Background: an optimization exercise with open tools, aiming at small area and a short achievable clock period. Do not read the settings as production practice. Where RTL was checked, it was by simulation tests only, not by an equivalence proof against the original. Not every run is shown, and edits may drop behaviour that the tests do not exercise. The RTL of runs 4 and 8 to 14 was laid out without a check of its function. Treat power and IR drop as tool artefacts here; the default activity estimate runs too high for this design.

$ cat flow/design.v
module Decoder (
input  wire [1:0] IN ,
output wire [3:0] OUT
);
assign OUT = {IN == 2'b11, IN == 2'b10, IN == 2'b01, IN == 2'b00};
endmodule
module DIV_UNIT (
input  wire [15:0] A ,
input  wire [15:0] B ,
output wire [15:0] Q
);
wire [17:0] b1 = {2'b00, B};
wire [17:0] b2 = {1'b0, B, 1'b0};
wire [17:0] b3 = b1 + b2;
wire [15:0] r [0:8];
assign r[8] = A;
genvar k;
generate
  for (k = 7; k >= 0; k = k - 1) begin : row
    localparam integer I = 2 * k;
    localparam integer W = 16 - I;
    wire [W-1:0] p = r[k+1][15:I];
    wire fit1 = (B <= ((1 << W) - 1));
    wire fit2 = (B <= ((1 << W) - 1) / 2);
    wire fit3 = (B <= ((1 << W) - 1) / 3);
    wire [W:0] d1 = {1'b0, p} - {1'b0, b1[W-1:0]};
    wire [W:0] d2 = {1'b0, p} - {1'b0, b2[W-1:0]};
    wire [W:0] d3 = {1'b0, p} - {1'b0, b3[W-1:0]};
    wire ge1 = fit1 & ~d1[W];
    wire ge2 = fit2 & ~d2[W];
    wire ge3 = fit3 & ~d3[W];
    assign Q[I+1] = ge2;
    assign Q[I]   = ge3 | (ge1 & ~ge2);
    assign r[k][15:I] = ge3 ? d3[W-1:0] : ge2 ? d2[W-1:0] : ge1 ? d1[W-1:0] : p;
    if (I > 0) begin : low
      assign r[k][I-1:0] = r[k+1][I-1:0];
    end
  end
endgenerate
endmodule
module MUL_UNIT (
input  wire [15:0] A ,
input  wire [15:0] B ,
output wire [31:0] P
);
wire one0;
wire two0;
wire neg0;
wire pp0_0;
wire pp0_1;
wire pp0_2;
wire pp0_3;
wire pp0_4;
wire pp0_5;
wire pp0_6;
wire pp0_7;
wire pp0_8;
wire pp0_9;
wire pp0_10;
wire pp0_11;
wire pp0_12;
wire pp0_13;
wire pp0_14;
wire pp0_15;
wire pp0_16;
wire ns0;
wire one1;
wire two1;
wire neg1;
wire pp1_0;
wire pp1_1;
wire pp1_2;
wire pp1_3;
wire pp1_4;
wire pp1_5;
wire pp1_6;
wire pp1_7;
wire pp1_8;
wire pp1_9;
wire pp1_10;
wire pp1_11;
wire pp1_12;
wire pp1_13;
wire pp1_14;
wire pp1_15;
wire pp1_16;
wire ns1;
wire one2;
wire two2;
wire neg2;
wire pp2_0;
wire pp2_1;
wire pp2_2;
wire pp2_3;
wire pp2_4;
wire pp2_5;
wire pp2_6;
wire pp2_7;
wire pp2_8;
wire pp2_9;
wire pp2_10;
wire pp2_11;
wire pp2_12;
wire pp2_13;
wire pp2_14;
wire pp2_15;
wire pp2_16;
wire ns2;
wire one3;
wire two3;
wire neg3;
wire pp3_0;
wire pp3_1;
wire pp3_2;
wire pp3_3;
wire pp3_4;
wire pp3_5;
wire pp3_6;
wire pp3_7;
wire pp3_8;
wire pp3_9;
wire pp3_10;
wire pp3_11;
wire pp3_12;
wire pp3_13;
wire pp3_14;
wire pp3_15;
wire pp3_16;
wire ns3;
wire one4;
wire two4;
wire neg4;
wire pp4_0;
wire pp4_1;
wire pp4_2;
wire pp4_3;
wire pp4_4;
wire pp4_5;
wire pp4_6;
wire pp4_7;
wire pp4_8;
wire pp4_9;
wire pp4_10;
wire pp4_11;
wire pp4_12;
wire pp4_13;
wire pp4_14;
wire pp4_15;
wire pp4_16;
wire ns4;
wire one5;
wire two5;
wire neg5;
wire pp5_0;
wire pp5_1;
wire pp5_2;
wire pp5_3;
wire pp5_4;
wire pp5_5;
wire pp5_6;
wire pp5_7;
wire pp5_8;
wire pp5_9;
wire pp5_10;
wire pp5_11;
wire pp5_12;
wire pp5_13;
wire pp5_14;
wire pp5_15;
wire pp5_16;
wire ns5;
wire one6;
wire two6;
wire neg6;
wire pp6_0;
wire pp6_1;
wire pp6_2;
wire pp6_3;
wire pp6_4;
wire pp6_5;
wire pp6_6;
wire pp6_7;
wire pp6_8;
wire pp6_9;
wire pp6_10;
wire pp6_11;
wire pp6_12;
wire pp6_13;
wire pp6_14;
wire pp6_15;
wire pp6_16;
wire ns6;
wire one7;
wire two7;
wire neg7;
wire pp7_0;
wire pp7_1;
wire pp7_2;
wire pp7_3;
wire pp7_4;
wire pp7_5;
wire pp7_6;
wire pp7_7;
wire pp7_8;
wire pp7_9;
wire pp7_10;
wire pp7_11;
wire pp7_12;
wire pp7_13;
wire pp7_14;
wire pp7_15;
wire pp7_16;
wire ns7;
wire pl_0;
wire pl_1;
wire pl_2;
wire pl_3;
wire pl_4;
wire pl_5;
wire pl_6;
wire pl_7;
wire pl_8;
wire pl_9;
wire pl_10;
wire pl_11;
wire pl_12;
wire pl_13;
wire pl_14;
wire pl_15;
wire s1;
wire s2;
wire s3;
wire s4;
wire s5;
wire s6;
wire s7;
wire s8;
wire s9;
wire c10;
wire s11;
wire c12;
wire s13;
wire c14;
wire s15;
wire c16;
wire s17;
wire c18;
wire s19;
wire c20;
wire s21;
wire c22;
wire s23;
wire c24;
wire s25;
wire c26;
wire s27;
wire c28;
wire s29;
wire c30;
wire s31;
wire c32;
wire s33;
wire c34;
wire s35;
wire c36;
wire s37;
wire c38;
wire s39;
wire c40;
wire s41;
wire c42;
wire s43;
wire c44;
wire s45;
wire c46;
wire s47;
wire c48;
wire s49;
wire c50;
wire s51;
wire c52;
wire s53;
wire c54;
wire s55;
wire c56;
wire s57;
wire c58;
wire s59;
wire c60;
wire s61;
wire c62;
wire s63;
wire c64;
wire s65;
wire c66;
wire s67;
wire c68;
wire s69;
wire c70;
wire s71;
wire c72;
wire s73;
wire c74;
wire s75;
wire c76;
wire s77;
wire c78;
wire s79;
wire c80;
wire s81;
wire c82;
wire s83;
wire c84;
wire s85;
wire c86;
wire s87;
wire c88;
wire s89;
wire c90;
wire s91;
wire c92;
wire s93;
wire c94;
wire s95;
wire c96;
wire s97;
wire c98;
wire s99;
wire c100;
wire s101;
wire c102;
wire s103;
wire c104;
wire s105;
wire c106;
wire s107;
wire c108;
wire s109;
wire c110;
wire s111;
wire c112;
wire s113;
wire c114;
wire s115;
wire c116;
wire s117;
wire c118;
wire s119;
wire c120;
wire s121;
wire c122;
wire s123;
wire c124;
wire s125;
wire c126;
wire s127;
wire c128;
wire s129;
wire c130;
wire s131;
wire c132;
wire s133;
wire c134;
wire s135;
wire c136;
wire s137;
wire c138;
wire s139;
wire c140;
wire s141;
wire c142;
wire s143;
wire c144;
wire s145;
wire c146;
wire s147;
wire c148;
wire s149;
wire c150;
wire s151;
wire c152;
wire s153;
wire c154;
wire s155;
wire c156;
wire s157;
wire c158;
wire s159;
wire c160;
wire s161;
wire c162;
wire s163;
wire c164;
wire s165;
wire c166;
wire s167;
wire c168;
wire s169;
wire c170;
wire s171;
wire c172;
wire s173;
wire c174;
wire s175;
wire c176;
wire s177;
wire c178;
wire s179;
wire c180;
wire s181;
wire c182;
wire s183;
wire c184;
wire s185;
wire c186;
wire s187;
wire c188;
wire s189;
wire c190;
wire s191;
wire c192;
wire s193;
wire c194;
wire s195;
wire c196;
wire s197;
wire c198;
wire s199;
wire c200;
wire s201;
wire c202;
wire s203;
wire c204;
wire s205;
wire c206;
wire s207;
wire c208;
wire s209;
wire c210;
wire s211;
wire c212;
wire s213;
wire c214;
wire s215;
wire c216;
wire s217;
wire c218;
wire s219;
wire c220;
wire s221;
wire c222;
wire s223;
wire c224;
wire s225;
wire c226;
wire s227;
wire c228;
wire s229;
wire c230;
wire s231;
wire c232;
wire s233;
wire c234;
wire s235;
wire c236;
wire s237;
wire c238;
wire s239;
wire c240;
wire s241;
wire c242;
wire s243;
wire c244;
wire s245;
wire c246;
wire s247;
wire c248;
wire s249;
wire c250;
wire s251;
wire c252;
wire s253;
wire c254;
wire s255;
wire c256;
wire s257;
wire c258;
wire s259;
wire c260;
wire s261;
wire c262;
wire s263;
wire c264;
wire s265;
wire c266;
wire s267;
wire c268;
wire s269;
wire c270;
wire s271;
wire c272;
wire s273;
wire c274;
wire s275;
wire c276;
wire s277;
wire c278;
wire s279;
wire c280;
wire s281;
wire c282;
wire s283;
wire c284;
wire s285;
wire c286;
wire s287;
wire c288;
wire s289;
wire c290;
wire s291;
wire c292;
wire s293;
wire c294;
wire s295;
wire c296;
wire s297;
wire c298;
wire s299;
wire c300;
wire s301;
wire c302;
wire s303;
wire c304;
wire s305;
wire c306;
wire s307;
wire c308;
wire s309;
wire c310;
wire s311;
wire c312;
wire s313;
wire c314;
wire s315;
wire c316;
wire s317;
wire c318;
wire s319;
wire c320;
wire s321;
wire c322;
wire s323;
wire c324;
assign one0 = B[0] ^ 1'b0;
assign two0 = (B[1] & ~B[0] & ~1'b0) | (~B[1] & B[0] & 1'b0);
assign neg0 = B[1];
assign pp0_0 = ((one0 & A[0])) ^ neg0;
assign pp0_1 = ((one0 & A[1]) | (two0 & A[0])) ^ neg0;
assign pp0_2 = ((one0 & A[2]) | (two0 & A[1])) ^ neg0;
assign pp0_3 = ((one0 & A[3]) | (two0 & A[2])) ^ neg0;
assign pp0_4 = ((one0 & A[4]) | (two0 & A[3])) ^ neg0;
assign pp0_5 = ((one0 & A[5]) | (two0 & A[4])) ^ neg0;
assign pp0_6 = ((one0 & A[6]) | (two0 & A[5])) ^ neg0;
assign pp0_7 = ((one0 & A[7]) | (two0 & A[6])) ^ neg0;
assign pp0_8 = ((one0 & A[8]) | (two0 & A[7])) ^ neg0;
assign pp0_9 = ((one0 & A[9]) | (two0 & A[8])) ^ neg0;
assign pp0_10 = ((one0 & A[10]) | (two0 & A[9])) ^ neg0;
assign pp0_11 = ((one0 & A[11]) | (two0 & A[10])) ^ neg0;
assign pp0_12 = ((one0 & A[12]) | (two0 & A[11])) ^ neg0;
assign pp0_13 = ((one0 & A[13]) | (two0 & A[12])) ^ neg0;
assign pp0_14 = ((one0 & A[14]) | (two0 & A[13])) ^ neg0;
assign pp0_15 = ((one0 & A[15]) | (two0 & A[14])) ^ neg0;
assign pp0_16 = ((two0 & A[15])) ^ neg0;
assign ns0 = ~neg0;
assign one1 = B[2] ^ B[1];
assign two1 = (B[3] & ~B[2] & ~B[1]) | (~B[3] & B[2] & B[1]);
assign neg1 = B[3];
assign pp1_0 = ((one1 & A[0])) ^ neg1;
assign pp1_1 = ((one1 & A[1]) | (two1 & A[0])) ^ neg1;
assign pp1_2 = ((one1 & A[2]) | (two1 & A[1])) ^ neg1;
assign pp1_3 = ((one1 & A[3]) | (two1 & A[2])) ^ neg1;
assign pp1_4 = ((one1 & A[4]) | (two1 & A[3])) ^ neg1;
assign pp1_5 = ((one1 & A[5]) | (two1 & A[4])) ^ neg1;
assign pp1_6 = ((one1 & A[6]) | (two1 & A[5])) ^ neg1;
assign pp1_7 = ((one1 & A[7]) | (two1 & A[6])) ^ neg1;
assign pp1_8 = ((one1 & A[8]) | (two1 & A[7])) ^ neg1;
assign pp1_9 = ((one1 & A[9]) | (two1 & A[8])) ^ neg1;
assign pp1_10 = ((one1 & A[10]) | (two1 & A[9])) ^ neg1;
assign pp1_11 = ((one1 & A[11]) | (two1 & A[10])) ^ neg1;
assign pp1_12 = ((one1 & A[12]) | (two1 & A[11])) ^ neg1;
assign pp1_13 = ((one1 & A[13]) | (two1 & A[12])) ^ neg1;
assign pp1_14 = ((one1 & A[14]) | (two1 & A[13])) ^ neg1;
assign pp1_15 = ((one1 & A[15]) | (two1 & A[14])) ^ neg1;
assign pp1_16 = ((two1 & A[15])) ^ neg1;
assign ns1 = ~neg1;
assign one2 = B[4] ^ B[3];
assign two2 = (B[5] & ~B[4] & ~B[3]) | (~B[5] & B[4] & B[3]);
assign neg2 = B[5];
assign pp2_0 = ((one2 & A[0])) ^ neg2;
assign pp2_1 = ((one2 & A[1]) | (two2 & A[0])) ^ neg2;
assign pp2_2 = ((one2 & A[2]) | (two2 & A[1])) ^ neg2;
assign pp2_3 = ((one2 & A[3]) | (two2 & A[2])) ^ neg2;
assign pp2_4 = ((one2 & A[4]) | (two2 & A[3])) ^ neg2;
assign pp2_5 = ((one2 & A[5]) | (two2 & A[4])) ^ neg2;
assign pp2_6 = ((one2 & A[6]) | (two2 & A[5])) ^ neg2;
assign pp2_7 = ((one2 & A[7]) | (two2 & A[6])) ^ neg2;
assign pp2_8 = ((one2 & A[8]) | (two2 & A[7])) ^ neg2;
assign pp2_9 = ((one2 & A[9]) | (two2 & A[8])) ^ neg2;
assign pp2_10 = ((one2 & A[10]) | (two2 & A[9])) ^ neg2;
assign pp2_11 = ((one2 & A[11]) | (two2 & A[10])) ^ neg2;
assign pp2_12 = ((one2 & A[12]) | (two2 & A[11])) ^ neg2;
assign pp2_13 = ((one2 & A[13]) | (two2 & A[12])) ^ neg2;
assign pp2_14 = ((one2 & A[14]) | (two2 & A[13])) ^ neg2;
assign pp2_15 = ((one2 & A[15]) | (two2 & A[14])) ^ neg2;
assign pp2_16 = ((two2 & A[15])) ^ neg2;
assign ns2 = ~neg2;
assign one3 = B[6] ^ B[5];
assign two3 = (B[7] & ~B[6] & ~B[5]) | (~B[7] & B[6] & B[5]);
assign neg3 = B[7];
assign pp3_0 = ((one3 & A[0])) ^ neg3;
assign pp3_1 = ((one3 & A[1]) | (two3 & A[0])) ^ neg3;
assign pp3_2 = ((one3 & A[2]) | (two3 & A[1])) ^ neg3;
assign pp3_3 = ((one3 & A[3]) | (two3 & A[2])) ^ neg3;
assign pp3_4 = ((one3 & A[4]) | (two3 & A[3])) ^ neg3;
assign pp3_5 = ((one3 & A[5]) | (two3 & A[4])) ^ neg3;
assign pp3_6 = ((one3 & A[6]) | (two3 & A[5])) ^ neg3;
assign pp3_7 = ((one3 & A[7]) | (two3 & A[6])) ^ neg3;
assign pp3_8 = ((one3 & A[8]) | (two3 & A[7])) ^ neg3;
assign pp3_9 = ((one3 & A[9]) | (two3 & A[8])) ^ neg3;
assign pp3_10 = ((one3 & A[10]) | (two3 & A[9])) ^ neg3;
assign pp3_11 = ((one3 & A[11]) | (two3 & A[10])) ^ neg3;
assign pp3_12 = ((one3 & A[12]) | (two3 & A[11])) ^ neg3;
assign pp3_13 = ((one3 & A[13]) | (two3 & A[12])) ^ neg3;
assign pp3_14 = ((one3 & A[14]) | (two3 & A[13])) ^ neg3;
assign pp3_15 = ((one3 & A[15]) | (two3 & A[14])) ^ neg3;
assign pp3_16 = ((two3 & A[15])) ^ neg3;
assign ns3 = ~neg3;
assign one4 = B[8] ^ B[7];
assign two4 = (B[9] & ~B[8] & ~B[7]) | (~B[9] & B[8] & B[7]);
assign neg4 = B[9];
assign pp4_0 = ((one4 & A[0])) ^ neg4;
assign pp4_1 = ((one4 & A[1]) | (two4 & A[0])) ^ neg4;
assign pp4_2 = ((one4 & A[2]) | (two4 & A[1])) ^ neg4;
assign pp4_3 = ((one4 & A[3]) | (two4 & A[2])) ^ neg4;
assign pp4_4 = ((one4 & A[4]) | (two4 & A[3])) ^ neg4;
assign pp4_5 = ((one4 & A[5]) | (two4 & A[4])) ^ neg4;
assign pp4_6 = ((one4 & A[6]) | (two4 & A[5])) ^ neg4;
assign pp4_7 = ((one4 & A[7]) | (two4 & A[6])) ^ neg4;
assign pp4_8 = ((one4 & A[8]) | (two4 & A[7])) ^ neg4;
assign pp4_9 = ((one4 & A[9]) | (two4 & A[8])) ^ neg4;
assign pp4_10 = ((one4 & A[10]) | (two4 & A[9])) ^ neg4;
assign pp4_11 = ((one4 & A[11]) | (two4 & A[10])) ^ neg4;
assign pp4_12 = ((one4 & A[12]) | (two4 & A[11])) ^ neg4;
assign pp4_13 = ((one4 & A[13]) | (two4 & A[12])) ^ neg4;
assign pp4_14 = ((one4 & A[14]) | (two4 & A[13])) ^ neg4;
assign pp4_15 = ((one4 & A[15]) | (two4 & A[14])) ^ neg4;
assign pp4_16 = ((two4 & A[15])) ^ neg4;
assign ns4 = ~neg4;
assign one5 = B[10] ^ B[9];
assign two5 = (B[11] & ~B[10] & ~B[9]) | (~B[11] & B[10] & B[9]);
assign neg5 = B[11];
assign pp5_0 = ((one5 & A[0])) ^ neg5;
assign pp5_1 = ((one5 & A[1]) | (two5 & A[0])) ^ neg5;
assign pp5_2 = ((one5 & A[2]) | (two5 & A[1])) ^ neg5;
assign pp5_3 = ((one5 & A[3]) | (two5 & A[2])) ^ neg5;
assign pp5_4 = ((one5 & A[4]) | (two5 & A[3])) ^ neg5;
assign pp5_5 = ((one5 & A[5]) | (two5 & A[4])) ^ neg5;
assign pp5_6 = ((one5 & A[6]) | (two5 & A[5])) ^ neg5;
assign pp5_7 = ((one5 & A[7]) | (two5 & A[6])) ^ neg5;
assign pp5_8 = ((one5 & A[8]) | (two5 & A[7])) ^ neg5;
assign pp5_9 = ((one5 & A[9]) | (two5 & A[8])) ^ neg5;
assign pp5_10 = ((one5 & A[10]) | (two5 & A[9])) ^ neg5;
assign pp5_11 = ((one5 & A[11]) | (two5 & A[10])) ^ neg5;
assign pp5_12 = ((one5 & A[12]) | (two5 & A[11])) ^ neg5;
assign pp5_13 = ((one5 & A[13]) | (two5 & A[12])) ^ neg5;
assign pp5_14 = ((one5 & A[14]) | (two5 & A[13])) ^ neg5;
assign pp5_15 = ((one5 & A[15]) | (two5 & A[14])) ^ neg5;
assign pp5_16 = ((two5 & A[15])) ^ neg5;
assign ns5 = ~neg5;
assign one6 = B[12] ^ B[11];
assign two6 = (B[13] & ~B[12] & ~B[11]) | (~B[13] & B[12] & B[11]);
assign neg6 = B[13];
assign pp6_0 = ((one6 & A[0])) ^ neg6;
assign pp6_1 = ((one6 & A[1]) | (two6 & A[0])) ^ neg6;
assign pp6_2 = ((one6 & A[2]) | (two6 & A[1])) ^ neg6;
assign pp6_3 = ((one6 & A[3]) | (two6 & A[2])) ^ neg6;
assign pp6_4 = ((one6 & A[4]) | (two6 & A[3])) ^ neg6;
assign pp6_5 = ((one6 & A[5]) | (two6 & A[4])) ^ neg6;
assign pp6_6 = ((one6 & A[6]) | (two6 & A[5])) ^ neg6;
assign pp6_7 = ((one6 & A[7]) | (two6 & A[6])) ^ neg6;
assign pp6_8 = ((one6 & A[8]) | (two6 & A[7])) ^ neg6;
assign pp6_9 = ((one6 & A[9]) | (two6 & A[8])) ^ neg6;
assign pp6_10 = ((one6 & A[10]) | (two6 & A[9])) ^ neg6;
assign pp6_11 = ((one6 & A[11]) | (two6 & A[10])) ^ neg6;
assign pp6_12 = ((one6 & A[12]) | (two6 & A[11])) ^ neg6;
assign pp6_13 = ((one6 & A[13]) | (two6 & A[12])) ^ neg6;
assign pp6_14 = ((one6 & A[14]) | (two6 & A[13])) ^ neg6;
assign pp6_15 = ((one6 & A[15]) | (two6 & A[14])) ^ neg6;
assign pp6_16 = ((two6 & A[15])) ^ neg6;
assign ns6 = ~neg6;
assign one7 = B[14] ^ B[13];
assign two7 = (B[15] & ~B[14] & ~B[13]) | (~B[15] & B[14] & B[13]);
assign neg7 = B[15];
assign pp7_0 = ((one7 & A[0])) ^ neg7;
assign pp7_1 = ((one7 & A[1]) | (two7 & A[0])) ^ neg7;
assign pp7_2 = ((one7 & A[2]) | (two7 & A[1])) ^ neg7;
assign pp7_3 = ((one7 & A[3]) | (two7 & A[2])) ^ neg7;
assign pp7_4 = ((one7 & A[4]) | (two7 & A[3])) ^ neg7;
assign pp7_5 = ((one7 & A[5]) | (two7 & A[4])) ^ neg7;
assign pp7_6 = ((one7 & A[6]) | (two7 & A[5])) ^ neg7;
assign pp7_7 = ((one7 & A[7]) | (two7 & A[6])) ^ neg7;
assign pp7_8 = ((one7 & A[8]) | (two7 & A[7])) ^ neg7;
assign pp7_9 = ((one7 & A[9]) | (two7 & A[8])) ^ neg7;
assign pp7_10 = ((one7 & A[10]) | (two7 & A[9])) ^ neg7;
assign pp7_11 = ((one7 & A[11]) | (two7 & A[10])) ^ neg7;
assign pp7_12 = ((one7 & A[12]) | (two7 & A[11])) ^ neg7;
assign pp7_13 = ((one7 & A[13]) | (two7 & A[12])) ^ neg7;
assign pp7_14 = ((one7 & A[14]) | (two7 & A[13])) ^ neg7;
assign pp7_15 = ((one7 & A[15]) | (two7 & A[14])) ^ neg7;
assign pp7_16 = ((two7 & A[15])) ^ neg7;
assign ns7 = ~neg7;
assign pl_0 = A[0] & B[15];
assign pl_1 = A[1] & B[15];
assign pl_2 = A[2] & B[15];
assign pl_3 = A[3] & B[15];
assign pl_4 = A[4] & B[15];
assign pl_5 = A[5] & B[15];
assign pl_6 = A[6] & B[15];
assign pl_7 = A[7] & B[15];
assign pl_8 = A[8] & B[15];
assign pl_9 = A[9] & B[15];
assign pl_10 = A[10] & B[15];
assign pl_11 = A[11] & B[15];
assign pl_12 = A[12] & B[15];
assign pl_13 = A[13] & B[15];
assign pl_14 = A[14] & B[15];
assign pl_15 = A[15] & B[15];
assign s1 = ~ns0;
assign s2 = ~pp1_16;
assign s3 = ~pp2_16;
assign s4 = ~pp3_16;
assign s5 = ~pp4_16;
assign s6 = ~pp5_16;
assign s7 = ~pp6_16;
assign s8 = ~pp7_16;
assign s9 = pp0_10 ^ pp1_8;
assign c10 = pp0_10 & pp1_8;
assign s11 = pp0_11 ^ pp1_9;
assign c12 = pp0_11 & pp1_9;
assign s13 = pp0_12 ^ pp1_10 ^ pp2_8;
assign c14 = (pp0_12 & pp1_10) | (pp0_12 & pp2_8) | (pp1_10 & pp2_8);
assign s15 = pp3_6 ^ pp4_4;
assign c16 = pp3_6 & pp4_4;
assign s17 = pp0_13 ^ pp1_11 ^ pp2_9;
assign c18 = (pp0_13 & pp1_11) | (pp0_13 & pp2_9) | (pp1_11 & pp2_9);
assign s19 = pp3_7 ^ pp4_5;
assign c20 = pp3_7 & pp4_5;
assign s21 = pp0_14 ^ pp1_12 ^ pp2_10;
assign c22 = (pp0_14 & pp1_12) | (pp0_14 & pp2_10) | (pp1_12 & pp2_10);
assign s23 = pp3_8 ^ pp4_6 ^ pp5_4;
assign c24 = (pp3_8 & pp4_6) | (pp3_8 & pp5_4) | (pp4_6 & pp5_4);
assign s25 = pp6_2 ^ pp7_0;
assign c26 = pp6_2 & pp7_0;
assign s27 = pp0_15 ^ pp1_13 ^ pp2_11;
assign c28 = (pp0_15 & pp1_13) | (pp0_15 & pp2_11) | (pp1_13 & pp2_11);
assign s29 = pp3_9 ^ pp4_7 ^ pp5_5;
assign c30 = (pp3_9 & pp4_7) | (pp3_9 & pp5_5) | (pp4_7 & pp5_5);
assign s31 = pp6_3 ^ pp7_1;
assign c32 = pp6_3 & pp7_1;
assign s33 = pp0_16 ^ pp1_14 ^ pp2_12;
assign c34 = (pp0_16 & pp1_14) | (pp0_16 & pp2_12) | (pp1_14 & pp2_12);
assign s35 = pp3_10 ^ pp4_8 ^ pp5_6;
assign c36 = (pp3_10 & pp4_8) | (pp3_10 & pp5_6) | (pp4_8 & pp5_6);
assign s37 = pp6_4 ^ pp7_2 ^ pl_0;
assign c38 = (pp6_4 & pp7_2) | (pp6_4 & pl_0) | (pp7_2 & pl_0);
assign s39 = pp1_15 ^ pp2_13 ^ pp3_11;
assign c40 = (pp1_15 & pp2_13) | (pp1_15 & pp3_11) | (pp2_13 & pp3_11);
assign s41 = pp4_9 ^ pp5_7 ^ pp6_5;
assign c42 = (pp4_9 & pp5_7) | (pp4_9 & pp6_5) | (pp5_7 & pp6_5);
assign s43 = pp7_3 ^ pl_1 ^ s1;
assign c44 = (pp7_3 & pl_1) | (pp7_3 & s1) | (pl_1 & s1);
assign s45 = pp2_14 ^ pp3_12 ^ pp4_10;
assign c46 = (pp2_14 & pp3_12) | (pp2_14 & pp4_10) | (pp3_12 & pp4_10);
assign s47 = pp5_8 ^ pp6_6 ^ pp7_4;
assign c48 = (pp5_8 & pp6_6) | (pp5_8 & pp7_4) | (pp6_6 & pp7_4);
assign s49 = pl_2 ^ ns0 ^ s2;
assign c50 = (pl_2 & ns0) | (pl_2 & s2) | (ns0 & s2);
assign s51 = ns1 ^ pp2_15 ^ pp3_13;
assign c52 = (ns1 & pp2_15) | (ns1 & pp3_13) | (pp2_15 & pp3_13);
assign s53 = pp4_11 ^ pp5_9 ^ pp6_7;
assign c54 = (pp4_11 & pp5_9) | (pp4_11 & pp6_7) | (pp5_9 & pp6_7);
assign s55 = pp7_5 ^ pl_3 ^ pp1_16;
assign c56 = (pp7_5 & pl_3) | (pp7_5 & pp1_16) | (pl_3 & pp1_16);
assign s57 = pp3_14 ^ pp4_12 ^ pp5_10;
assign c58 = (pp3_14 & pp4_12) | (pp3_14 & pp5_10) | (pp4_12 & pp5_10);
assign s59 = pp6_8 ^ pp7_6 ^ pl_4;
assign c60 = (pp6_8 & pp7_6) | (pp6_8 & pl_4) | (pp7_6 & pl_4);
assign s61 = ns2 ^ pp3_15 ^ pp4_13;
assign c62 = (ns2 & pp3_15) | (ns2 & pp4_13) | (pp3_15 & pp4_13);
assign s63 = pp5_11 ^ pp6_9 ^ pp7_7;
assign c64 = (pp5_11 & pp6_9) | (pp5_11 & pp7_7) | (pp6_9 & pp7_7);
assign s65 = pp4_14 ^ pp5_12 ^ pp6_10;
assign c66 = (pp4_14 & pp5_12) | (pp4_14 & pp6_10) | (pp5_12 & pp6_10);
assign s67 = ns3 ^ pp4_15 ^ pp5_13;
assign c68 = (ns3 & pp4_15) | (ns3 & pp5_13) | (pp4_15 & pp5_13);
assign s69 = pp0_6 ^ pp1_4;
assign c70 = pp0_6 & pp1_4;
assign s71 = pp0_7 ^ pp1_5;
assign c72 = pp0_7 & pp1_5;
assign s73 = pp0_8 ^ pp1_6 ^ pp2_4;
assign c74 = (pp0_8 & pp1_6) | (pp0_8 & pp2_4) | (pp1_6 & pp2_4);
assign s75 = pp3_2 ^ pp4_0;
assign c76 = pp3_2 & pp4_0;
assign s77 = pp0_9 ^ pp1_7 ^ pp2_5;
assign c78 = (pp0_9 & pp1_7) | (pp0_9 & pp2_5) | (pp1_7 & pp2_5);
assign s79 = pp3_3 ^ pp4_1;
assign c80 = pp3_3 & pp4_1;
assign s81 = s9 ^ pp2_6 ^ pp3_4;
assign c82 = (s9 & pp2_6) | (s9 & pp3_4) | (pp2_6 & pp3_4);
assign s83 = pp4_2 ^ pp5_0 ^ neg5;
assign c84 = (pp4_2 & pp5_0) | (pp4_2 & neg5) | (pp5_0 & neg5);
assign s85 = c10 ^ s11 ^ pp2_7;
assign c86 = (c10 & s11) | (c10 & pp2_7) | (s11 & pp2_7);
assign s87 = pp3_5 ^ pp4_3 ^ pp5_1;
assign c88 = (pp3_5 & pp4_3) | (pp3_5 & pp5_1) | (pp4_3 & pp5_1);
assign s89 = c12 ^ s13 ^ s15;
assign c90 = (c12 & s13) | (c12 & s15) | (s13 & s15);
assign s91 = pp5_2 ^ pp6_0 ^ neg6;
assign c92 = (pp5_2 & pp6_0) | (pp5_2 & neg6) | (pp6_0 & neg6);
assign s93 = c14 ^ c16 ^ s17;
assign c94 = (c14 & c16) | (c14 & s17) | (c16 & s17);
assign s95 = s19 ^ pp5_3 ^ pp6_1;
assign c96 = (s19 & pp5_3) | (s19 & pp6_1) | (pp5_3 & pp6_1);
assign s97 = c18 ^ c20 ^ s21;
assign c98 = (c18 & c20) | (c18 & s21) | (c20 & s21);
assign s99 = s23 ^ s25 ^ neg7;
assign c100 = (s23 & s25) | (s23 & neg7) | (s25 & neg7);
assign s101 = c22 ^ c24 ^ c26;
assign c102 = (c22 & c24) | (c22 & c26) | (c24 & c26);
assign s103 = s27 ^ s29 ^ s31;
assign c104 = (s27 & s29) | (s27 & s31) | (s29 & s31);
assign s105 = c28 ^ c30 ^ c32;
assign c106 = (c28 & c30) | (c28 & c32) | (c30 & c32);
assign s107 = s33 ^ s35 ^ s37;
assign c108 = (s33 & s35) | (s33 & s37) | (s35 & s37);
assign s109 = c34 ^ c36 ^ c38;
assign c110 = (c34 & c36) | (c34 & c38) | (c36 & c38);
assign s111 = s39 ^ s41 ^ s43;
assign c112 = (s39 & s41) | (s39 & s43) | (s41 & s43);
assign s113 = c40 ^ c42 ^ c44;
assign c114 = (c40 & c42) | (c40 & c44) | (c42 & c44);
assign s115 = s45 ^ s47 ^ s49;
assign c116 = (s45 & s47) | (s45 & s49) | (s47 & s49);
assign s117 = c46 ^ c48 ^ c50;
assign c118 = (c46 & c48) | (c46 & c50) | (c48 & c50);
assign s119 = s51 ^ s53 ^ s55;
assign c120 = (s51 & s53) | (s51 & s55) | (s53 & s55);
assign s121 = c52 ^ c54 ^ c56;
assign c122 = (c52 & c54) | (c52 & c56) | (c54 & c56);
assign s123 = s57 ^ s59 ^ s3;
assign c124 = (s57 & s59) | (s57 & s3) | (s59 & s3);
assign s125 = c58 ^ c60 ^ s61;
assign c126 = (c58 & c60) | (c58 & s61) | (c60 & s61);
assign s127 = s63 ^ pl_5 ^ pp2_16;
assign c128 = (s63 & pl_5) | (s63 & pp2_16) | (pl_5 & pp2_16);
assign s129 = c62 ^ c64 ^ s65;
assign c130 = (c62 & c64) | (c62 & s65) | (c64 & s65);
assign s131 = pp7_8 ^ pl_6 ^ s4;
assign c132 = (pp7_8 & pl_6) | (pp7_8 & s4) | (pl_6 & s4);
assign s133 = c66 ^ s67 ^ pp6_11;
assign c134 = (c66 & s67) | (c66 & pp6_11) | (s67 & pp6_11);
assign s135 = pp7_9 ^ pl_7 ^ pp3_16;
assign c136 = (pp7_9 & pl_7) | (pp7_9 & pp3_16) | (pl_7 & pp3_16);
assign s137 = c68 ^ pp5_14 ^ pp6_12;
assign c138 = (c68 & pp5_14) | (c68 & pp6_12) | (pp5_14 & pp6_12);
assign s139 = pp7_10 ^ pl_8 ^ s5;
assign c140 = (pp7_10 & pl_8) | (pp7_10 & s5) | (pl_8 & s5);
assign s141 = ns4 ^ pp5_15 ^ pp6_13;
assign c142 = (ns4 & pp5_15) | (ns4 & pp6_13) | (pp5_15 & pp6_13);
assign s143 = pp7_11 ^ pl_9 ^ pp4_16;
assign c144 = (pp7_11 & pl_9) | (pp7_11 & pp4_16) | (pl_9 & pp4_16);
assign s145 = pp6_14 ^ pp7_12 ^ pl_10;
assign c146 = (pp6_14 & pp7_12) | (pp6_14 & pl_10) | (pp7_12 & pl_10);
assign s147 = ns5 ^ pp6_15 ^ pp7_13;
assign c148 = (ns5 & pp6_15) | (ns5 & pp7_13) | (pp6_15 & pp7_13);
assign s149 = pp0_4 ^ pp1_2;
assign c150 = pp0_4 & pp1_2;
assign s151 = pp0_5 ^ pp1_3;
assign c152 = pp0_5 & pp1_3;
assign s153 = s69 ^ pp2_2 ^ pp3_0;
assign c154 = (s69 & pp2_2) | (s69 & pp3_0) | (pp2_2 & pp3_0);
assign s155 = c70 ^ s71 ^ pp2_3;
assign c156 = (c70 & s71) | (c70 & pp2_3) | (s71 & pp2_3);
assign s157 = c72 ^ s73 ^ s75;
assign c158 = (c72 & s73) | (c72 & s75) | (s73 & s75);
assign s159 = c74 ^ c76 ^ s77;
assign c160 = (c74 & c76) | (c74 & s77) | (c76 & s77);
assign s161 = c78 ^ c80 ^ s81;
assign c162 = (c78 & c80) | (c78 & s81) | (c80 & s81);
assign s163 = c82 ^ c84 ^ s85;
assign c164 = (c82 & c84) | (c82 & s85) | (c84 & s85);
assign s165 = c86 ^ c88 ^ s89;
assign c166 = (c86 & c88) | (c86 & s89) | (c88 & s89);
assign s167 = c90 ^ c92 ^ s93;
assign c168 = (c90 & c92) | (c90 & s93) | (c92 & s93);
assign s169 = c94 ^ c96 ^ s97;
assign c170 = (c94 & c96) | (c94 & s97) | (c96 & s97);
assign s171 = c98 ^ c100 ^ s101;
assign c172 = (c98 & c100) | (c98 & s101) | (c100 & s101);
assign s173 = c102 ^ c104 ^ s105;
assign c174 = (c102 & c104) | (c102 & s105) | (c104 & s105);
assign s175 = c106 ^ c108 ^ s109;
assign c176 = (c106 & c108) | (c106 & s109) | (c108 & s109);
assign s177 = c110 ^ c112 ^ s113;
assign c178 = (c110 & c112) | (c110 & s113) | (c112 & s113);
assign s179 = c114 ^ c116 ^ s117;
assign c180 = (c114 & c116) | (c114 & s117) | (c116 & s117);
assign s181 = c118 ^ c120 ^ s121;
assign c182 = (c118 & c120) | (c118 & s121) | (c120 & s121);
assign s183 = c122 ^ c124 ^ s125;
assign c184 = (c122 & c124) | (c122 & s125) | (c124 & s125);
assign s185 = c126 ^ c128 ^ s129;
assign c186 = (c126 & c128) | (c126 & s129) | (c128 & s129);
assign s187 = c130 ^ c132 ^ s133;
assign c188 = (c130 & c132) | (c130 & s133) | (c132 & s133);
assign s189 = c134 ^ c136 ^ s137;
assign c190 = (c134 & c136) | (c134 & s137) | (c136 & s137);
assign s191 = c138 ^ c140 ^ s141;
assign c192 = (c138 & c140) | (c138 & s141) | (c140 & s141);
assign s193 = c142 ^ c144 ^ s145;
assign c194 = (c142 & c144) | (c142 & s145) | (c144 & s145);
assign s195 = c146 ^ s147 ^ pl_11;
assign c196 = (c146 & s147) | (c146 & pl_11) | (s147 & pl_11);
assign s197 = c148 ^ pp7_14 ^ pl_12;
assign c198 = (c148 & pp7_14) | (c148 & pl_12) | (pp7_14 & pl_12);
assign s199 = ns6 ^ pp7_15 ^ pl_13;
assign c200 = (ns6 & pp7_15) | (ns6 & pl_13) | (pp7_15 & pl_13);
assign s201 = pp0_2 ^ pp1_0;
assign c202 = pp0_2 & pp1_0;
assign s203 = pp0_3 ^ pp1_1;
assign c204 = pp0_3 & pp1_1;
assign s205 = s149 ^ pp2_0 ^ neg2;
assign c206 = (s149 & pp2_0) | (s149 & neg2) | (pp2_0 & neg2);
assign s207 = c150 ^ s151 ^ pp2_1;
assign c208 = (c150 & s151) | (c150 & pp2_1) | (s151 & pp2_1);
assign s209 = c152 ^ s153 ^ neg3;
assign c210 = (c152 & s153) | (c152 & neg3) | (s153 & neg3);
assign s211 = c154 ^ s155 ^ pp3_1;
assign c212 = (c154 & s155) | (c154 & pp3_1) | (s155 & pp3_1);
assign s213 = c156 ^ s157 ^ neg4;
assign c214 = (c156 & s157) | (c156 & neg4) | (s157 & neg4);
assign s215 = c158 ^ s159 ^ s79;
assign c216 = (c158 & s159) | (c158 & s79) | (s159 & s79);
assign s217 = c160 ^ s161 ^ s83;
assign c218 = (c160 & s161) | (c160 & s83) | (s161 & s83);
assign s219 = c162 ^ s163 ^ s87;
assign c220 = (c162 & s163) | (c162 & s87) | (s163 & s87);
assign s221 = c164 ^ s165 ^ s91;
assign c222 = (c164 & s165) | (c164 & s91) | (s165 & s91);
assign s223 = c166 ^ s167 ^ s95;
assign c224 = (c166 & s167) | (c166 & s95) | (s167 & s95);
assign s225 = c168 ^ s169 ^ s99;
assign c226 = (c168 & s169) | (c168 & s99) | (s169 & s99);
assign s227 = c170 ^ s171 ^ s103;
assign c228 = (c170 & s171) | (c170 & s103) | (s171 & s103);
assign s229 = c172 ^ s173 ^ s107;
assign c230 = (c172 & s173) | (c172 & s107) | (s173 & s107);
assign s231 = c174 ^ s175 ^ s111;
assign c232 = (c174 & s175) | (c174 & s111) | (s175 & s111);
assign s233 = c176 ^ s177 ^ s115;
assign c234 = (c176 & s177) | (c176 & s115) | (s177 & s115);
assign s235 = c178 ^ s179 ^ s119;
assign c236 = (c178 & s179) | (c178 & s119) | (s179 & s119);
assign s237 = c180 ^ s181 ^ s123;
assign c238 = (c180 & s181) | (c180 & s123) | (s181 & s123);
assign s239 = c182 ^ s183 ^ s127;
assign c240 = (c182 & s183) | (c182 & s127) | (s183 & s127);
assign s241 = c184 ^ s185 ^ s131;
assign c242 = (c184 & s185) | (c184 & s131) | (s185 & s131);
assign s243 = c186 ^ s187 ^ s135;
assign c244 = (c186 & s187) | (c186 & s135) | (s187 & s135);
assign s245 = c188 ^ s189 ^ s139;
assign c246 = (c188 & s189) | (c188 & s139) | (s189 & s139);
assign s247 = c190 ^ s191 ^ s143;
assign c248 = (c190 & s191) | (c190 & s143) | (s191 & s143);
assign s249 = c192 ^ s193 ^ s6;
assign c250 = (c192 & s193) | (c192 & s6) | (s193 & s6);
assign s251 = c194 ^ s195 ^ pp5_16;
assign c252 = (c194 & s195) | (c194 & pp5_16) | (s195 & pp5_16);
assign s253 = c196 ^ s197 ^ s7;
assign c254 = (c196 & s197) | (c196 & s7) | (s197 & s7);
assign s255 = c198 ^ s199 ^ pp6_16;
assign c256 = (c198 & s199) | (c198 & pp6_16) | (s199 & pp6_16);
assign s257 = c200 ^ pl_14 ^ s8;
assign c258 = (c200 & pl_14) | (c200 & s8) | (pl_14 & s8);
assign s259 = ns7 ^ pl_15 ^ pp7_16;
assign c260 = (ns7 & pl_15) | (ns7 & pp7_16) | (pl_15 & pp7_16);
assign s261 = pp0_0 ^ neg0;
assign c262 = pp0_0 & neg0;
assign s263 = pp0_1 ^ c262;
assign c264 = pp0_1 & c262;
assign s265 = s201 ^ neg1 ^ c264;
assign c266 = (s201 & neg1) | (s201 & c264) | (neg1 & c264);
assign s267 = c202 ^ s203 ^ c266;
assign c268 = (c202 & s203) | (c202 & c266) | (s203 & c266);
assign s269 = c204 ^ s205 ^ c268;
assign c270 = (c204 & s205) | (c204 & c268) | (s205 & c268);
assign s271 = c206 ^ s207 ^ c270;
assign c272 = (c206 & s207) | (c206 & c270) | (s207 & c270);
assign s273 = c208 ^ s209 ^ c272;
assign c274 = (c208 & s209) | (c208 & c272) | (s209 & c272);
assign s275 = c210 ^ s211 ^ c274;
assign c276 = (c210 & s211) | (c210 & c274) | (s211 & c274);
assign s277 = c212 ^ s213 ^ c276;
assign c278 = (c212 & s213) | (c212 & c276) | (s213 & c276);
assign s279 = c214 ^ s215 ^ c278;
assign c280 = (c214 & s215) | (c214 & c278) | (s215 & c278);
assign s281 = c216 ^ s217 ^ c280;
assign c282 = (c216 & s217) | (c216 & c280) | (s217 & c280);
assign s283 = c218 ^ s219 ^ c282;
assign c284 = (c218 & s219) | (c218 & c282) | (s219 & c282);
assign s285 = c220 ^ s221 ^ c284;
assign c286 = (c220 & s221) | (c220 & c284) | (s221 & c284);
assign s287 = c222 ^ s223 ^ c286;
assign c288 = (c222 & s223) | (c222 & c286) | (s223 & c286);
assign s289 = c224 ^ s225 ^ c288;
assign c290 = (c224 & s225) | (c224 & c288) | (s225 & c288);
assign s291 = c226 ^ s227 ^ c290;
assign c292 = (c226 & s227) | (c226 & c290) | (s227 & c290);
assign s293 = c228 ^ s229 ^ c292;
assign c294 = (c228 & s229) | (c228 & c292) | (s229 & c292);
assign s295 = c230 ^ s231 ^ c294;
assign c296 = (c230 & s231) | (c230 & c294) | (s231 & c294);
assign s297 = c232 ^ s233 ^ c296;
assign c298 = (c232 & s233) | (c232 & c296) | (s233 & c296);
assign s299 = c234 ^ s235 ^ c298;
assign c300 = (c234 & s235) | (c234 & c298) | (s235 & c298);
assign s301 = c236 ^ s237 ^ c300;
assign c302 = (c236 & s237) | (c236 & c300) | (s237 & c300);
assign s303 = c238 ^ s239 ^ c302;
assign c304 = (c238 & s239) | (c238 & c302) | (s239 & c302);
assign s305 = c240 ^ s241 ^ c304;
assign c306 = (c240 & s241) | (c240 & c304) | (s241 & c304);
assign s307 = c242 ^ s243 ^ c306;
assign c308 = (c242 & s243) | (c242 & c306) | (s243 & c306);
assign s309 = c244 ^ s245 ^ c308;
assign c310 = (c244 & s245) | (c244 & c308) | (s245 & c308);
assign s311 = c246 ^ s247 ^ c310;
assign c312 = (c246 & s247) | (c246 & c310) | (s247 & c310);
assign s313 = c248 ^ s249 ^ c312;
assign c314 = (c248 & s249) | (c248 & c312) | (s249 & c312);
assign s315 = c250 ^ s251 ^ c314;
assign c316 = (c250 & s251) | (c250 & c314) | (s251 & c314);
assign s317 = c252 ^ s253 ^ c316;
assign c318 = (c252 & s253) | (c252 & c316) | (s253 & c316);
assign s319 = c254 ^ s255 ^ c318;
assign c320 = (c254 & s255) | (c254 & c318) | (s255 & c318);
assign s321 = c256 ^ s257 ^ c320;
assign c322 = (c256 & s257) | (c256 & c320) | (s257 & c320);
assign s323 = c258 ^ s259 ^ c322;
assign c324 = (c258 & s259) | (c258 & c322) | (s259 & c322);
assign P = {s323, s321, s319, s317, s315, s313, s311, s309, s307, s305, s303, s301, s299, s297, s295, s293, s291, s289, s287, s285, s283, s281, s279, s277, s275, s273, s271, s269, s267, s265, s263, s261};
endmodule
module LOGIC_UNIT (
input  wire [15:0] A ,
input  wire [15:0] B ,
input  wire [1:0]  F ,
output wire [15:0] Y
);
assign Y = (F[0] ? (A | B) : (A & B)) ^ {16{F[1]}};
endmodule
module SHIFT_UNIT (
input  wire [15:0] A ,
input  wire [15:0] B ,
input  wire [1:0]  F ,
output wire [15:0] Y
);
wire [15:0] x = F[1] ? B : A;
assign Y = F[0] ? {x[14:0], 1'b0} : {1'b0, x[15:1]};
endmodule
module CMP_UNIT (
input  wire       eq ,
input  wire       lt ,
input  wire [1:0] F ,
output wire [2:0] Y
);
assign Y = (F == 2'b01) ? {2'b00, eq} :
           (F == 2'b10) ? {1'b0, ~lt & ~eq, 1'b0} :
           (F == 2'b11) ? {1'b0, lt, lt} : 3'b000;
endmodule
module ALU_TOP (
input  wire [15:0] A ,
input  wire [15:0] B ,
input  wire [3:0]  ALU_FUNC ,
input  wire        CLK ,
output reg  [31:0] Arith_OUT ,
output reg         Carry_OUT ,
output reg         Arith_Flag ,
output reg  [15:0] Logic_OUT ,
output reg         Logic_Flag ,
output reg  [15:0] Shift_OUT ,
output reg         Shift_Flag ,
output reg  [2:0]  CMP_OUT ,
output reg         CMP_Flag
);
wire [3:0] en;
Decoder U0 (.IN(ALU_FUNC[3:2]), .OUT(en));
wire        sub = (en[0] & (ALU_FUNC[1:0] == 2'b01)) | en[2];
wire [16:0] s   = {1'b0, A} + {1'b0, B ^ {16{sub}}} + {16'b0, sub};
wire        lt  = ~s[16];
wire        eq  = (A == B);
wire [31:0] prod;
wire [15:0] quot;
MUL_UNIT U_MUL (.A(A), .B(B), .P(prod));
DIV_UNIT U_DIV (.A(A), .B(B), .Q(quot));
reg [31:0] arith;
always @(*) begin
  case (ALU_FUNC[1:0])
    2'b00: arith = {15'b0, s};
    2'b01: arith = {{16{lt}}, s[15:0]};
    2'b10: arith = prod;
    default: arith = {16'b0, quot};
  endcase
end
wire [15:0] logic_y, shift_y;
wire [2:0]  cmp_y;
LOGIC_UNIT U_LOGIC (.A(A), .B(B), .F(ALU_FUNC[1:0]), .Y(logic_y));
SHIFT_UNIT U_SHIFT (.A(A), .B(B), .F(ALU_FUNC[1:0]), .Y(shift_y));
CMP_UNIT   U_CMP   (.eq(eq), .lt(lt), .F(ALU_FUNC[1:0]), .Y(cmp_y));
always @(posedge CLK) begin
  Arith_OUT  <= en[0] ? arith : 32'b0;
  Carry_OUT  <= en[0] & arith[16];
  Arith_Flag <= en[0];
  Logic_OUT  <= en[1] ? logic_y : 16'b0;
  Logic_Flag <= en[1];
  CMP_OUT    <= en[2] ? cmp_y : 3'b0;
  CMP_Flag   <= en[2];
  Shift_OUT  <= en[3] ? shift_y : 16'b0;
  Shift_Flag <= en[3];
end
endmodule
$ cat flow/flow/run.sh
#!/bin/bash
# Layout flow: the standard synthesis, then the combinational logic is
# re-mapped (full-adder polarity chosen to save inverters, other cells
# re-mapped by ABC; flip-flops untouched), proven equivalent to the standard
# netlist, and laid out by the standard flow with small port buffers.
set -euo pipefail
F=$PWD/flow
source $F/params.sh
R=$PWD/orfs/results/sky130hd/ALU_TOP/base
export LIB=$FLOW_HOME/platforms/sky130hd/lib/sky130_fd_sc_hd__tt_025C_1v80.lib
export YOSYS=$(command -v yosys || echo /OpenROAD-flow-scripts/tools/install/yosys/bin/yosys)
export YOSYS_ABC=$(command -v yosys-abc || echo $(dirname $YOSYS)/yosys-abc)

bash standard.sh synth > synth.log 2>&1
cp $R/1_2_yosys.v std_synth.v
python3 $F/fixinv.py std_synth.v fixinv1.v > fixinv1.log 2>&1
RS_IN=$PWD/fixinv1.v RS_OUT=$PWD/resynth.v RS_LIB=$LIB RS_SCRIPT=$F/$ABC_SCRIPT \
  RS_DONT_USE="$(cat $F/dont_use.txt)" RS_CONSTR=$F/abc.constr \
  $YOSYS -c $F/resynth.tcl > resynth.log 2>&1
python3 $F/fixinv.py resynth.v fixinv2.v > fixinv2.log 2>&1
if bash $F/equiv.sh std_synth.v fixinv2.v $PWD/equiv > equiv.log 2>&1; then
  echo "re-mapped netlist proven equivalent" >> equiv.log
  cp fixinv2.v $R/1_2_yosys.v
  rm -f $R/1_synth.odb $R/1_synth.sdc
else
  echo "equivalence not proven: keeping the standard netlist" >> equiv.log
fi
bash standard.sh "${EXTRA[@]}" finish > layout.log 2>&1
$ cat flow/flow/abc.constr
set_driving_cell sky130_fd_sc_hd__buf_1
set_load 5
$ cat flow/flow/area.abc
strash
dch
map -B 0.9
topo
stime -c
buffer -c
upsize -c
dnsize -c
$ cat flow/flow/cutff.py
#!/usr/bin/env python3
"""cutff.py IN.v OUT.v: turn every dfxtp flip-flop into a pair of ports
(Q as input ffq_N, D as output ffd_N, N from the sorted instance names)."""
import re, sys
src = open(sys.argv[1]).read()
inst_re = re.compile(r"^\s*(sky130_fd_sc_hd__dfxtp_\w+)\s+(\\\S+\s|\S+)\s*\((.*?)\);", re.S | re.M)
ffs = []
def repl(m):
    pins = dict((p, n.strip()) for p, n in re.findall(r"\.(\w+)\(\s*(.*?)\s*\)\s*(?:,|$)", m.group(3), re.S))
    ffs.append((m.group(2).strip(), pins))
    return ""
body = inst_re.sub(repl, src)
ffs.sort()
esc = lambda s: s + " " if s.startswith("\\") else s
hdr_end = body.index(");") 
ports = ", ".join(f"ffq_{i}, ffd_{i}" for i in range(len(ffs)))
body = body[:hdr_end] + ", " + ports + body[hdr_end:]
decl = "".join(f"  input ffq_{i};\n  output ffd_{i};\n  assign {esc(p['Q'])} = ffq_{i};\n  assign ffd_{i} = {esc(p['D'])};\n" for i, (n, p) in enumerate(ffs))
k = body.rindex("endmodule")
body = body[:k] + decl + body[k:]
open(sys.argv[2], "w").write(body)
sys.stderr.write(f"cutff: {len(ffs)} flip-flops\n")
$ cat flow/flow/dont_use.txt
sky130_fd_sc_hd__probe_p_8 sky130_fd_sc_hd__probec_p_8 sky130_fd_sc_hd__lpflow_bleeder_1 sky130_fd_sc_hd__lpflow_clkbufkapwr_1 sky130_fd_sc_hd__lpflow_clkbufkapwr_16 sky130_fd_sc_hd__lpflow_clkbufkapwr_2 sky130_fd_sc_hd__lpflow_clkbufkapwr_4 sky130_fd_sc_hd__lpflow_clkbufkapwr_8 sky130_fd_sc_hd__lpflow_clkinvkapwr_1 sky130_fd_sc_hd__lpflow_clkinvkapwr_16 sky130_fd_sc_hd__lpflow_clkinvkapwr_2 sky130_fd_sc_hd__lpflow_clkinvkapwr_4 sky130_fd_sc_hd__lpflow_clkinvkapwr_8 sky130_fd_sc_hd__lpflow_decapkapwr_12 sky130_fd_sc_hd__lpflow_decapkapwr_3 sky130_fd_sc_hd__lpflow_decapkapwr_4 sky130_fd_sc_hd__lpflow_decapkapwr_6 sky130_fd_sc_hd__lpflow_decapkapwr_8 sky130_fd_sc_hd__lpflow_inputiso0n_1 sky130_fd_sc_hd__lpflow_inputiso0p_1 sky130_fd_sc_hd__lpflow_inputiso1n_1 sky130_fd_sc_hd__lpflow_inputiso1p_1 sky130_fd_sc_hd__lpflow_inputisolatch_1 sky130_fd_sc_hd__lpflow_isobufsrc_1 sky130_fd_sc_hd__lpflow_isobufsrc_16 sky130_fd_sc_hd__lpflow_isobufsrc_2 sky130_fd_sc_hd__lpflow_isobufsrc_4 sky130_fd_sc_hd__lpflow_isobufsrc_8 sky130_fd_sc_hd__lpflow_isobufsrckapwr_16 sky130_fd_sc_hd__lpflow_lsbuf_lh_hl_isowell_tap_1 sky130_fd_sc_hd__lpflow_lsbuf_lh_hl_isowell_tap_2 sky130_fd_sc_hd__lpflow_lsbuf_lh_hl_isowell_tap_4 sky130_fd_sc_hd__lpflow_lsbuf_lh_isowell_4 sky130_fd_sc_hd__lpflow_lsbuf_lh_isowell_tap_1 sky130_fd_sc_hd__lpflow_lsbuf_lh_isowell_tap_2 sky130_fd_sc_hd__lpflow_lsbuf_lh_isowell_tap_4
$ cat flow/flow/equiv.sh
#!/bin/bash
# equiv.sh GOLD.v GATE.v DIR: prove two sky130 netlists with the same flip-flops equivalent
set -u
T=$3; mkdir -p $T
F=$(dirname "$0")
python3 $F/cutff.py $1 $T/gold.v && python3 $F/cutff.py $2 $T/gate.v || exit 1
cat > $T/eq.ys <<EOT
read_liberty -ignore_miss_func $LIB
read_verilog -noblackbox $T/gold.v
rename ALU_TOP gold
read_verilog -noblackbox $T/gate.v
rename ALU_TOP gate
flatten gold gate
miter -equiv -flatten gold gate miter
hierarchy -top miter
flatten
techmap
aigmap
opt_clean
write_aiger -zinit $T/miter.aig
EOT
$YOSYS $T/eq.ys > $T/eq_yosys.log 2>&1 || exit 1
$YOSYS_ABC -c "read $T/miter.aig; strash; print_stats; iprove" > $T/eq_abc.log 2>&1
grep -q "^UNSATISFIABLE" $T/eq_abc.log
$ cat flow/flow/fixinv.py
#!/usr/bin/env python3
"""Re-choose the polarity of sky130 full adders in a Yosys netlist to need
fewer inverters.

A full adder is self-dual: FA(~a,~b,~c) = (~sum, ~cout).  Each fa cell may be
used in either polarity; a local search picks the polarities that need the
fewest inverters, then every inv_1 (except ones driving ports) is rebuilt:
at most one inverter per signal.  The logic function is unchanged and
flip-flops are not touched.
Usage: fixinv.py IN.v OUT.v
"""
import re, sys, random

OUTPINS = {"X", "Y", "Q", "Q_N", "SUM", "COUT", "HI", "LO"}
INV = "sky130_fd_sc_hd__inv_1"
FA = "sky130_fd_sc_hd__fa_1"

src = open(sys.argv[1]).read()
m = re.search(r"^\s*sky130_fd_sc_hd__\w+\s", src, re.M)
head = src[:m.start()]
body = src[m.start():src.rindex("endmodule")]
if re.search(r"^\s*assign\s", body, re.M):
    sys.exit("fixinv: assign statements in the cell list are not handled")
inst_re = re.compile(r"(sky130_fd_sc_hd__\w+)\s+(\\\S+\s|\S+)\s*\((.*?)\);", re.S)
pin_re = re.compile(r"\.(\w+)\(\s*(.*?)\s*\)\s*(?:,|$)", re.S)
insts = {}
for t, n, pins in inst_re.findall(body):
    insts[n.strip()] = [t, {p: net.strip() for p, net in pin_re.findall(pins)}]
ports = set()
for d, rng, names in re.findall(r"^\s*(input|output|inout)\s+(\[[^\]]+\]\s+)?([^;]+);", head, re.M):
    for nm in names.split(","):
        nm = nm.strip()
        ports.add(nm)
        if rng:
            hi, lo = map(int, re.findall(r"-?\d+", rng))
            for i in range(min(hi, lo), max(hi, lo) + 1):
                ports.add(f"{nm}[{i}]")

drv = {}
for n, (t, pins) in insts.items():
    for p, net in pins.items():
        if p in OUTPINS:
            drv[net] = (n, p)
# inverters that may be rebuilt: inv_1 not driving a port
free_inv = {n for n, (t, pins) in insts.items() if t == INV and pins["Y"] not in ports}
def base_of(net):
    par = 0
    seen = 0
    while net in drv and drv[net][0] in free_inv and seen < 100:
        net = insts[drv[net][0]][1]["A"]
        par ^= 1
        seen += 1
    return net, par
fas = [n for n, (t, _) in insts.items() if t == FA]
fa_idx = {n: i for i, n in enumerate(fas)}
# source variable of each base signal
src_var = {}
for n in fas:
    for p in ("SUM", "COUT"):
        src_var[insts[n][1][p]] = fa_idx[n]
# fas whose outputs reach ports keep their polarity
fixed = set()
# consumers: list of (base, parity, fa index or None, inst, pin)
cons = {}
for n, (t, pins) in insts.items():
    if n in free_inv:
        continue
    for p, net in pins.items():
        if p in OUTPINS:
            continue
        b, par = base_of(net)
        v = fa_idx[n] if t == FA else None
        cons.setdefault(b, []).append((par, v, n, p))
for net in ports:
    if net in drv or net in src_var:
        b, par = base_of(net)
        if b in src_var:
            fixed.add(src_var[b])
x = [0] * len(fas)
def sig_cost(b):
    sp = x[src_var[b]] if b in src_var else 0
    for par, v, _, _ in cons.get(b, ()):
        w = par ^ (x[v] if v is not None else 0)
        if w != sp:
            return 1
    return 0
# signals touched by each fa
touch = [set() for _ in fas]
for b, cl in cons.items():
    for _, v, _, _ in cl:
        if v is not None:
            touch[v].add(b)
for b, v in src_var.items():
    touch[v].add(b)
def total():
    return sum(sig_cost(b) for b in cons)
start = total()
best_x, best = list(x), start
cur = start
rng = random.Random(1)
T = 1.0
for step in range(200000):
    i = rng.randrange(len(fas))
    if i in fixed:
        continue
    before = sum(sig_cost(b) for b in touch[i])
    x[i] ^= 1
    d = sum(sig_cost(b) for b in touch[i]) - before
    if d <= 0 or rng.random() < pow(2.718, -d / T):
        cur += d
        if cur < best:
            best, best_x = cur, list(x)
    else:
        x[i] ^= 1
    T = max(0.05, T * 0.99997)
x = best_x
sys.stderr.write(f"fixinv: signals needing an inverter {start} -> {total()} "
                 f"({sum(x)} of {len(fas)} full adders flipped; {len(free_inv)} inverters before)\n")
# rebuild
for n in free_inv:
    del insts[n]
cnt = [0]
inv_net = {}
new_wires = []
for b, cl in cons.items():
    sp = x[src_var[b]] if b in src_var else 0
    for par, v, n, p in cl:
        w = par ^ (x[v] if v is not None else 0)
        if w == sp:
            insts[n][1][p] = b
        else:
            if b not in inv_net:
                cnt[0] += 1
                y = f"_fixinv_n{cnt[0]}_"
                new_wires.append(y)
                insts[f"_fixinv_i{cnt[0]}_"] = [INV, {"A": b, "Y": y}]
                inv_net[b] = y
            insts[n][1][p] = inv_net[b]
sys.stderr.write(f"fixinv: inverters now {sum(1 for t, _ in insts.values() if t == INV)}\n")
out = [head.rstrip("\n") + "\n"]
for w in new_wires:
    out.append(f"  wire {w};\n")
for n, (t, pins) in insts.items():
    esc = lambda s: s + " " if s.startswith("\\") else s
    pl = ",\n".join(f"    .{p}({esc(net)})" for p, net in pins.items())
    out.append(f"  {t} {esc(n)} (\n{pl}\n  );\n")
out.append("endmodule\n")
open(sys.argv[2], "w").write("".join(out))
$ cat flow/flow/params.sh
ABC_SCRIPT=area.abc
EXTRA=("BUFFER_PORTS_ARGS=-buffer_cell sky130_fd_sc_hd__buf_1")
$ cat flow/flow/resynth.abc
strash
dc2
dch
map -B 0.9
topo
stime -c
buffer -c
upsize -c
dnsize -c
$ cat flow/flow/resynth.tcl
# Re-map the combinational logic of a synthesized sky130 netlist with ABC.
# Full adders, flip-flops and tie cells stay as they are; every other cell is
# dissolved into its logic function and mapped again.
# env: RS_IN, RS_OUT, RS_LIB, RS_SCRIPT, RS_DONT_USE, RS_CONSTR
yosys -import
set lib $::env(RS_LIB)
read_liberty -ignore_miss_func $lib
read_verilog -noblackbox $::env(RS_IN)
hierarchy -top ALU_TOP
set keep {sky130_fd_sc_hd__fa_1 sky130_fd_sc_hd__dfxtp_1 sky130_fd_sc_hd__conb_1}
foreach c $keep { catch { setattr -mod -set keep_hierarchy 1 $c } }
flatten
foreach c $keep { catch { blackbox $c } }
opt_clean -purge
set dont {}
foreach c $::env(RS_DONT_USE) { lappend dont -dont_use $c }
abc -liberty $lib {*}$dont -script $::env(RS_SCRIPT) -constr $::env(RS_CONSTR)
opt_clean -purge
hilomap -singleton -hicell sky130_fd_sc_hd__conb_1 HI -locell sky130_fd_sc_hd__conb_1 LO
splitnets
opt_clean -purge
insbuf -buf sky130_fd_sc_hd__buf_2 A X
opt_clean -purge
stat -liberty $lib
write_verilog -noattr -noexpr -nohex -nodec -selected $::env(RS_OUT)
$ cat flow/standard.sh
#!/bin/bash
# synth_recipe.tcl (not shown) runs the flow's synth.tcl, then flattens the netlist and writes it again
# the make line also repeats each setting of config.mk as NAME=value (left out here)
make -C /OpenROAD-flow-scripts/flow DESIGN_CONFIG=/design/flow/config.mk WORK_HOME=/design/flow/orfs CLKGATE_MAP_FILE= SYNTH_SCRIPT=/design/flow/synth_recipe.tcl "${@:-finish}"
$ cat flow/config.mk
export PLATFORM = sky130hd
export DESIGN_NAME = ALU_TOP
export DESIGN_NICKNAME = ALU_TOP
export VERILOG_FILES = /design/flow/design.v
export SDC_FILE = /design/flow/constraint.sdc
export NUM_CORES = 4
export LEC_CHECK = 0
export ABC_AREA = 1
export CAP_MARGIN = 20
export CORE_MARGIN = 2
export CORE_UTILIZATION = 40
export SLEW_MARGIN = 20
$ cat flow/constraint.sdc
create_clock -name core_clock -period 105.0 [get_ports {CLK}]
set_input_delay 21.0000 -clock core_clock [delete_from_list [all_inputs] [get_ports {CLK}]]
set_output_delay 21.0000 -clock core_clock [all_outputs]
set_load 0.01 [all_outputs]
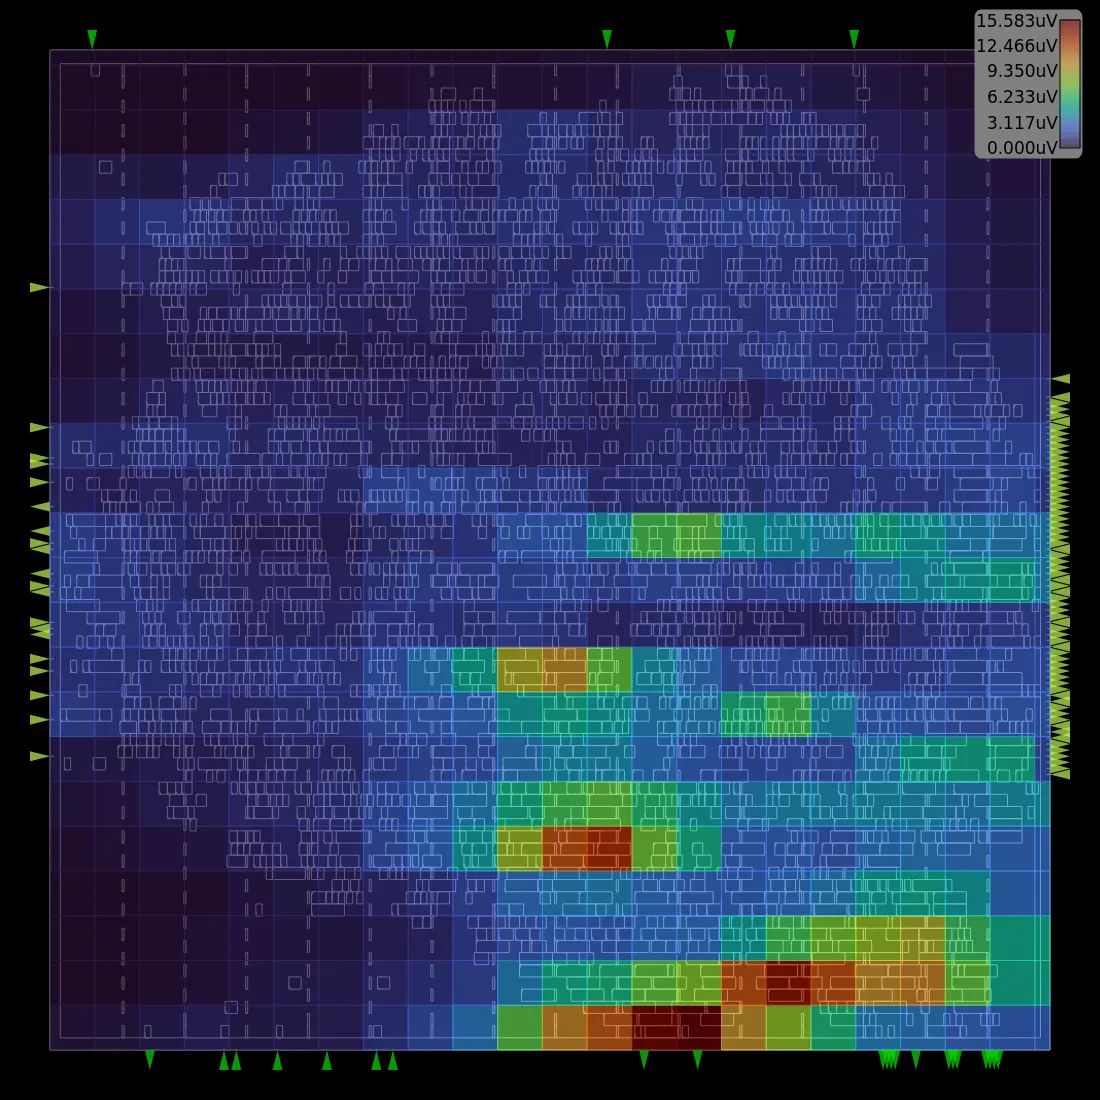
Fig. 1. IR drop map (run 1).

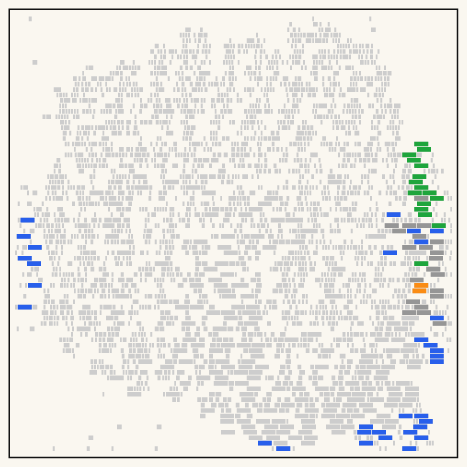
Fig. 2. Where the registers sit (run 1).
Drawn at 2 px/µm. Other sequential cells in the stronger gray, the rest of the logic in the fainter gray.
Key: CMP_OUT = orange [flops 2]; Arith_OUT = blue [flops 32]; Shift_OUT = green [flops 16, where middle right]
Util after Layout: 0.4253

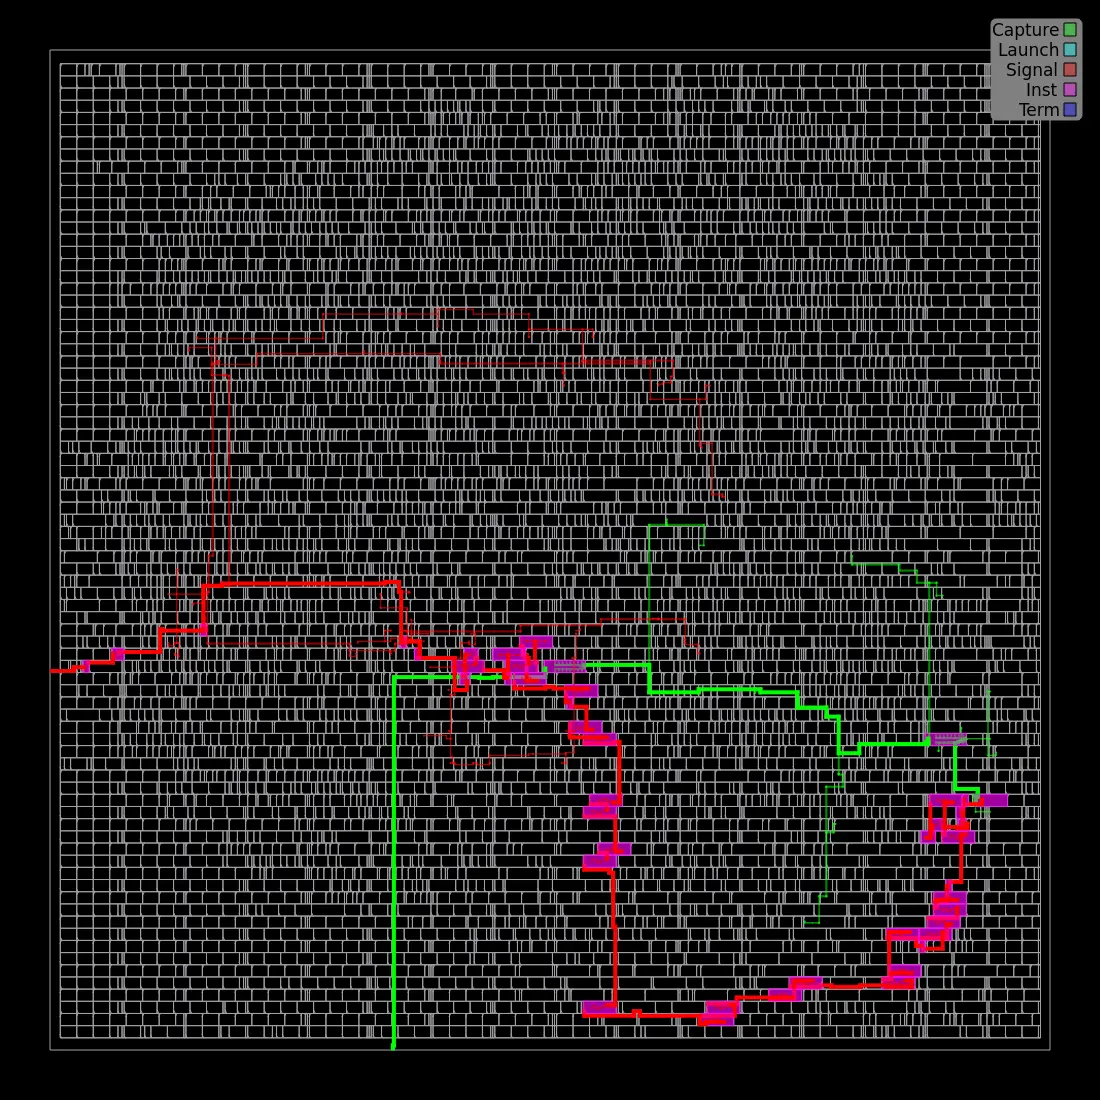
Fig. 3. Critical path on the layout (run 1).
setup slack after layout: 71830 ps
Final TNS setup: 0 ps

==> qor.csv, run 1 <==
stage;metric;value;unit
cells_and_area;largest cell class by area;multi-input gates;
cells_and_area;clock buf count;9;
routing;WL/cell;20.24;µm
cells_and_area;nonclk buf count;159;
cts;CTS sink count;71;
floorplan;DIE AREA;0.04990;mm²
outcome;run status;complete, no violations;
worst_setup_path;most frequent CP cell;fa_1;
flow_run;max_cap viols;0;
timing;RSZ-0062 raised after global routing;false;
global_route;GRT Overall Usage;0.3003;
cells_and_area;Signal inverters;374;
placement;pre-CTS WS;71610;ps
worst_setup_path;Required @ worst endpoint;105220;ps
placement;GPL Wtd Cong;0.9641;
floorplan;Tapcells;615;
routing;DR vias/cell;5.719;
synth;Synth Instances;3095;
cells_and_area;most frequent cells in the layout;nand2_1 (832), nor2_1 (327), inv_1 (297);
cells_and_area;ant diodes;2;
worst_setup_path;crit-path max FO;21;
cells_and_area;fraction of area in registers;0.07014;
cells_and_area;number of sequential cells;71;
cells_and_area;biggest regs;Arith_OUT (32), Logic_OUT (16), Shift_OUT (16);
timing;setup violators final;0;
global_route;vias in the first global route;20680;
synth;syn avg cell area;6.220;µm²
routing;DR DRC count;0;
cells_and_area;Final clock-cell share;0.01414;
timing;fin crit period;33170;ps
## run 1: worst paths after layout
| check | slack, ps | depth (start not counted) | from | endpoint |
|---|---|---|---|---|
| setup / recovery | 71830 | 42 | B[4] | Arith_OUT[31] |
| hold / removal | 20950 | 2 | ALU_FUNC[2] | CMP_Flag |
## run 1: critical path: cells and delay by family
family	cells	cell delay, ps
AO/OA/AOI/OAI	3	370
XOR/XNOR	3	590
buffers and inverters	7	1230
AND/OR/NAND/NOR	3	990
adder cells (fa/ha/maj)	26	9210
## run 1: routing by layer
layer / wire [µm] / up-vias / GRT usage
met4: 3350 / 0 / 0.1226
met5: 0 / - / 0
li1: - / 9973 / -
met2: 31900 / 1199 / 0.4663
met1: 32490 / 10030 / 0.4099
met3: 8040 / 209 / 0.05650
## run 1: metrics by stage
stage	instances	hold slack (ps)	instance area [µm²]	util
global placement	3724	21360	19960	0.4190
global route	3742	21010	20260	0.4253
detailed placement	3725	21350	19970	0.4192
finish	3743	20950	20270	0.4253
floorplan	3095	21110	19250	-
CTS	3741	20950	20260	0.4252
Fig. 4: run 1, cells colored by class
Drawn at 1.5 px/µm.
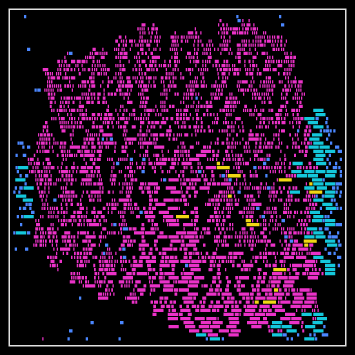

==> run 2: changes to the inputs <==
==> flow/flow/params.sh (replaced) <==
ABC_SCRIPT=resynth.abc
EXTRA=("BUFFER_PORTS_ARGS=-buffer_cell sky130_fd_sc_hd__buf_1")
removed: flow/flow/area.abc
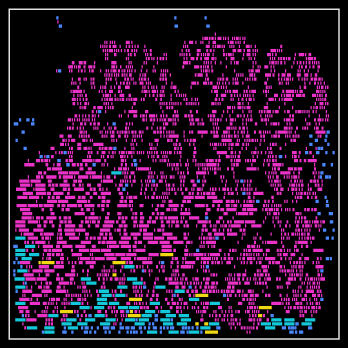
Fig. 5. Cells colored by class (run 2).
Drawn at 1.5 px/µm.
Key: other buffers and delay cells = blue [cells 170]; flip-flops = cyan [cells 71]; clock drivers and dummy loads = yellow [cells 15]; all other logic = magenta [cells 2773]

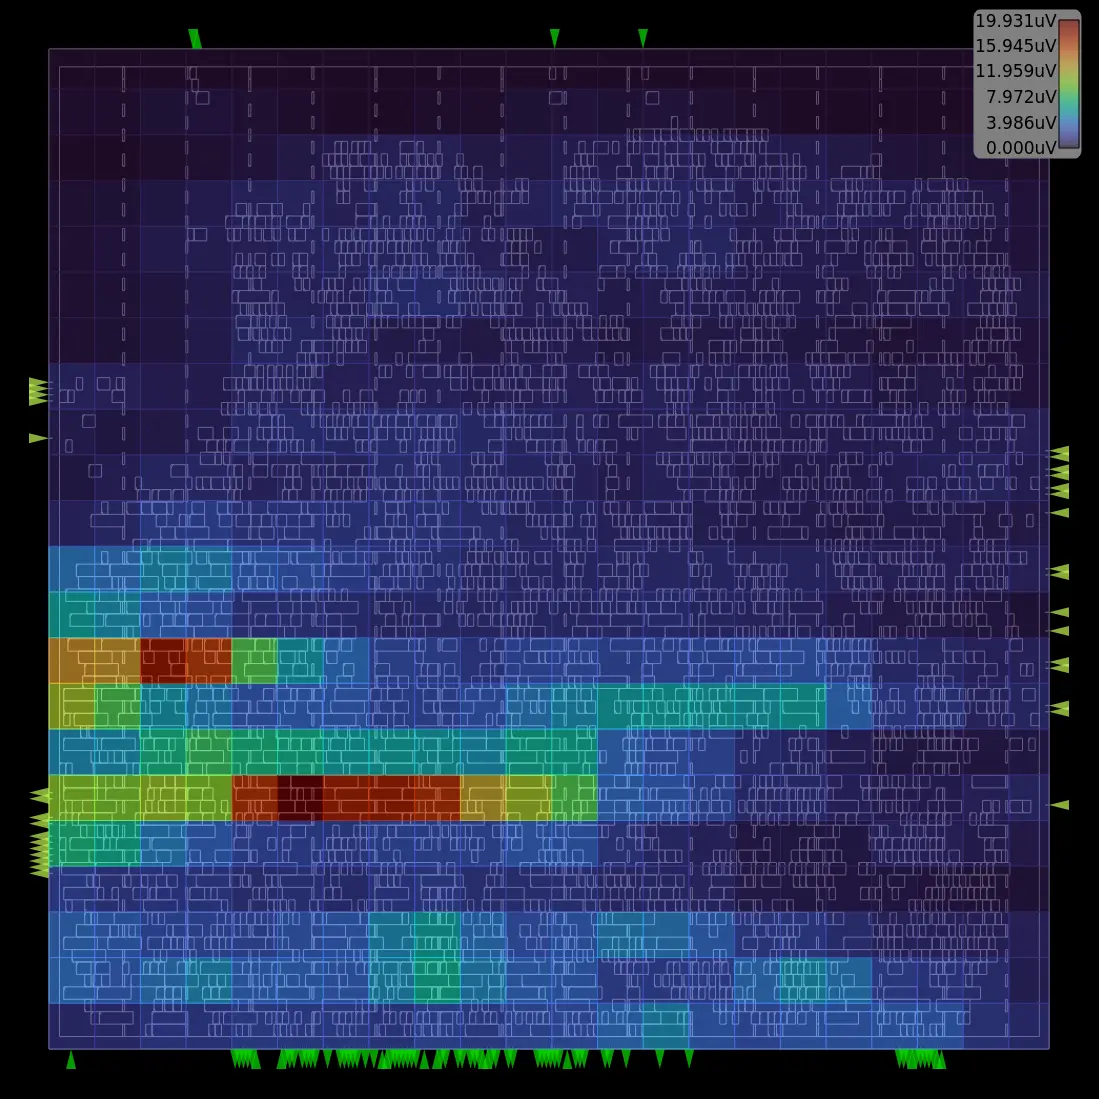
Fig. 6. IR drop map (run 2).

==> qor.csv, run 2 <==
stage;metric;value;unit
global_route;Top Usage Layer GRT;met2;
cells_and_area;biggest regs;Arith_OUT (32), Logic_OUT (16), Shift_OUT (16);
placement;GPL Wtd Cong;0.9710;
routing;DR vias/cell;5.795;
worst_setup_path;Top Family by Delay on Critical Path;simple AND/OR/NAND/NOR gates;
cells_and_area;Util after Layout;0.4330;
global_route;M1 GR Usage;0.4249;
outcome;run status;complete, no violations;
worst_setup_path;crit-path max FO;38;
routing;WL/cell;21.64;µm
placement;post-place instance area;0.01942;mm²
worst_setup_path;Required @ worst endpoint;105280;ps
placement;pre-CTS WS;70860;ps
global_route;grt met3 use;0.07082;
cts;CTS sink count;71;
flow_run;max_cap viols;0;
timing;RSZ-0062 raised after global routing;false;
global_route;GRT Overall Usage;0.3266;
timing;setup violators final;0;
worst_setup_path;most frequent CP cell;nand2_1;
cells_and_area;Finished Layout Cells;3629;
timing;worst hold margin;20940;ps
worst_setup_path;WP buf/inv;9;
global_route;met2 usage in global routing;0.5109;
cells_and_area;ant diodes;0;
routing;DR DRC count;0;
global_route;vias in the first global route;20270;
timing;Final TNS setup;0;ps
placement;cell total after placement;3614;
floorplan;DIE AREA;0.04786;mm²
synth;syn avg cell area;6.181;µm²
timing;fin crit period;34080;ps
## run 2: cell types whose count changed in the layout (fill, tap and decap cells not counted), sizes merged, moves of 7 or more
cell	before	now
a221oi	0	7
a22o	4	11
buf	151	165
inv	355	338
nand2	951	1053
nand3	217	237
nor2	348	177
o211ai	14	22
o21ai	179	148
o21bai	10	2
o22ai	125	136
or2	14	26
xor2	203	175
## run 2: area by class of cell
class / count / area, µm² / share of cell area
Multi-Input combinational cell: 2418 / 15030 / 0.7631
Clock inverter: 6 / 46.29 / 0.002351
Inverter: 355 / 1341 / 0.06812
Tap cell: 600 / 750.7 / 0.03812
Sequential cell: 71 / 1421 / 0.07218
Timing Repair Buffer: 170 / 880.8 / 0.04473
Clock buffer: 9 / 225.2 / 0.01144
## run 2: layer usage
layer / share of wire / vias up
met5: 0.00017 / -
met4: 0.056 / 2
met3: 0.10 / 226
met2: 0.44 / 1141
met1: 0.40 / 9963
li1: - / 9699
## run 2: worst paths after layout
| kind | start | to | slack [ps] | cells after the start |
|---|---|---|---|---|
| worst max-delay path | B[0] | Arith_OUT[0] | 70920 | 113 |
| worst min-delay path | ALU_FUNC[2] | CMP_Flag | 20940 | 2 |
Fig. 7: run 2, critical path on the layout
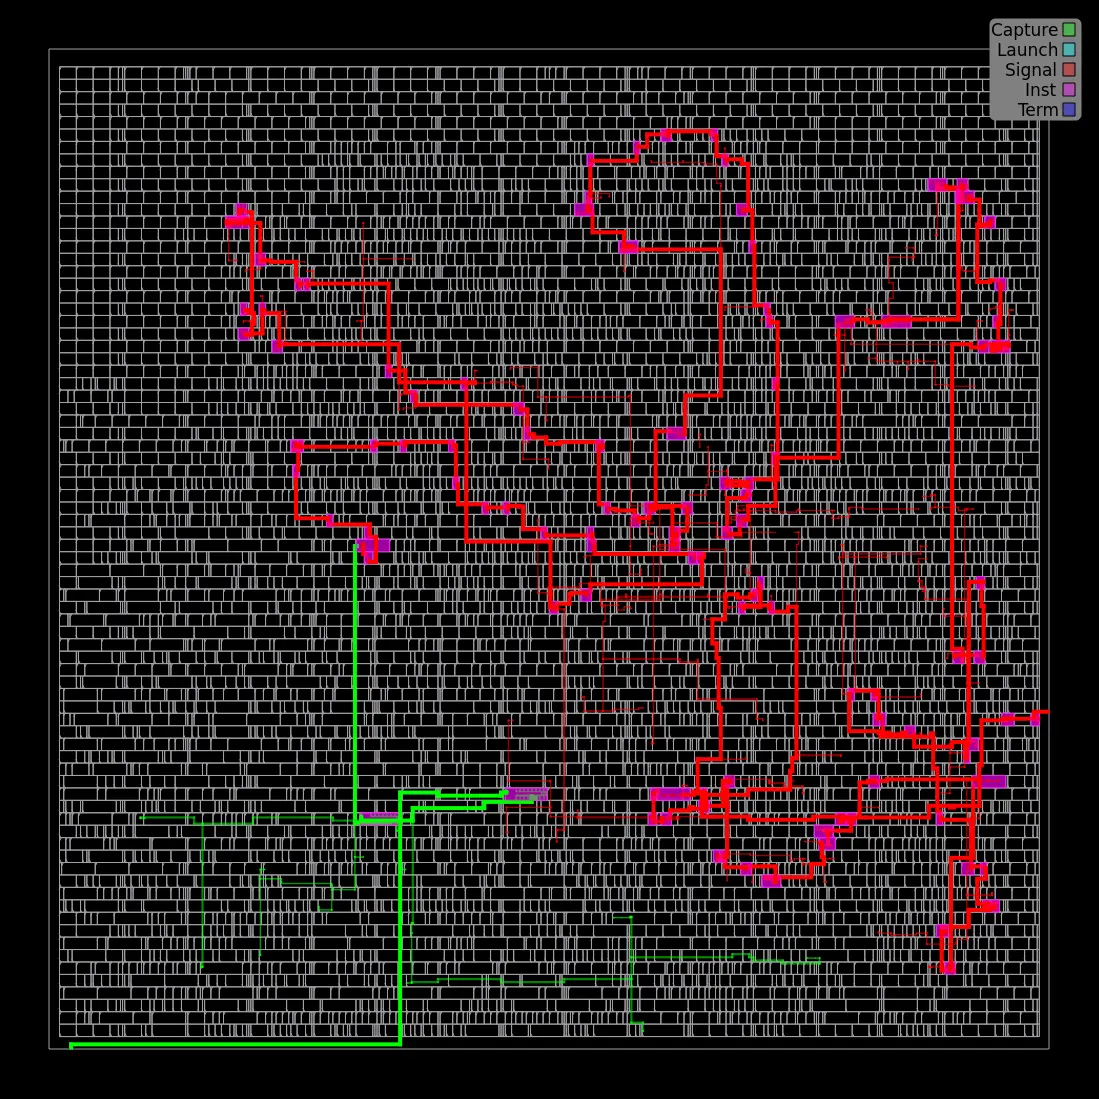

==> run 3: changes to the inputs <==
==> flow/flow/area.abc (new file) <==
strash
dch
map -B 0.9
topo
stime -c
buffer -c
upsize -c
dnsize -c
==> flow/flow/params.sh (replaced) <==
ABC_SCRIPT=area.abc
EXTRA=("BUFFER_PORTS_ARGS=-buffer_cell sky130_fd_sc_hd__buf_1" "SETUP_SLACK_MARGIN=75")
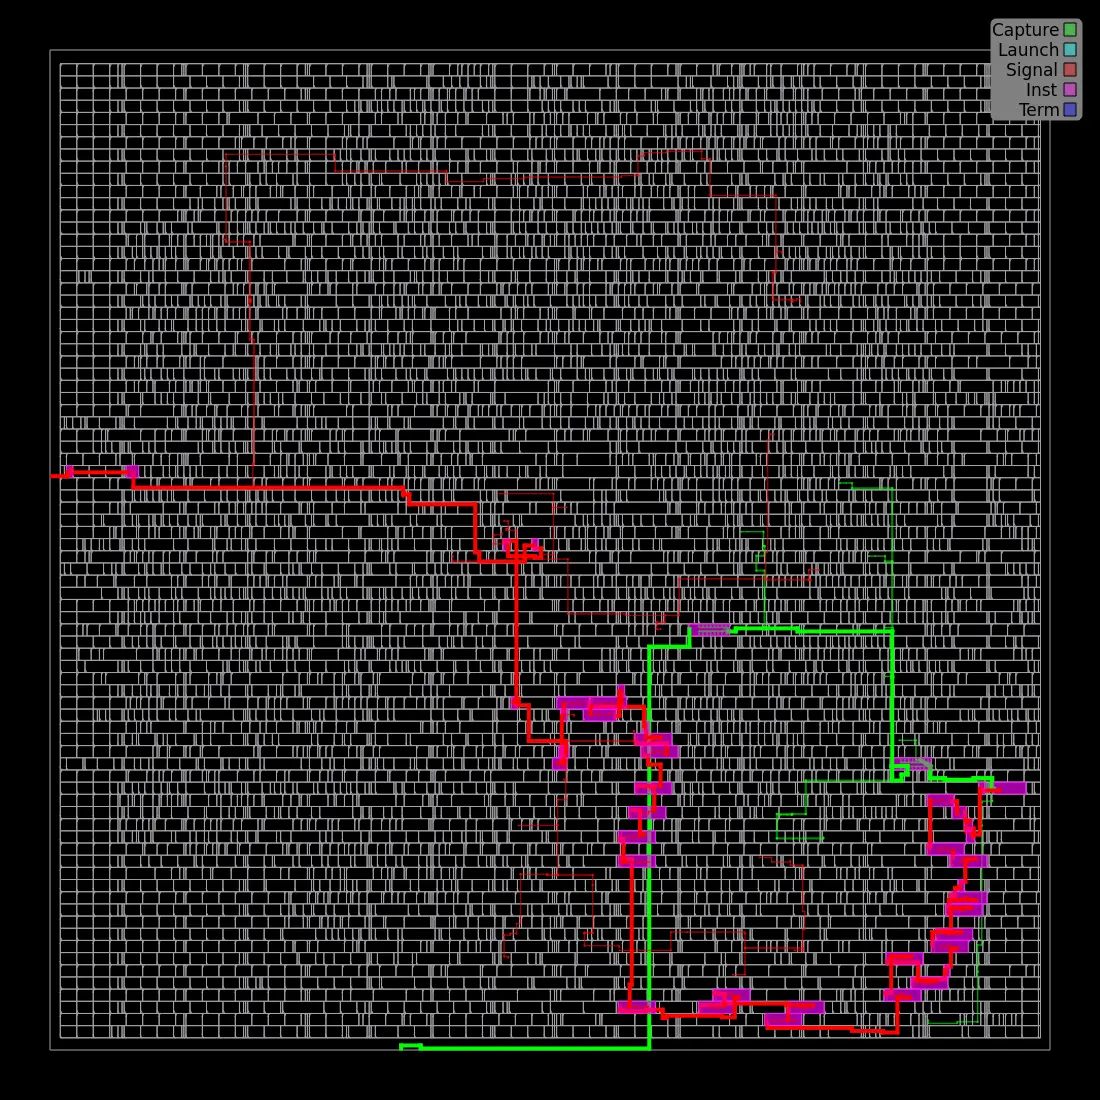
Fig. 8. Critical path on the layout (run 3).
Util after Layout: 0.5278
fin crit period: 31310 ps

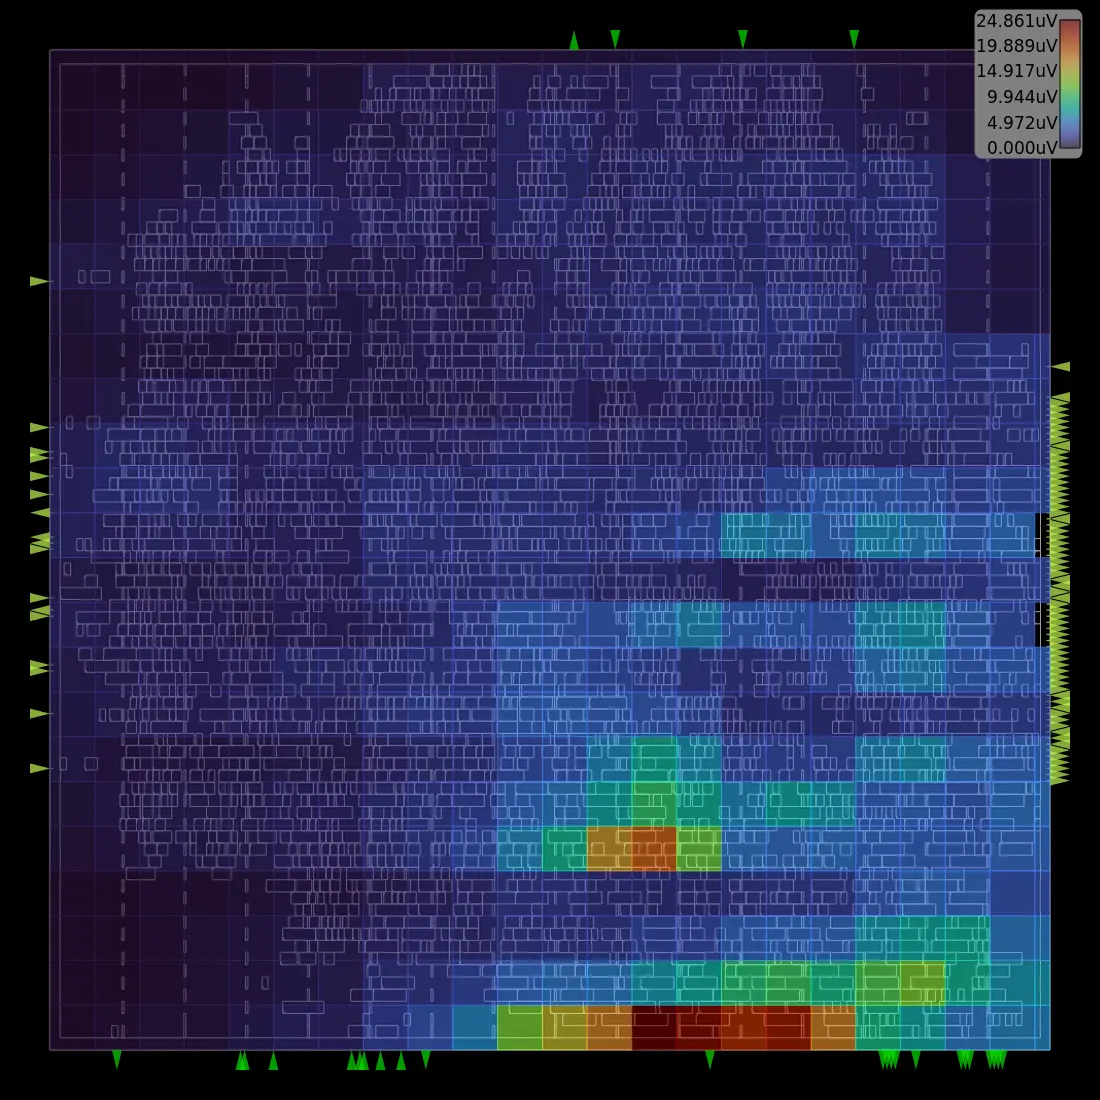
Fig. 9. IR drop map (run 3).

==> qor.csv, run 3 <==
stage;metric;value;unit
outcome;run status;complete, no violations;
worst_setup_path;most frequent CP cell;fa_2;
placement;cell total after placement;3722;
cells_and_area;NonClk Buf Share;0.1392;
cells_and_area;largest cell class by area;multi-input gates;
floorplan;die extent in x;223.4;µm
cells_and_area;Signal inverters;377;
cells_and_area;share of cells above drive strength 1;0.2877;
global_route;vias in the first global route;22170;
cells_and_area;most frequent cells in the layout;nand2_1 (676), nor2_1 (284), inv_1 (266);
worst_hold_path;Hold Crit Class;in2reg;
cells_and_area;footprint of the multi-input gates;0.01746;mm²
cts;CTS sink count;71;
timing;crit share post-route;0.2982;
floorplan;Rows;80;
worst_setup_path;Required @ worst endpoint;105210;ps
timing;RSZ-0062 raised after global routing;true;
cts;cts hold-fix bufs;0;
timing;setup violators final;0;
cells_and_area;Largest register FFs;32;
floorplan;initial core utilization;0.4040;
cts;CTS tree;done;
routing;DR DRC count;0;
cells_and_area;multi-input logic portion of the cell area;0.6944;
flow_run;max_cap viols;0;
cells_and_area;biggest regs;Arith_OUT (32), Logic_OUT (16), Shift_OUT (16);
cells_and_area;Final clock-cell share;0.01204;
synth;Post-Syn Area;0.01925;mm²
floorplan;DIE AREA;0.04990;mm²
cells_and_area;ant diodes;0;
routing;Detailed Route WL;86440;µm
global_route;GRT Overall Usage;0.3342;
cells_and_area;register area;0.001421;mm²
timing;Final TNS setup;0;ps
worst_setup_path;crit-path max FO;16;
synth;Synth Instances;3095;
floorplan;Tapcells;615;
routing;initial DRC count;2438;
cells_and_area;clock buf count;9;
timing;fmax;0.03194;GHz
cells_and_area;#MultiIn Comb;2512;
placement;GPL Wtd Cong;0.9489;
routing;DR vias/cell;5.769;
cells_and_area;Finished Layout Cells;4011;
synth;syn avg cell area;6.220;µm²
cells_and_area;number of sequential cells;71;
cells_and_area;fraction of area in registers;0.05653;
routing;WL/cell;21.55;µm
cts;clk buf depth;2;
cells_and_area;nonclk buf count;420;
run 3: path summary, 6_finish.rpt:
check / cells after the start / start / slack [ps] / to
setup / recovery: 40 / B[8] / 73690 / Arith_OUT[31]
hold / removal: 3 / ALU_FUNC[3] / 21000 / CMP_Flag
run 3: worst max-delay path: cells and delay by family:
kind,cells,cell delay (ps)
buf+inv,7,1040
simple gates,4,680
fa+ha+maj,23,7690
xor+xnor,3,590
compound gates,3,500
run 3: stage by stage:
stage	instance area (µm²)	hold slack (ps)	setup slack, ps	utilization
after global routing	25150	21010	73060	0.5278
after global placement	20050	21360	71690	0.4208
after floorplan	19420	21110	73820	-
after detailed placement	20050	21360	71440	0.4208
final	25150	21000	73690	0.5278
after CTS	23470	21000	73820	0.4925
run 3: per-layer routing:
layer	part of all wire	vias to the layer above	GRT usage
li1	-	10550	-
met1	0.41	10890	0.4425
met2	0.43	1380	0.5249
met3	0.11	316	0.06927
met4	0.052	4	0.1490
met5	0.00027	-	0
Fig. 10: run 3, cells by drive strength
Drawn at 1.5 px/µm.
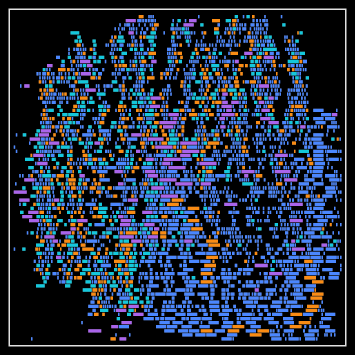

==> run 4: changes to the inputs <==
--- a/flow/design.v
+++ b/flow/design.v
@@ -552,4 +552,54 @@
 wire s323;
 wire c324;
+wire k325;
+wire s326;
+wire c327;
+wire s328;
+wire c329;
+wire s330;
+wire c331;
+wire s332;
+wire c333;
+wire s334;
+wire c335;
+wire s336;
+wire c337;
+wire s338;
+wire c339;
+wire s340;
+wire c341;
+wire s342;
+wire c343;
+wire s344;
+wire c345;
+wire s346;
+wire c347;
+wire s348;
+wire c349;
+wire s350;
+wire c351;
+wire s352;
+wire c353;
+wire s354;
+wire c355;
+wire s356;
+wire c357;
+wire m358;
+wire m359;
+wire m360;
+wire m361;
+wire m362;
+wire m363;
+wire m364;
+wire m365;
+wire m366;
+wire m367;
+wire m368;
+wire m369;
+wire m370;
+wire m371;
+wire m372;
+wire m373;
+wire cs374;
 assign one0 = B[0] ^ 1'b0;
 assign two0 = (B[1] & ~B[0] & ~1'b0) | (~B[1] & B[0] & 1'b0);
@@ -1028,6 +1078,6 @@
 assign s291 = c226 ^ s227 ^ c290;
 assign c292 = (c226 & s227) | (c226 & c290) | (s227 & c290);
-assign s293 = c228 ^ s229 ^ c292;
-assign c294 = (c228 & s229) | (c228 & c292) | (s229 & c292);
+assign s293 = c228 ^ s229;
+assign c294 = c228 & s229;
 assign s295 = c230 ^ s231 ^ c294;
 assign c296 = (c230 & s231) | (c230 & c294) | (s231 & c294);
@@ -1060,5 +1110,55 @@
 assign s323 = c258 ^ s259 ^ c322;
 assign c324 = (c258 & s259) | (c258 & c322) | (s259 & c322);
-assign P = {s323, s321, s319, s317, s315, s313, s311, s309, s307, s305, s303, s301, s299, s297, s295, s293, s291, s289, s287, s285, s283, s281, s279, s277, s275, s273, s271, s269, s267, s265, s263, s261};
+assign k325 = 1'b1;
+assign s326 = c228 ^ s229 ^ k325;
+assign c327 = (c228 & s229) | (c228 & k325) | (s229 & k325);
+assign s328 = c230 ^ s231 ^ c327;
+assign c329 = (c230 & s231) | (c230 & c327) | (s231 & c327);
+assign s330 = c232 ^ s233 ^ c329;
+assign c331 = (c232 & s233) | (c232 & c329) | (s233 & c329);
+assign s332 = c234 ^ s235 ^ c331;
+assign c333 = (c234 & s235) | (c234 & c331) | (s235 & c331);
+assign s334 = c236 ^ s237 ^ c333;
+assign c335 = (c236 & s237) | (c236 & c333) | (s237 & c333);
+assign s336 = c238 ^ s239 ^ c335;
+assign c337 = (c238 & s239) | (c238 & c335) | (s239 & c335);
+assign s338 = c240 ^ s241 ^ c337;
+assign c339 = (c240 & s241) | (c240 & c337) | (s241 & c337);
+assign s340 = c242 ^ s243 ^ c339;
+assign c341 = (c242 & s243) | (c242 & c339) | (s243 & c339);
+assign s342 = c244 ^ s245 ^ c341;
+assign c343 = (c244 & s245) | (c244 & c341) | (s245 & c341);
+assign s344 = c246 ^ s247 ^ c343;
+assign c345 = (c246 & s247) | (c246 & c343) | (s247 & c343);
+assign s346 = c248 ^ s249 ^ c345;
+assign c347 = (c248 & s249) | (c248 & c345) | (s249 & c345);
+assign s348 = c250 ^ s251 ^ c347;
+assign c349 = (c250 & s251) | (c250 & c347) | (s251 & c347);
+assign s350 = c252 ^ s253 ^ c349;
+assign c351 = (c252 & s253) | (c252 & c349) | (s253 & c349);
+assign s352 = c254 ^ s255 ^ c351;
+assign c353 = (c254 & s255) | (c254 & c351) | (s255 & c351);
+assign s354 = c256 ^ s257 ^ c353;
+assign c355 = (c256 & s257) | (c256 & c353) | (s257 & c353);
+assign s356 = c258 ^ s259 ^ c355;
+assign c357 = (c258 & s259) | (c258 & c355) | (s259 & c355);
+assign m358 = c292 ? s326 : s293;
+assign m359 = c292 ? s328 : s295;
+assign m360 = c292 ? s330 : s297;
+assign m361 = c292 ? s332 : s299;
+assign m362 = c292 ? s334 : s301;
+assign m363 = c292 ? s336 : s303;
+assign m364 = c292 ? s338 : s305;
+assign m365 = c292 ? s340 : s307;
+assign m366 = c292 ? s342 : s309;
+assign m367 = c292 ? s344 : s311;
+assign m368 = c292 ? s346 : s313;
+assign m369 = c292 ? s348 : s315;
+assign m370 = c292 ? s350 : s317;
+assign m371 = c292 ? s352 : s319;
+assign m372 = c292 ? s354 : s321;
+assign m373 = c292 ? s356 : s323;
+assign cs374 = c292 ? c357 : c324;
+assign P = {m373, m372, m371, m370, m369, m368, m367, m366, m365, m364, m363, m362, m361, m360, m359, m358, s291, s289, s287, s285, s283, s281, s279, s277, s275, s273, s271, s269, s267, s265, s263, s261};
 endmodule
 module LOGIC_UNIT (
==> flow/flow/params.sh (replaced) <==
ABC_SCRIPT=resynth.abc
EXTRA=("BUFFER_PORTS_ARGS=-buffer_cell sky130_fd_sc_hd__buf_1")
==> flow/flow/resynth.abc (replaced) <==
strash
dc2
dch
map -B 0.9
topo
stime -c
upsize -c
dnsize -c
removed: flow/flow/area.abc
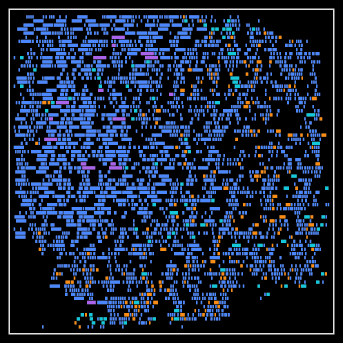
Fig. 11. Cells by drive strength (run 4).
Drawn at 1.5 px/µm.
Key: drive 1 or less = blue [cells 2839, share 90%, most used nand2_1]; drive 6 and up = purple [cells 16, share 0.51%, most used clkbuf_16]; drive 2 = orange [cells 201, share 6.4%, most used inv_2]; drive 3 to 4 = cyan [cells 82, share 2.6%, most used buf_4]

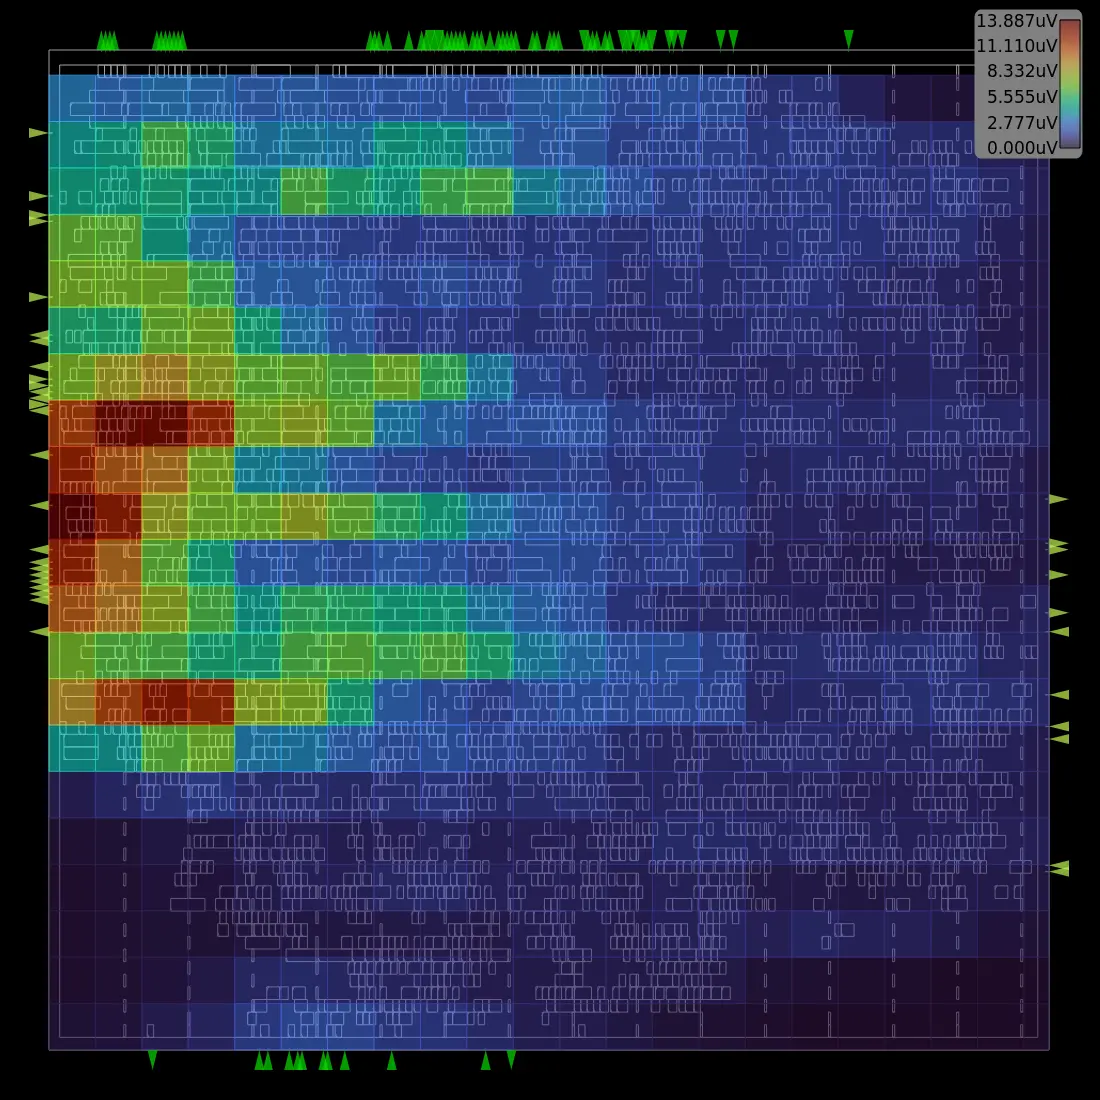
Fig. 12. IR drop map (run 4).

==> qor.csv, run 4 <==
stage;metric;value;unit
cells_and_area;Final clock-cell share;0.01468;
cells_and_area;most frequent cells in the layout;nand2_1 (1005), clkinv_1 (295), nand3_1 (228);
timing;fmax;0.02920;GHz
worst_hold_path;worst min-delay path endpoint;Arith_Flag;
outcome;run status;complete, no violations;
placement;post-place instance area;0.01940;mm²
routing;DR DRC count;0;
worst_setup_path;crit path to;Arith_OUT[0];
floorplan;die extent in x;215.4;µm
worst_setup_path;WP buf/inv;13;
routing;Detailed Route WL;80140;µm
cells_and_area;largest cell class by area;multi-input gates;
timing;setup violators final;0;
cells_and_area;#MultiIn Comb;2481;
cells_and_area;footprint of the multi-input gates;0.01486;mm²
worst_hold_path;Hold Crit Class;in2reg;
cts;clk buf depth;2;
synth;Post-Syn Area;0.01788;mm²
cells_and_area;Signal inverters;411;
worst_setup_path;most frequent CP cell;nand2_1;
synth;syn avg cell area;6.023;µm²
worst_setup_path;crit-path max FO;32;
floorplan;Tapcells;592;
worst_setup_path;Worst path depth;99;
==> run 4: cell types whose count changed in the layout (fill, tap and decap cells not counted), sizes merged, moves of 15 or more <==
cell	before	now
clkinv	22	299
buf	399	153
inv	353	116
nor2	348	190
nand2	956	1079
xor2	203	160
nand3	217	253
o21ai	180	147
a21oi	102	118
fa	159	144
o22ai	125	140
==> run 4: per-stage QoR <==
| stage | setup slack, ps | instances | hold WS, ps | utilization |
|---|---|---|---|---|
| detailed placement | 70720 | 3714 | 21340 | 0.4397 |
| floorplan | 73620 | 2968 | 21090 | - |
| global route | 69460 | 3730 | 21030 | 0.4463 |
| finish | 70750 | 3730 | 20980 | 0.4463 |
| CTS | 71080 | 3730 | 20970 | 0.4462 |
| global placement | 70800 | 3714 | 21340 | 0.4397 |
==> run 4: layer usage <==
layer	part of all wire	global-route usage
met1	0.40	0.4426
met2	0.44	0.5461
met3	0.097	0.05694
met4	0.060	0.1791
met5	0	0
Fig. 13: run 4, I/O nets highlighted
Drawn at 3 px/µm.
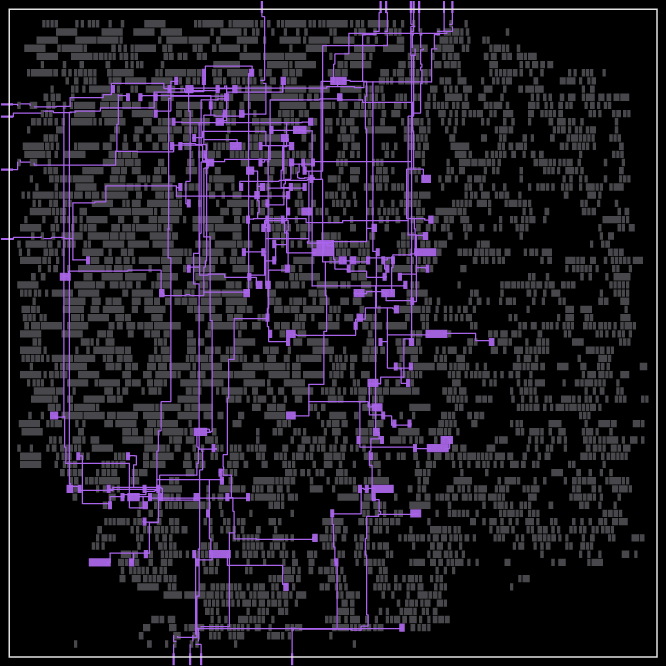

==> run 5: changes to the inputs <==
--- a/flow/design.v
+++ b/flow/design.v
@@ -552,54 +552,4 @@
 wire s323;
 wire c324;
-wire k325;
-wire s326;
-wire c327;
-wire s328;
-wire c329;
-wire s330;
-wire c331;
-wire s332;
-wire c333;
-wire s334;
-wire c335;
-wire s336;
-wire c337;
-wire s338;
-wire c339;
-wire s340;
-wire c341;
-wire s342;
-wire c343;
-wire s344;
-wire c345;
-wire s346;
-wire c347;
-wire s348;
-wire c349;
-wire s350;
-wire c351;
-wire s352;
-wire c353;
-wire s354;
-wire c355;
-wire s356;
-wire c357;
-wire m358;
-wire m359;
-wire m360;
-wire m361;
-wire m362;
-wire m363;
-wire m364;
-wire m365;
-wire m366;
-wire m367;
-wire m368;
-wire m369;
-wire m370;
-wire m371;
-wire m372;
-wire m373;
-wire cs374;
 assign one0 = B[0] ^ 1'b0;
 assign two0 = (B[1] & ~B[0] & ~1'b0) | (~B[1] & B[0] & 1'b0);
@@ -1078,6 +1028,6 @@
 assign s291 = c226 ^ s227 ^ c290;
 assign c292 = (c226 & s227) | (c226 & c290) | (s227 & c290);
-assign s293 = c228 ^ s229;
-assign c294 = c228 & s229;
+assign s293 = c228 ^ s229 ^ c292;
+assign c294 = (c228 & s229) | (c228 & c292) | (s229 & c292);
 assign s295 = c230 ^ s231 ^ c294;
 assign c296 = (c230 & s231) | (c230 & c294) | (s231 & c294);
@@ -1110,55 +1060,5 @@
 assign s323 = c258 ^ s259 ^ c322;
 assign c324 = (c258 & s259) | (c258 & c322) | (s259 & c322);
-assign k325 = 1'b1;
-assign s326 = c228 ^ s229 ^ k325;
-assign c327 = (c228 & s229) | (c228 & k325) | (s229 & k325);
-assign s328 = c230 ^ s231 ^ c327;
-assign c329 = (c230 & s231) | (c230 & c327) | (s231 & c327);
-assign s330 = c232 ^ s233 ^ c329;
-assign c331 = (c232 & s233) | (c232 & c329) | (s233 & c329);
-assign s332 = c234 ^ s235 ^ c331;
-assign c333 = (c234 & s235) | (c234 & c331) | (s235 & c331);
-assign s334 = c236 ^ s237 ^ c333;
-assign c335 = (c236 & s237) | (c236 & c333) | (s237 & c333);
-assign s336 = c238 ^ s239 ^ c335;
-assign c337 = (c238 & s239) | (c238 & c335) | (s239 & c335);
-assign s338 = c240 ^ s241 ^ c337;
-assign c339 = (c240 & s241) | (c240 & c337) | (s241 & c337);
-assign s340 = c242 ^ s243 ^ c339;
-assign c341 = (c242 & s243) | (c242 & c339) | (s243 & c339);
-assign s342 = c244 ^ s245 ^ c341;
-assign c343 = (c244 & s245) | (c244 & c341) | (s245 & c341);
-assign s344 = c246 ^ s247 ^ c343;
-assign c345 = (c246 & s247) | (c246 & c343) | (s247 & c343);
-assign s346 = c248 ^ s249 ^ c345;
-assign c347 = (c248 & s249) | (c248 & c345) | (s249 & c345);
-assign s348 = c250 ^ s251 ^ c347;
-assign c349 = (c250 & s251) | (c250 & c347) | (s251 & c347);
-assign s350 = c252 ^ s253 ^ c349;
-assign c351 = (c252 & s253) | (c252 & c349) | (s253 & c349);
-assign s352 = c254 ^ s255 ^ c351;
-assign c353 = (c254 & s255) | (c254 & c351) | (s255 & c351);
-assign s354 = c256 ^ s257 ^ c353;
-assign c355 = (c256 & s257) | (c256 & c353) | (s257 & c353);
-assign s356 = c258 ^ s259 ^ c355;
-assign c357 = (c258 & s259) | (c258 & c355) | (s259 & c355);
-assign m358 = c292 ? s326 : s293;
-assign m359 = c292 ? s328 : s295;
-assign m360 = c292 ? s330 : s297;
-assign m361 = c292 ? s332 : s299;
-assign m362 = c292 ? s334 : s301;
-assign m363 = c292 ? s336 : s303;
-assign m364 = c292 ? s338 : s305;
-assign m365 = c292 ? s340 : s307;
-assign m366 = c292 ? s342 : s309;
-assign m367 = c292 ? s344 : s311;
-assign m368 = c292 ? s346 : s313;
-assign m369 = c292 ? s348 : s315;
-assign m370 = c292 ? s350 : s317;
-assign m371 = c292 ? s352 : s319;
-assign m372 = c292 ? s354 : s321;
-assign m373 = c292 ? s356 : s323;
-assign cs374 = c292 ? c357 : c324;
-assign P = {m373, m372, m371, m370, m369, m368, m367, m366, m365, m364, m363, m362, m361, m360, m359, m358, s291, s289, s287, s285, s283, s281, s279, s277, s275, s273, s271, s269, s267, s265, s263, s261};
+assign P = {s323, s321, s319, s317, s315, s313, s311, s309, s307, s305, s303, s301, s299, s297, s295, s293, s291, s289, s287, s285, s283, s281, s279, s277, s275, s273, s271, s269, s267, s265, s263, s261};
 endmodule
 module LOGIC_UNIT (
==> flow/run.sh (new file) <==
#!/bin/bash
# synth_recipe.tcl (not shown) runs the flow's synth.tcl, then flattens the netlist and writes it again
# the make line also repeats each setting of config.mk as NAME=value (left out here)
make -C /OpenROAD-flow-scripts/flow DESIGN_CONFIG=/design/flow/config.mk WORK_HOME=/design/flow/orfs CLKGATE_MAP_FILE= SYNTH_SCRIPT=/design/flow/synth_recipe.tcl finish
removed: flow/flow/run.sh
removed: flow/flow/abc.constr
removed: flow/flow/cutff.py
removed: flow/flow/dont_use.txt
removed: flow/flow/equiv.sh
removed: flow/flow/fixinv.py
removed: flow/flow/params.sh
removed: flow/flow/resynth.abc
removed: flow/flow/resynth.tcl
removed: flow/standard.sh
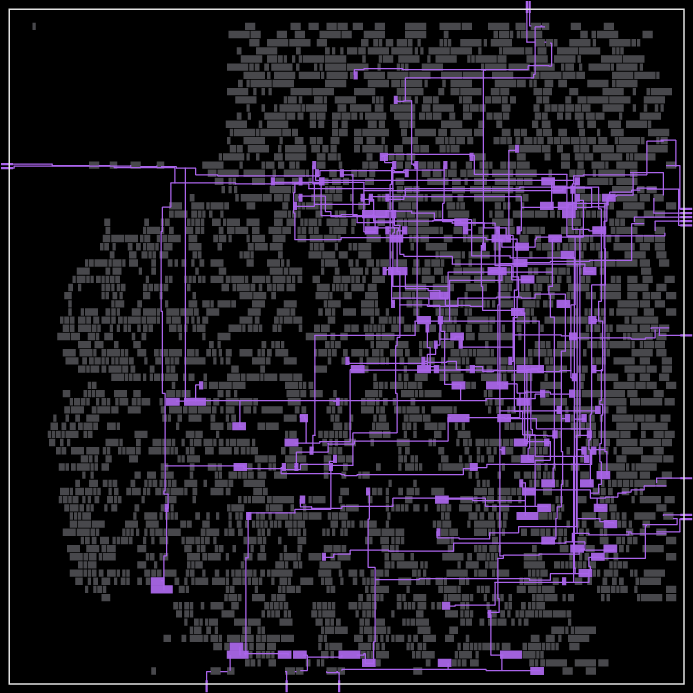
Fig. 14. I/O nets highlighted (run 5).
Drawn at 3 px/µm.
Key: A = purple [direction input, edge 9 right, 3 bottom, 2 left, 2 top, end cells 150, buffers 30, wire 6070 µm]

==> qor.csv, run 5 <==
stage;metric;value;unit
routing;met1 WL;31580;µm
routing;Detailed Route WL;73800;µm
worst_hold_path;Hold Crit Class;in2reg;
global_route;M1 GR Usage;0.3863;
placement;post-place instance area;0.02144;mm²
cells_and_area;Util after Layout;0.4546;
cells_and_area;clock buf count;10;
worst_setup_path;Setup crit start;B[13];
synth;syn avg cell area;7.279;µm²
worst_setup_path;Worst path depth;101;
synth;Post-Syn Area;0.01943;mm²
worst_setup_path;Top Family by Delay on Critical Path;compound AO/OA/AOI/OAI gates;
routing;DR WL met2;33210;µm
cells_and_area;ant diodes;0;
cells_and_area;share of cells above drive strength 1;0.05115;
timing;RSZ-0062 raised after global routing;false;
outcome;run status;complete, no violations;
cells_and_area;register area;0.001421;mm²
cells_and_area;NonClk Buf Share;0.07041;
timing;Final TNS setup;0;ps
cts;CTS sink count;71;
worst_setup_path;Required @ worst endpoint;105200;ps
cells_and_area;Final clock-cell share;0.01409;
cts;clk buf depth;2;
timing;setup slack after layout;64920;ps
synth;Synth Instances;2670;
cells_and_area;biggest regs;Arith_OUT (32), Logic_OUT (16), Shift_OUT (16);
routing;DR DRC count;0;
placement;cell total after placement;3375;
cells_and_area;Largest register FFs;32;
routing;highest routed layer;met4;
cts;cts hold-fix bufs;0;
timing;fmax;0.02495;GHz
floorplan;Tapcells;615;
worst_setup_path;most frequent CP cell;nand2_1;
routing;initial DRC count;1847;
worst_setup_path;crit path to;Arith_OUT[1];
global_route;met2 usage in global routing;0.4782;
worst_setup_path;WP buf/inv;9;
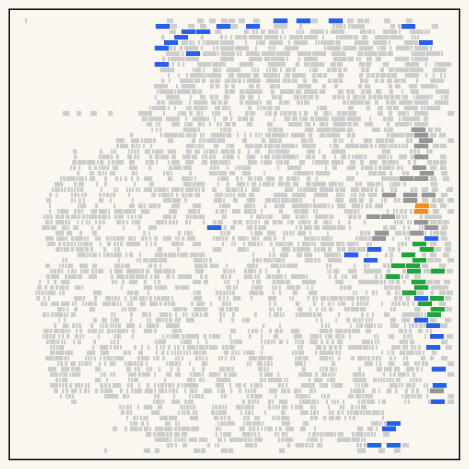
Fig. 15. Where the registers sit (run 5).
Drawn at 2 px/µm. Other sequential cells in the stronger gray, the rest of the logic in the fainter gray.
Key: CMP_OUT = orange [flops 2]; Shift_OUT = green [flops 16, where middle right]; Arith_OUT = blue [flops 32]
Another 21 sequential cells are not colored.

-- run 5: cell types whose count changed in the layout (fill, tap and decap cells not counted), moves of 54 or more --
| cell | before | now |
|---|---|---|
| clkinv_1 | 295 | 10 |
| inv_1 | 21 | 404 |
| nand3_1 | 228 | 91 |
| buf_1 | 101 | 0 |
| a21oi_1 | 114 | 223 |
| xor2_1 | 160 | 214 |
| inv_2 | 87 | 8 |
| nor2_1 | 185 | 108 |
| clkdlybuf4s50_1 | 0 | 106 |
| nand2_1 | 1005 | 444 |
| ha_1 | 0 | 315 |
-- run 5: worst min-delay path by stage --
| stage | startpoint | end | slack (ps) | cells after the start |
|---|---|---|---|---|
| after detailed placement | ALU_FUNC[3] | CMP_Flag | 21660 | 3 |
| after CTS | ALU_FUNC[3] | CMP_Flag | 21280 | 3 |
| final | ALU_FUNC[3] | CMP_Flag | 21300 | 3 |
| after global placement | ALU_FUNC[3] | CMP_Flag | 21680 | 3 |
| after floorplan | ALU_FUNC[2] | CMP_Flag | 21080 | 1 |
| after global routing | ALU_FUNC[3] | CMP_Flag | 21360 | 3 |
Fig. 16: run 5, IR drop map
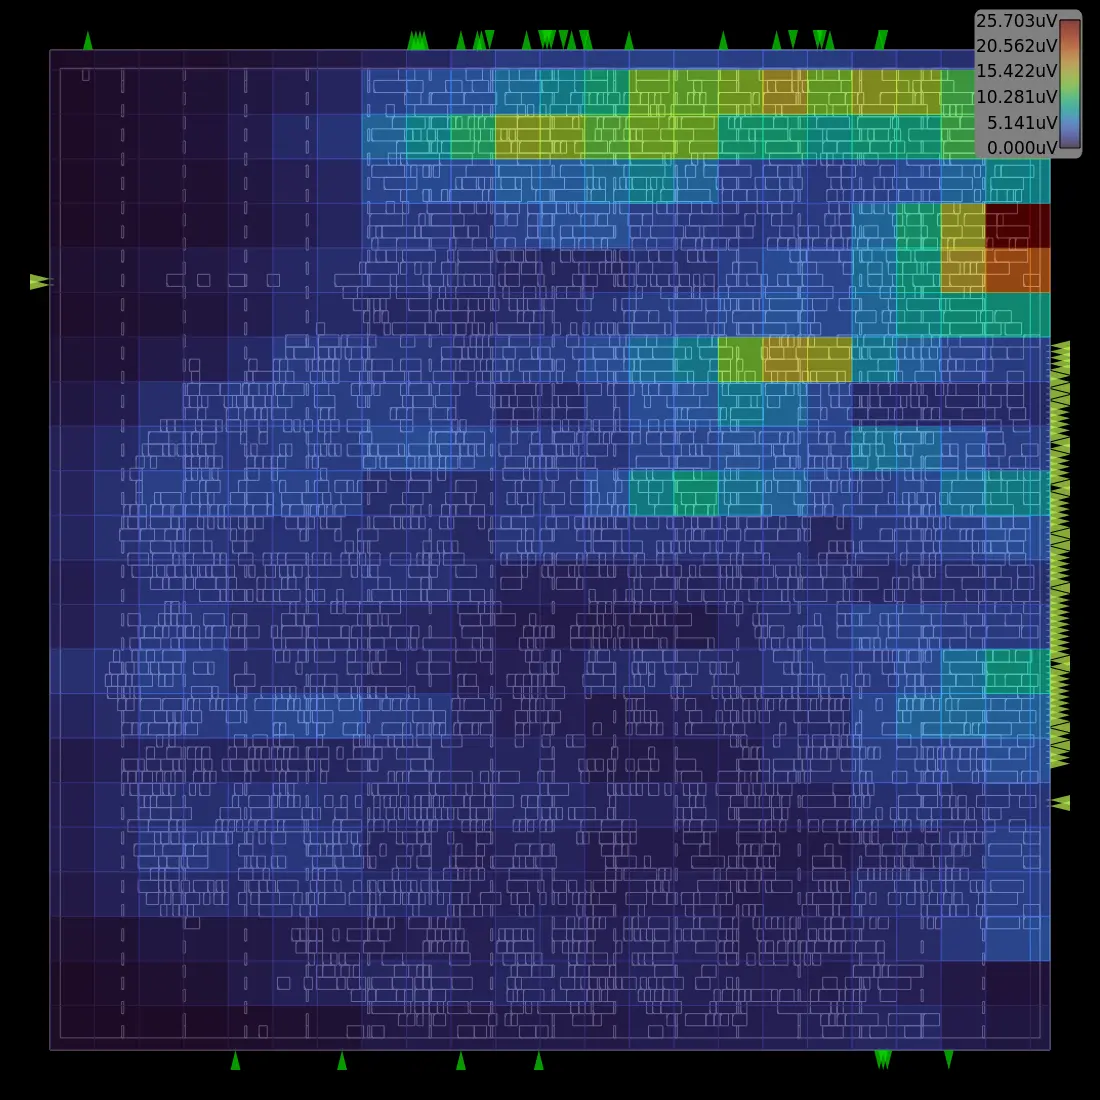

==> run 6: changes to the inputs <==
--- a/flow/config.mk
+++ b/flow/config.mk
@@ -9,4 +9,4 @@
 export CAP_MARGIN = 20
 export CORE_MARGIN = 2
-export CORE_UTILIZATION = 40
+export CORE_UTILIZATION = 65
 export SLEW_MARGIN = 20
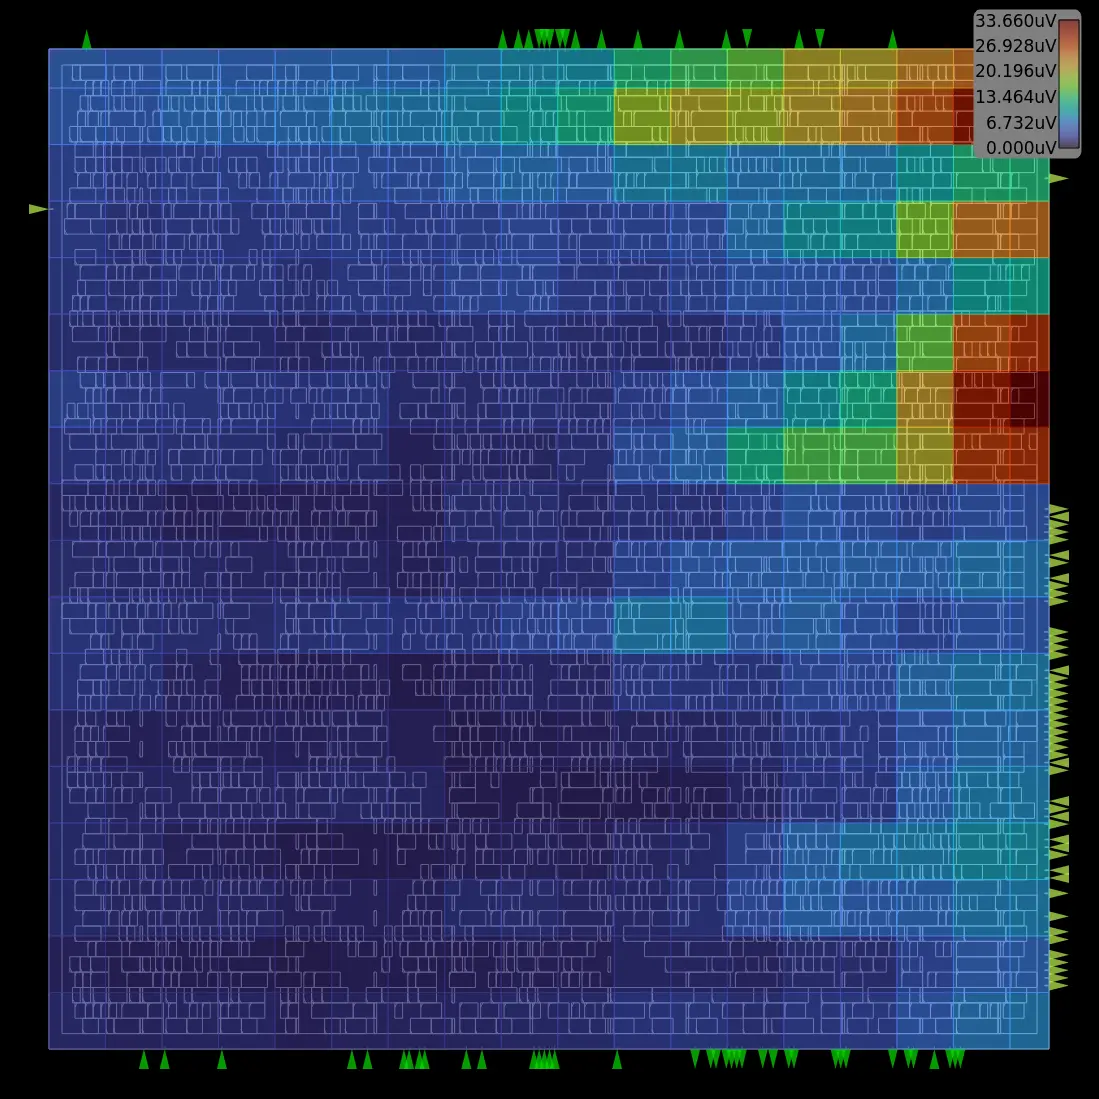
Fig. 17. IR drop map (run 6).

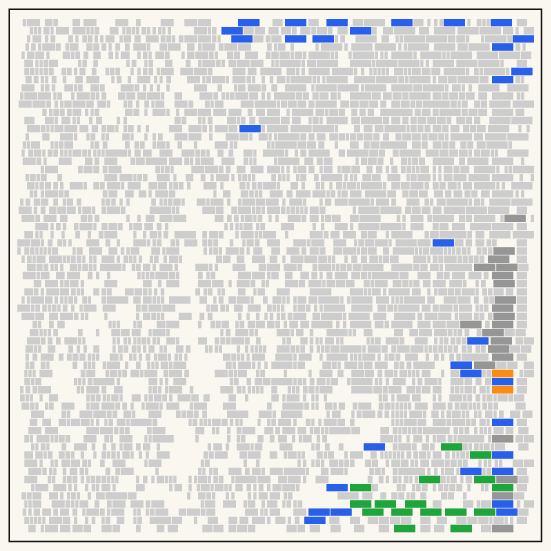
Fig. 18. Where the registers sit (run 6).
Drawn at 3 px/µm. Other sequential cells in the stronger gray, the rest of the logic in the fainter gray.
Key: Shift_OUT = green [flops 16, where lower right]; Arith_OUT = blue [flops 32]; CMP_OUT = orange [flops 2]

==> qor.csv, run 6 <==
stage;metric;value;unit
floorplan;die extent in x;176.9;µm
floorplan;DIE AREA;0.03130;mm²
cells_and_area;Util after Layout;0.7212;
global_route;grt met3 use;0.1336;
synth;Synth Instances;2670;
timing;fin crit period;39500;ps
cells_and_area;footprint of the multi-input gates;0.01613;mm²
worst_hold_path;Worst Hold Depth;2;
routing;via count;20080;
global_route;M1 GR Usage;0.5331;
worst_hold_path;worst min-delay path endpoint;Logic_OUT[1];
global_route;Top Usage Layer GRT;met2;
routing;DR vias/cell;6.378;
placement;cell total after placement;3132;
worst_setup_path;Required @ worst endpoint;105280;ps
cells_and_area;register area;0.001421;mm²
worst_setup_path;crit-path max FO;25;
timing;crit share post-route;0.3762;
outcome;run status;complete, no violations;
flow_run;max_cap viols;0;
synth;syn avg cell area;7.279;µm²
cells_and_area;share of cells above drive strength 1;0.04460;
cells_and_area;most frequent cells in the layout;nand2_1 (444), inv_1 (404), ha_1 (315);
worst_setup_path;most frequent CP cell;nand2_1;
floorplan;initial core utilization;0.6574;
worst_hold_path;hold path start;ALU_FUNC[1];
cts;CTS tree;done;
cts;cts hold-fix bufs;0;
synth;most area-consuming cells after synthesis;ha_1 (20%), fa_1 (16%), xor2_1 (9.6%), nand2_1 (8.6%), inv_1 (7.8%);
routing;DR WL met2;30080;µm
timing;RSZ-0062 raised after global routing;false;
routing;Detailed Route WL;70870;µm
global_route;GRT Overall Usage;0.4494;
cells_and_area;Finished Layout Cells;3148;
worst_setup_path;Worst path depth;101;
placement;GPL Wtd Cong;1.033;
timing;setup violators final;0;
floorplan;Rows;63;
routing;WL/cell;22.51;µm
cells_and_area;ant diodes;0;
routing;highest routed layer;met5;
cells_and_area;Largest register FFs;32;
placement;pre-CTS WS;65660;ps
placement;post-place instance area;0.02102;mm²
cts;CTS sink count;71;
worst_setup_path;Top Family by Delay on Critical Path;compound AO/OA/AOI/OAI gates;
worst_setup_path;crit path to;Arith_OUT[0];
routing;DR DRC count;0;
worst_setup_path;Setup crit start;B[11];
timing;fmax;0.02532;GHz
cts;clk buf depth;2;
cells_and_area;fin area;0.02132;mm²
==> run 6: cell families (layout without fill, tap and decap cells) <==
| family | after synthesis | after routing | share of synthesized area |
|---|---|---|---|
| XOR/XNOR | 250 | 250 | 0.1127 |
| buffers and inverters | 501 | 589 | 0.09748 |
| AND/OR/NAND/NOR | 730 | 730 | 0.1577 |
| flip-flops | 71 | 71 | 0.07314 |
| adder cells (fa/ha/maj) | 474 | 474 | 0.3666 |
| multiplexers | 2 | 2 | 0.001094 |
| other | 1 | 1 | 0.0001930 |
| AO/OA/AOI/OAI | 641 | 641 | 0.1912 |
==> run 6: cell type report <==
class	instances	area share
Multi-Input combinational cell	2098	0.7567
Inverter	422	0.07430
Sequential cell	71	0.06667
Timing Repair Buffer	151	0.06550
Tap cell	390	0.02289
Clock buffer	10	0.01074
Clock inverter	6	0.003228
Fig. 19: run 6, cells colored by class
Drawn at 2 px/µm.
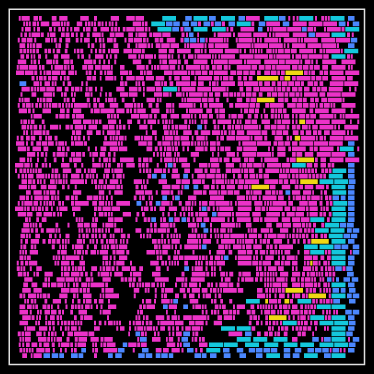

==> run 7: changes to the inputs <==
==> flow/flow/run.sh (new file) <==
#!/bin/bash
# Standard layout, unchanged.
set -e
bash standard.sh > standard.log 2>&1
==> flow/standard.sh (new file) <==
#!/bin/bash
# synth_recipe.tcl (not shown) runs the flow's synth.tcl, then flattens the netlist and writes it again
# the make line also repeats each setting of config.mk as NAME=value (left out here)
make -C /OpenROAD-flow-scripts/flow DESIGN_CONFIG=/design/flow/config.mk WORK_HOME=/design/flow/orfs CLKGATE_MAP_FILE= SYNTH_SCRIPT=/design/flow/synth_recipe.tcl "${@:-finish}"
--- a/flow/config.mk
+++ b/flow/config.mk
@@ -9,4 +9,4 @@
 export CAP_MARGIN = 20
 export CORE_MARGIN = 2
-export CORE_UTILIZATION = 65
+export CORE_UTILIZATION = 40
 export SLEW_MARGIN = 20
removed: flow/run.sh
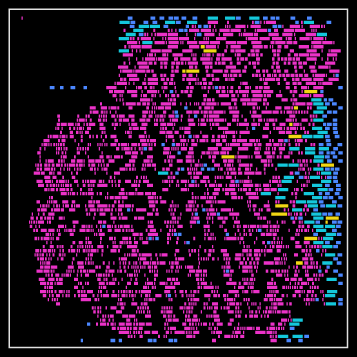
Fig. 20. Cells colored by class (run 7).
Drawn at 1.5 px/µm.
Key: all other logic = magenta [cells 2520]; other buffers and delay cells = blue [cells 169]; clock drivers and dummy loads = yellow [cells 16]; flip-flops = cyan [cells 71]

==> qor.csv, run 7 <==
stage;metric;value;unit
placement;GPL Wtd Cong;0.9512;
routing;initial DRC count;1847;
worst_setup_path;most frequent CP cell;nand2_1;
synth;largest family of logic cells by synthesized area;adder cells;
routing;Detailed Route WL;73800;µm
synth;multiplexer share of the synthesized area;0.001095;
cells_and_area;#MultiIn Comb;2098;
cells_and_area;clock buf count;10;
floorplan;DIE AREA;0.05036;mm²
floorplan;initial core utilization;0.4062;
floorplan;Tapcells;615;
synth;Post-Synth XOR/XNOR Area;0.1127;
cells_and_area;Signal inverters;422;
routing;met1 WL;31580;µm
worst_hold_path;Hold Crit Class;in2reg;
placement;pre-CTS WS;64880;ps
floorplan;die extent in x;224.4;µm
outcome;run status;complete, no violations;
timing;crit share post-route;0.3817;
cts;CTS sink count;71;
routing;DR WL met2;33210;µm
cells_and_area;Final clock-cell share;0.01409;
routing;via count;19240;
routing;highest routed layer;met4;
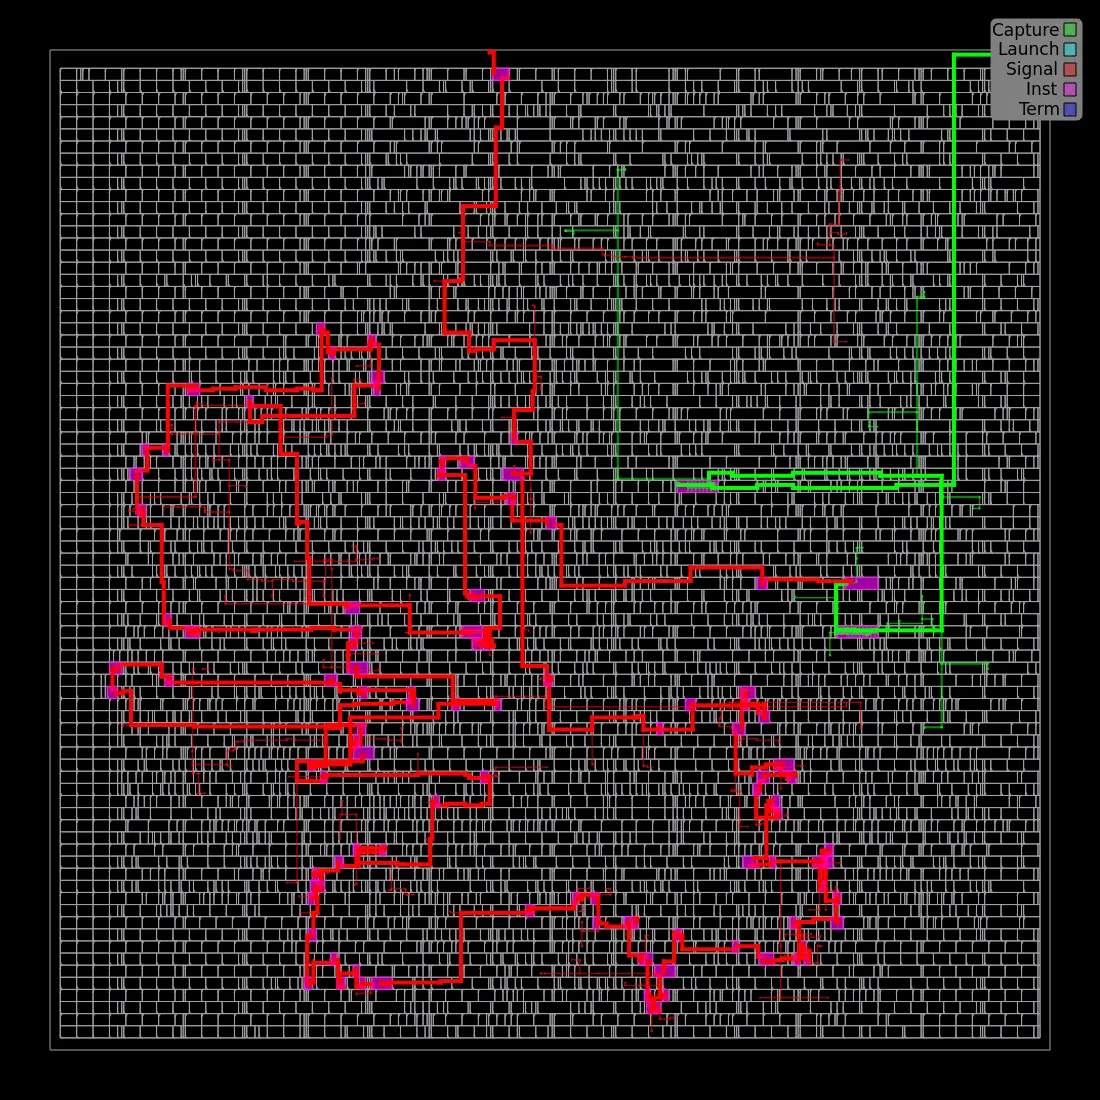
Fig. 21. Critical path on the layout (run 7).
Finished Layout Cells: 3391
fin crit period: 40080 ps

==> run 7: layer usage <==
metal | global-route usage | vias to the layer above
li1 | - | 9043
met1 | 0.3863 | 9115
met4 | 0.1205 | 0
met2 | 0.4782 | 890
met3 | 0.04311 | 187
met5 | 0 | -
==> run 7: cells by family after synthesis <==
family                   count (synthesis)
flip-flops                              71
AND/OR/NAND/NOR                        730
XOR/XNOR                               250
other                                    1
adder cells (fa/ha/maj)                474
buffers and inverters                  501
multiplexers                             2
AO/OA/AOI/OAI                          641
==> run 7: path summary, 6_finish.rpt <==
path	to	cells after the start
setup / recovery	Arith_OUT[1]	101
hold / removal	CMP_Flag	3
==> run 7: worst max-delay path: cells and delay by family <==
family / cells / cell delay (ps)
adders and majority gates: 8 / 2960
AOI/OAI and AO/OA: 42 / 8310
buffers and inverters: 9 / 2480
and+or+nand+nor: 42 / 5480
Fig. 22: run 7, cells by drive strength
Drawn at 1.5 px/µm.
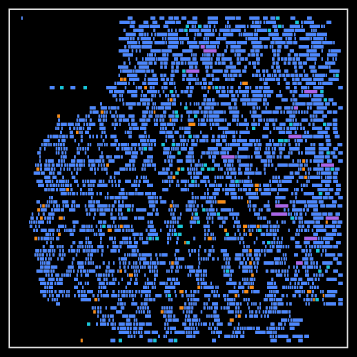

--- run 8 (changed files replaced; the others as in run 7) ---
removed: flow/flow/run.sh
removed: flow/standard.sh
==> flow/design.v <==
module Decoder (
input  wire [1:0] IN ,
output wire [3:0] OUT
);
assign OUT = {IN == 2'b11, IN == 2'b10, IN == 2'b01, IN == 2'b00};
endmodule
module DIV_UNIT (
input  wire [15:0] A ,
input  wire [15:0] B ,
output wire [15:0] Q
);
wire [15:0] r [0:16];
assign r[16] = A;
genvar i;
generate
  for (i = 15; i >= 0; i = i - 1) begin : row
    wire [16-i:0] d = {1'b0, r[i+1][15:i]} - {1'b0, B[15-i:0]};
    wire          fit;
    if (i == 0) begin : f0
      assign fit = 1'b1;
    end else begin : fn
      assign fit = ~|B[15:16-i];
    end
    assign Q[i] = fit & ~d[16-i];
    assign r[i][15:i] = Q[i] ? d[15-i:0] : r[i+1][15:i];
    if (i > 0) begin : low
      assign r[i][i-1:0] = r[i+1][i-1:0];
    end
  end
endgenerate
endmodule
module MUL_UNIT (
input  wire [15:0] A ,
input  wire [15:0] B ,
output wire [31:0] P
);
assign P = A * B;
endmodule
module LOGIC_UNIT (
input  wire [15:0] A ,
input  wire [15:0] B ,
input  wire [1:0]  F ,
output wire [15:0] Y
);
assign Y = (F[0] ? (A | B) : (A & B)) ^ {16{F[1]}};
endmodule
module SHIFT_UNIT (
input  wire [15:0] A ,
input  wire [15:0] B ,
input  wire [1:0]  F ,
output wire [15:0] Y
);
wire [15:0] x = F[1] ? B : A;
assign Y = F[0] ? {x[14:0], 1'b0} : {1'b0, x[15:1]};
endmodule
module CMP_UNIT (
input  wire       eq ,
input  wire       lt ,
input  wire [1:0] F ,
output wire [2:0] Y
);
assign Y = (F == 2'b01) ? {2'b00, eq} :
           (F == 2'b10) ? {1'b0, ~lt & ~eq, 1'b0} :
           (F == 2'b11) ? {1'b0, lt, lt} : 3'b000;
endmodule
module ALU_TOP (
input  wire [15:0] A ,
input  wire [15:0] B ,
input  wire [3:0]  ALU_FUNC ,
input  wire        CLK ,
output reg  [31:0] Arith_OUT ,
output reg         Carry_OUT ,
output reg         Arith_Flag ,
output reg  [15:0] Logic_OUT ,
output reg         Logic_Flag ,
output reg  [15:0] Shift_OUT ,
output reg         Shift_Flag ,
output reg  [2:0]  CMP_OUT ,
output reg         CMP_Flag
);
wire [3:0] en;
Decoder U0 (.IN(ALU_FUNC[3:2]), .OUT(en));
wire        sub = (en[0] & (ALU_FUNC[1:0] == 2'b01)) | en[2];
wire [16:0] s   = {1'b0, A} + {1'b0, B ^ {16{sub}}} + {16'b0, sub};
wire        lt  = ~s[16];
wire        eq  = (A == B);
wire [31:0] prod;
wire [15:0] quot;
MUL_UNIT U_MUL (.A(A), .B(B), .P(prod));
DIV_UNIT U_DIV (.A(A), .B(B), .Q(quot));
reg [31:0] arith;
always @(*) begin
  case (ALU_FUNC[1:0])
    2'b00: arith = {15'b0, s};
    2'b01: arith = {{16{lt}}, s[15:0]};
    2'b10: arith = prod;
    default: arith = {16'b0, quot};
  endcase
end
wire [15:0] logic_y, shift_y;
wire [2:0]  cmp_y;
LOGIC_UNIT U_LOGIC (.A(A), .B(B), .F(ALU_FUNC[1:0]), .Y(logic_y));
SHIFT_UNIT U_SHIFT (.A(A), .B(B), .F(ALU_FUNC[1:0]), .Y(shift_y));
CMP_UNIT   U_CMP   (.eq(eq), .lt(lt), .F(ALU_FUNC[1:0]), .Y(cmp_y));
always @(posedge CLK) begin
  Arith_OUT  <= en[0] ? arith : 32'b0;
  Carry_OUT  <= en[0] & arith[16];
  Arith_Flag <= en[0];
  Logic_OUT  <= en[1] ? logic_y : 16'b0;
  Logic_Flag <= en[1];
  CMP_OUT    <= en[2] ? cmp_y : 3'b0;
  CMP_Flag   <= en[2];
  Shift_OUT  <= en[3] ? shift_y : 16'b0;
  Shift_Flag <= en[3];
end
endmodule
==> flow/run.sh <==
#!/bin/bash
# synth_recipe.tcl (not shown) runs the flow's synth.tcl, then flattens the netlist and writes it again
# the make line also repeats each setting of config.mk as NAME=value (left out here)
make -C /OpenROAD-flow-scripts/flow DESIGN_CONFIG=/design/flow/config.mk WORK_HOME=/design/flow/orfs CLKGATE_MAP_FILE= SYNTH_SCRIPT=/design/flow/synth_recipe.tcl finish
==> flow/config.mk <==
export PLATFORM = sky130hd
export DESIGN_NAME = ALU_TOP
export DESIGN_NICKNAME = ALU_TOP
export VERILOG_FILES = /design/flow/design.v
export SDC_FILE = /design/flow/constraint.sdc
export NUM_CORES = 4
export LEC_CHECK = 0
export CAP_MARGIN = 20
export CORE_MARGIN = 2
export CORE_UTILIZATION = 40
export SLEW_MARGIN = 20
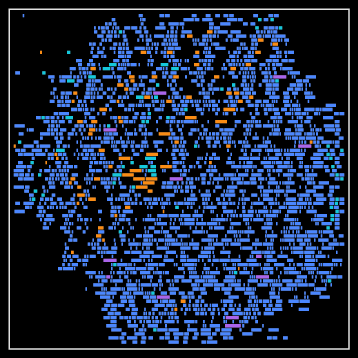
Fig. 23. Cells by drive strength (run 8).
Drawn at 1.5 px/µm.
Key: drive 3 to 4 = cyan [cells 66, share 2.6%, most used buf_4]; drive 2 = orange [cells 78, share 3.1%, most used mux2_2]; drive 6 and up = purple [cells 12, share 0.48%, most used clkbuf_16]; drive 1 or less = blue [cells 2342, share 94%, most used inv_1]
Synth-to-Final Area Change: 10.96%
setup slack after layout: 53220 ps
fin area: 0.02177 mm²
nonclk buf count: 153

==> qor.csv, run 8 <==
stage;metric;value;unit
outcome;run status;complete, no violations;
timing;worst hold margin;21250;ps
worst_setup_path;crit path to;Arith_OUT[0];
placement;cell total after placement;3104;
synth;Post-Syn Area;0.01962;mm²
cells_and_area;footprint of the multi-input gates;0.01669;mm²
placement;pre-CTS WS;53230;ps
global_route;GRT Overall Usage;0.2733;
worst_hold_path;Hold Crit Class;in2reg;
floorplan;Rows;81;
routing;DR DRC count;0;
timing;crit share post-route;0.4931;
cells_and_area;Util after Layout;0.4474;
worst_setup_path;Setup crit start;B[11];
routing;Detailed Route WL;68760;µm
worst_setup_path;Required @ worst endpoint;105290;ps
cells_and_area;most frequent cells in the layout;inv_1 (303), ha_1 (301), nand2_1 (277);
cts;CTS sink count;71;
worst_setup_path;crit-path max FO;20;
cells_and_area;register area;0.001421;mm²
cells_and_area;share of cells above drive strength 1;0.06245;
routing;WL/cell;22.03;µm
timing;RSZ-0062 raised after global routing;false;
placement;post-place instance area;0.02145;mm²
timing;Final TNS setup;0;ps
synth;syn avg cell area;8.126;µm²
cells_and_area;biggest regs;Arith_OUT (32), Logic_OUT (16), Shift_OUT (16);
floorplan;die extent in x;225.5;µm
floorplan;initial core utilization;0.4032;
cts;clk buf depth;2;
flow_run;max_cap viols;0;
timing;fmax;0.01931;GHz
worst_hold_path;hold path start;ALU_FUNC[0];
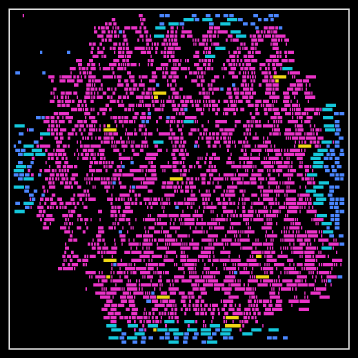
Fig. 24. Cells colored by class (run 8).
Drawn at 1.5 px/µm.
Key: all other logic = magenta [cells 2258]; other buffers and delay cells = blue [cells 153]; clock drivers and dummy loads = yellow [cells 16]; flip-flops = cyan [cells 71]

run 8: metal layers:
layer | wire [µm] | global-route usage | vias up
li1 | - | - | 8307
met1 | 30730 | 0.3842 | 8885
met2 | 29850 | 0.4180 | 804
met3 | 6130 | 0.05372 | 130
met4 | 2037 | 0.09229 | 2
met5 | 11 | 0 | -
run 8: layout make-up:
| type | instances | area share |
|---|---|---|
| inverter | 311 | 0.05363 |
| clock buffer | 9 | 0.01035 |
| multi-input combinational | 1947 | 0.7666 |
| timing repair buffer | 153 | 0.06450 |
| antenna | 1 | 0.0001150 |
| clock inverter | 7 | 0.003736 |
| tap | 622 | 0.03576 |
| sequential | 71 | 0.06530 |
run 8: cells by family after synthesis:
| family | synth area share |
|---|---|
| buffers and inverters | 0.07756 |
| adder cells (fa/ha/maj) | 0.4053 |
| XOR/XNOR | 0.05760 |
| flip-flops | 0.07246 |
| AND/OR/NAND/NOR | 0.1733 |
| AO/OA/AOI/OAI | 0.1668 |
| multiplexers | 0.04682 |
| other | 0.0001912 |
run 8: worst max-delay path, delay by kind of cell:
kind	cells	cell delay (ps)
simple gates	28	5690
buf+inv	6	1330
fa+ha+maj	15	5370
compound gates	60	16330
mux	6	2270
Fig. 25: run 8, I/O nets highlighted
Drawn at 3 px/µm.
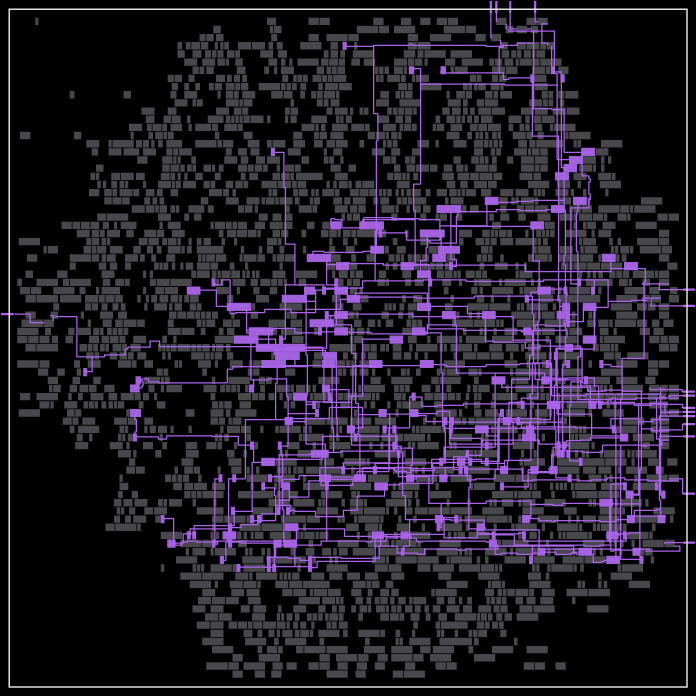

==> run 9: changes to the inputs <==
--- a/flow/config.mk
+++ b/flow/config.mk
@@ -6,4 +6,5 @@
 export NUM_CORES = 4
 export LEC_CHECK = 0
+export ABC_AREA = 1
 export CAP_MARGIN = 20
 export CORE_MARGIN = 2
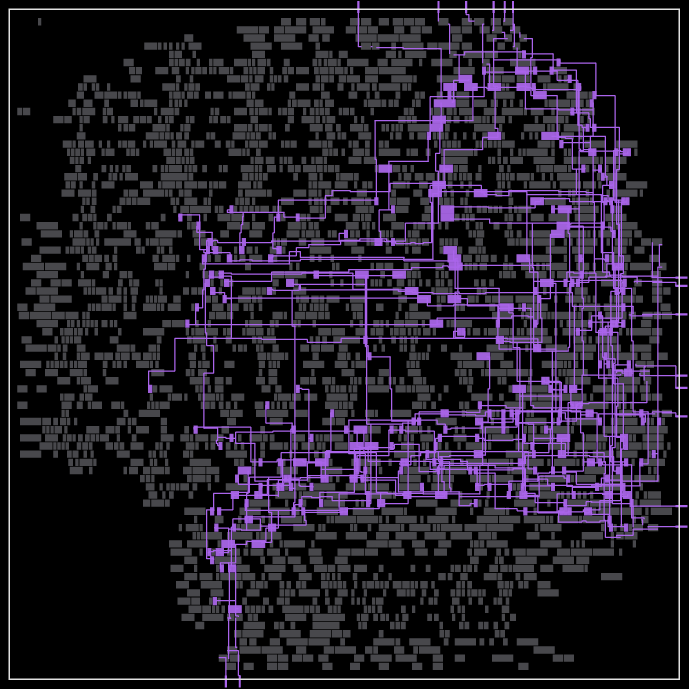
Fig. 26. I/O nets highlighted (run 9).
Drawn at 3 px/µm.
Key: A = purple [direction input, edge 8 right, 6 top, 2 bottom, end cells 316, buffers 32, wire 7560 µm]

==> qor.csv, run 9 <==
stage;metric;value;unit
global_route;M1 GR Usage;0.3453;
routing;DR WL met2;28250;µm
global_route;met2 usage in global routing;0.4130;
synth;Synth Area in Compound Gates;0.1393;
cells_and_area;Largest register FFs;32;
synth;largest family of logic cells by synthesized area;adder cells;
routing;WL/cell;18.45;µm
timing;setup slack after layout;54910;ps
global_route;vias in the first global route;17100;
timing;RSZ-0062 raised after global routing;false;
timing;setup violators final;0;
cells_and_area;footprint of the multi-input gates;0.01526;mm²
timing;worst hold margin;21230;ps
cells_and_area;register area;0.001421;mm²
worst_setup_path;most frequent CP cell;nand2_1;
routing;DR vias/cell;5.202;
global_route;grt met3 use;0.03345;
cells_and_area;ant diodes;0;
outcome;run status;complete, no violations;
synth;Synth Instances;2654;
worst_setup_path;WP buf/inv;17;
cts;CTS tree;done;
cells_and_area;Util after Layout;0.4460;
routing;Detailed Route WL;61620;µm
timing;crit share post-route;0.4771;
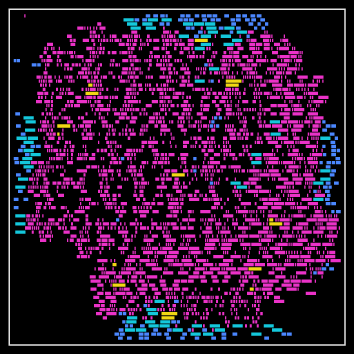
Fig. 27. Cells colored by class (run 9).
Drawn at 1.5 px/µm.
Key: flip-flops = cyan [cells 71]; other buffers and delay cells = blue [cells 150]; clock drivers and dummy loads = yellow [cells 16]; all other logic = magenta [cells 2488]

run 9: cells by family after synthesis:
| group | after synthesis |
|---|---|
| compound gates | 464 |
| xor+xnor | 83 |
| fa+ha+maj | 510 |
| buf+inv | 638 |
| flops | 71 |
| mux | 1 |
| other cells | 1 |
| simple gates | 886 |
run 9: worst paths after layout:
check / startpoint / end / slack (ps) / depth (start not counted)
worst max-delay path: B[4] / Arith_OUT[0] / 54910 / 176
worst min-delay path: ALU_FUNC[1] / Logic_OUT[5] / 21230 / 3
run 9: cell type report:
| type | count | area share |
|---|---|---|
| sequential | 71 | 0.06703 |
| inverter | 543 | 0.09624 |
| clock buffer | 9 | 0.01062 |
| tap | 615 | 0.03629 |
| clock inverter | 7 | 0.004721 |
| multi-input combinational | 1945 | 0.7198 |
| timing repair buffer | 150 | 0.06526 |
Fig. 28: run 9, critical path on the layout
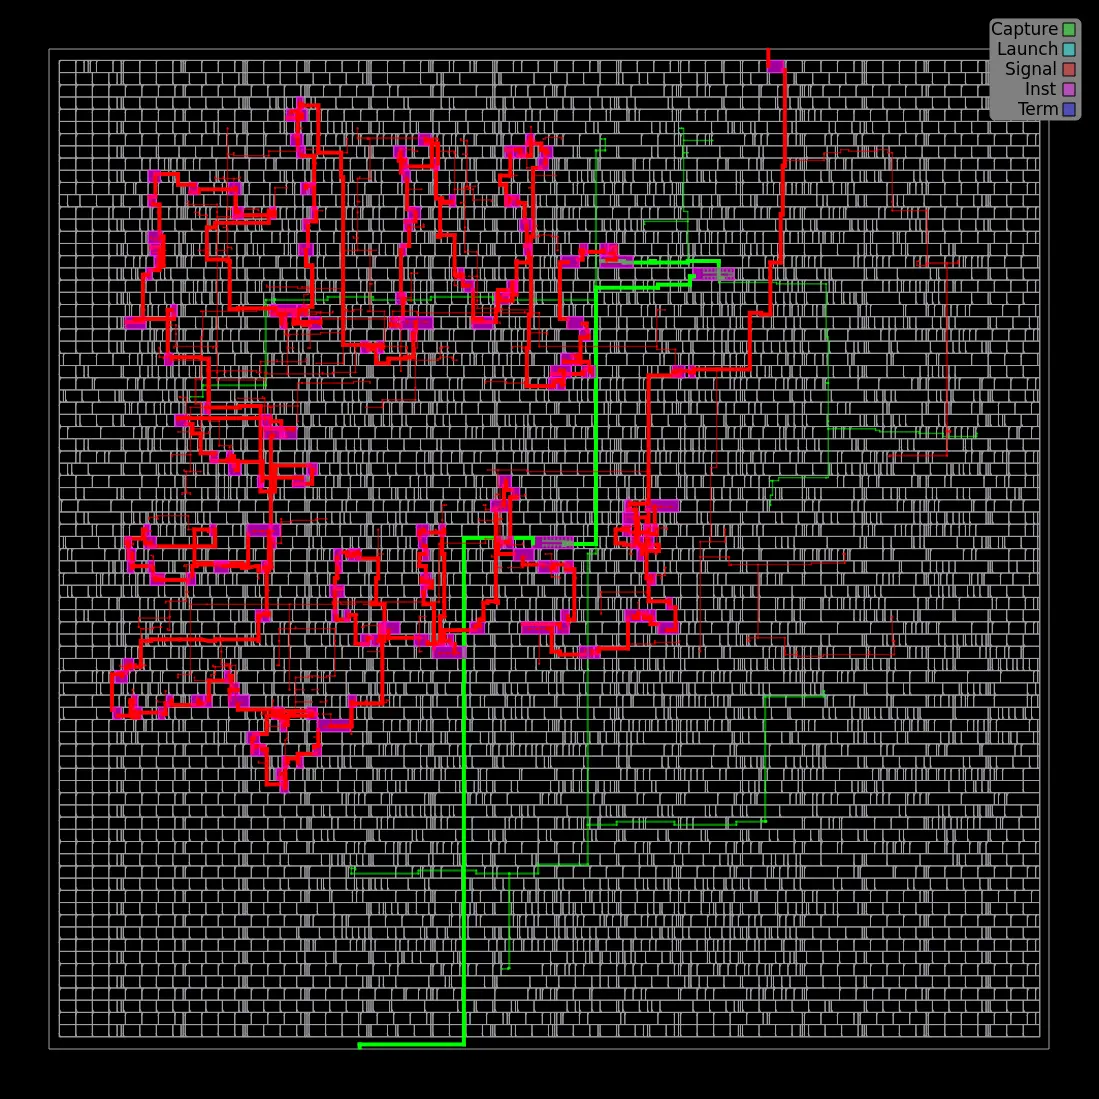

==> run 10: a larger rewrite; changed files in full <==
==> flow/design.v <==
module Decoder (
input  wire [1:0] IN ,
output reg  [3:0] OUT
);
always @(*)
  begin
  OUT = 4'b0000 ;
    case (IN)
     2'b00 : OUT = 4'b0001 ;
     2'b01 : OUT = 4'b0010 ;          
     2'b10 : OUT = 4'b0100 ;     
     2'b11 : OUT = 4'b1000 ;     
   endcase
 end 
 endmodule
module ARITHMETIC_UNIT 
#( parameter IN_DATA_WIDTH = 16,
             OUT_DATA_WIDTH = 16
)
(
input  wire [IN_DATA_WIDTH-1:0]   A   ,
input  wire [IN_DATA_WIDTH-1:0]   B   ,
input  wire [1:0]                 ALU_FUNC ,
input  wire                       CLK ,
input  wire                       Arith_enable ,
output reg                        Carry_OUT,
output reg [OUT_DATA_WIDTH-1:0]   Arith_OUT,
output reg                        Arith_Flag
);
reg [OUT_DATA_WIDTH-1:0]  Arith_OUT_comb  ;
reg                       Arith_Flag_comb ;
wire                      Carry_OUT_comb  ;
always @ (posedge CLK)
 begin 
   Arith_OUT <= Arith_OUT_comb ;
   Carry_OUT <= Carry_OUT_comb ;
   Arith_Flag <= Arith_Flag_comb ;
	end
always @ (*)
 begin 
    Arith_OUT_comb = 1'b0 ;
    Arith_Flag_comb = 1'b0 ;
	if(Arith_enable)
      case (ALU_FUNC)
      2'b00 : begin
              Arith_OUT_comb = A + B ;
              Arith_Flag_comb = 1'b1 ;              
		      end
      2'b01 : begin
              Arith_OUT_comb = A - B ;
              Arith_Flag_comb = 1'b1 ;           
		      end
      2'b10 : begin
              Arith_OUT_comb = A * B ;
              Arith_Flag_comb = 1'b1 ;           
		      end
      2'b11 : begin
              Arith_OUT_comb = (B == 0) ? {IN_DATA_WIDTH{1'b1}} : A / B ;   
              Arith_Flag_comb = 1'b1 ;           
		      end
      endcase
	else
	 begin
      Arith_OUT_comb = 'b0 ;
      Arith_Flag_comb = 1'b0 ;
     end
 end
assign Carry_OUT_comb = Arith_OUT_comb [IN_DATA_WIDTH] ;
 endmodule
module LOGIC_UNIT 
#( parameter IN_DATA_WIDTH = 16 ,
             OUT_DATA_WIDTH = 16
)
(
input  wire [IN_DATA_WIDTH-1:0]  A   ,
input  wire [IN_DATA_WIDTH-1:0]  B   ,
input  wire [1:0]                ALU_FUNC ,
input  wire                      CLK ,
input  wire                      Logic_enable ,
output reg [OUT_DATA_WIDTH-1:0]  Logic_OUT,
output reg                       Logic_Flag
);
reg [OUT_DATA_WIDTH-1:0]  Logic_OUT_comb  ;
reg                       Logic_Flag_comb ;
always @ (posedge CLK)
 begin 
   Logic_OUT  <= Logic_OUT_comb ;
   Logic_Flag <= Logic_Flag_comb ;
	end
always @ (*)
 begin 
    Logic_OUT_comb = 1'b0 ;
    Logic_Flag_comb = 1'b0 ;
	if(Logic_enable)
      case (ALU_FUNC)
      2'b00 : begin
              Logic_OUT_comb = A & B ;
              Logic_Flag_comb = 1'b1 ;              
		      end
      2'b01 : begin
              Logic_OUT_comb = A | B ;
              Logic_Flag_comb = 1'b1 ;           
		      end
      2'b10 : begin
              Logic_OUT_comb = ~(A & B) ;
              Logic_Flag_comb = 1'b1 ;           
		      end
      2'b11 : begin
              Logic_OUT_comb = ~(A | B) ;
              Logic_Flag_comb = 1'b1 ;           
		      end
      endcase
	else
	 begin
      Logic_OUT_comb = 1'b0 ;
      Logic_Flag_comb = 1'b0 ;
     end
 end
 endmodule
module SHIFT_UNIT 
#( parameter IN_DATA_WIDTH = 16 ,
             OUT_DATA_WIDTH = 16
)
(
input  wire [IN_DATA_WIDTH-1:0]  A   ,
input  wire [IN_DATA_WIDTH-1:0]  B   ,
input  wire [1:0]                ALU_FUNC ,
input  wire                      CLK ,
input  wire                      Shift_enable ,
output reg  [OUT_DATA_WIDTH-1:0] Shift_OUT,
output reg                       Shift_Flag
);
reg [OUT_DATA_WIDTH-1:0]  Shift_OUT_comb  ;
reg                       Shift_Flag_comb ;
always @ (posedge CLK)
 begin 
   Shift_OUT  <= Shift_OUT_comb ;
   Shift_Flag <= Shift_Flag_comb ;
	end
always @ (*)
 begin 
    Shift_OUT_comb = 1'b0 ;
    Shift_Flag_comb = 1'b0 ;
	if(Shift_enable)
      case (ALU_FUNC)
      2'b00 : begin
              Shift_OUT_comb = A >> 1  ;
              Shift_Flag_comb = 1'b1 ;              
		      end
      2'b01 : begin
              Shift_OUT_comb = A << 1 ;
              Shift_Flag_comb = 1'b1 ;           
		      end
      2'b10 : begin
              Shift_OUT_comb = B >> 1 ;
              Shift_Flag_comb = 1'b1 ;           
		      end
      2'b11 : begin
              Shift_OUT_comb = B << 1 ;
              Shift_Flag_comb = 1'b1 ;           
		      end
      endcase
	else
	 begin
      Shift_OUT_comb = 1'b0 ;
      Shift_Flag_comb = 1'b0 ;
     end
 end
 endmodule
module CMP_UNIT 
#( parameter IN_DATA_WIDTH  = 16,
             OUT_DATA_WIDTH = 16
)
(
input  wire [IN_DATA_WIDTH-1:0]   A   ,
input  wire [IN_DATA_WIDTH-1:0]   B   ,
input  wire [1:0]                 ALU_FUNC ,
input  wire                       CLK ,
input  wire                       CMP_enable ,
output reg  [OUT_DATA_WIDTH-1:0]  CMP_OUT ,
output reg                        CMP_Flag
);
reg [OUT_DATA_WIDTH-1:0]  CMP_OUT_comb  ;
reg                       CMP_Flag_comb ;
always @ (posedge CLK)
 begin 
   CMP_OUT  <= CMP_OUT_comb ;
   CMP_Flag <= CMP_Flag_comb ;
	end
always @ (*)
 begin 
    CMP_OUT_comb = 1'b0 ;
    CMP_Flag_comb = 1'b0 ;
	if(CMP_enable)
      case (ALU_FUNC)
      2'b00 : begin
              CMP_OUT_comb = 'b0  ;
              CMP_Flag_comb = 1'b1 ;              
		      end
      2'b01 : begin
              CMP_Flag_comb = 1'b1 ;  
              if (A==B)
                CMP_OUT_comb = 'b1;
              else
                CMP_OUT_comb = 'b0;			  
		      end
      2'b10 : begin
              CMP_Flag_comb = 1'b1 ;  
              if (A>B)
                CMP_OUT_comb = 'b10;
              else
                CMP_OUT_comb = 'b0;			  
		      end
      2'b11 : begin
              CMP_Flag_comb = 1'b1 ; 
              if (A<B)
                CMP_OUT_comb = 'b11;
              else
                CMP_OUT_comb = 'b0;			  
		      end
      endcase
	else
	 begin
      CMP_OUT_comb = 'b0 ;
      CMP_Flag_comb = 1'b0 ;
     end
 end
 endmodule
module ALU_TOP 
#( parameter OP_DATA_WIDTH = 16 ,
             Arith_OUT_WIDTH = OP_DATA_WIDTH + OP_DATA_WIDTH ,            
             Logic_OUT_WIDTH = OP_DATA_WIDTH ,
             Shift_OUT_WIDTH = OP_DATA_WIDTH ,
             CMP_OUT_WIDTH = 3 
)
(
input  wire [OP_DATA_WIDTH-1:0]    A   ,
input  wire [OP_DATA_WIDTH-1:0]    B   ,
input  wire [3:0]                  ALU_FUNC ,
input  wire                        CLK ,
output wire [Arith_OUT_WIDTH-1:0]  Arith_OUT,
output wire                        Carry_OUT,
output wire                        Arith_Flag,
output wire [Logic_OUT_WIDTH-1:0]  Logic_OUT,
output wire                        Logic_Flag,
output wire [Shift_OUT_WIDTH-1:0]  Shift_OUT,
output wire                        Shift_Flag,
output wire [CMP_OUT_WIDTH-1:0]    CMP_OUT,
output wire                        CMP_Flag
);
wire                  CMP_enable ;
wire                  Shift_enable ;
wire                  Logic_enable ;
wire                  Arith_enable ;
Decoder U0 (
.IN(ALU_FUNC[3:2]),
.OUT({Shift_enable,CMP_enable,Logic_enable,Arith_enable})
);
ARITHMETIC_UNIT # ( .IN_DATA_WIDTH(OP_DATA_WIDTH), .OUT_DATA_WIDTH(Arith_OUT_WIDTH)) U0_ARITHMETIC_UNIT (
.A(A),
.B(B),
.ALU_FUNC(ALU_FUNC[1:0]),
.CLK(CLK),
.Arith_enable(Arith_enable),
.Arith_OUT(Arith_OUT),
.Carry_OUT(Carry_OUT),
.Arith_Flag(Arith_Flag)
);
LOGIC_UNIT # ( .IN_DATA_WIDTH(OP_DATA_WIDTH), .OUT_DATA_WIDTH(Logic_OUT_WIDTH)) U0_LOGIC_UNIT (
.A(A),
.B(B),
.ALU_FUNC(ALU_FUNC[1:0]),
.CLK(CLK),
.Logic_enable(Logic_enable),
.Logic_OUT(Logic_OUT),
.Logic_Flag(Logic_Flag)
);
SHIFT_UNIT # ( .IN_DATA_WIDTH(OP_DATA_WIDTH), .OUT_DATA_WIDTH(Shift_OUT_WIDTH)) U0_SHIFT_UNIT (
.A(A),
.B(B),
.ALU_FUNC(ALU_FUNC[1:0]),
.CLK(CLK),
.Shift_enable(Shift_enable),
.Shift_OUT(Shift_OUT),
.Shift_Flag(Shift_Flag)
);
CMP_UNIT # ( .IN_DATA_WIDTH(OP_DATA_WIDTH), .OUT_DATA_WIDTH(CMP_OUT_WIDTH)) U0_CMP_UNIT (
.A(A),
.B(B),
.ALU_FUNC(ALU_FUNC[1:0]),
.CLK(CLK),
.CMP_enable(CMP_enable),
.CMP_OUT(CMP_OUT),
.CMP_Flag(CMP_Flag)
);
endmodule
==> flow/config.mk <==
export PLATFORM = sky130hd
export DESIGN_NAME = ALU_TOP
export DESIGN_NICKNAME = ALU_TOP
export VERILOG_FILES = /design/flow/design.v
export SDC_FILE = /design/flow/constraint.sdc
export NUM_CORES = 4
export LEC_CHECK = 0
export CAP_MARGIN = 20
export CORE_MARGIN = 2
export CORE_UTILIZATION = 40
export SLEW_MARGIN = 20
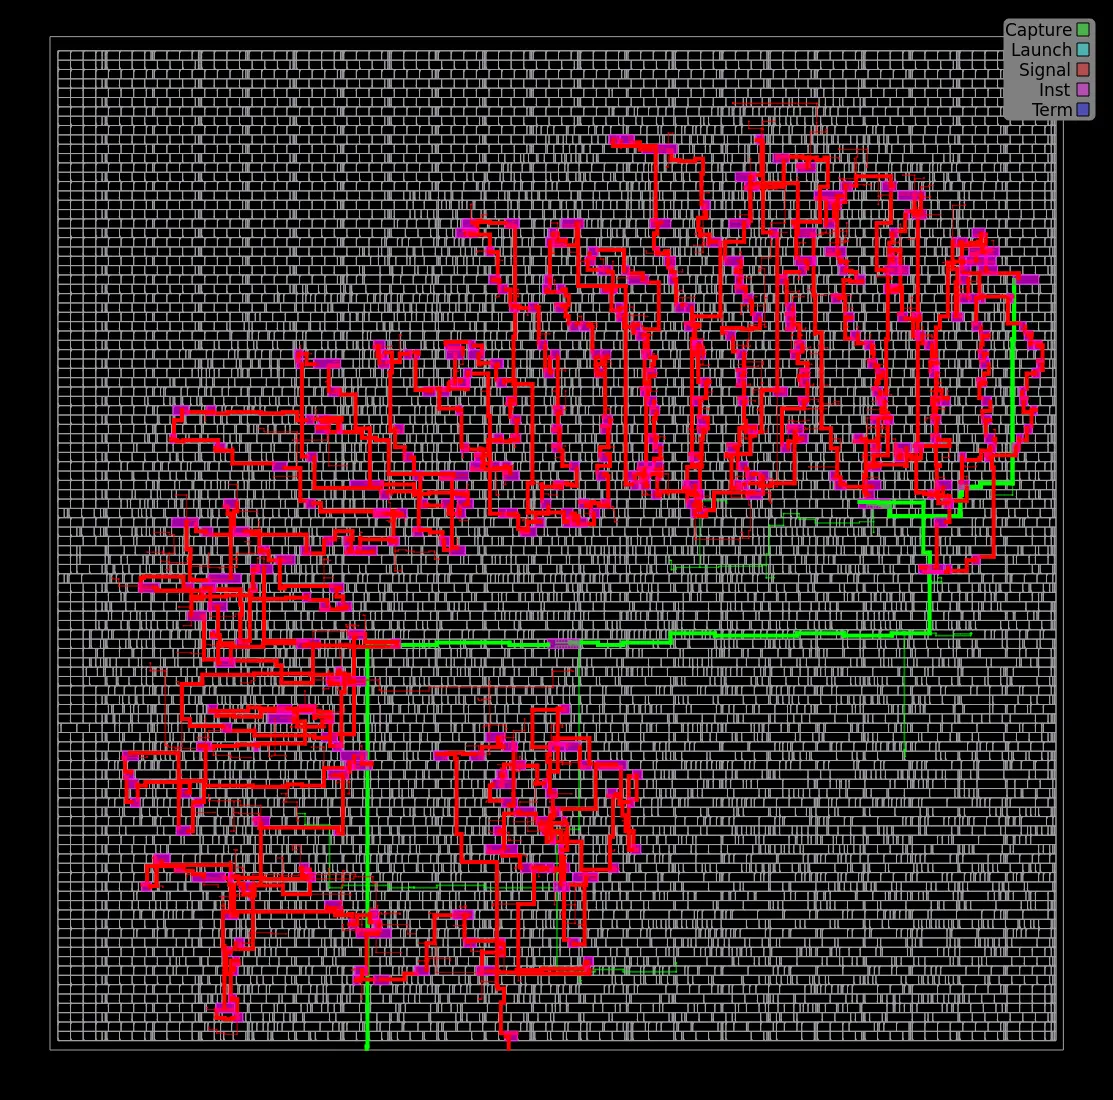
Fig. 29. Critical path on the layout (run 10).
Finished Layout Cells: 5959
fin crit period: 100840 ps
setup slack after layout: 4161 ps
Util after Layout: 0.4762

==> qor.csv, run 10 <==
stage;metric;value;unit
outcome;run status;complete, no violations;
worst_setup_path;crit-path max FO;32;
timing;worst hold margin;20960;ps
timing;setup violators final;0;
routing;met3 routed WL;8322;µm
global_route;M1 GR Usage;0.3782;
synth;most area-consuming cells after synthesis;ha_1 (20%), fa_1 (12%), nor2_1 (5.8%), nand2_1 (4.7%), o21a_1 (4.3%);
worst_setup_path;Required @ worst endpoint;105280;ps
synth;Post-Synth XOR/XNOR Area;0.06010;
synth;largest family of logic cells by synthesized area;adder cells;
cells_and_area;biggest regs;U0_ARITHMETIC_UNIT.Arith_OUT (32), U0_LOGIC_UNIT.Logic_OUT (16), U0_SHIFT_UNIT.Shift_OUT (16);
routing;met1 WL;55970;µm
worst_setup_path;Top Family by Delay on Critical Path;compound AO/OA/AOI/OAI gates;
cts;CTS tree;done;
placement;GPL Wtd Cong;0.9530;
global_route;Top Usage Layer GRT;met2;
worst_hold_path;Hold Crit Class;in2reg;
flow_run;max_cap viols;0;
routing;WL/cell;20.08;µm
global_route;largest net degree at the start of global routing;54;
synth;Synth Instances;4529;
synth;syn avg cell area;7.488;µm²
routing;via count;34930;
cells_and_area;Largest register FFs;32;
cells_and_area;share of cells above drive strength 1;0.1588;
cells_and_area;ant diodes;0;
worst_setup_path;WP buf/inv;31;
synth;multiplexer share of the synthesized area;0.04674;
cells_and_area;Synth-to-Final Area Change;17.70;%
synth;Synth Area in Compound Gates;0.2502;
floorplan;Rows;106;
global_route;GRT Overall Usage;0.2655;
timing;fmax;0.009917;GHz
floorplan;initial core utilization;0.4046;
routing;highest routed layer;met4;
global_route;met2 usage in global routing;0.4115;
routing;Detailed Route WL;119700;µm
global_route;grt met3 use;0.03684;
cts;CTS sink count;70;
synth;Post-Syn Area;0.03391;mm²
floorplan;DIE AREA;0.08713;mm²
placement;pre-CTS WS;-1755;ps
synth;post-synthesis simple-gate area fraction;0.2243;
routing;DR vias/cell;5.861;
routing;DR WL met2;51300;µm
routing;initial DRC count;3035;
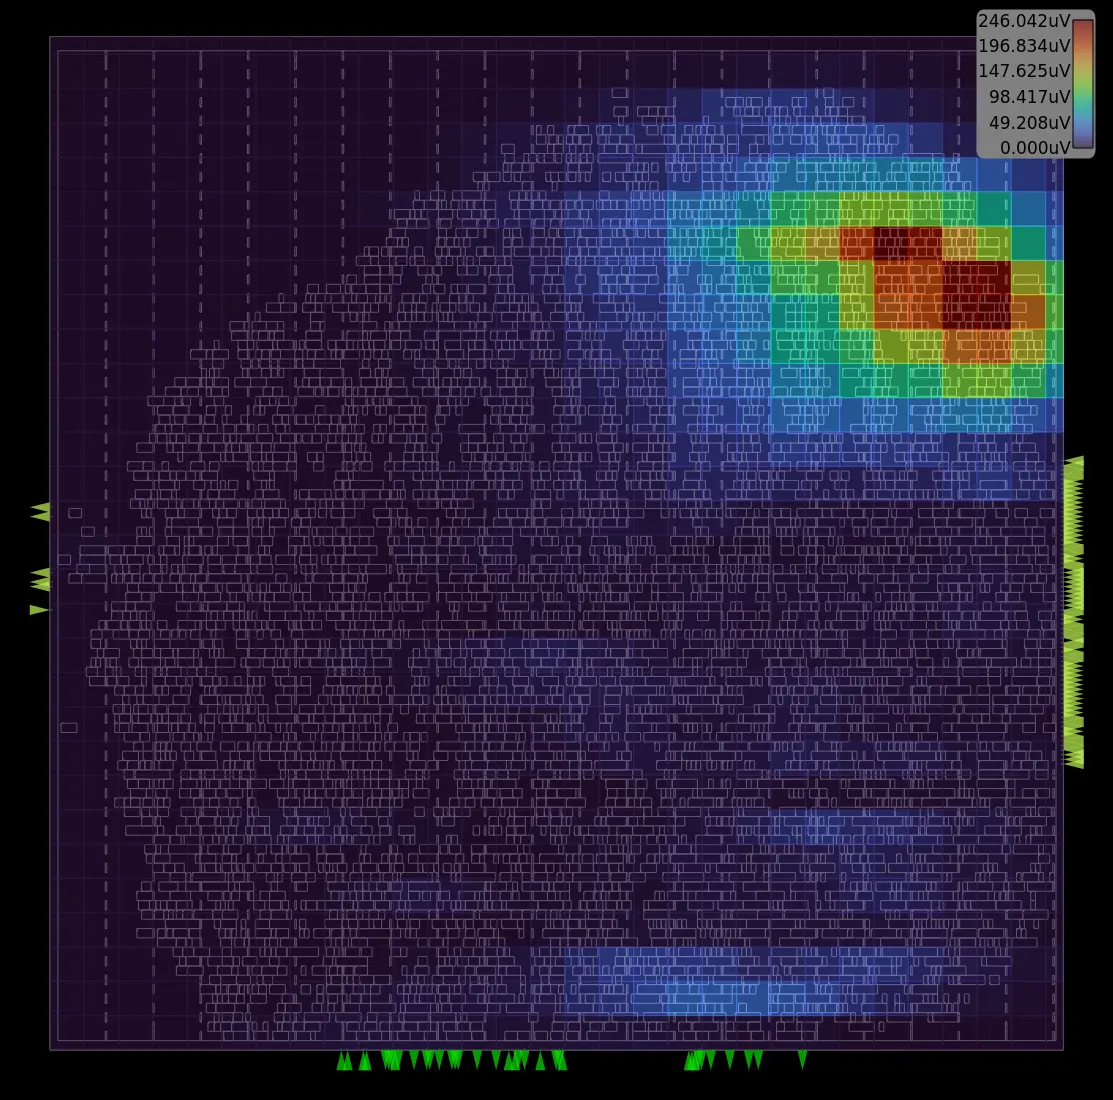
Fig. 30. IR drop map (run 10).

## run 10: what timing repair did
action                                  CTS  global route
hold buffers                              0             0
endpoints found under the hold margin     0             0
cloned                                    0             3
endpoints found under the setup margin    1             2
pin swaps                                 4            92
resized for setup                        23           242
setup buffers                             7            91
## run 10: per-stage QoR
stage                     instance area [µm²]  setup TNS [ps]
after floorplan                         34220               0
after global placement                  37630          -75.20
after detailed placement                37630           -1755
after CTS                               38030               0
after global routing                    39920          -545.1
final                                   39920               0
## run 10: final cells by class
type,count,area (µm²)
clock buffer,9,225.2
timing repair buffer,425,3566
fill,8359,43900
clock inverter,6,38.79
multi-input combinational,3956,31910
tap,1134,1419
inverter,359,1351
sequential,70,1401
## run 10: final timing paths
path | endpoint | cells past startpoint | startpoint | slack, ps
max | U0_ARITHMETIC_UNIT.Arith_OUT[0] | 422 | B[12] | 4160
min | U0_ARITHMETIC_UNIT.Arith_OUT[14] | 2 | ALU_FUNC[1] | 20960
Fig. 31: run 10, cells colored by class
Drawn at 1 px/µm.
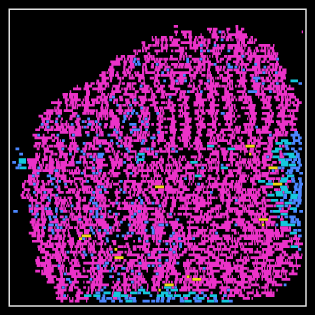

==> run 11: too many edits to list; what changed since run 10 <==
flow/design.v: 296 -> 1597 lines; modules unchanged: 0
  Decoder: edited, 15 -> 6 lines
  DIV_UNIT: new, 34 lines
  MUL_UNIT: new, 1479 lines
  LOGIC_UNIT: edited, 50 -> 8 lines
  SHIFT_UNIT: edited, 50 -> 9 lines
  CMP_UNIT: edited, 59 -> 10 lines
  ALU_TOP: edited, 68 -> 51 lines
  removed: ARITHMETIC_UNIT
==> module DIV_UNIT as of run 11 <==
module DIV_UNIT (
input  wire [15:0] A ,
input  wire [15:0] B ,
output wire [15:0] Q
);
wire [17:0] b1 = {2'b00, B};
wire [17:0] b2 = {1'b0, B, 1'b0};
wire [17:0] b3 = b1 + b2;
wire [15:0] r [0:8];
assign r[8] = A;
genvar k;
generate
  for (k = 7; k >= 0; k = k - 1) begin : row
    localparam integer I = 2 * k;
    localparam integer W = 16 - I;
    wire [W-1:0] p = r[k+1][15:I];
    wire fit1 = (B <= ((1 << W) - 1));
    wire fit2 = (B <= ((1 << W) - 1) / 2);
    wire fit3 = (B <= ((1 << W) - 1) / 3);
    wire [W:0] d1 = {1'b0, p} - {1'b0, b1[W-1:0]};
    wire [W:0] d2 = {1'b0, p} - {1'b0, b2[W-1:0]};
    wire [W:0] d3 = {1'b0, p} - {1'b0, b3[W-1:0]};
    wire ge1 = fit1 & ~d1[W];
    wire ge2 = fit2 & ~d2[W];
    wire ge3 = fit3 & ~d3[W];
    assign Q[I+1] = ge2;
    assign Q[I]   = ge3 | (ge1 & ~ge2);
    assign r[k][15:I] = ge3 ? d3[W-1:0] : ge2 ? d2[W-1:0] : ge1 ? d1[W-1:0] : p;
    if (I > 0) begin : low
      assign r[k][I-1:0] = r[k+1][I-1:0];
    end
  end
endgenerate
endmodule
==> module Decoder as of run 11 <==
module Decoder (
input  wire [1:0] IN ,
output wire [3:0] OUT
);
assign OUT = {IN == 2'b11, IN == 2'b10, IN == 2'b01, IN == 2'b00};
endmodule
==> module SHIFT_UNIT as of run 11 <==
module SHIFT_UNIT (
input  wire [15:0] A ,
input  wire [15:0] B ,
input  wire [1:0]  F ,
output wire [15:0] Y
);
wire [15:0] x = F[1] ? B : A;
assign Y = F[0] ? {x[14:0], 1'b0} : {1'b0, x[15:1]};
endmodule
==> module ALU_TOP as of run 11 <==
module ALU_TOP (
input  wire [15:0] A ,
input  wire [15:0] B ,
input  wire [3:0]  ALU_FUNC ,
input  wire        CLK ,
output reg  [31:0] Arith_OUT ,
output reg         Carry_OUT ,
output reg         Arith_Flag ,
output reg  [15:0] Logic_OUT ,
output reg         Logic_Flag ,
output reg  [15:0] Shift_OUT ,
output reg         Shift_Flag ,
output reg  [2:0]  CMP_OUT ,
output reg         CMP_Flag
);
wire [3:0] en;
Decoder U0 (.IN(ALU_FUNC[3:2]), .OUT(en));
wire        sub = (en[0] & (ALU_FUNC[1:0] == 2'b01)) | en[2];
wire [16:0] s   = {1'b0, A} + {1'b0, B ^ {16{sub}}} + {16'b0, sub};
wire        lt  = ~s[16];
wire        eq  = (A == B);
wire [31:0] prod;
wire [15:0] quot;
MUL_UNIT U_MUL (.A(A), .B(B), .P(prod));
DIV_UNIT U_DIV (.A(A), .B(B), .Q(quot));
reg [31:0] arith;
always @(*) begin
  case (ALU_FUNC[1:0])
    2'b00: arith = {15'b0, s};
    2'b01: arith = {{16{lt}}, s[15:0]};
    2'b10: arith = prod;
    default: arith = {16'b0, quot};
  endcase
end
wire [15:0] logic_y, shift_y;
wire [2:0]  cmp_y;
LOGIC_UNIT U_LOGIC (.A(A), .B(B), .F(ALU_FUNC[1:0]), .Y(logic_y));
SHIFT_UNIT U_SHIFT (.A(A), .B(B), .F(ALU_FUNC[1:0]), .Y(shift_y));
CMP_UNIT   U_CMP   (.eq(eq), .lt(lt), .F(ALU_FUNC[1:0]), .Y(cmp_y));
always @(posedge CLK) begin
  Arith_OUT  <= en[0] ? arith : 32'b0;
  Carry_OUT  <= en[0] & arith[16];
  Arith_Flag <= en[0];
  Logic_OUT  <= en[1] ? logic_y : 16'b0;
  Logic_Flag <= en[1];
  CMP_OUT    <= en[2] ? cmp_y : 3'b0;
  CMP_Flag   <= en[2];
  Shift_OUT  <= en[3] ? shift_y : 16'b0;
  Shift_Flag <= en[3];
end
endmodule
==> module CMP_UNIT as of run 11 <==
module CMP_UNIT (
input  wire       eq ,
input  wire       lt ,
input  wire [1:0] F ,
output wire [2:0] Y
);
assign Y = (F == 2'b01) ? {2'b00, eq} :
           (F == 2'b10) ? {1'b0, ~lt & ~eq, 1'b0} :
           (F == 2'b11) ? {1'b0, lt, lt} : 3'b000;
endmodule
==> module LOGIC_UNIT as of run 11 <==
module LOGIC_UNIT (
input  wire [15:0] A ,
input  wire [15:0] B ,
input  wire [1:0]  F ,
output wire [15:0] Y
);
assign Y = (F[0] ? (A | B) : (A & B)) ^ {16{F[1]}};
endmodule
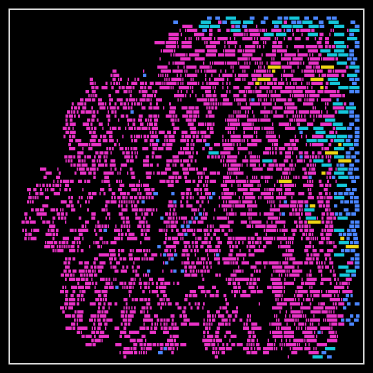
Fig. 32. Cells colored by class (run 11).
Drawn at 1.5 px/µm.
Key: flip-flops = cyan [cells 71]; all other logic = magenta [cells 2457]; clock drivers and dummy loads = yellow [cells 16]; other buffers and delay cells = blue [cells 164]
fin area: 0.02369 mm²
Rows: 84
Util after Layout: 0.4490
fraction of area in registers: 0.06000
core region area: 0.05276 mm²

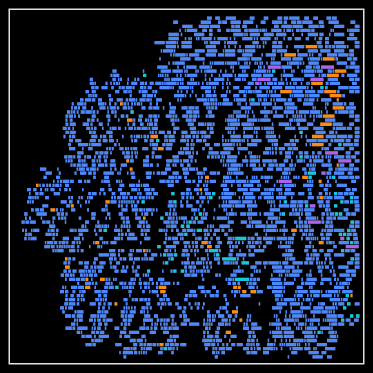
Fig. 33. Cells by drive strength (run 11).
Drawn at 1.5 px/µm.
Key: drive 2 = orange [cells 55, share 2.0%, most used mux4_2]; drive 1 or less = blue [cells 2573, share 95%, most used inv_1]; drive 6 and up = purple [cells 13, share 0.48%, most used clkbuf_16]; drive 3 to 4 = cyan [cells 67, share 2.5%, most used buf_4]

==> qor.csv, run 11 <==
stage;metric;value;unit
outcome;run status;complete, no violations;
cts;CTS tree;done;
cts;Setup Buffers After CTS;0;
cells_and_area;Finished Layout Cells;3396;
placement;pre-CTS WS;62950;ps
cells_and_area;most frequent cells in the layout;inv_1 (332), nor2_1 (316), ha_1 (313);
timing;setup violators final;0;
worst_setup_path;Worst path depth;66;
global_route;grt met3 use;0.05042;
cells_and_area;FILL cells;5162;
floorplan;initial core utilization;0.4055;
routing;DR DRC count;0;
routing;met1 WL;34140;µm
routing;DR WL met2;36410;µm
global_route;largest net degree at the start of global routing;53;
timing;fmax;0.02381;GHz
cells_and_area;biggest regs;Arith_OUT (32), Logic_OUT (16), Shift_OUT (16);
worst_setup_path;Required @ worst endpoint;105320;ps
routing;DR vias/cell;5.963;
routing;highest routed layer;met5;
worst_setup_path;most frequent CP cell;o21ai_0;
cells_and_area;Synth-to-Final Area Change;10.71;%
timing;Final TNS setup;0;ps
placement;GPL Wtd Cong;0.9674;
placement;cell total after placement;3380;
worst_hold_path;worst min-delay path endpoint;Logic_OUT[9];
timing;setup slack after layout;63010;ps
routing;met3 routed WL;7540;µm
cells_and_area;ant diodes;0;
synth;syn avg cell area;8.179;µm²
routing;via count;20250;
floorplan;die extent in x;235.3;µm
worst_hold_path;Hold Crit Class;in2reg;
global_route;M1 GR Usage;0.3887;
cts;cts hold-fix bufs;0;
worst_setup_path;WP buf/inv;5;
synth;Synth Instances;2616;
worst_setup_path;crit path to;Arith_OUT[0];
worst_setup_path;Top Family by Delay on Critical Path;compound AO/OA/AOI/OAI gates;
routing;initial DRC count;1713;
worst_setup_path;crit-path max FO;18;
## run 11: changes by cell type in the layout (fill, tap and decap cells not counted), sizes merged, moves of 40 or more
| cell | delta |
|---|---|
| xnor2 | -68 |
| o31ai | -104 |
| o21a | -145 |
| nor3 | -189 |
| ha | -233 |
| fa | +50 |
| mux2 | -72 |
| o21ai | -54 |
| a21oi | -142 |
| nor2 | -209 |
| or2 | -40 |
| buf | -259 |
| a21o | -56 |
| nand2 | -257 |
## run 11: cell type report
type / count / area [µm²] / share of cell area
well taps: 688 / 860.8 / 0.03634
clock buffers: 9 / 225.2 / 0.009508
clock inverters: 7 / 60.06 / 0.002535
inverters: 336 / 1261 / 0.05324
repair buffers: 164 / 1484 / 0.06265
multi-input cells: 2121 / 18380 / 0.7757
flip-flops and latches: 71 / 1421 / 0.06000
## run 11: worst min-delay path, delay by kind of cell
kind          cells  cell delay [ps]
buf+inv           1              260
simple gates      1               40
xor+xnor          1              220
## run 11: logic make-up after synthesis
family,Yosys count,synth area share
and+or+nand+nor,770,0.1667
AOI/OAI and AO/OA,596,0.1862
adders and majority gates,559,0.4132
xor gates and xnor gates,142,0.05813
other,1,0.0001753
muxes,53,0.03339
buffers and inverters,424,0.07578
DFF,71,0.06643
Fig. 34: run 11, IR drop map
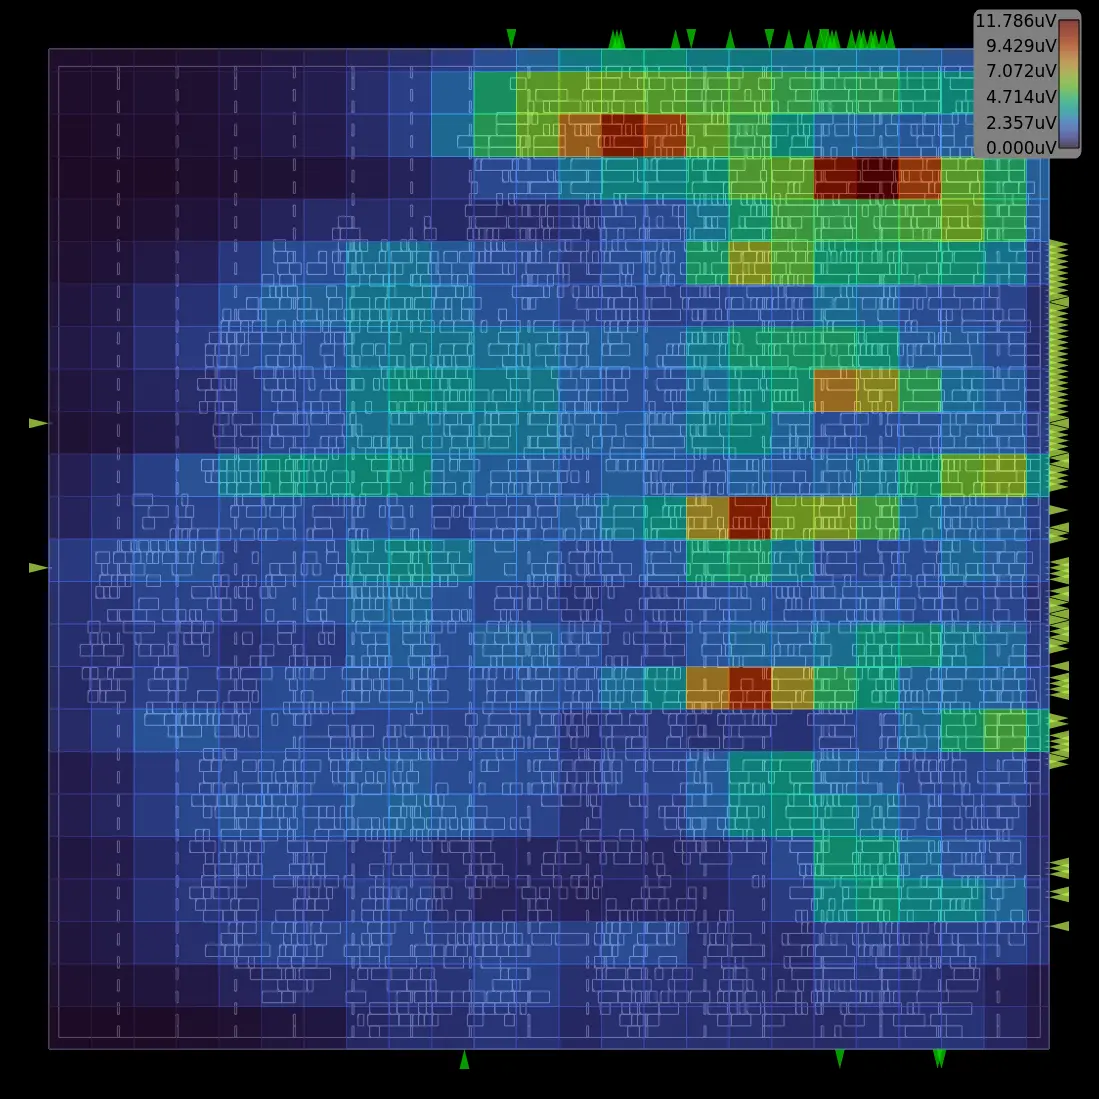

==> run 12: changes to the inputs <==
--- a/flow/config.mk
+++ b/flow/config.mk
@@ -6,4 +6,5 @@
 export NUM_CORES = 4
 export LEC_CHECK = 0
+export ABC_AREA = 1
 export CAP_MARGIN = 20
 export CORE_MARGIN = 2
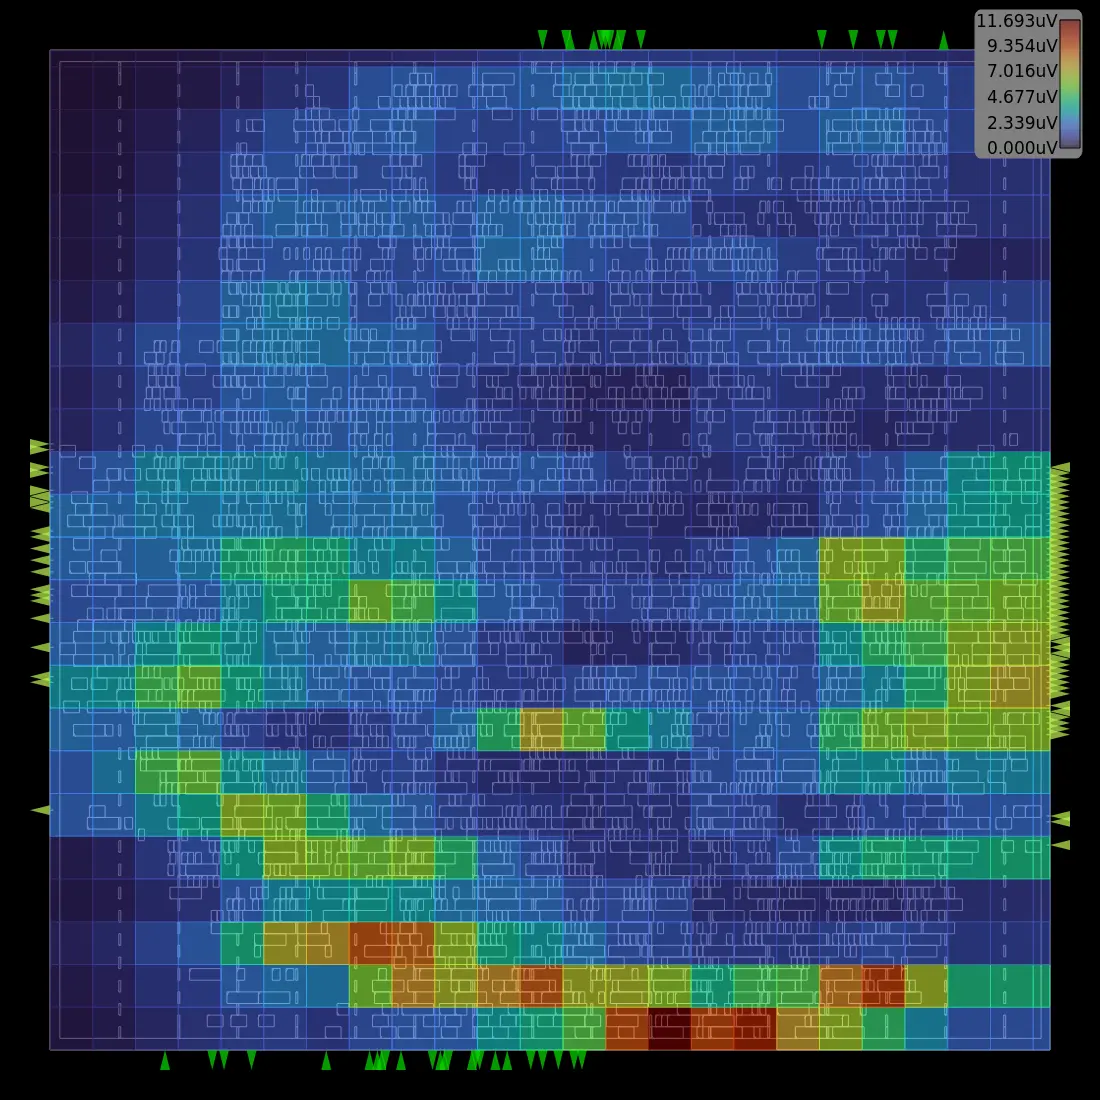
Fig. 35. IR drop map (run 12).

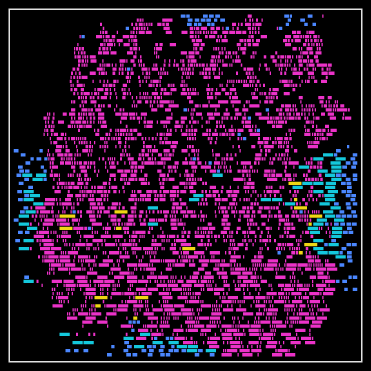
Fig. 36. Cells colored by class (run 12).
Drawn at 1.5 px/µm.
Key: clock drivers and dummy loads = yellow [cells 16]; other buffers and delay cells = blue [cells 158]; flip-flops = cyan [cells 71]; all other logic = magenta [cells 2836]

==> qor.csv, run 12 <==
stage;metric;value;unit
cells_and_area;largest cell class by area;multi-input gates;
outcome;run status;complete, no violations;
synth;Post-Synth XOR/XNOR Area;0.04556;
cells_and_area;Largest register FFs;32;
cells_and_area;fraction of area in registers;0.06065;
cells_and_area;clock buf count;9;
synth;post-synthesis simple-gate area fraction;0.1881;
worst_setup_path;Required @ worst endpoint;105300;ps
routing;DR vias/cell;5.353;
global_route;vias in the first global route;20150;
cts;CTS sink count;71;
timing;Final TNS setup;0;ps
cells_and_area;register area;0.001421;mm²
synth;Synth Area in Compound Gates;0.1428;
floorplan;DIE AREA;0.05472;mm²
cells_and_area;most frequent cells in the layout;inv_1 (682), nand2_1 (672), ha_1 (313);
routing;WL/cell;20.35;µm
cells_and_area;FILL cells;5309;
worst_setup_path;WP buf/inv;11;
cells_and_area;ant diodes;0;
## run 12: changes by cell type in the layout (fill, tap and decap cells not counted), moves of 34 or more
cell     previous run  this run
nand2_1           166       672
inv_1             332       682
nor2_1            316        88
a21oi_1           139       205
nand3_1            40       100
nor2b_1            55         0
xnor2_1            90        35
o21a_1             50         5
nor3_1             50        14
mux2i_1            35         0
a21o_1             45        11
## run 12: path summary, 6_finish.rpt
path / from / end / slack, ps / depth (start not counted)
worst max-delay path: B[11] / Arith_OUT[0] / 66680 / 94
worst min-delay path: ALU_FUNC[1] / Logic_OUT[4] / 21250 / 3
## run 12: layer usage
layer,wire [µm],track usage,part of all wire,vias up
met1,33560,0.3859,0.44,9646
met2,34340,0.4608,0.45,853
met5,0,0,0,-
met3,5771,0.04134,0.075,165
met4,3045,0.09810,0.040,0
li1,-,-,-,9510
## run 12: per-stage QoR
| step | std cells | worst slack (ps) |
|---|---|---|
| final | 3769 | 66680 |
| after global routing | 3769 | 65310 |
| after CTS | 3769 | 67050 |
| after detailed placement | 3753 | 66700 |
| after global placement | 3753 | 66860 |
| after floorplan | 2990 | 70740 |
Fig. 37: run 12, where the registers sit
Drawn at 2 px/µm. Other sequential cells in the stronger gray, the rest of the logic in the fainter gray.
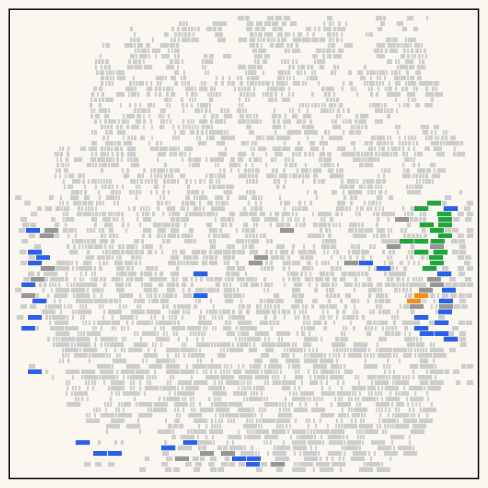

==> run 13: changes to the inputs <==
--- a/flow/config.mk
+++ b/flow/config.mk
@@ -6,5 +6,5 @@
 export NUM_CORES = 4
 export LEC_CHECK = 0
-export ABC_AREA = 1
+export ABC_CLOCK_PERIOD_IN_PS = 12000
 export CAP_MARGIN = 20
 export CORE_MARGIN = 2
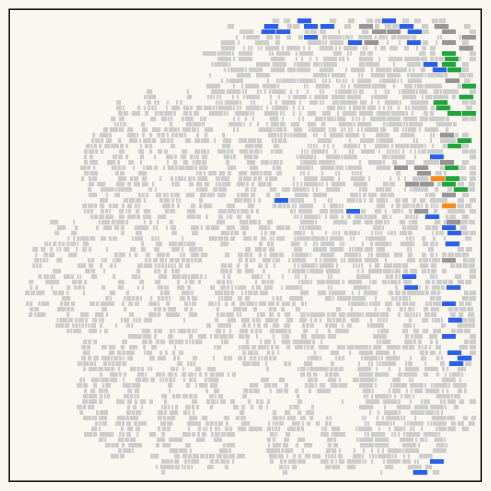
Fig. 38. Where the registers sit (run 13).
Drawn at 2 px/µm. Other sequential cells in the stronger gray, the rest of the logic in the fainter gray.
Key: Arith_OUT = blue [flops 32]; Shift_OUT = green [flops 16, where upper right]; CMP_OUT = orange [flops 2]
Another 21 sequential cells are not colored.
register area: 0.001421 mm²

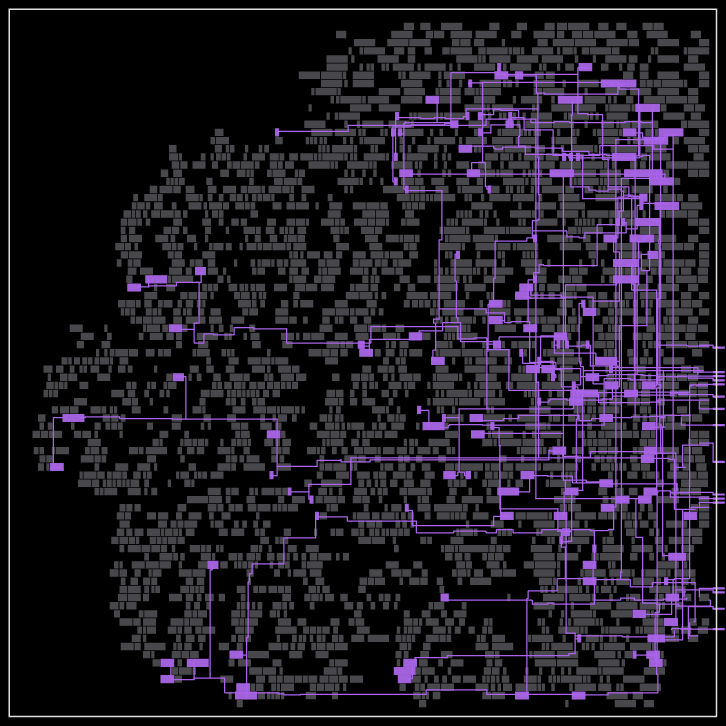
Fig. 39. I/O nets highlighted (run 13).
Drawn at 3 px/µm.
Key: A = purple [direction input, edge right, end cells 157, buffers 28, wire 6190 µm]
I/O Pins: 109
# port buffers: 107

==> qor.csv, run 13 <==
stage;metric;value;unit
floorplan;Tapcells;688;
outcome;run status;complete, no violations;
routing;Detailed Route WL;82320;µm
worst_setup_path;Required @ worst endpoint;105320;ps
routing;highest routed layer;met5;
cts;CTS tree;done;
routing;WL/cell;24.24;µm
global_route;met2 usage in global routing;0.4770;
timing;fin crit period;41990;ps
routing;DR vias/cell;5.963;
cells_and_area;multi-input logic portion of the cell area;0.7757;
timing;Final TNS setup;0;ps
routing;via count;20250;
worst_setup_path;Setup crit start;B[12];
routing;initial DRC count;1713;
worst_hold_path;hold path start;ALU_FUNC[1];
worst_hold_path;worst min-delay path endpoint;Logic_OUT[9];
cells_and_area;#MultiIn Comb;2121;
synth;Post-Syn Area;0.02140;mm²
cells_and_area;footprint of the multi-input gates;0.01838;mm²
cells_and_area;Synth-to-Final Area Change;10.71;%
floorplan;initial core utilization;0.4055;
timing;crit share post-route;0.3999;
## run 13: cell types whose count changed in the layout (fill, tap and decap cells not counted), sizes merged, moves of 34 or more
cell	delta
nor2b	+55
nand3	-60
nor2	+225
nand2	-522
xnor2	+55
a21oi	-67
nor3	+36
mux2i	+35
a21o	+34
o21a	+45
inv	-358
## run 13: cells by family (layout without fill, tap and decap cells)
kind of cell             after synthesis  count (layout)  share of synthesized area
AND/OR/NAND/NOR                      770             770                     0.1667
AO/OA/AOI/OAI                        596             596                     0.1862
adder cells (fa/ha/maj)              559             559                     0.4132
buffers and inverters                424             516                    0.07578
XOR/XNOR                             142             142                    0.05813
flip-flops                            71              71                    0.06643
multiplexers                          53              53                    0.03339
other                                  1               1                  0.0001753
## run 13: critical path, delay by kind of cell
| kind | cells | cell delay (ps) |
|---|---|---|
| fa+ha+maj | 8 | 3040 |
| mux | 4 | 1750 |
| compound gates | 37 | 11330 |
| buf+inv | 5 | 2160 |
| simple gates | 12 | 2950 |
## run 13: per-stage QoR
stage	cell area, µm²	hold slack [ps]
after floorplan	21400	21110
after global routing	23690	21230
after CTS	23690	21190
final	23690	21200
after detailed placement	23400	21580
after global placement	23400	21590
==> run 14: changes to the inputs <==
--- a/flow/config.mk
+++ b/flow/config.mk
@@ -6,5 +6,5 @@
 export NUM_CORES = 4
 export LEC_CHECK = 0
-export ABC_CLOCK_PERIOD_IN_PS = 12000
+export ABC_CLOCK_PERIOD_IN_PS = 18000
 export CAP_MARGIN = 20
 export CORE_MARGIN = 2
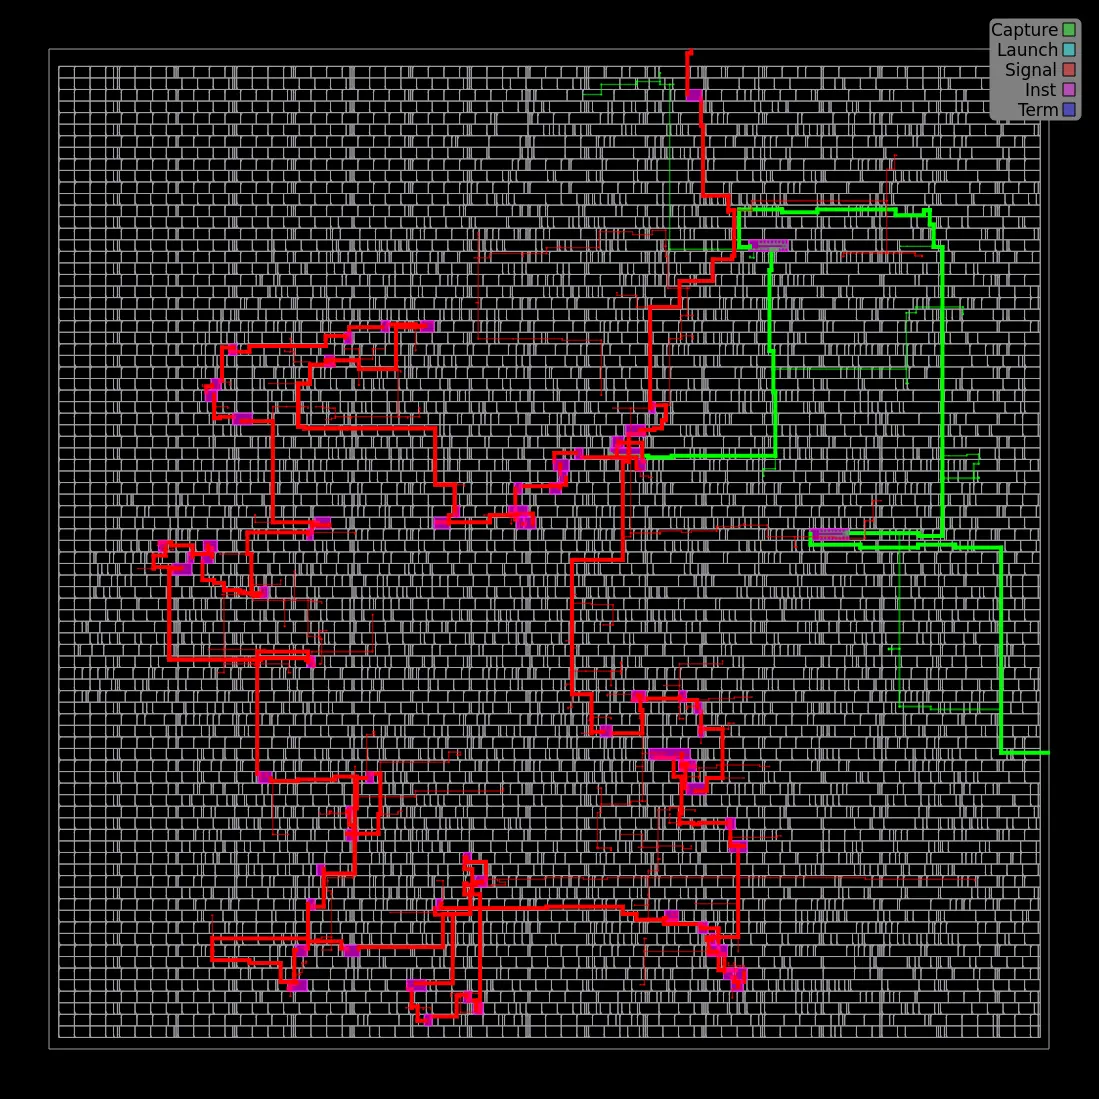
Fig. 40. Critical path on the layout (run 14).
Finished Layout Cells: 3396
setup slack after layout: 63010 ps
fin crit period: 41990 ps

==> qor.csv, run 14 <==
stage;metric;value;unit
outcome;run status;complete, no violations;
placement;GPL Wtd Cong;0.9674;
floorplan;DIE AREA;0.05536;mm²
floorplan;die extent in x;235.3;µm
synth;Post-Syn Area;0.02140;mm²
cells_and_area;Signal inverters;336;
worst_setup_path;Required @ worst endpoint;105320;ps
routing;Detailed Route WL;82320;µm
cells_and_area;biggest regs;Arith_OUT (32), Logic_OUT (16), Shift_OUT (16);
cells_and_area;NonClk Buf Share;0.06265;
worst_setup_path;crit-path max FO;18;
cells_and_area;register area;0.001421;mm²
cells_and_area;Util after Layout;0.4490;
timing;setup violators final;0;
global_route;largest net degree at the start of global routing;53;
cells_and_area;clock buf count;9;
global_route;Top Usage Layer GRT;met2;
worst_hold_path;hold path start;ALU_FUNC[1];
cells_and_area;number of sequential cells;71;
cts;post_cts resized;0;
placement;post-place instance area;0.02340;mm²
global_route;met2 usage in global routing;0.4770;
flow_run;max_cap viols;0;
placement;cell total after placement;3380;
worst_hold_path;worst min-delay path endpoint;Logic_OUT[9];
worst_setup_path;most frequent CP cell;o21ai_0;
synth;most area-consuming cells after synthesis;fa_1 (23%), ha_1 (18%), dfxtp_1 (6.6%), inv_1 (5.8%), nor2_1 (5.5%);
cells_and_area;Synth-to-Final Area Change;10.71;%
floorplan;Rows;84;
floorplan;initial core utilization;0.4055;
placement;pre-CTS WS;62950;ps
run 14: critical path: cells and delay by family:
family,cells,cell delay (ps)
AO/OA/AOI/OAI,37,11330
multiplexers,4,1750
AND/OR/NAND/NOR,12,2950
adder cells (fa/ha/maj),8,3040
buffers and inverters,5,2160
run 14: kinds of logic after synthesis:
family | after synthesis | share of synthesized area
buffers and inverters | 424 | 0.07578
other | 1 | 0.0001753
AO/OA/AOI/OAI | 596 | 0.1862
multiplexers | 53 | 0.03339
adder cells (fa/ha/maj) | 559 | 0.4132
XOR/XNOR | 142 | 0.05813
AND/OR/NAND/NOR | 770 | 0.1667
flip-flops | 71 | 0.06643
run 14: routing by layer:
metal | vias up | share of wire
li1 | 9095 | -
met1 | 9891 | 0.41
met2 | 1025 | 0.44
met3 | 232 | 0.092
met4 | 6 | 0.051
met5 | - | 0.00039
==> run 15: too many edits to list; what changed since run 14 <==
flow/design.v: 1597 -> 2494 lines; modules unchanged: 4
  DIV_UNIT: edited, 34 -> 1276 lines
  MUL_UNIT: edited, 1479 -> 1123 lines
  ALU_TOP: edited, 51 -> 62 lines
==> module ALU_TOP as of run 15 <==
module ALU_TOP (
input  wire [15:0] A ,
input  wire [15:0] B ,
input  wire [3:0]  ALU_FUNC ,
input  wire        CLK ,
output reg  [31:0] Arith_OUT ,
output reg         Carry_OUT ,
output reg         Arith_Flag ,
output reg  [15:0] Logic_OUT ,
output reg         Logic_Flag ,
output reg  [15:0] Shift_OUT ,
output reg         Shift_Flag ,
output reg  [2:0]  CMP_OUT ,
output reg         CMP_Flag
);
wire [3:0] en;
Decoder U0 (.IN(ALU_FUNC[3:2]), .OUT(en));
wire        sub = (en[0] & (ALU_FUNC[1:0] == 2'b01)) | en[2];
wire [15:0] y   = B ^ {16{sub}};
wire [16:0] c;
wire [16:0] s;
assign c[0] = sub;
genvar i;
generate
  for (i = 0; i < 16; i = i + 1) begin : add
    assign s[i]   = A[i] ^ y[i] ^ c[i];
    assign c[i+1] = (A[i] & y[i]) | (A[i] & c[i]) | (y[i] & c[i]);
  end
endgenerate
assign s[16] = c[16];
wire        lt  = ~s[16];
wire        eq  = (A == B);
wire [31:0] prod;
wire [15:0] quot;
MUL_UNIT U_MUL (.A(A), .B(B), .P(prod));
DIV_UNIT U_DIV (.A(A), .B(B), .Q(quot));
reg [31:0] arith;
always @(*) begin
  case (ALU_FUNC[1:0])
    2'b00: arith = {15'b0, s};
    2'b01: arith = {{16{lt}}, s[15:0]};
    2'b10: arith = prod;
    default: arith = {16'b0, quot};
  endcase
end
wire [15:0] logic_y, shift_y;
wire [2:0]  cmp_y;
LOGIC_UNIT U_LOGIC (.A(A), .B(B), .F(ALU_FUNC[1:0]), .Y(logic_y));
SHIFT_UNIT U_SHIFT (.A(A), .B(B), .F(ALU_FUNC[1:0]), .Y(shift_y));
CMP_UNIT   U_CMP   (.eq(eq), .lt(lt), .F(ALU_FUNC[1:0]), .Y(cmp_y));
always @(posedge CLK) begin
  Arith_OUT  <= en[0] ? arith : 32'b0;
  Carry_OUT  <= en[0] & arith[16];
  Arith_Flag <= en[0];
  Logic_OUT  <= en[1] ? logic_y : 16'b0;
  Logic_Flag <= en[1];
  CMP_OUT    <= en[2] ? cmp_y : 3'b0;
  CMP_Flag   <= en[2];
  Shift_OUT  <= en[3] ? shift_y : 16'b0;
  Shift_Flag <= en[3];
end
endmodule
==> flow/flow/run.sh (new file) <==
#!/bin/bash
# Layout flow: the standard synthesis, then the combinational logic is
# re-mapped (full-adder polarity chosen to save inverters, other cells
# re-mapped by ABC; flip-flops untouched), proven equivalent to the standard
# netlist, and laid out by the standard flow with small port buffers.
set -euo pipefail
F=$PWD/flow
source $F/params.sh
R=$PWD/orfs/results/sky130hd/ALU_TOP/base
export LIB=$FLOW_HOME/platforms/sky130hd/lib/sky130_fd_sc_hd__tt_025C_1v80.lib
export YOSYS=$(command -v yosys || echo /OpenROAD-flow-scripts/tools/install/yosys/bin/yosys)
export YOSYS_ABC=$(command -v yosys-abc || echo $(dirname $YOSYS)/yosys-abc)

bash standard.sh synth > synth.log 2>&1
cp $R/1_2_yosys.v std_synth.v
python3 $F/fixinv.py std_synth.v fixinv1.v > fixinv1.log 2>&1
RS_IN=$PWD/fixinv1.v RS_OUT=$PWD/resynth.v RS_LIB=$LIB RS_SCRIPT=$F/$ABC_SCRIPT \
  RS_DONT_USE="$(cat $F/dont_use.txt)" RS_CONSTR=$F/abc.constr \
  $YOSYS -c $F/resynth.tcl > resynth.log 2>&1
python3 $F/fixinv.py resynth.v fixinv2.v > fixinv2.log 2>&1
if bash $F/equiv.sh std_synth.v fixinv2.v $PWD/equiv > equiv.log 2>&1; then
  echo "re-mapped netlist proven equivalent" >> equiv.log
  cp fixinv2.v $R/1_2_yosys.v
  rm -f $R/1_synth.odb $R/1_synth.sdc
else
  echo "equivalence not proven: keeping the standard netlist" >> equiv.log
fi
bash standard.sh "${EXTRA[@]}" finish > layout.log 2>&1
==> flow/flow/abc.constr (new file) <==
set_driving_cell sky130_fd_sc_hd__buf_1
set_load 5
==> flow/flow/cutff.py (new file) <==
#!/usr/bin/env python3
"""cutff.py IN.v OUT.v: turn every dfxtp flip-flop into a pair of ports
(Q as input ffq_N, D as output ffd_N, N from the sorted instance names)."""
import re, sys
src = open(sys.argv[1]).read()
inst_re = re.compile(r"^\s*(sky130_fd_sc_hd__dfxtp_\w+)\s+(\\\S+\s|\S+)\s*\((.*?)\);", re.S | re.M)
ffs = []
def repl(m):
    pins = dict((p, n.strip()) for p, n in re.findall(r"\.(\w+)\(\s*(.*?)\s*\)\s*(?:,|$)", m.group(3), re.S))
    ffs.append((m.group(2).strip(), pins))
    return ""
body = inst_re.sub(repl, src)
ffs.sort()
esc = lambda s: s + " " if s.startswith("\\") else s
hdr_end = body.index(");") 
ports = ", ".join(f"ffq_{i}, ffd_{i}" for i in range(len(ffs)))
body = body[:hdr_end] + ", " + ports + body[hdr_end:]
decl = "".join(f"  input ffq_{i};\n  output ffd_{i};\n  assign {esc(p['Q'])} = ffq_{i};\n  assign ffd_{i} = {esc(p['D'])};\n" for i, (n, p) in enumerate(ffs))
k = body.rindex("endmodule")
body = body[:k] + decl + body[k:]
open(sys.argv[2], "w").write(body)
sys.stderr.write(f"cutff: {len(ffs)} flip-flops\n")
==> flow/flow/dont_use.txt (new file) <==
sky130_fd_sc_hd__probe_p_8 sky130_fd_sc_hd__probec_p_8 sky130_fd_sc_hd__lpflow_bleeder_1 sky130_fd_sc_hd__lpflow_clkbufkapwr_1 sky130_fd_sc_hd__lpflow_clkbufkapwr_16 sky130_fd_sc_hd__lpflow_clkbufkapwr_2 sky130_fd_sc_hd__lpflow_clkbufkapwr_4 sky130_fd_sc_hd__lpflow_clkbufkapwr_8 sky130_fd_sc_hd__lpflow_clkinvkapwr_1 sky130_fd_sc_hd__lpflow_clkinvkapwr_16 sky130_fd_sc_hd__lpflow_clkinvkapwr_2 sky130_fd_sc_hd__lpflow_clkinvkapwr_4 sky130_fd_sc_hd__lpflow_clkinvkapwr_8 sky130_fd_sc_hd__lpflow_decapkapwr_12 sky130_fd_sc_hd__lpflow_decapkapwr_3 sky130_fd_sc_hd__lpflow_decapkapwr_4 sky130_fd_sc_hd__lpflow_decapkapwr_6 sky130_fd_sc_hd__lpflow_decapkapwr_8 sky130_fd_sc_hd__lpflow_inputiso0n_1 sky130_fd_sc_hd__lpflow_inputiso0p_1 sky130_fd_sc_hd__lpflow_inputiso1n_1 sky130_fd_sc_hd__lpflow_inputiso1p_1 sky130_fd_sc_hd__lpflow_inputisolatch_1 sky130_fd_sc_hd__lpflow_isobufsrc_1 sky130_fd_sc_hd__lpflow_isobufsrc_16 sky130_fd_sc_hd__lpflow_isobufsrc_2 sky130_fd_sc_hd__lpflow_isobufsrc_4 sky130_fd_sc_hd__lpflow_isobufsrc_8 sky130_fd_sc_hd__lpflow_isobufsrckapwr_16 sky130_fd_sc_hd__lpflow_lsbuf_lh_hl_isowell_tap_1 sky130_fd_sc_hd__lpflow_lsbuf_lh_hl_isowell_tap_2 sky130_fd_sc_hd__lpflow_lsbuf_lh_hl_isowell_tap_4 sky130_fd_sc_hd__lpflow_lsbuf_lh_isowell_4 sky130_fd_sc_hd__lpflow_lsbuf_lh_isowell_tap_1 sky130_fd_sc_hd__lpflow_lsbuf_lh_isowell_tap_2 sky130_fd_sc_hd__lpflow_lsbuf_lh_isowell_tap_4
==> flow/flow/equiv.sh (new file) <==
#!/bin/bash
# equiv.sh GOLD.v GATE.v DIR: prove two sky130 netlists with the same flip-flops equivalent
set -u
T=$3; mkdir -p $T
F=$(dirname "$0")
python3 $F/cutff.py $1 $T/gold.v && python3 $F/cutff.py $2 $T/gate.v || exit 1
cat > $T/eq.ys <<EOT
read_liberty -ignore_miss_func $LIB
read_verilog -noblackbox $T/gold.v
rename ALU_TOP gold
read_verilog -noblackbox $T/gate.v
rename ALU_TOP gate
flatten gold gate
miter -equiv -flatten gold gate miter
hierarchy -top miter
flatten
techmap
aigmap
opt_clean
write_aiger -zinit $T/miter.aig
EOT
$YOSYS $T/eq.ys > $T/eq_yosys.log 2>&1 || exit 1
$YOSYS_ABC -c "read $T/miter.aig; strash; print_stats; iprove" > $T/eq_abc.log 2>&1
grep -q "^UNSATISFIABLE" $T/eq_abc.log
==> flow/flow/fixinv.py (new file) <==
#!/usr/bin/env python3
"""Re-choose the polarity of sky130 full adders in a Yosys netlist to need
fewer inverters.

A full adder is self-dual: FA(~a,~b,~c) = (~sum, ~cout).  Each fa cell may be
used in either polarity; a local search picks the polarities that need the
fewest inverters, then every inv_1 (except ones driving ports) is rebuilt:
at most one inverter per signal.  The logic function is unchanged and
flip-flops are not touched.
Usage: fixinv.py IN.v OUT.v
"""
import re, sys, random

OUTPINS = {"X", "Y", "Q", "Q_N", "SUM", "COUT", "HI", "LO"}
INV = "sky130_fd_sc_hd__inv_1"
FA = "sky130_fd_sc_hd__fa_1"

src = open(sys.argv[1]).read()
m = re.search(r"^\s*sky130_fd_sc_hd__\w+\s", src, re.M)
head = src[:m.start()]
body = src[m.start():src.rindex("endmodule")]
if re.search(r"^\s*assign\s", body, re.M):
    sys.exit("fixinv: assign statements in the cell list are not handled")
inst_re = re.compile(r"(sky130_fd_sc_hd__\w+)\s+(\\\S+\s|\S+)\s*\((.*?)\);", re.S)
pin_re = re.compile(r"\.(\w+)\(\s*(.*?)\s*\)\s*(?:,|$)", re.S)
insts = {}
for t, n, pins in inst_re.findall(body):
    insts[n.strip()] = [t, {p: net.strip() for p, net in pin_re.findall(pins)}]
ports = set()
for d, rng, names in re.findall(r"^\s*(input|output|inout)\s+(\[[^\]]+\]\s+)?([^;]+);", head, re.M):
    for nm in names.split(","):
        nm = nm.strip()
        ports.add(nm)
        if rng:
            hi, lo = map(int, re.findall(r"-?\d+", rng))
            for i in range(min(hi, lo), max(hi, lo) + 1):
                ports.add(f"{nm}[{i}]")

drv = {}
for n, (t, pins) in insts.items():
    for p, net in pins.items():
        if p in OUTPINS:
            drv[net] = (n, p)
# inverters that may be rebuilt: inv_1 not driving a port
free_inv = {n for n, (t, pins) in insts.items() if t == INV and pins["Y"] not in ports}
def base_of(net):
    par = 0
    seen = 0
    while net in drv and drv[net][0] in free_inv and seen < 100:
        net = insts[drv[net][0]][1]["A"]
        par ^= 1
        seen += 1
    return net, par
fas = [n for n, (t, _) in insts.items() if t == FA]
fa_idx = {n: i for i, n in enumerate(fas)}
# source variable of each base signal
src_var = {}
for n in fas:
    for p in ("SUM", "COUT"):
        src_var[insts[n][1][p]] = fa_idx[n]
# fas whose outputs reach ports keep their polarity
fixed = set()
# consumers: list of (base, parity, fa index or None, inst, pin)
cons = {}
for n, (t, pins) in insts.items():
    if n in free_inv:
        continue
    for p, net in pins.items():
        if p in OUTPINS:
            continue
        b, par = base_of(net)
        v = fa_idx[n] if t == FA else None
        cons.setdefault(b, []).append((par, v, n, p))
for net in ports:
    if net in drv or net in src_var:
        b, par = base_of(net)
        if b in src_var:
            fixed.add(src_var[b])
x = [0] * len(fas)
def sig_cost(b):
    sp = x[src_var[b]] if b in src_var else 0
    for par, v, _, _ in cons.get(b, ()):
        w = par ^ (x[v] if v is not None else 0)
        if w != sp:
            return 1
    return 0
# signals touched by each fa
touch = [set() for _ in fas]
for b, cl in cons.items():
    for _, v, _, _ in cl:
        if v is not None:
            touch[v].add(b)
for b, v in src_var.items():
    touch[v].add(b)
def total():
    return sum(sig_cost(b) for b in cons)
start = total()
best_x, best = list(x), start
cur = start
rng = random.Random(1)
T = 1.0
for step in range(200000):
    i = rng.randrange(len(fas))
    if i in fixed:
        continue
    before = sum(sig_cost(b) for b in touch[i])
    x[i] ^= 1
    d = sum(sig_cost(b) for b in touch[i]) - before
    if d <= 0 or rng.random() < pow(2.718, -d / T):
        cur += d
        if cur < best:
            best, best_x = cur, list(x)
    else:
        x[i] ^= 1
    T = max(0.05, T * 0.99997)
x = best_x
sys.stderr.write(f"fixinv: signals needing an inverter {start} -> {total()} "
                 f"({sum(x)} of {len(fas)} full adders flipped; {len(free_inv)} inverters before)\n")
# rebuild
for n in free_inv:
    del insts[n]
cnt = [0]
inv_net = {}
new_wires = []
for b, cl in cons.items():
    sp = x[src_var[b]] if b in src_var else 0
    for par, v, n, p in cl:
        w = par ^ (x[v] if v is not None else 0)
        if w == sp:
            insts[n][1][p] = b
        else:
            if b not in inv_net:
                cnt[0] += 1
                y = f"_fixinv_n{cnt[0]}_"
                new_wires.append(y)
                insts[f"_fixinv_i{cnt[0]}_"] = [INV, {"A": b, "Y": y}]
                inv_net[b] = y
            insts[n][1][p] = inv_net[b]
sys.stderr.write(f"fixinv: inverters now {sum(1 for t, _ in insts.values() if t == INV)}\n")
out = [head.rstrip("\n") + "\n"]
for w in new_wires:
    out.append(f"  wire {w};\n")
for n, (t, pins) in insts.items():
    esc = lambda s: s + " " if s.startswith("\\") else s
    pl = ",\n".join(f"    .{p}({esc(net)})" for p, net in pins.items())
    out.append(f"  {t} {esc(n)} (\n{pl}\n  );\n")
out.append("endmodule\n")
open(sys.argv[2], "w").write("".join(out))
==> flow/flow/params.sh (new file) <==
ABC_SCRIPT=resynth.abc
EXTRA=("BUFFER_PORTS_ARGS=-buffer_cell sky130_fd_sc_hd__buf_1")
==> flow/flow/resynth.abc (new file) <==
strash
dch
map -B 0.9
topo
stime -c
buffer -c
upsize -c
dnsize -c
==> flow/flow/resynth.tcl (new file) <==
# Re-map the combinational logic of a synthesized sky130 netlist with ABC.
# Full adders, flip-flops and tie cells stay as they are; every other cell is
# dissolved into its logic function and mapped again.
# env: RS_IN, RS_OUT, RS_LIB, RS_SCRIPT, RS_DONT_USE, RS_CONSTR
yosys -import
set lib $::env(RS_LIB)
read_liberty -ignore_miss_func $lib
read_verilog -noblackbox $::env(RS_IN)
hierarchy -top ALU_TOP
set keep {sky130_fd_sc_hd__fa_1 sky130_fd_sc_hd__dfxtp_1 sky130_fd_sc_hd__conb_1}
foreach c $keep { catch { setattr -mod -set keep_hierarchy 1 $c } }
flatten
foreach c $keep { catch { blackbox $c } }
opt_clean -purge
set dont {}
foreach c $::env(RS_DONT_USE) { lappend dont -dont_use $c }
abc -liberty $lib {*}$dont -script $::env(RS_SCRIPT) -constr $::env(RS_CONSTR)
opt_clean -purge
hilomap -singleton -hicell sky130_fd_sc_hd__conb_1 HI -locell sky130_fd_sc_hd__conb_1 LO
splitnets
opt_clean -purge
insbuf -buf sky130_fd_sc_hd__buf_2 A X
opt_clean -purge
stat -liberty $lib
write_verilog -noattr -noexpr -nohex -nodec -selected $::env(RS_OUT)
==> flow/standard.sh (new file) <==
#!/bin/bash
# synth_recipe.tcl (not shown) runs the flow's synth.tcl, then flattens the netlist and writes it again
# the make line also repeats each setting of config.mk as NAME=value (left out here)
make -C /OpenROAD-flow-scripts/flow DESIGN_CONFIG=/design/flow/config.mk WORK_HOME=/design/flow/orfs CLKGATE_MAP_FILE= SYNTH_SCRIPT=/design/flow/synth_recipe.tcl "${@:-finish}"
--- a/flow/config.mk
+++ b/flow/config.mk
@@ -6,5 +6,5 @@
 export NUM_CORES = 4
 export LEC_CHECK = 0
-export ABC_CLOCK_PERIOD_IN_PS = 18000
+export ABC_AREA = 1
 export CAP_MARGIN = 20
 export CORE_MARGIN = 2
removed: flow/run.sh
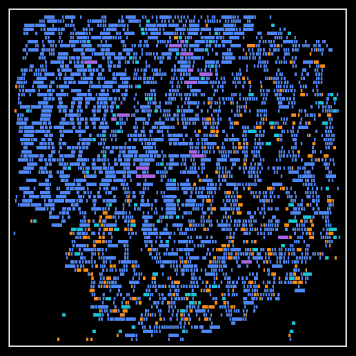
Fig. 41. Cells by drive strength (run 15).
Drawn at 1.5 px/µm.
Key: drive 3 to 4 = cyan [cells 88, share 2.9%, most used buf_4]; drive 6 and up = purple [cells 16, share 0.52%, most used clkbuf_16]; drive 2 = orange [cells 230, share 7.5%, most used nand2_2]; drive 1 or less = blue [cells 2721, share 89%, most used nand2_1]

==> qor.csv, run 15 <==
stage;metric;value;unit
worst_setup_path;crit-path max FO;32;
outcome;run status;complete, no violations;
floorplan;DIE AREA;0.05005;mm²
flow_run;max_cap viols;0;
timing;setup slack after layout;71790;ps
placement;pre-CTS WS;71600;ps
timing;fin crit period;33210;ps
floorplan;initial core utilization;0.4045;
timing;fmax;0.03011;GHz
worst_hold_path;Hold Crit Class;in2reg;
floorplan;core region area;0.04775;mm²
cells_and_area;ant diodes;0;
synth;syn avg cell area;6.403;µm²
synth;Post-Syn Area;0.01931;mm²
worst_setup_path;Required @ worst endpoint;105250;ps
timing;RSZ-0062 raised after global routing;false;
cts;post_cts resized;0;
timing;Final TNS setup;0;ps
cells_and_area;biggest regs;Arith_OUT (32), Logic_OUT (16), Shift_OUT (16);
timing;setup violators final;0;
cells_and_area;FILL cells;5094;
synth;Synth Instances;3016;
cells_and_area;Synth-to-Final Area Change;6.226;%
routing;DR DRC count;0;
worst_setup_path;most frequent CP cell;nand2_1;
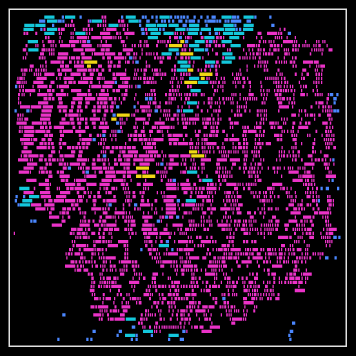
Fig. 42. Cells colored by class (run 15).
Drawn at 1.5 px/µm.
Key: flip-flops = cyan [cells 71]; other buffers and delay cells = blue [cells 161]; all other logic = magenta [cells 2807]; clock drivers and dummy loads = yellow [cells 16]
fin area: 0.02051 mm²
Util after Layout: 0.4296
Rows: 80

-- run 15: path summary, 6_finish.rpt --
| path | depth (start not counted) | slack, ps | startpoint | end |
|---|---|---|---|---|
| max | 75 | 71790 | B[0] | Arith_OUT[0] |
| min | 2 | 20960 | ALU_FUNC[2] | CMP_Flag |
-- run 15: per-layer routing --
metal | GRT usage | wire, µm
met1 | 0.4060 | 31700
met2 | 0.5171 | 36010
met3 | 0.03843 | 6177
met4 | 0.1516 | 4135
met5 | 0 | 13
-- run 15: layout make-up --
| type | instances | area share |
|---|---|---|
| clock buffer | 9 | 0.01098 |
| tap | 615 | 0.03751 |
| timing repair buffer | 161 | 0.03995 |
| multi-input combinational | 2461 | 0.7751 |
| sequential | 71 | 0.06929 |
| inverter | 346 | 0.06343 |
| clock inverter | 7 | 0.003721 |
-- run 15: through the flow --
step	area, µm²	std cells	hold slack [ps]
after global placement	20210	3654	21320
after floorplan	19310	3016	21110
final	20510	3670	20960
after global routing	20510	3670	21020
after detailed placement	20210	3654	21320
after CTS	20510	3670	20940
Fig. 43: run 15, critical path on the layout
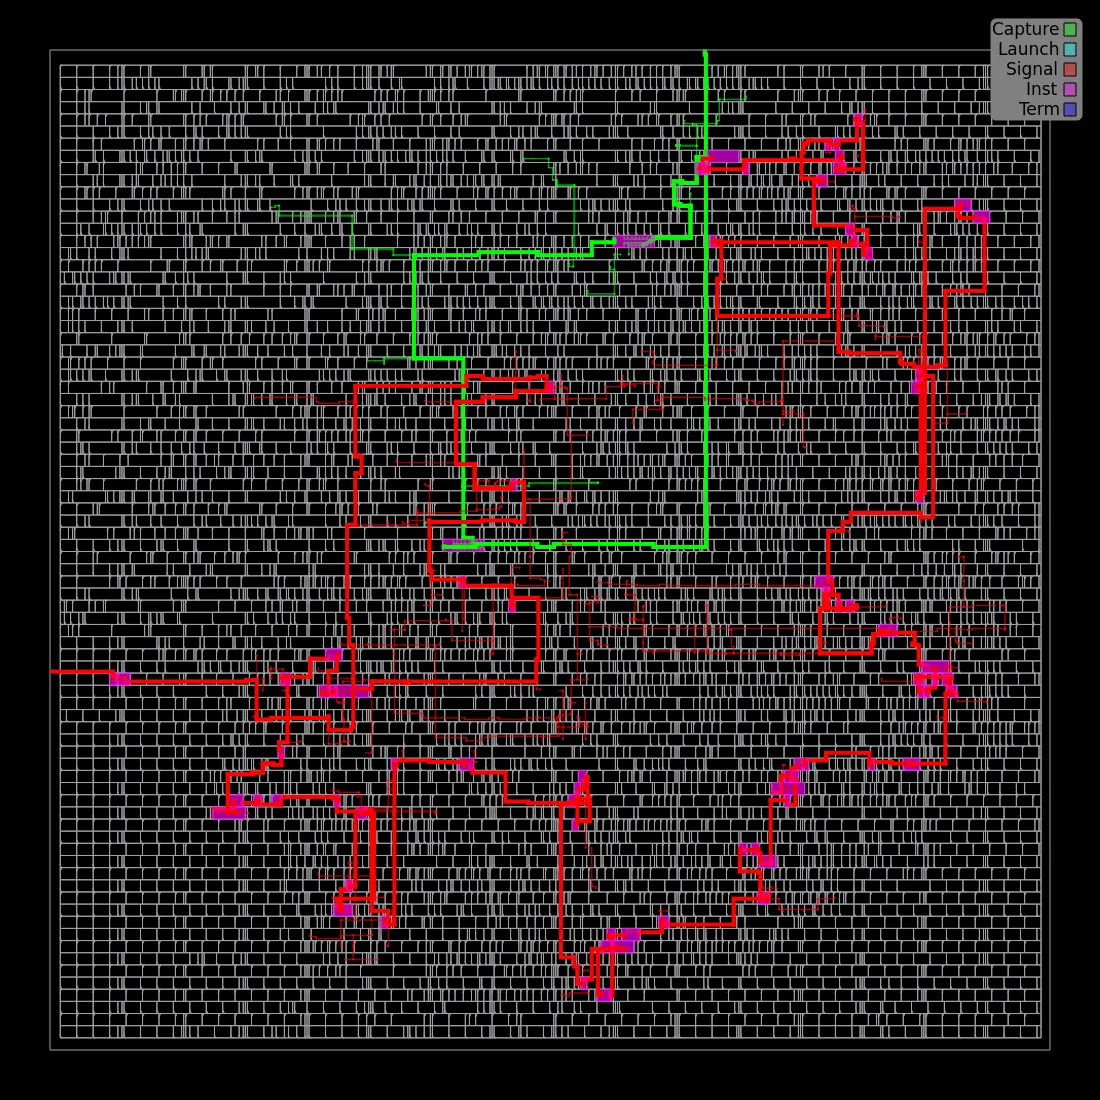

==> run 16: changes to the inputs <==
==> flow/flow/resynth.abc (replaced) <==
strash
dc2
dch
map -B 0.9
topo
stime -c
upsize -c
dnsize -c
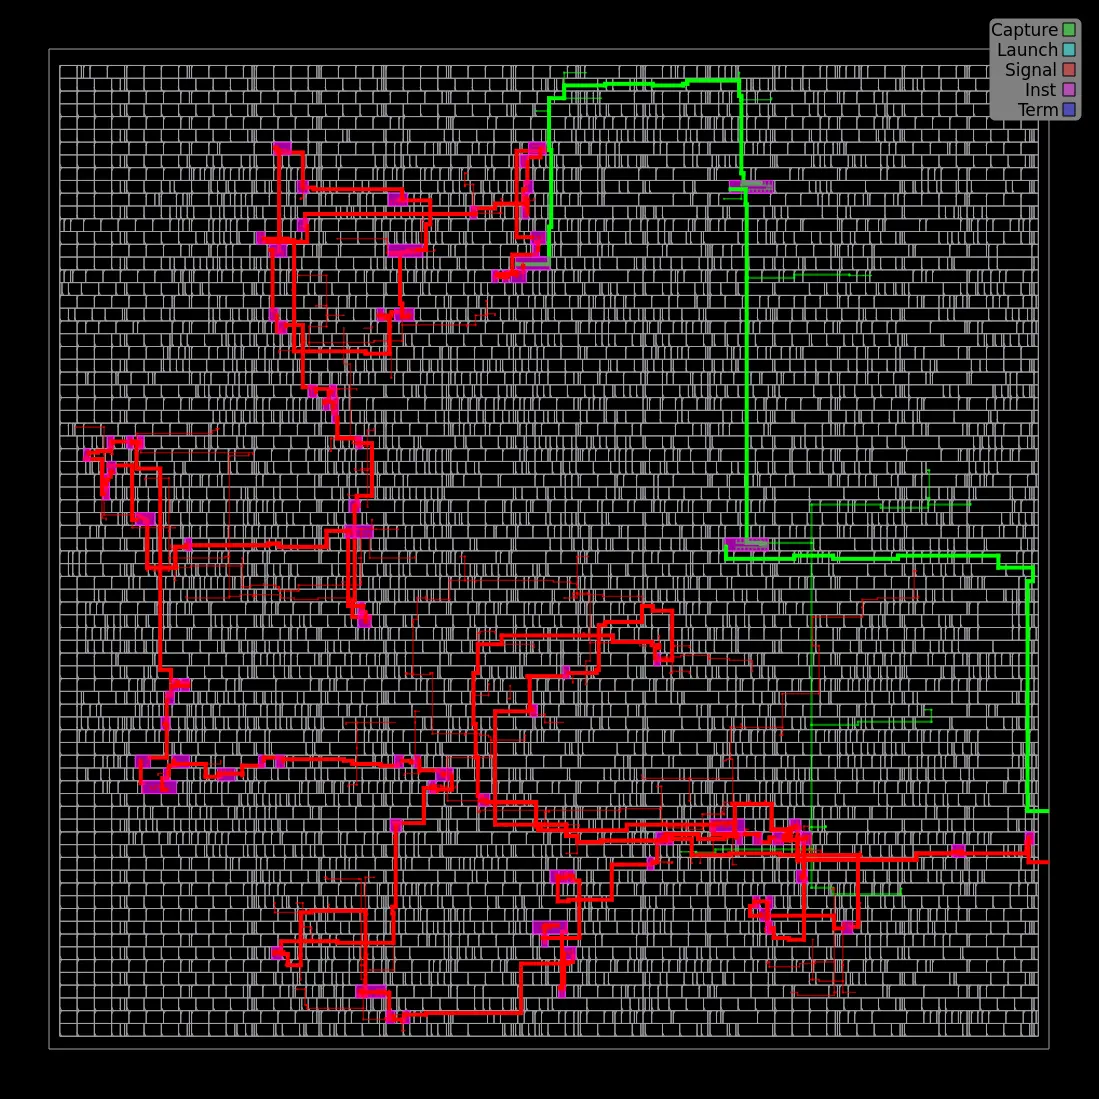
Fig. 44. Critical path on the layout (run 16).
Util after Layout: 0.4470
fin crit period: 33300 ps
Finished Layout Cells: 3350
setup slack after layout: 71700 ps

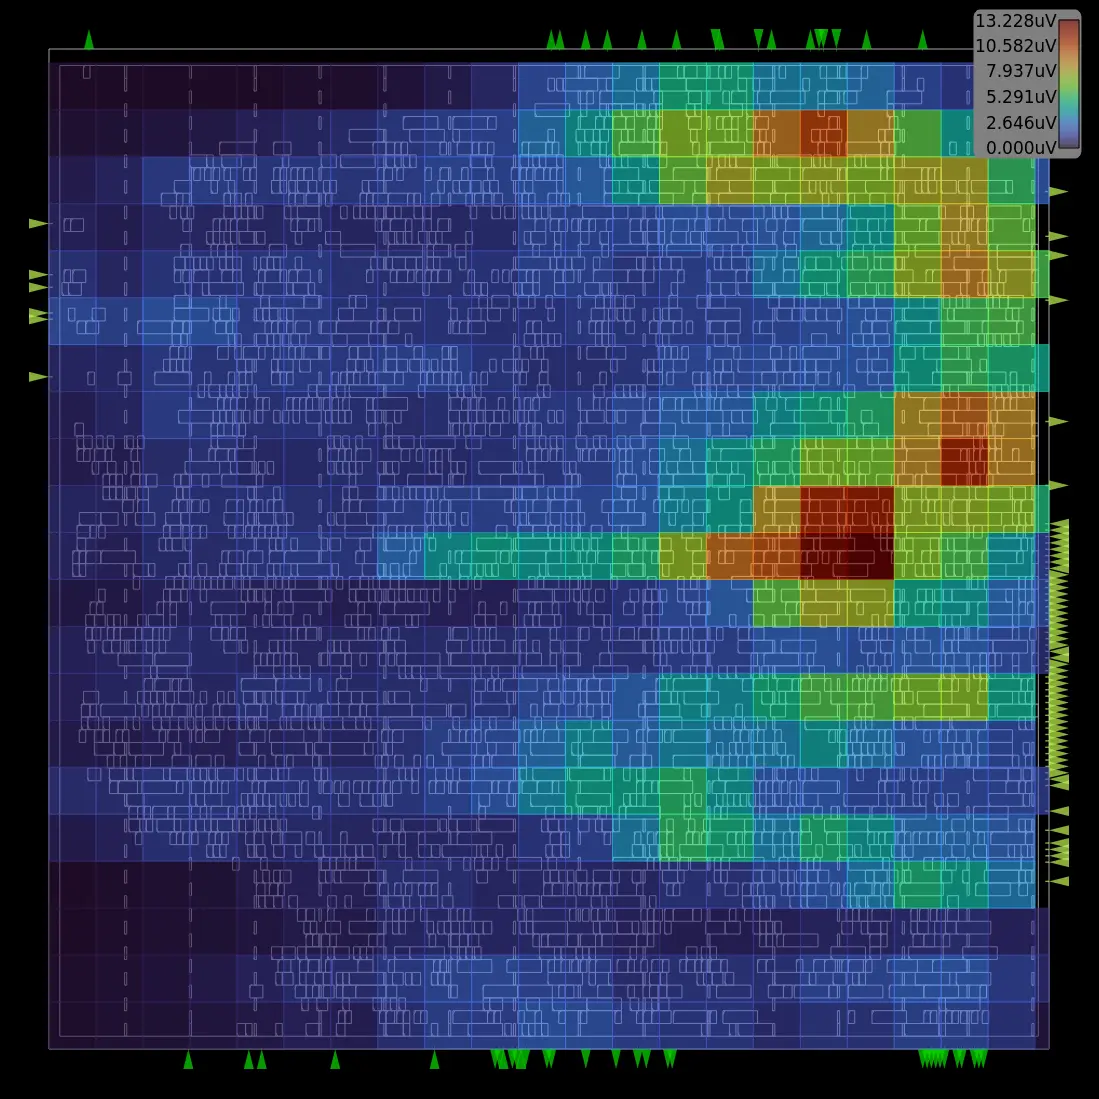
Fig. 45. IR drop map (run 16).

==> qor.csv, run 16 <==
stage;metric;value;unit
cells_and_area;fin area;0.01926;mm²
routing;WL/cell;21.53;µm
floorplan;DIE AREA;0.04535;mm²
cts;clk buf depth;2;
placement;cell total after placement;3334;
placement;pre-CTS WS;71520;ps
global_route;vias in the first global route;18260;
synth;Synth Instances;2599;
worst_setup_path;Required @ worst endpoint;105240;ps
timing;crit share post-route;0.3171;
worst_hold_path;Hold Crit Class;in2reg;
floorplan;Rows;76;
placement;GPL Wtd Cong;0.9910;
worst_setup_path;most frequent CP cell;nand2_1;
routing;via count;19050;
floorplan;die extent in x;213.0;µm
floorplan;I/O Pins;109;
outcome;run status;complete, no violations;
global_route;largest net degree at the start of global routing;62;
synth;Post-Syn Area;0.01746;mm²
cells_and_area;ant diodes;0;
timing;Final TNS setup;0;ps
floorplan;core region area;0.04308;mm²
placement;# port buffers;107;
cells_and_area;most frequent cells in the layout;nand2_1 (738), clkinv_1 (251), nor2_1 (208);
floorplan;initial core utilization;0.4054;
global_route;met2 usage in global routing;0.5227;
cts;cts hold-fix bufs;0;
routing;DR WL met2;32590;µm
global_route;M1 GR Usage;0.4252;
routing;initial DRC count;1965;
cts;CTS sink count;71;
routing;DR DRC count;0;
[run 16: final timing paths]
kind                        start           end  slack [ps]  cells past startpoint
worst min-delay path  ALU_FUNC[2]      CMP_Flag       20950                      2
worst max-delay path         B[0]  Arith_OUT[0]       71700                     90
[run 16: layout make-up]
cell class | count | area [µm²] | area share
Tap cell | 585 | 732.0 | 0.03801
Sequential cell | 71 | 1421 | 0.07381
Clock inverter | 6 | 68.82 | 0.003574
Multi-Input combinational cell | 2163 | 14610 | 0.7587
Clock buffer | 10 | 229.0 | 0.01189
Inverter | 358 | 1409 | 0.07316
Timing Repair Buffer | 157 | 785.8 | 0.04081
[run 16: critical path, delay by kind of cell]
family,cells,cell delay [ps]
AOI/OAI and AO/OA,11,1750
buffers and inverters,12,1840
and+or+nand+nor,63,7280
adders and majority gates,3,1400
xor gates and xnor gates,1,190
Fig. 46: run 16, cells colored by class
Drawn at 2 px/µm.
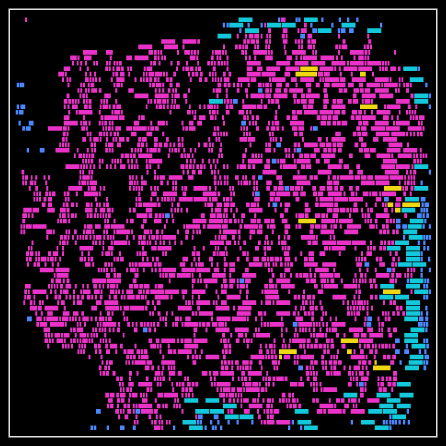

==> run 17: changes to the inputs <==
--- a/flow/design.v
+++ b/flow/design.v
@@ -2437,5 +2437,5 @@
 input  wire        CLK ,
 output reg  [31:0] Arith_OUT ,
-output reg         Carry_OUT ,
+output wire        Carry_OUT ,
 output reg         Arith_Flag ,
 output reg  [15:0] Logic_OUT ,
@@ -2483,5 +2483,4 @@
 always @(posedge CLK) begin
   Arith_OUT  <= en[0] ? arith : 32'b0;
-  Carry_OUT  <= en[0] & arith[16];
   Arith_Flag <= en[0];
   Logic_OUT  <= en[1] ? logic_y : 16'b0;
@@ -2492,3 +2491,4 @@
   Shift_Flag <= en[3];
 end
+assign Carry_OUT = Arith_OUT[16];
 endmodule
--- a/flow/config.mk
+++ b/flow/config.mk
@@ -10,3 +10,4 @@
 export CORE_MARGIN = 2
 export CORE_UTILIZATION = 40
+export CTS_BUF_LIST = sky130_fd_sc_hd__clkbuf_4 sky130_fd_sc_hd__clkbuf_8
 export SLEW_MARGIN = 20
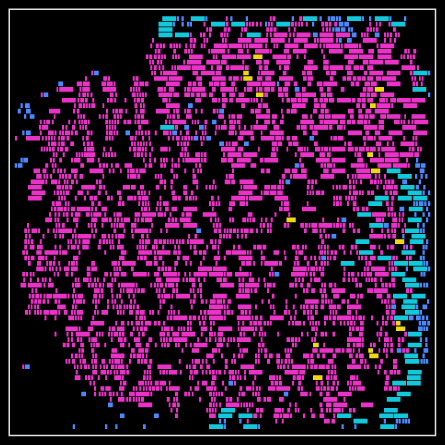
Fig. 47. Cells colored by class (run 17).
Drawn at 2 px/µm.
Key: all other logic = magenta [cells 2523]; other buffers and delay cells = blue [cells 167]; flip-flops = cyan [cells 70]; clock drivers and dummy loads = yellow [cells 16]
Rows: 76
fin area: 0.01911 mm²

==> qor.csv, run 17 <==
stage;metric;value;unit
outcome;run status;complete, no violations;
worst_setup_path;most frequent CP cell;nand2_1;
worst_setup_path;crit path to;Arith_OUT[0];
worst_hold_path;Worst Hold Depth;3;
timing;Final TNS setup;0;ps
cells_and_area;biggest regs;Arith_OUT (32), Logic_OUT (16), Shift_OUT (16);
cells_and_area;FILL cells;4561;
cells_and_area;share of cells above drive strength 1;0.1178;
cts;post_cts resized;0;
placement;pre-CTS WS;71620;ps
cells_and_area;footprint of the multi-input gates;0.01453;mm²
cells_and_area;register area;0.001401;mm²
timing;crit share post-route;0.3153;
global_route;vias in the first global route;18100;
routing;DR DRC count;0;
floorplan;initial core utilization;0.4041;
cts;clk buf depth;2;
cts;CTS sink count;70;
synth;Post-Syn Area;0.01737;mm²
timing;setup violators final;0;
global_route;largest net degree at the start of global routing;57;
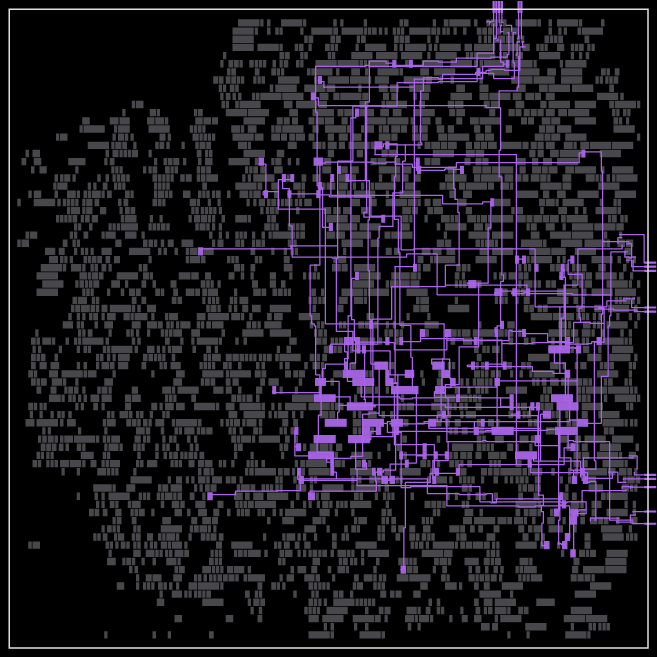
Fig. 48. I/O nets highlighted (run 17).
Drawn at 3 px/µm.
Key: A = purple [direction input, edge 10 right, 6 top, end cells 158, buffers 32, wire 5160 µm]

[run 17: changes by cell type in the layout (fill, tap and decap cells not counted), sizes merged, moves of 5 or more]
cell    previous run  this run
buf              150       161
nand2            829       806
clkinv           253       281
a21oi             82        87
xor2             163       156
o21ai            153       173
a22oi              2         7
o21a               6         1
nand4             18        24
inv              107        89
nand3            184       198
[run 17: stage by stage]
step / util / area [µm²]
global placement: 0.4404 / 18930
global route: 0.4447 / 19110
detailed placement: 0.4404 / 18930
finish: 0.4447 / 19110
CTS: 0.4447 / 19110
floorplan: - / 17370
[run 17: per-layer routing]
layer | global-route usage | share of wire
met5 | 0 | 0
met2 | 0.5269 | 0.46
met3 | 0.04018 | 0.084
met4 | 0.1133 | 0.037
met1 | 0.4408 | 0.42
[run 17: area by class of cell]
cell class / instances / area share
Inverter: 366 / 0.07364
Clock buffer: 9 / 0.006480
Timing Repair Buffer: 167 / 0.04497
Sequential cell: 70 / 0.07331
Tap cell: 585 / 0.03829
Clock inverter: 7 / 0.003207
Multi-Input combinational cell: 2157 / 0.7601
Fig. 49: run 17, critical path on the layout
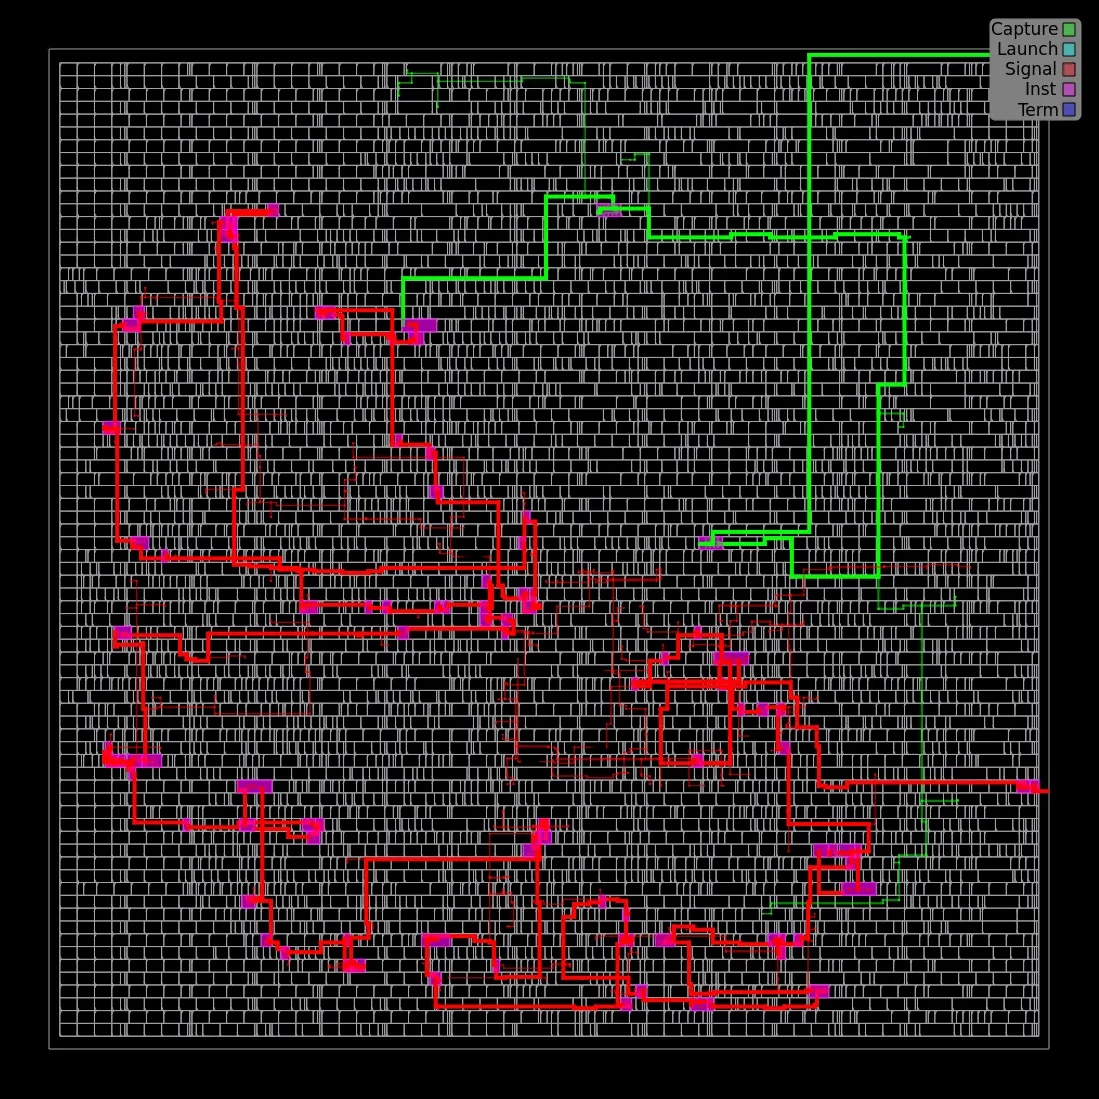

==> run 18: changes to the inputs <==
--- a/flow/flow/run.sh
+++ b/flow/flow/run.sh
@@ -14,5 +14,5 @@
 bash standard.sh synth > synth.log 2>&1
 cp $R/1_2_yosys.v std_synth.v
-python3 $F/fixinv.py std_synth.v fixinv1.v > fixinv1.log 2>&1
+python3 $F/fixinv.py std_synth.v fixinv1.v $SOFTEN > fixinv1.log 2>&1
 RS_IN=$PWD/fixinv1.v RS_OUT=$PWD/resynth.v RS_LIB=$LIB RS_SCRIPT=$F/$ABC_SCRIPT \
   RS_DONT_USE="$(cat $F/dont_use.txt)" RS_CONSTR=$F/abc.constr \
--- a/flow/flow/fixinv.py
+++ b/flow/flow/fixinv.py
@@ -100,5 +100,5 @@
 rng = random.Random(1)
 T = 1.0
-for step in range(200000):
+for step in range(200000 if fas else 0):
     i = rng.randrange(len(fas))
     if i in fixed:
@@ -138,4 +138,34 @@
             insts[n][1][p] = inv_net[b]
 sys.stderr.write(f"fixinv: inverters now {sum(1 for t, _ in insts.values() if t == INV)}\n")
+SOFT = "--soften" in sys.argv
+soft_def = ""
+if SOFT:
+    # full adders whose carry feeds logic other than full adders are handed
+    # back to ABC (as plain logic) so it can restructure those paths
+    drv2, loads2 = {}, {}
+    for n, (t, pins) in insts.items():
+        for p, net in pins.items():
+            if p in OUTPINS: drv2[net] = n
+            else: loads2.setdefault(net, []).append(n)
+    def fa_only(net):
+        for ln in loads2.get(net, []):
+            t = insts[ln][0]
+            if t == FA: continue
+            if t == INV and all(insts[l2][0] == FA for l2 in loads2.get(insts[ln][1]["Y"], [])): continue
+            return False
+        return True
+    nsoft = 0
+    for n, (t, pins) in list(insts.items()):
+        if t == FA and ("--soften-all" in sys.argv or not fa_only(pins["COUT"])):
+            insts[n][0] = "fa_soft"; nsoft += 1
+    sys.stderr.write(f"fixinv: {nsoft} full adders handed back as logic\n")
+    soft_def = """
+module fa_soft (A, B, CIN, SUM, COUT);
+  input A, B, CIN;
+  output SUM, COUT;
+  assign SUM = A ^ B ^ CIN;
+  assign COUT = (A & B) | (A & CIN) | (B & CIN);
+endmodule
+"""
 out = [head.rstrip("\n") + "\n"]
 for w in new_wires:
@@ -146,3 +176,4 @@
     out.append(f"  {t} {esc(n)} (\n{pl}\n  );\n")
 out.append("endmodule\n")
+out.append(soft_def)
 open(sys.argv[2], "w").write("".join(out))
==> flow/flow/params.sh (replaced) <==
ABC_SCRIPT=resynth.abc
SOFTEN="--soften --soften-all"
EXTRA=("BUFFER_PORTS_ARGS=-buffer_cell sky130_fd_sc_hd__buf_1")
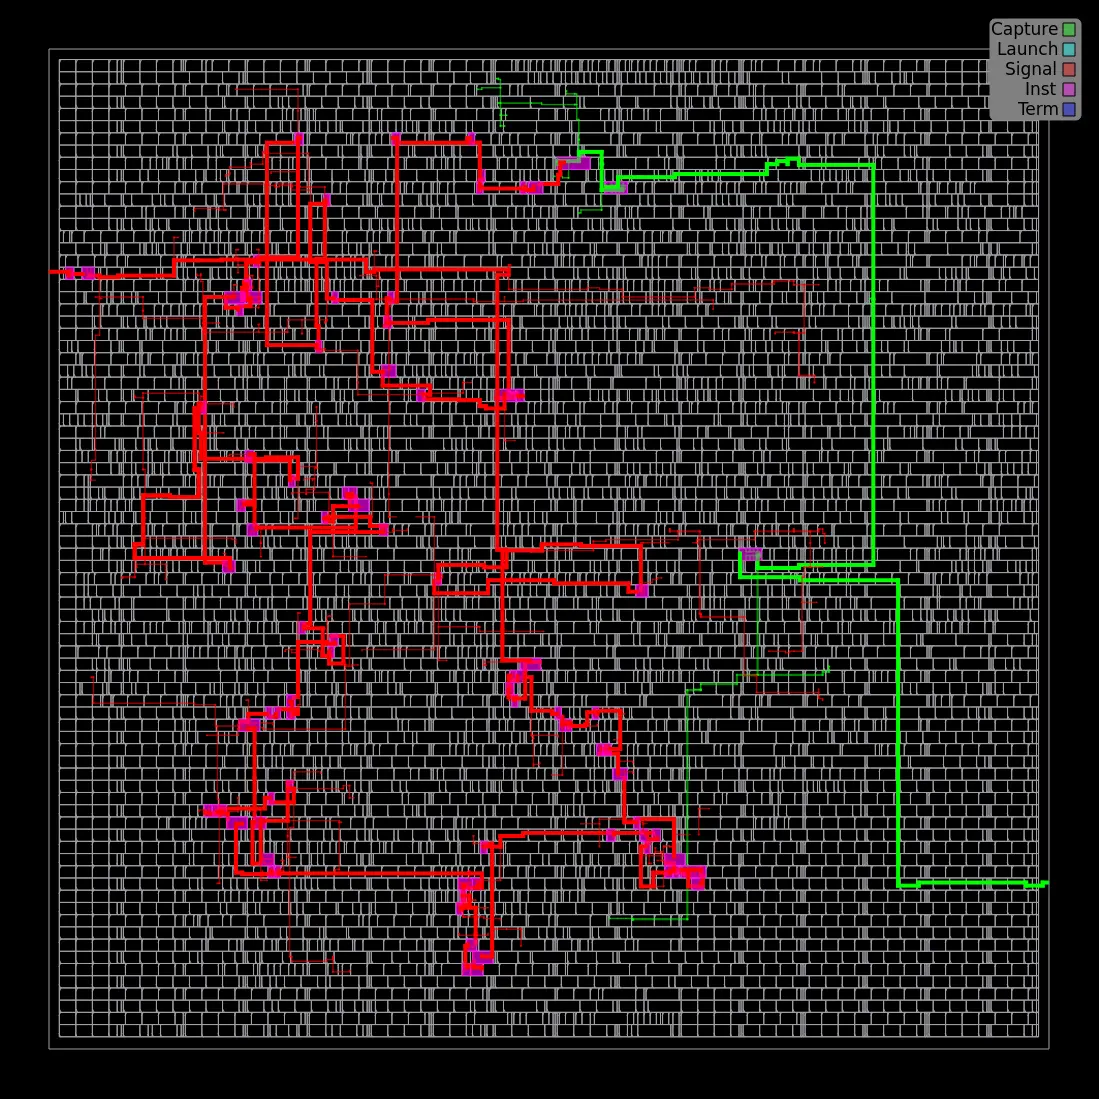
Fig. 50. Critical path on the layout (run 18).
setup slack after layout: 67220 ps
Util after Layout: 0.4334
Finished Layout Cells: 3179
fin crit period: 37780 ps

==> qor.csv, run 18 <==
stage;metric;value;unit
worst_setup_path;Top Family by Delay on Critical Path;compound AO/OA/AOI/OAI gates;
worst_setup_path;most frequent CP cell;nand2_1;
cts;post_cts resized;0;
worst_setup_path;Worst path depth;86;
timing;setup violators final;0;
routing;DR vias/cell;5.683;
worst_hold_path;Worst Hold Depth;3;
worst_setup_path;Required @ worst endpoint;105330;ps
cts;Setup Buffers After CTS;0;
placement;GPL Wtd Cong;0.9607;
flow_run;max_cap viols;0;
timing;fmax;0.02647;GHz
cells_and_area;share of cells above drive strength 1;0.06048;
outcome;run status;complete, no violations;
floorplan;Rows;80;
worst_hold_path;Hold Crit Class;in2reg;
routing;WL/cell;22.18;µm
worst_setup_path;WP buf/inv;17;
synth;largest family of logic cells by synthesized area;adder cells;
synth;Post-Synth XOR/XNOR Area;0.09983;
routing;initial DRC count;1650;
synth;most area-consuming cells after synthesis;fa_1 (21%), ha_1 (20%), xor2_1 (8.2%), nand2_1 (8.0%), dfxtp_1 (7.3%);
worst_hold_path;worst min-delay path endpoint;CMP_Flag;
placement;pre-CTS WS;67150;ps
routing;via count;18070;
worst_hold_path;hold path start;ALU_FUNC[3];
global_route;largest net degree at the start of global routing;45;
timing;crit share post-route;0.3598;
timing;worst hold margin;20960;ps
cts;clk buf depth;2;
routing;DR DRC count;0;
cts;CTS sink count;70;
placement;cell total after placement;3162;
placement;post-place instance area;0.02036;mm²
cts;cts hold-fix bufs;0;
synth;multiplexer share of the synthesized area;0.001635;
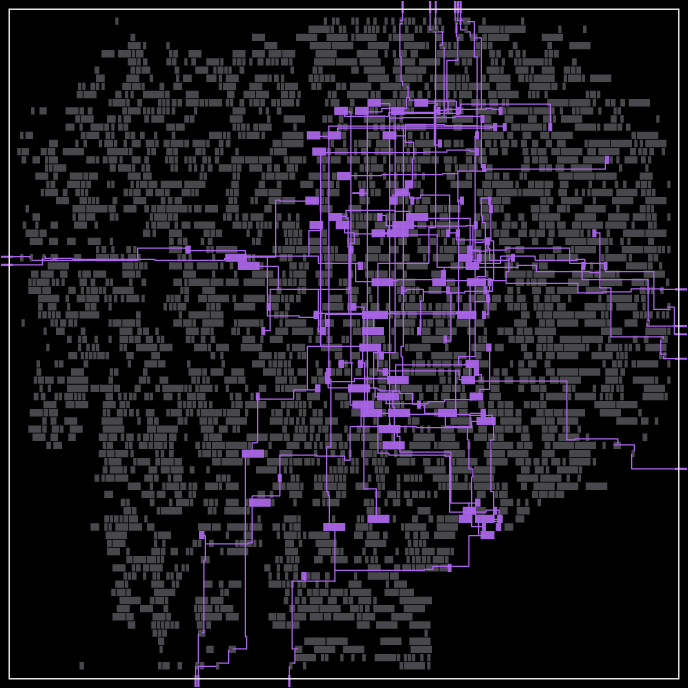
Fig. 51. I/O nets highlighted (run 18).
Drawn at 3 px/µm.
Key: A = purple [direction input, edge 6 top, 5 right, 3 bottom, 2 left, end cells 126, buffers 28, wire 4300 µm]

[run 18: cell type report]
| class | count | area, µm² |
|---|---|---|
| fill | 4892 | 26880 |
| multi-input combinational | 1945 | 16000 |
| inverter | 376 | 1414 |
| sequential | 70 | 1401 |
| timing repair buffer | 156 | 777.0 |
| tap | 615 | 769.5 |
| clock buffer | 10 | 131.4 |
| clock inverter | 6 | 68.82 |
| antenna | 1 | 2.502 |
[run 18: routing by layer]
| layer | up-vias | global-route usage | routed length [µm] |
|---|---|---|---|
| met5 | - | 0 | 0 |
| li1 | 8361 | - | - |
| met4 | 0 | 0.1258 | 3283 |
| met1 | 8697 | 0.3751 | 29740 |
| met3 | 169 | 0.03742 | 5293 |
| met2 | 838 | 0.4672 | 32180 |
[run 18: worst min-delay path, cell delays in order]
cell and delay [ps]:
buf_1 160, inv_1 90, nor2_1 60
[run 18: logic make-up (layout without fill, tap and decap cells)]
logic type      Yosys count  after routing
fa+ha+maj               505            505
other cells               1              2
flops                    70             70
mux                       3              3
simple gates            659            659
buf+inv                 456            548
xor+xnor                218            218
compound gates          559            559

==> notes/layouts.md <==
Pictures saved along the way, in no particular order.

Cells by drive strength.
picture 1
Drawn at 1.5 px/µm.
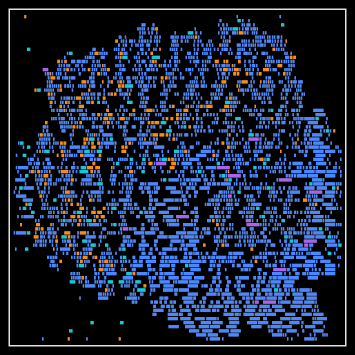
picture 2
Drawn at 1.5 px/µm.
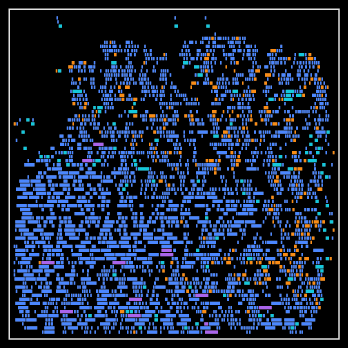
picture 3
Drawn at 2 px/µm.
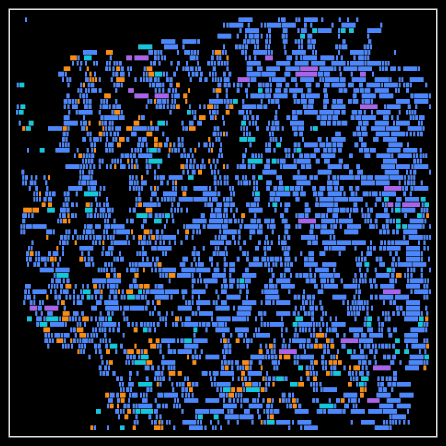
picture 4
Drawn at 2 px/µm.
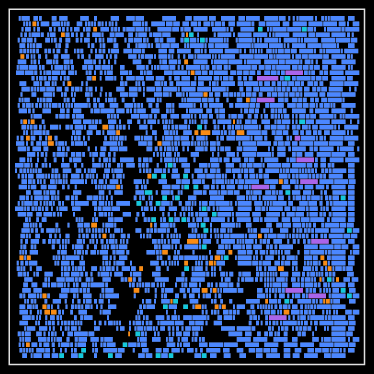
picture 5
Drawn at 1.5 px/µm.
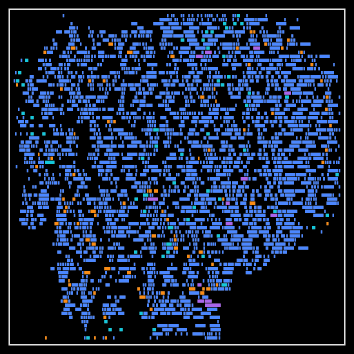
picture 6
Drawn at 1.5 px/µm.
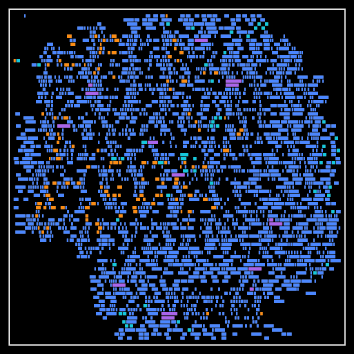
The one with the smallest die is picture 4.
For run 18, see picture 5.
For run 6, see picture 4.
For run 2, see picture 2.
For run 9, see picture 6.
For run 1, see picture 1.
For run 16, see picture 3.

Key to picture 2:
Key: drive 6 and up = purple [cells 13, share 0.43%, most used clkbuf_16]; drive 3 to 4 = cyan [cells 97, share 3.2%, most used buf_4]; drive 1 or less = blue [cells 2698, share 89%, most used nand2_1]; drive 2 = orange [cells 221, share 7.3%, most used nand2_2]


==> notes/layouts.md <==
Pictures saved along the way, in no particular order.

I/O nets highlighted.
Plate I
Drawn at 3 px/µm.
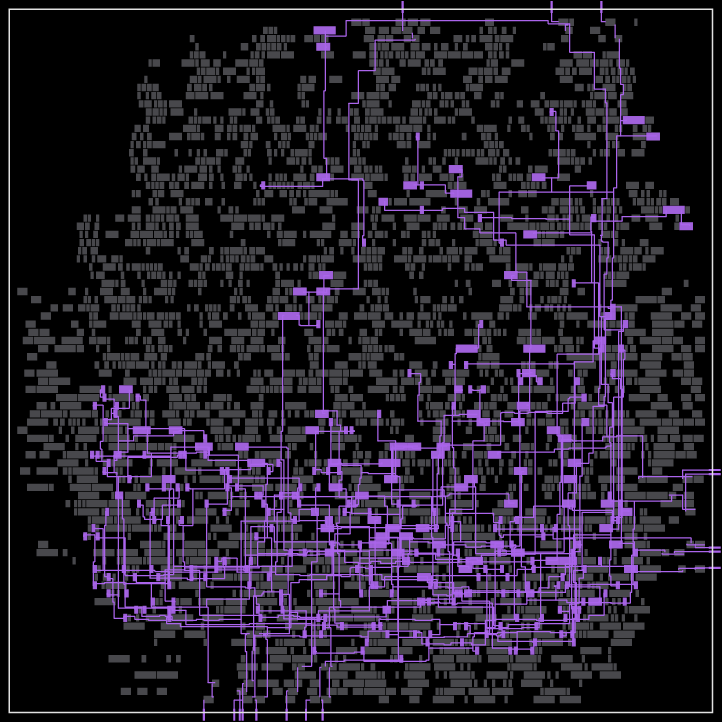
Plate II
Drawn at 3 px/µm.
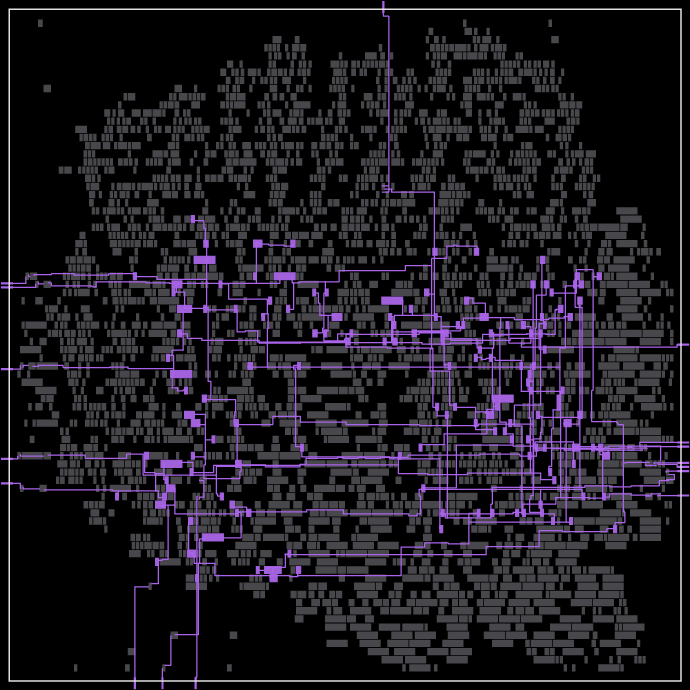
Plate III
Drawn at 2 px/µm.
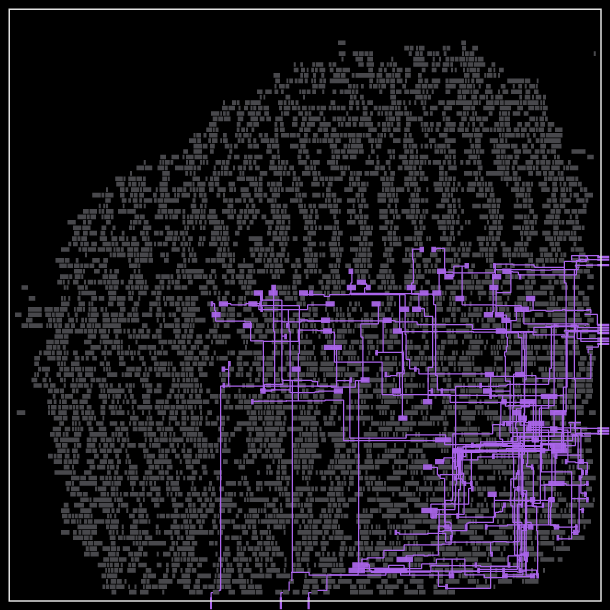
Plate IV
Drawn at 3 px/µm.
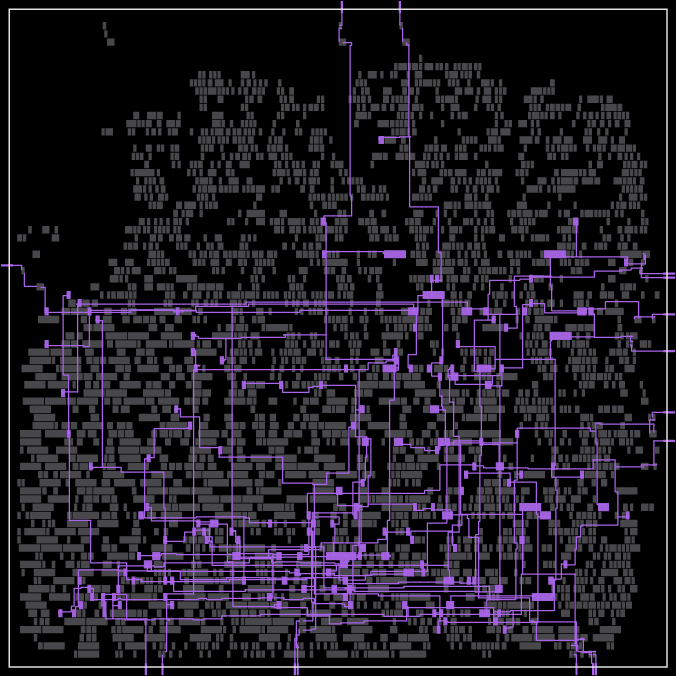
Plate V
Drawn at 3 px/µm.
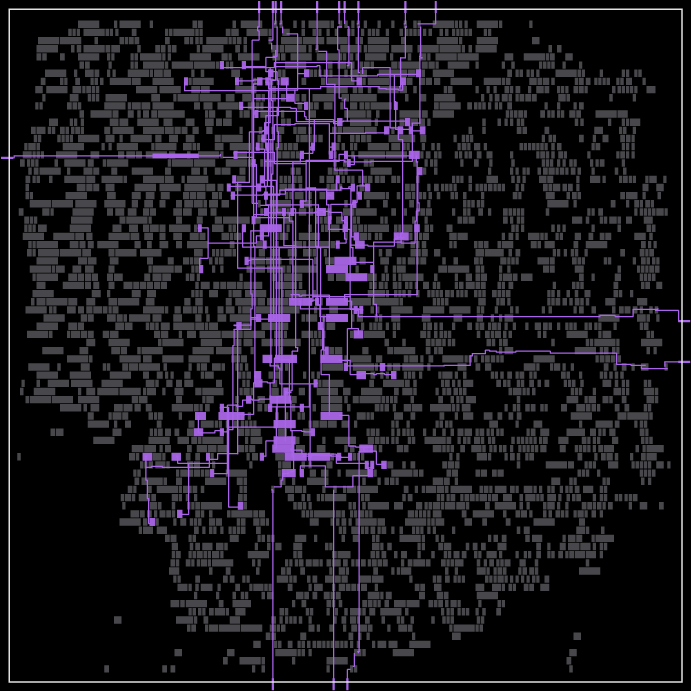
Plate VI
Drawn at 4 px/µm.
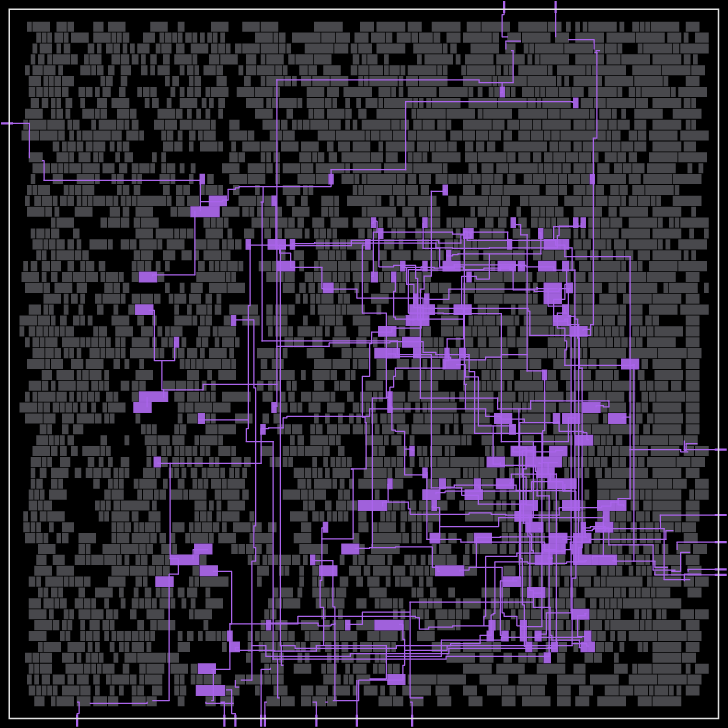
Plate II -> run 1
Plate III -> run 10
Plate IV -> run 2
Plate I -> run 12
Plate VI -> run 6
Plate V -> run 15

Key to Plate III:
Key: A = purple [direction input, edge 13 right, 3 bottom, end cells 177, buffers 30, wire 6560 µm]

## port drivers added, routing unchanged
Ports are ideal in the flow. The routed layouts listed here were re-timed in OpenROAD. Step 1 assumes that a clkbuf_16 drives the clock port and a buf_2 every other input. Step 2 adds t to the input delays and takes it off the output delays; t is the mean of the earliest and latest rising clock arrival at the registers after step 1. Input paths then give back, and output paths get back, about the clock's delay inside the block. a / b / c = ideal / step 1 / step 2; a / b = the first two.
run | t, ns | setup WS [ns] | hold WS [ns] | worst setup path at the end | worst register clock-pin slew, ns
run 1 | 0.412 | 71.830 / 71.852 / 71.440 | 20.950 / 20.933 / 21.345 | input to register | 0.10 / 0.10
run 2 | 0.403 | 70.917 / 70.941 / 70.538 | 20.941 / 20.921 / 21.324 | input to register | 0.07 / 0.07
run 3 | 0.398 | 73.694 / 73.718 / 73.320 | 20.999 / 20.973 / 21.371 | input to register | 0.08 / 0.08
run 4 | 0.399 | 70.748 / 70.772 / 70.373 | 20.982 / 20.959 / 21.358 | input to register | 0.08 / 0.08
run 5 | 0.419 | 64.918 / 64.948 / 64.529 | 21.305 / 21.280 / 21.699 | input to register | 0.07 / 0.07
run 6 | 0.399 | 65.501 / 65.528 / 65.128 | 21.297 / 21.273 / 21.672 | input to register | 0.07 / 0.07
run 7 | 0.419 | 64.918 / 64.948 / 64.529 | 21.305 / 21.280 / 21.699 | input to register | 0.07 / 0.07
run 8 | 0.438 | 53.223 / 53.250 / 52.812 | 21.251 / 21.224 / 21.662 | input to register | 0.07 / 0.07
run 9 | 0.440 | 54.909 / 54.937 / 54.497 | 21.231 / 21.200 / 21.640 | input to register | 0.08 / 0.08
run 10 | 0.449 | 4.161 / 4.196 / 3.747 | 20.962 / 21.019 / 21.467 | input to register | 0.08 / 0.08
run 11 | 0.404 | 63.009 / 63.027 / 62.623 | 21.197 / 21.179 / 21.583 | input to register | 0.09 / 0.09
run 12 | 0.414 | 66.684 / 66.698 / 66.284 | 21.251 / 21.230 / 21.644 | input to register | 0.08 / 0.08
run 13 | 0.404 | 63.009 / 63.027 / 62.623 | 21.197 / 21.179 / 21.583 | input to register | 0.09 / 0.09
run 14 | 0.404 | 63.009 / 63.027 / 62.623 | 21.197 / 21.179 / 21.583 | input to register | 0.09 / 0.09
run 15 | 0.421 | 71.789 / 71.814 / 71.392 | 20.959 / 20.931 / 21.352 | input to register | 0.09 / 0.09
run 16 | 0.407 | 71.703 / 71.725 / 71.318 | 20.946 / 20.927 / 21.335 | input to register | 0.07 / 0.07
run 17 | 0.466 | 71.892 / 71.920 / 71.454 | 20.902 / 20.875 / 21.341 | input to register | 0.10 / 0.10
run 18 | 0.442 | 67.223 / 67.241 / 66.800 | 20.958 / 20.938 / 21.380 | input to register | 0.10 / 0.10
After both steps setup and hold are still met in every run listed. For run 17, which loses most, drivers alone change the setup slack by +0.028 ns; drivers and shift together by -0.438 ns.
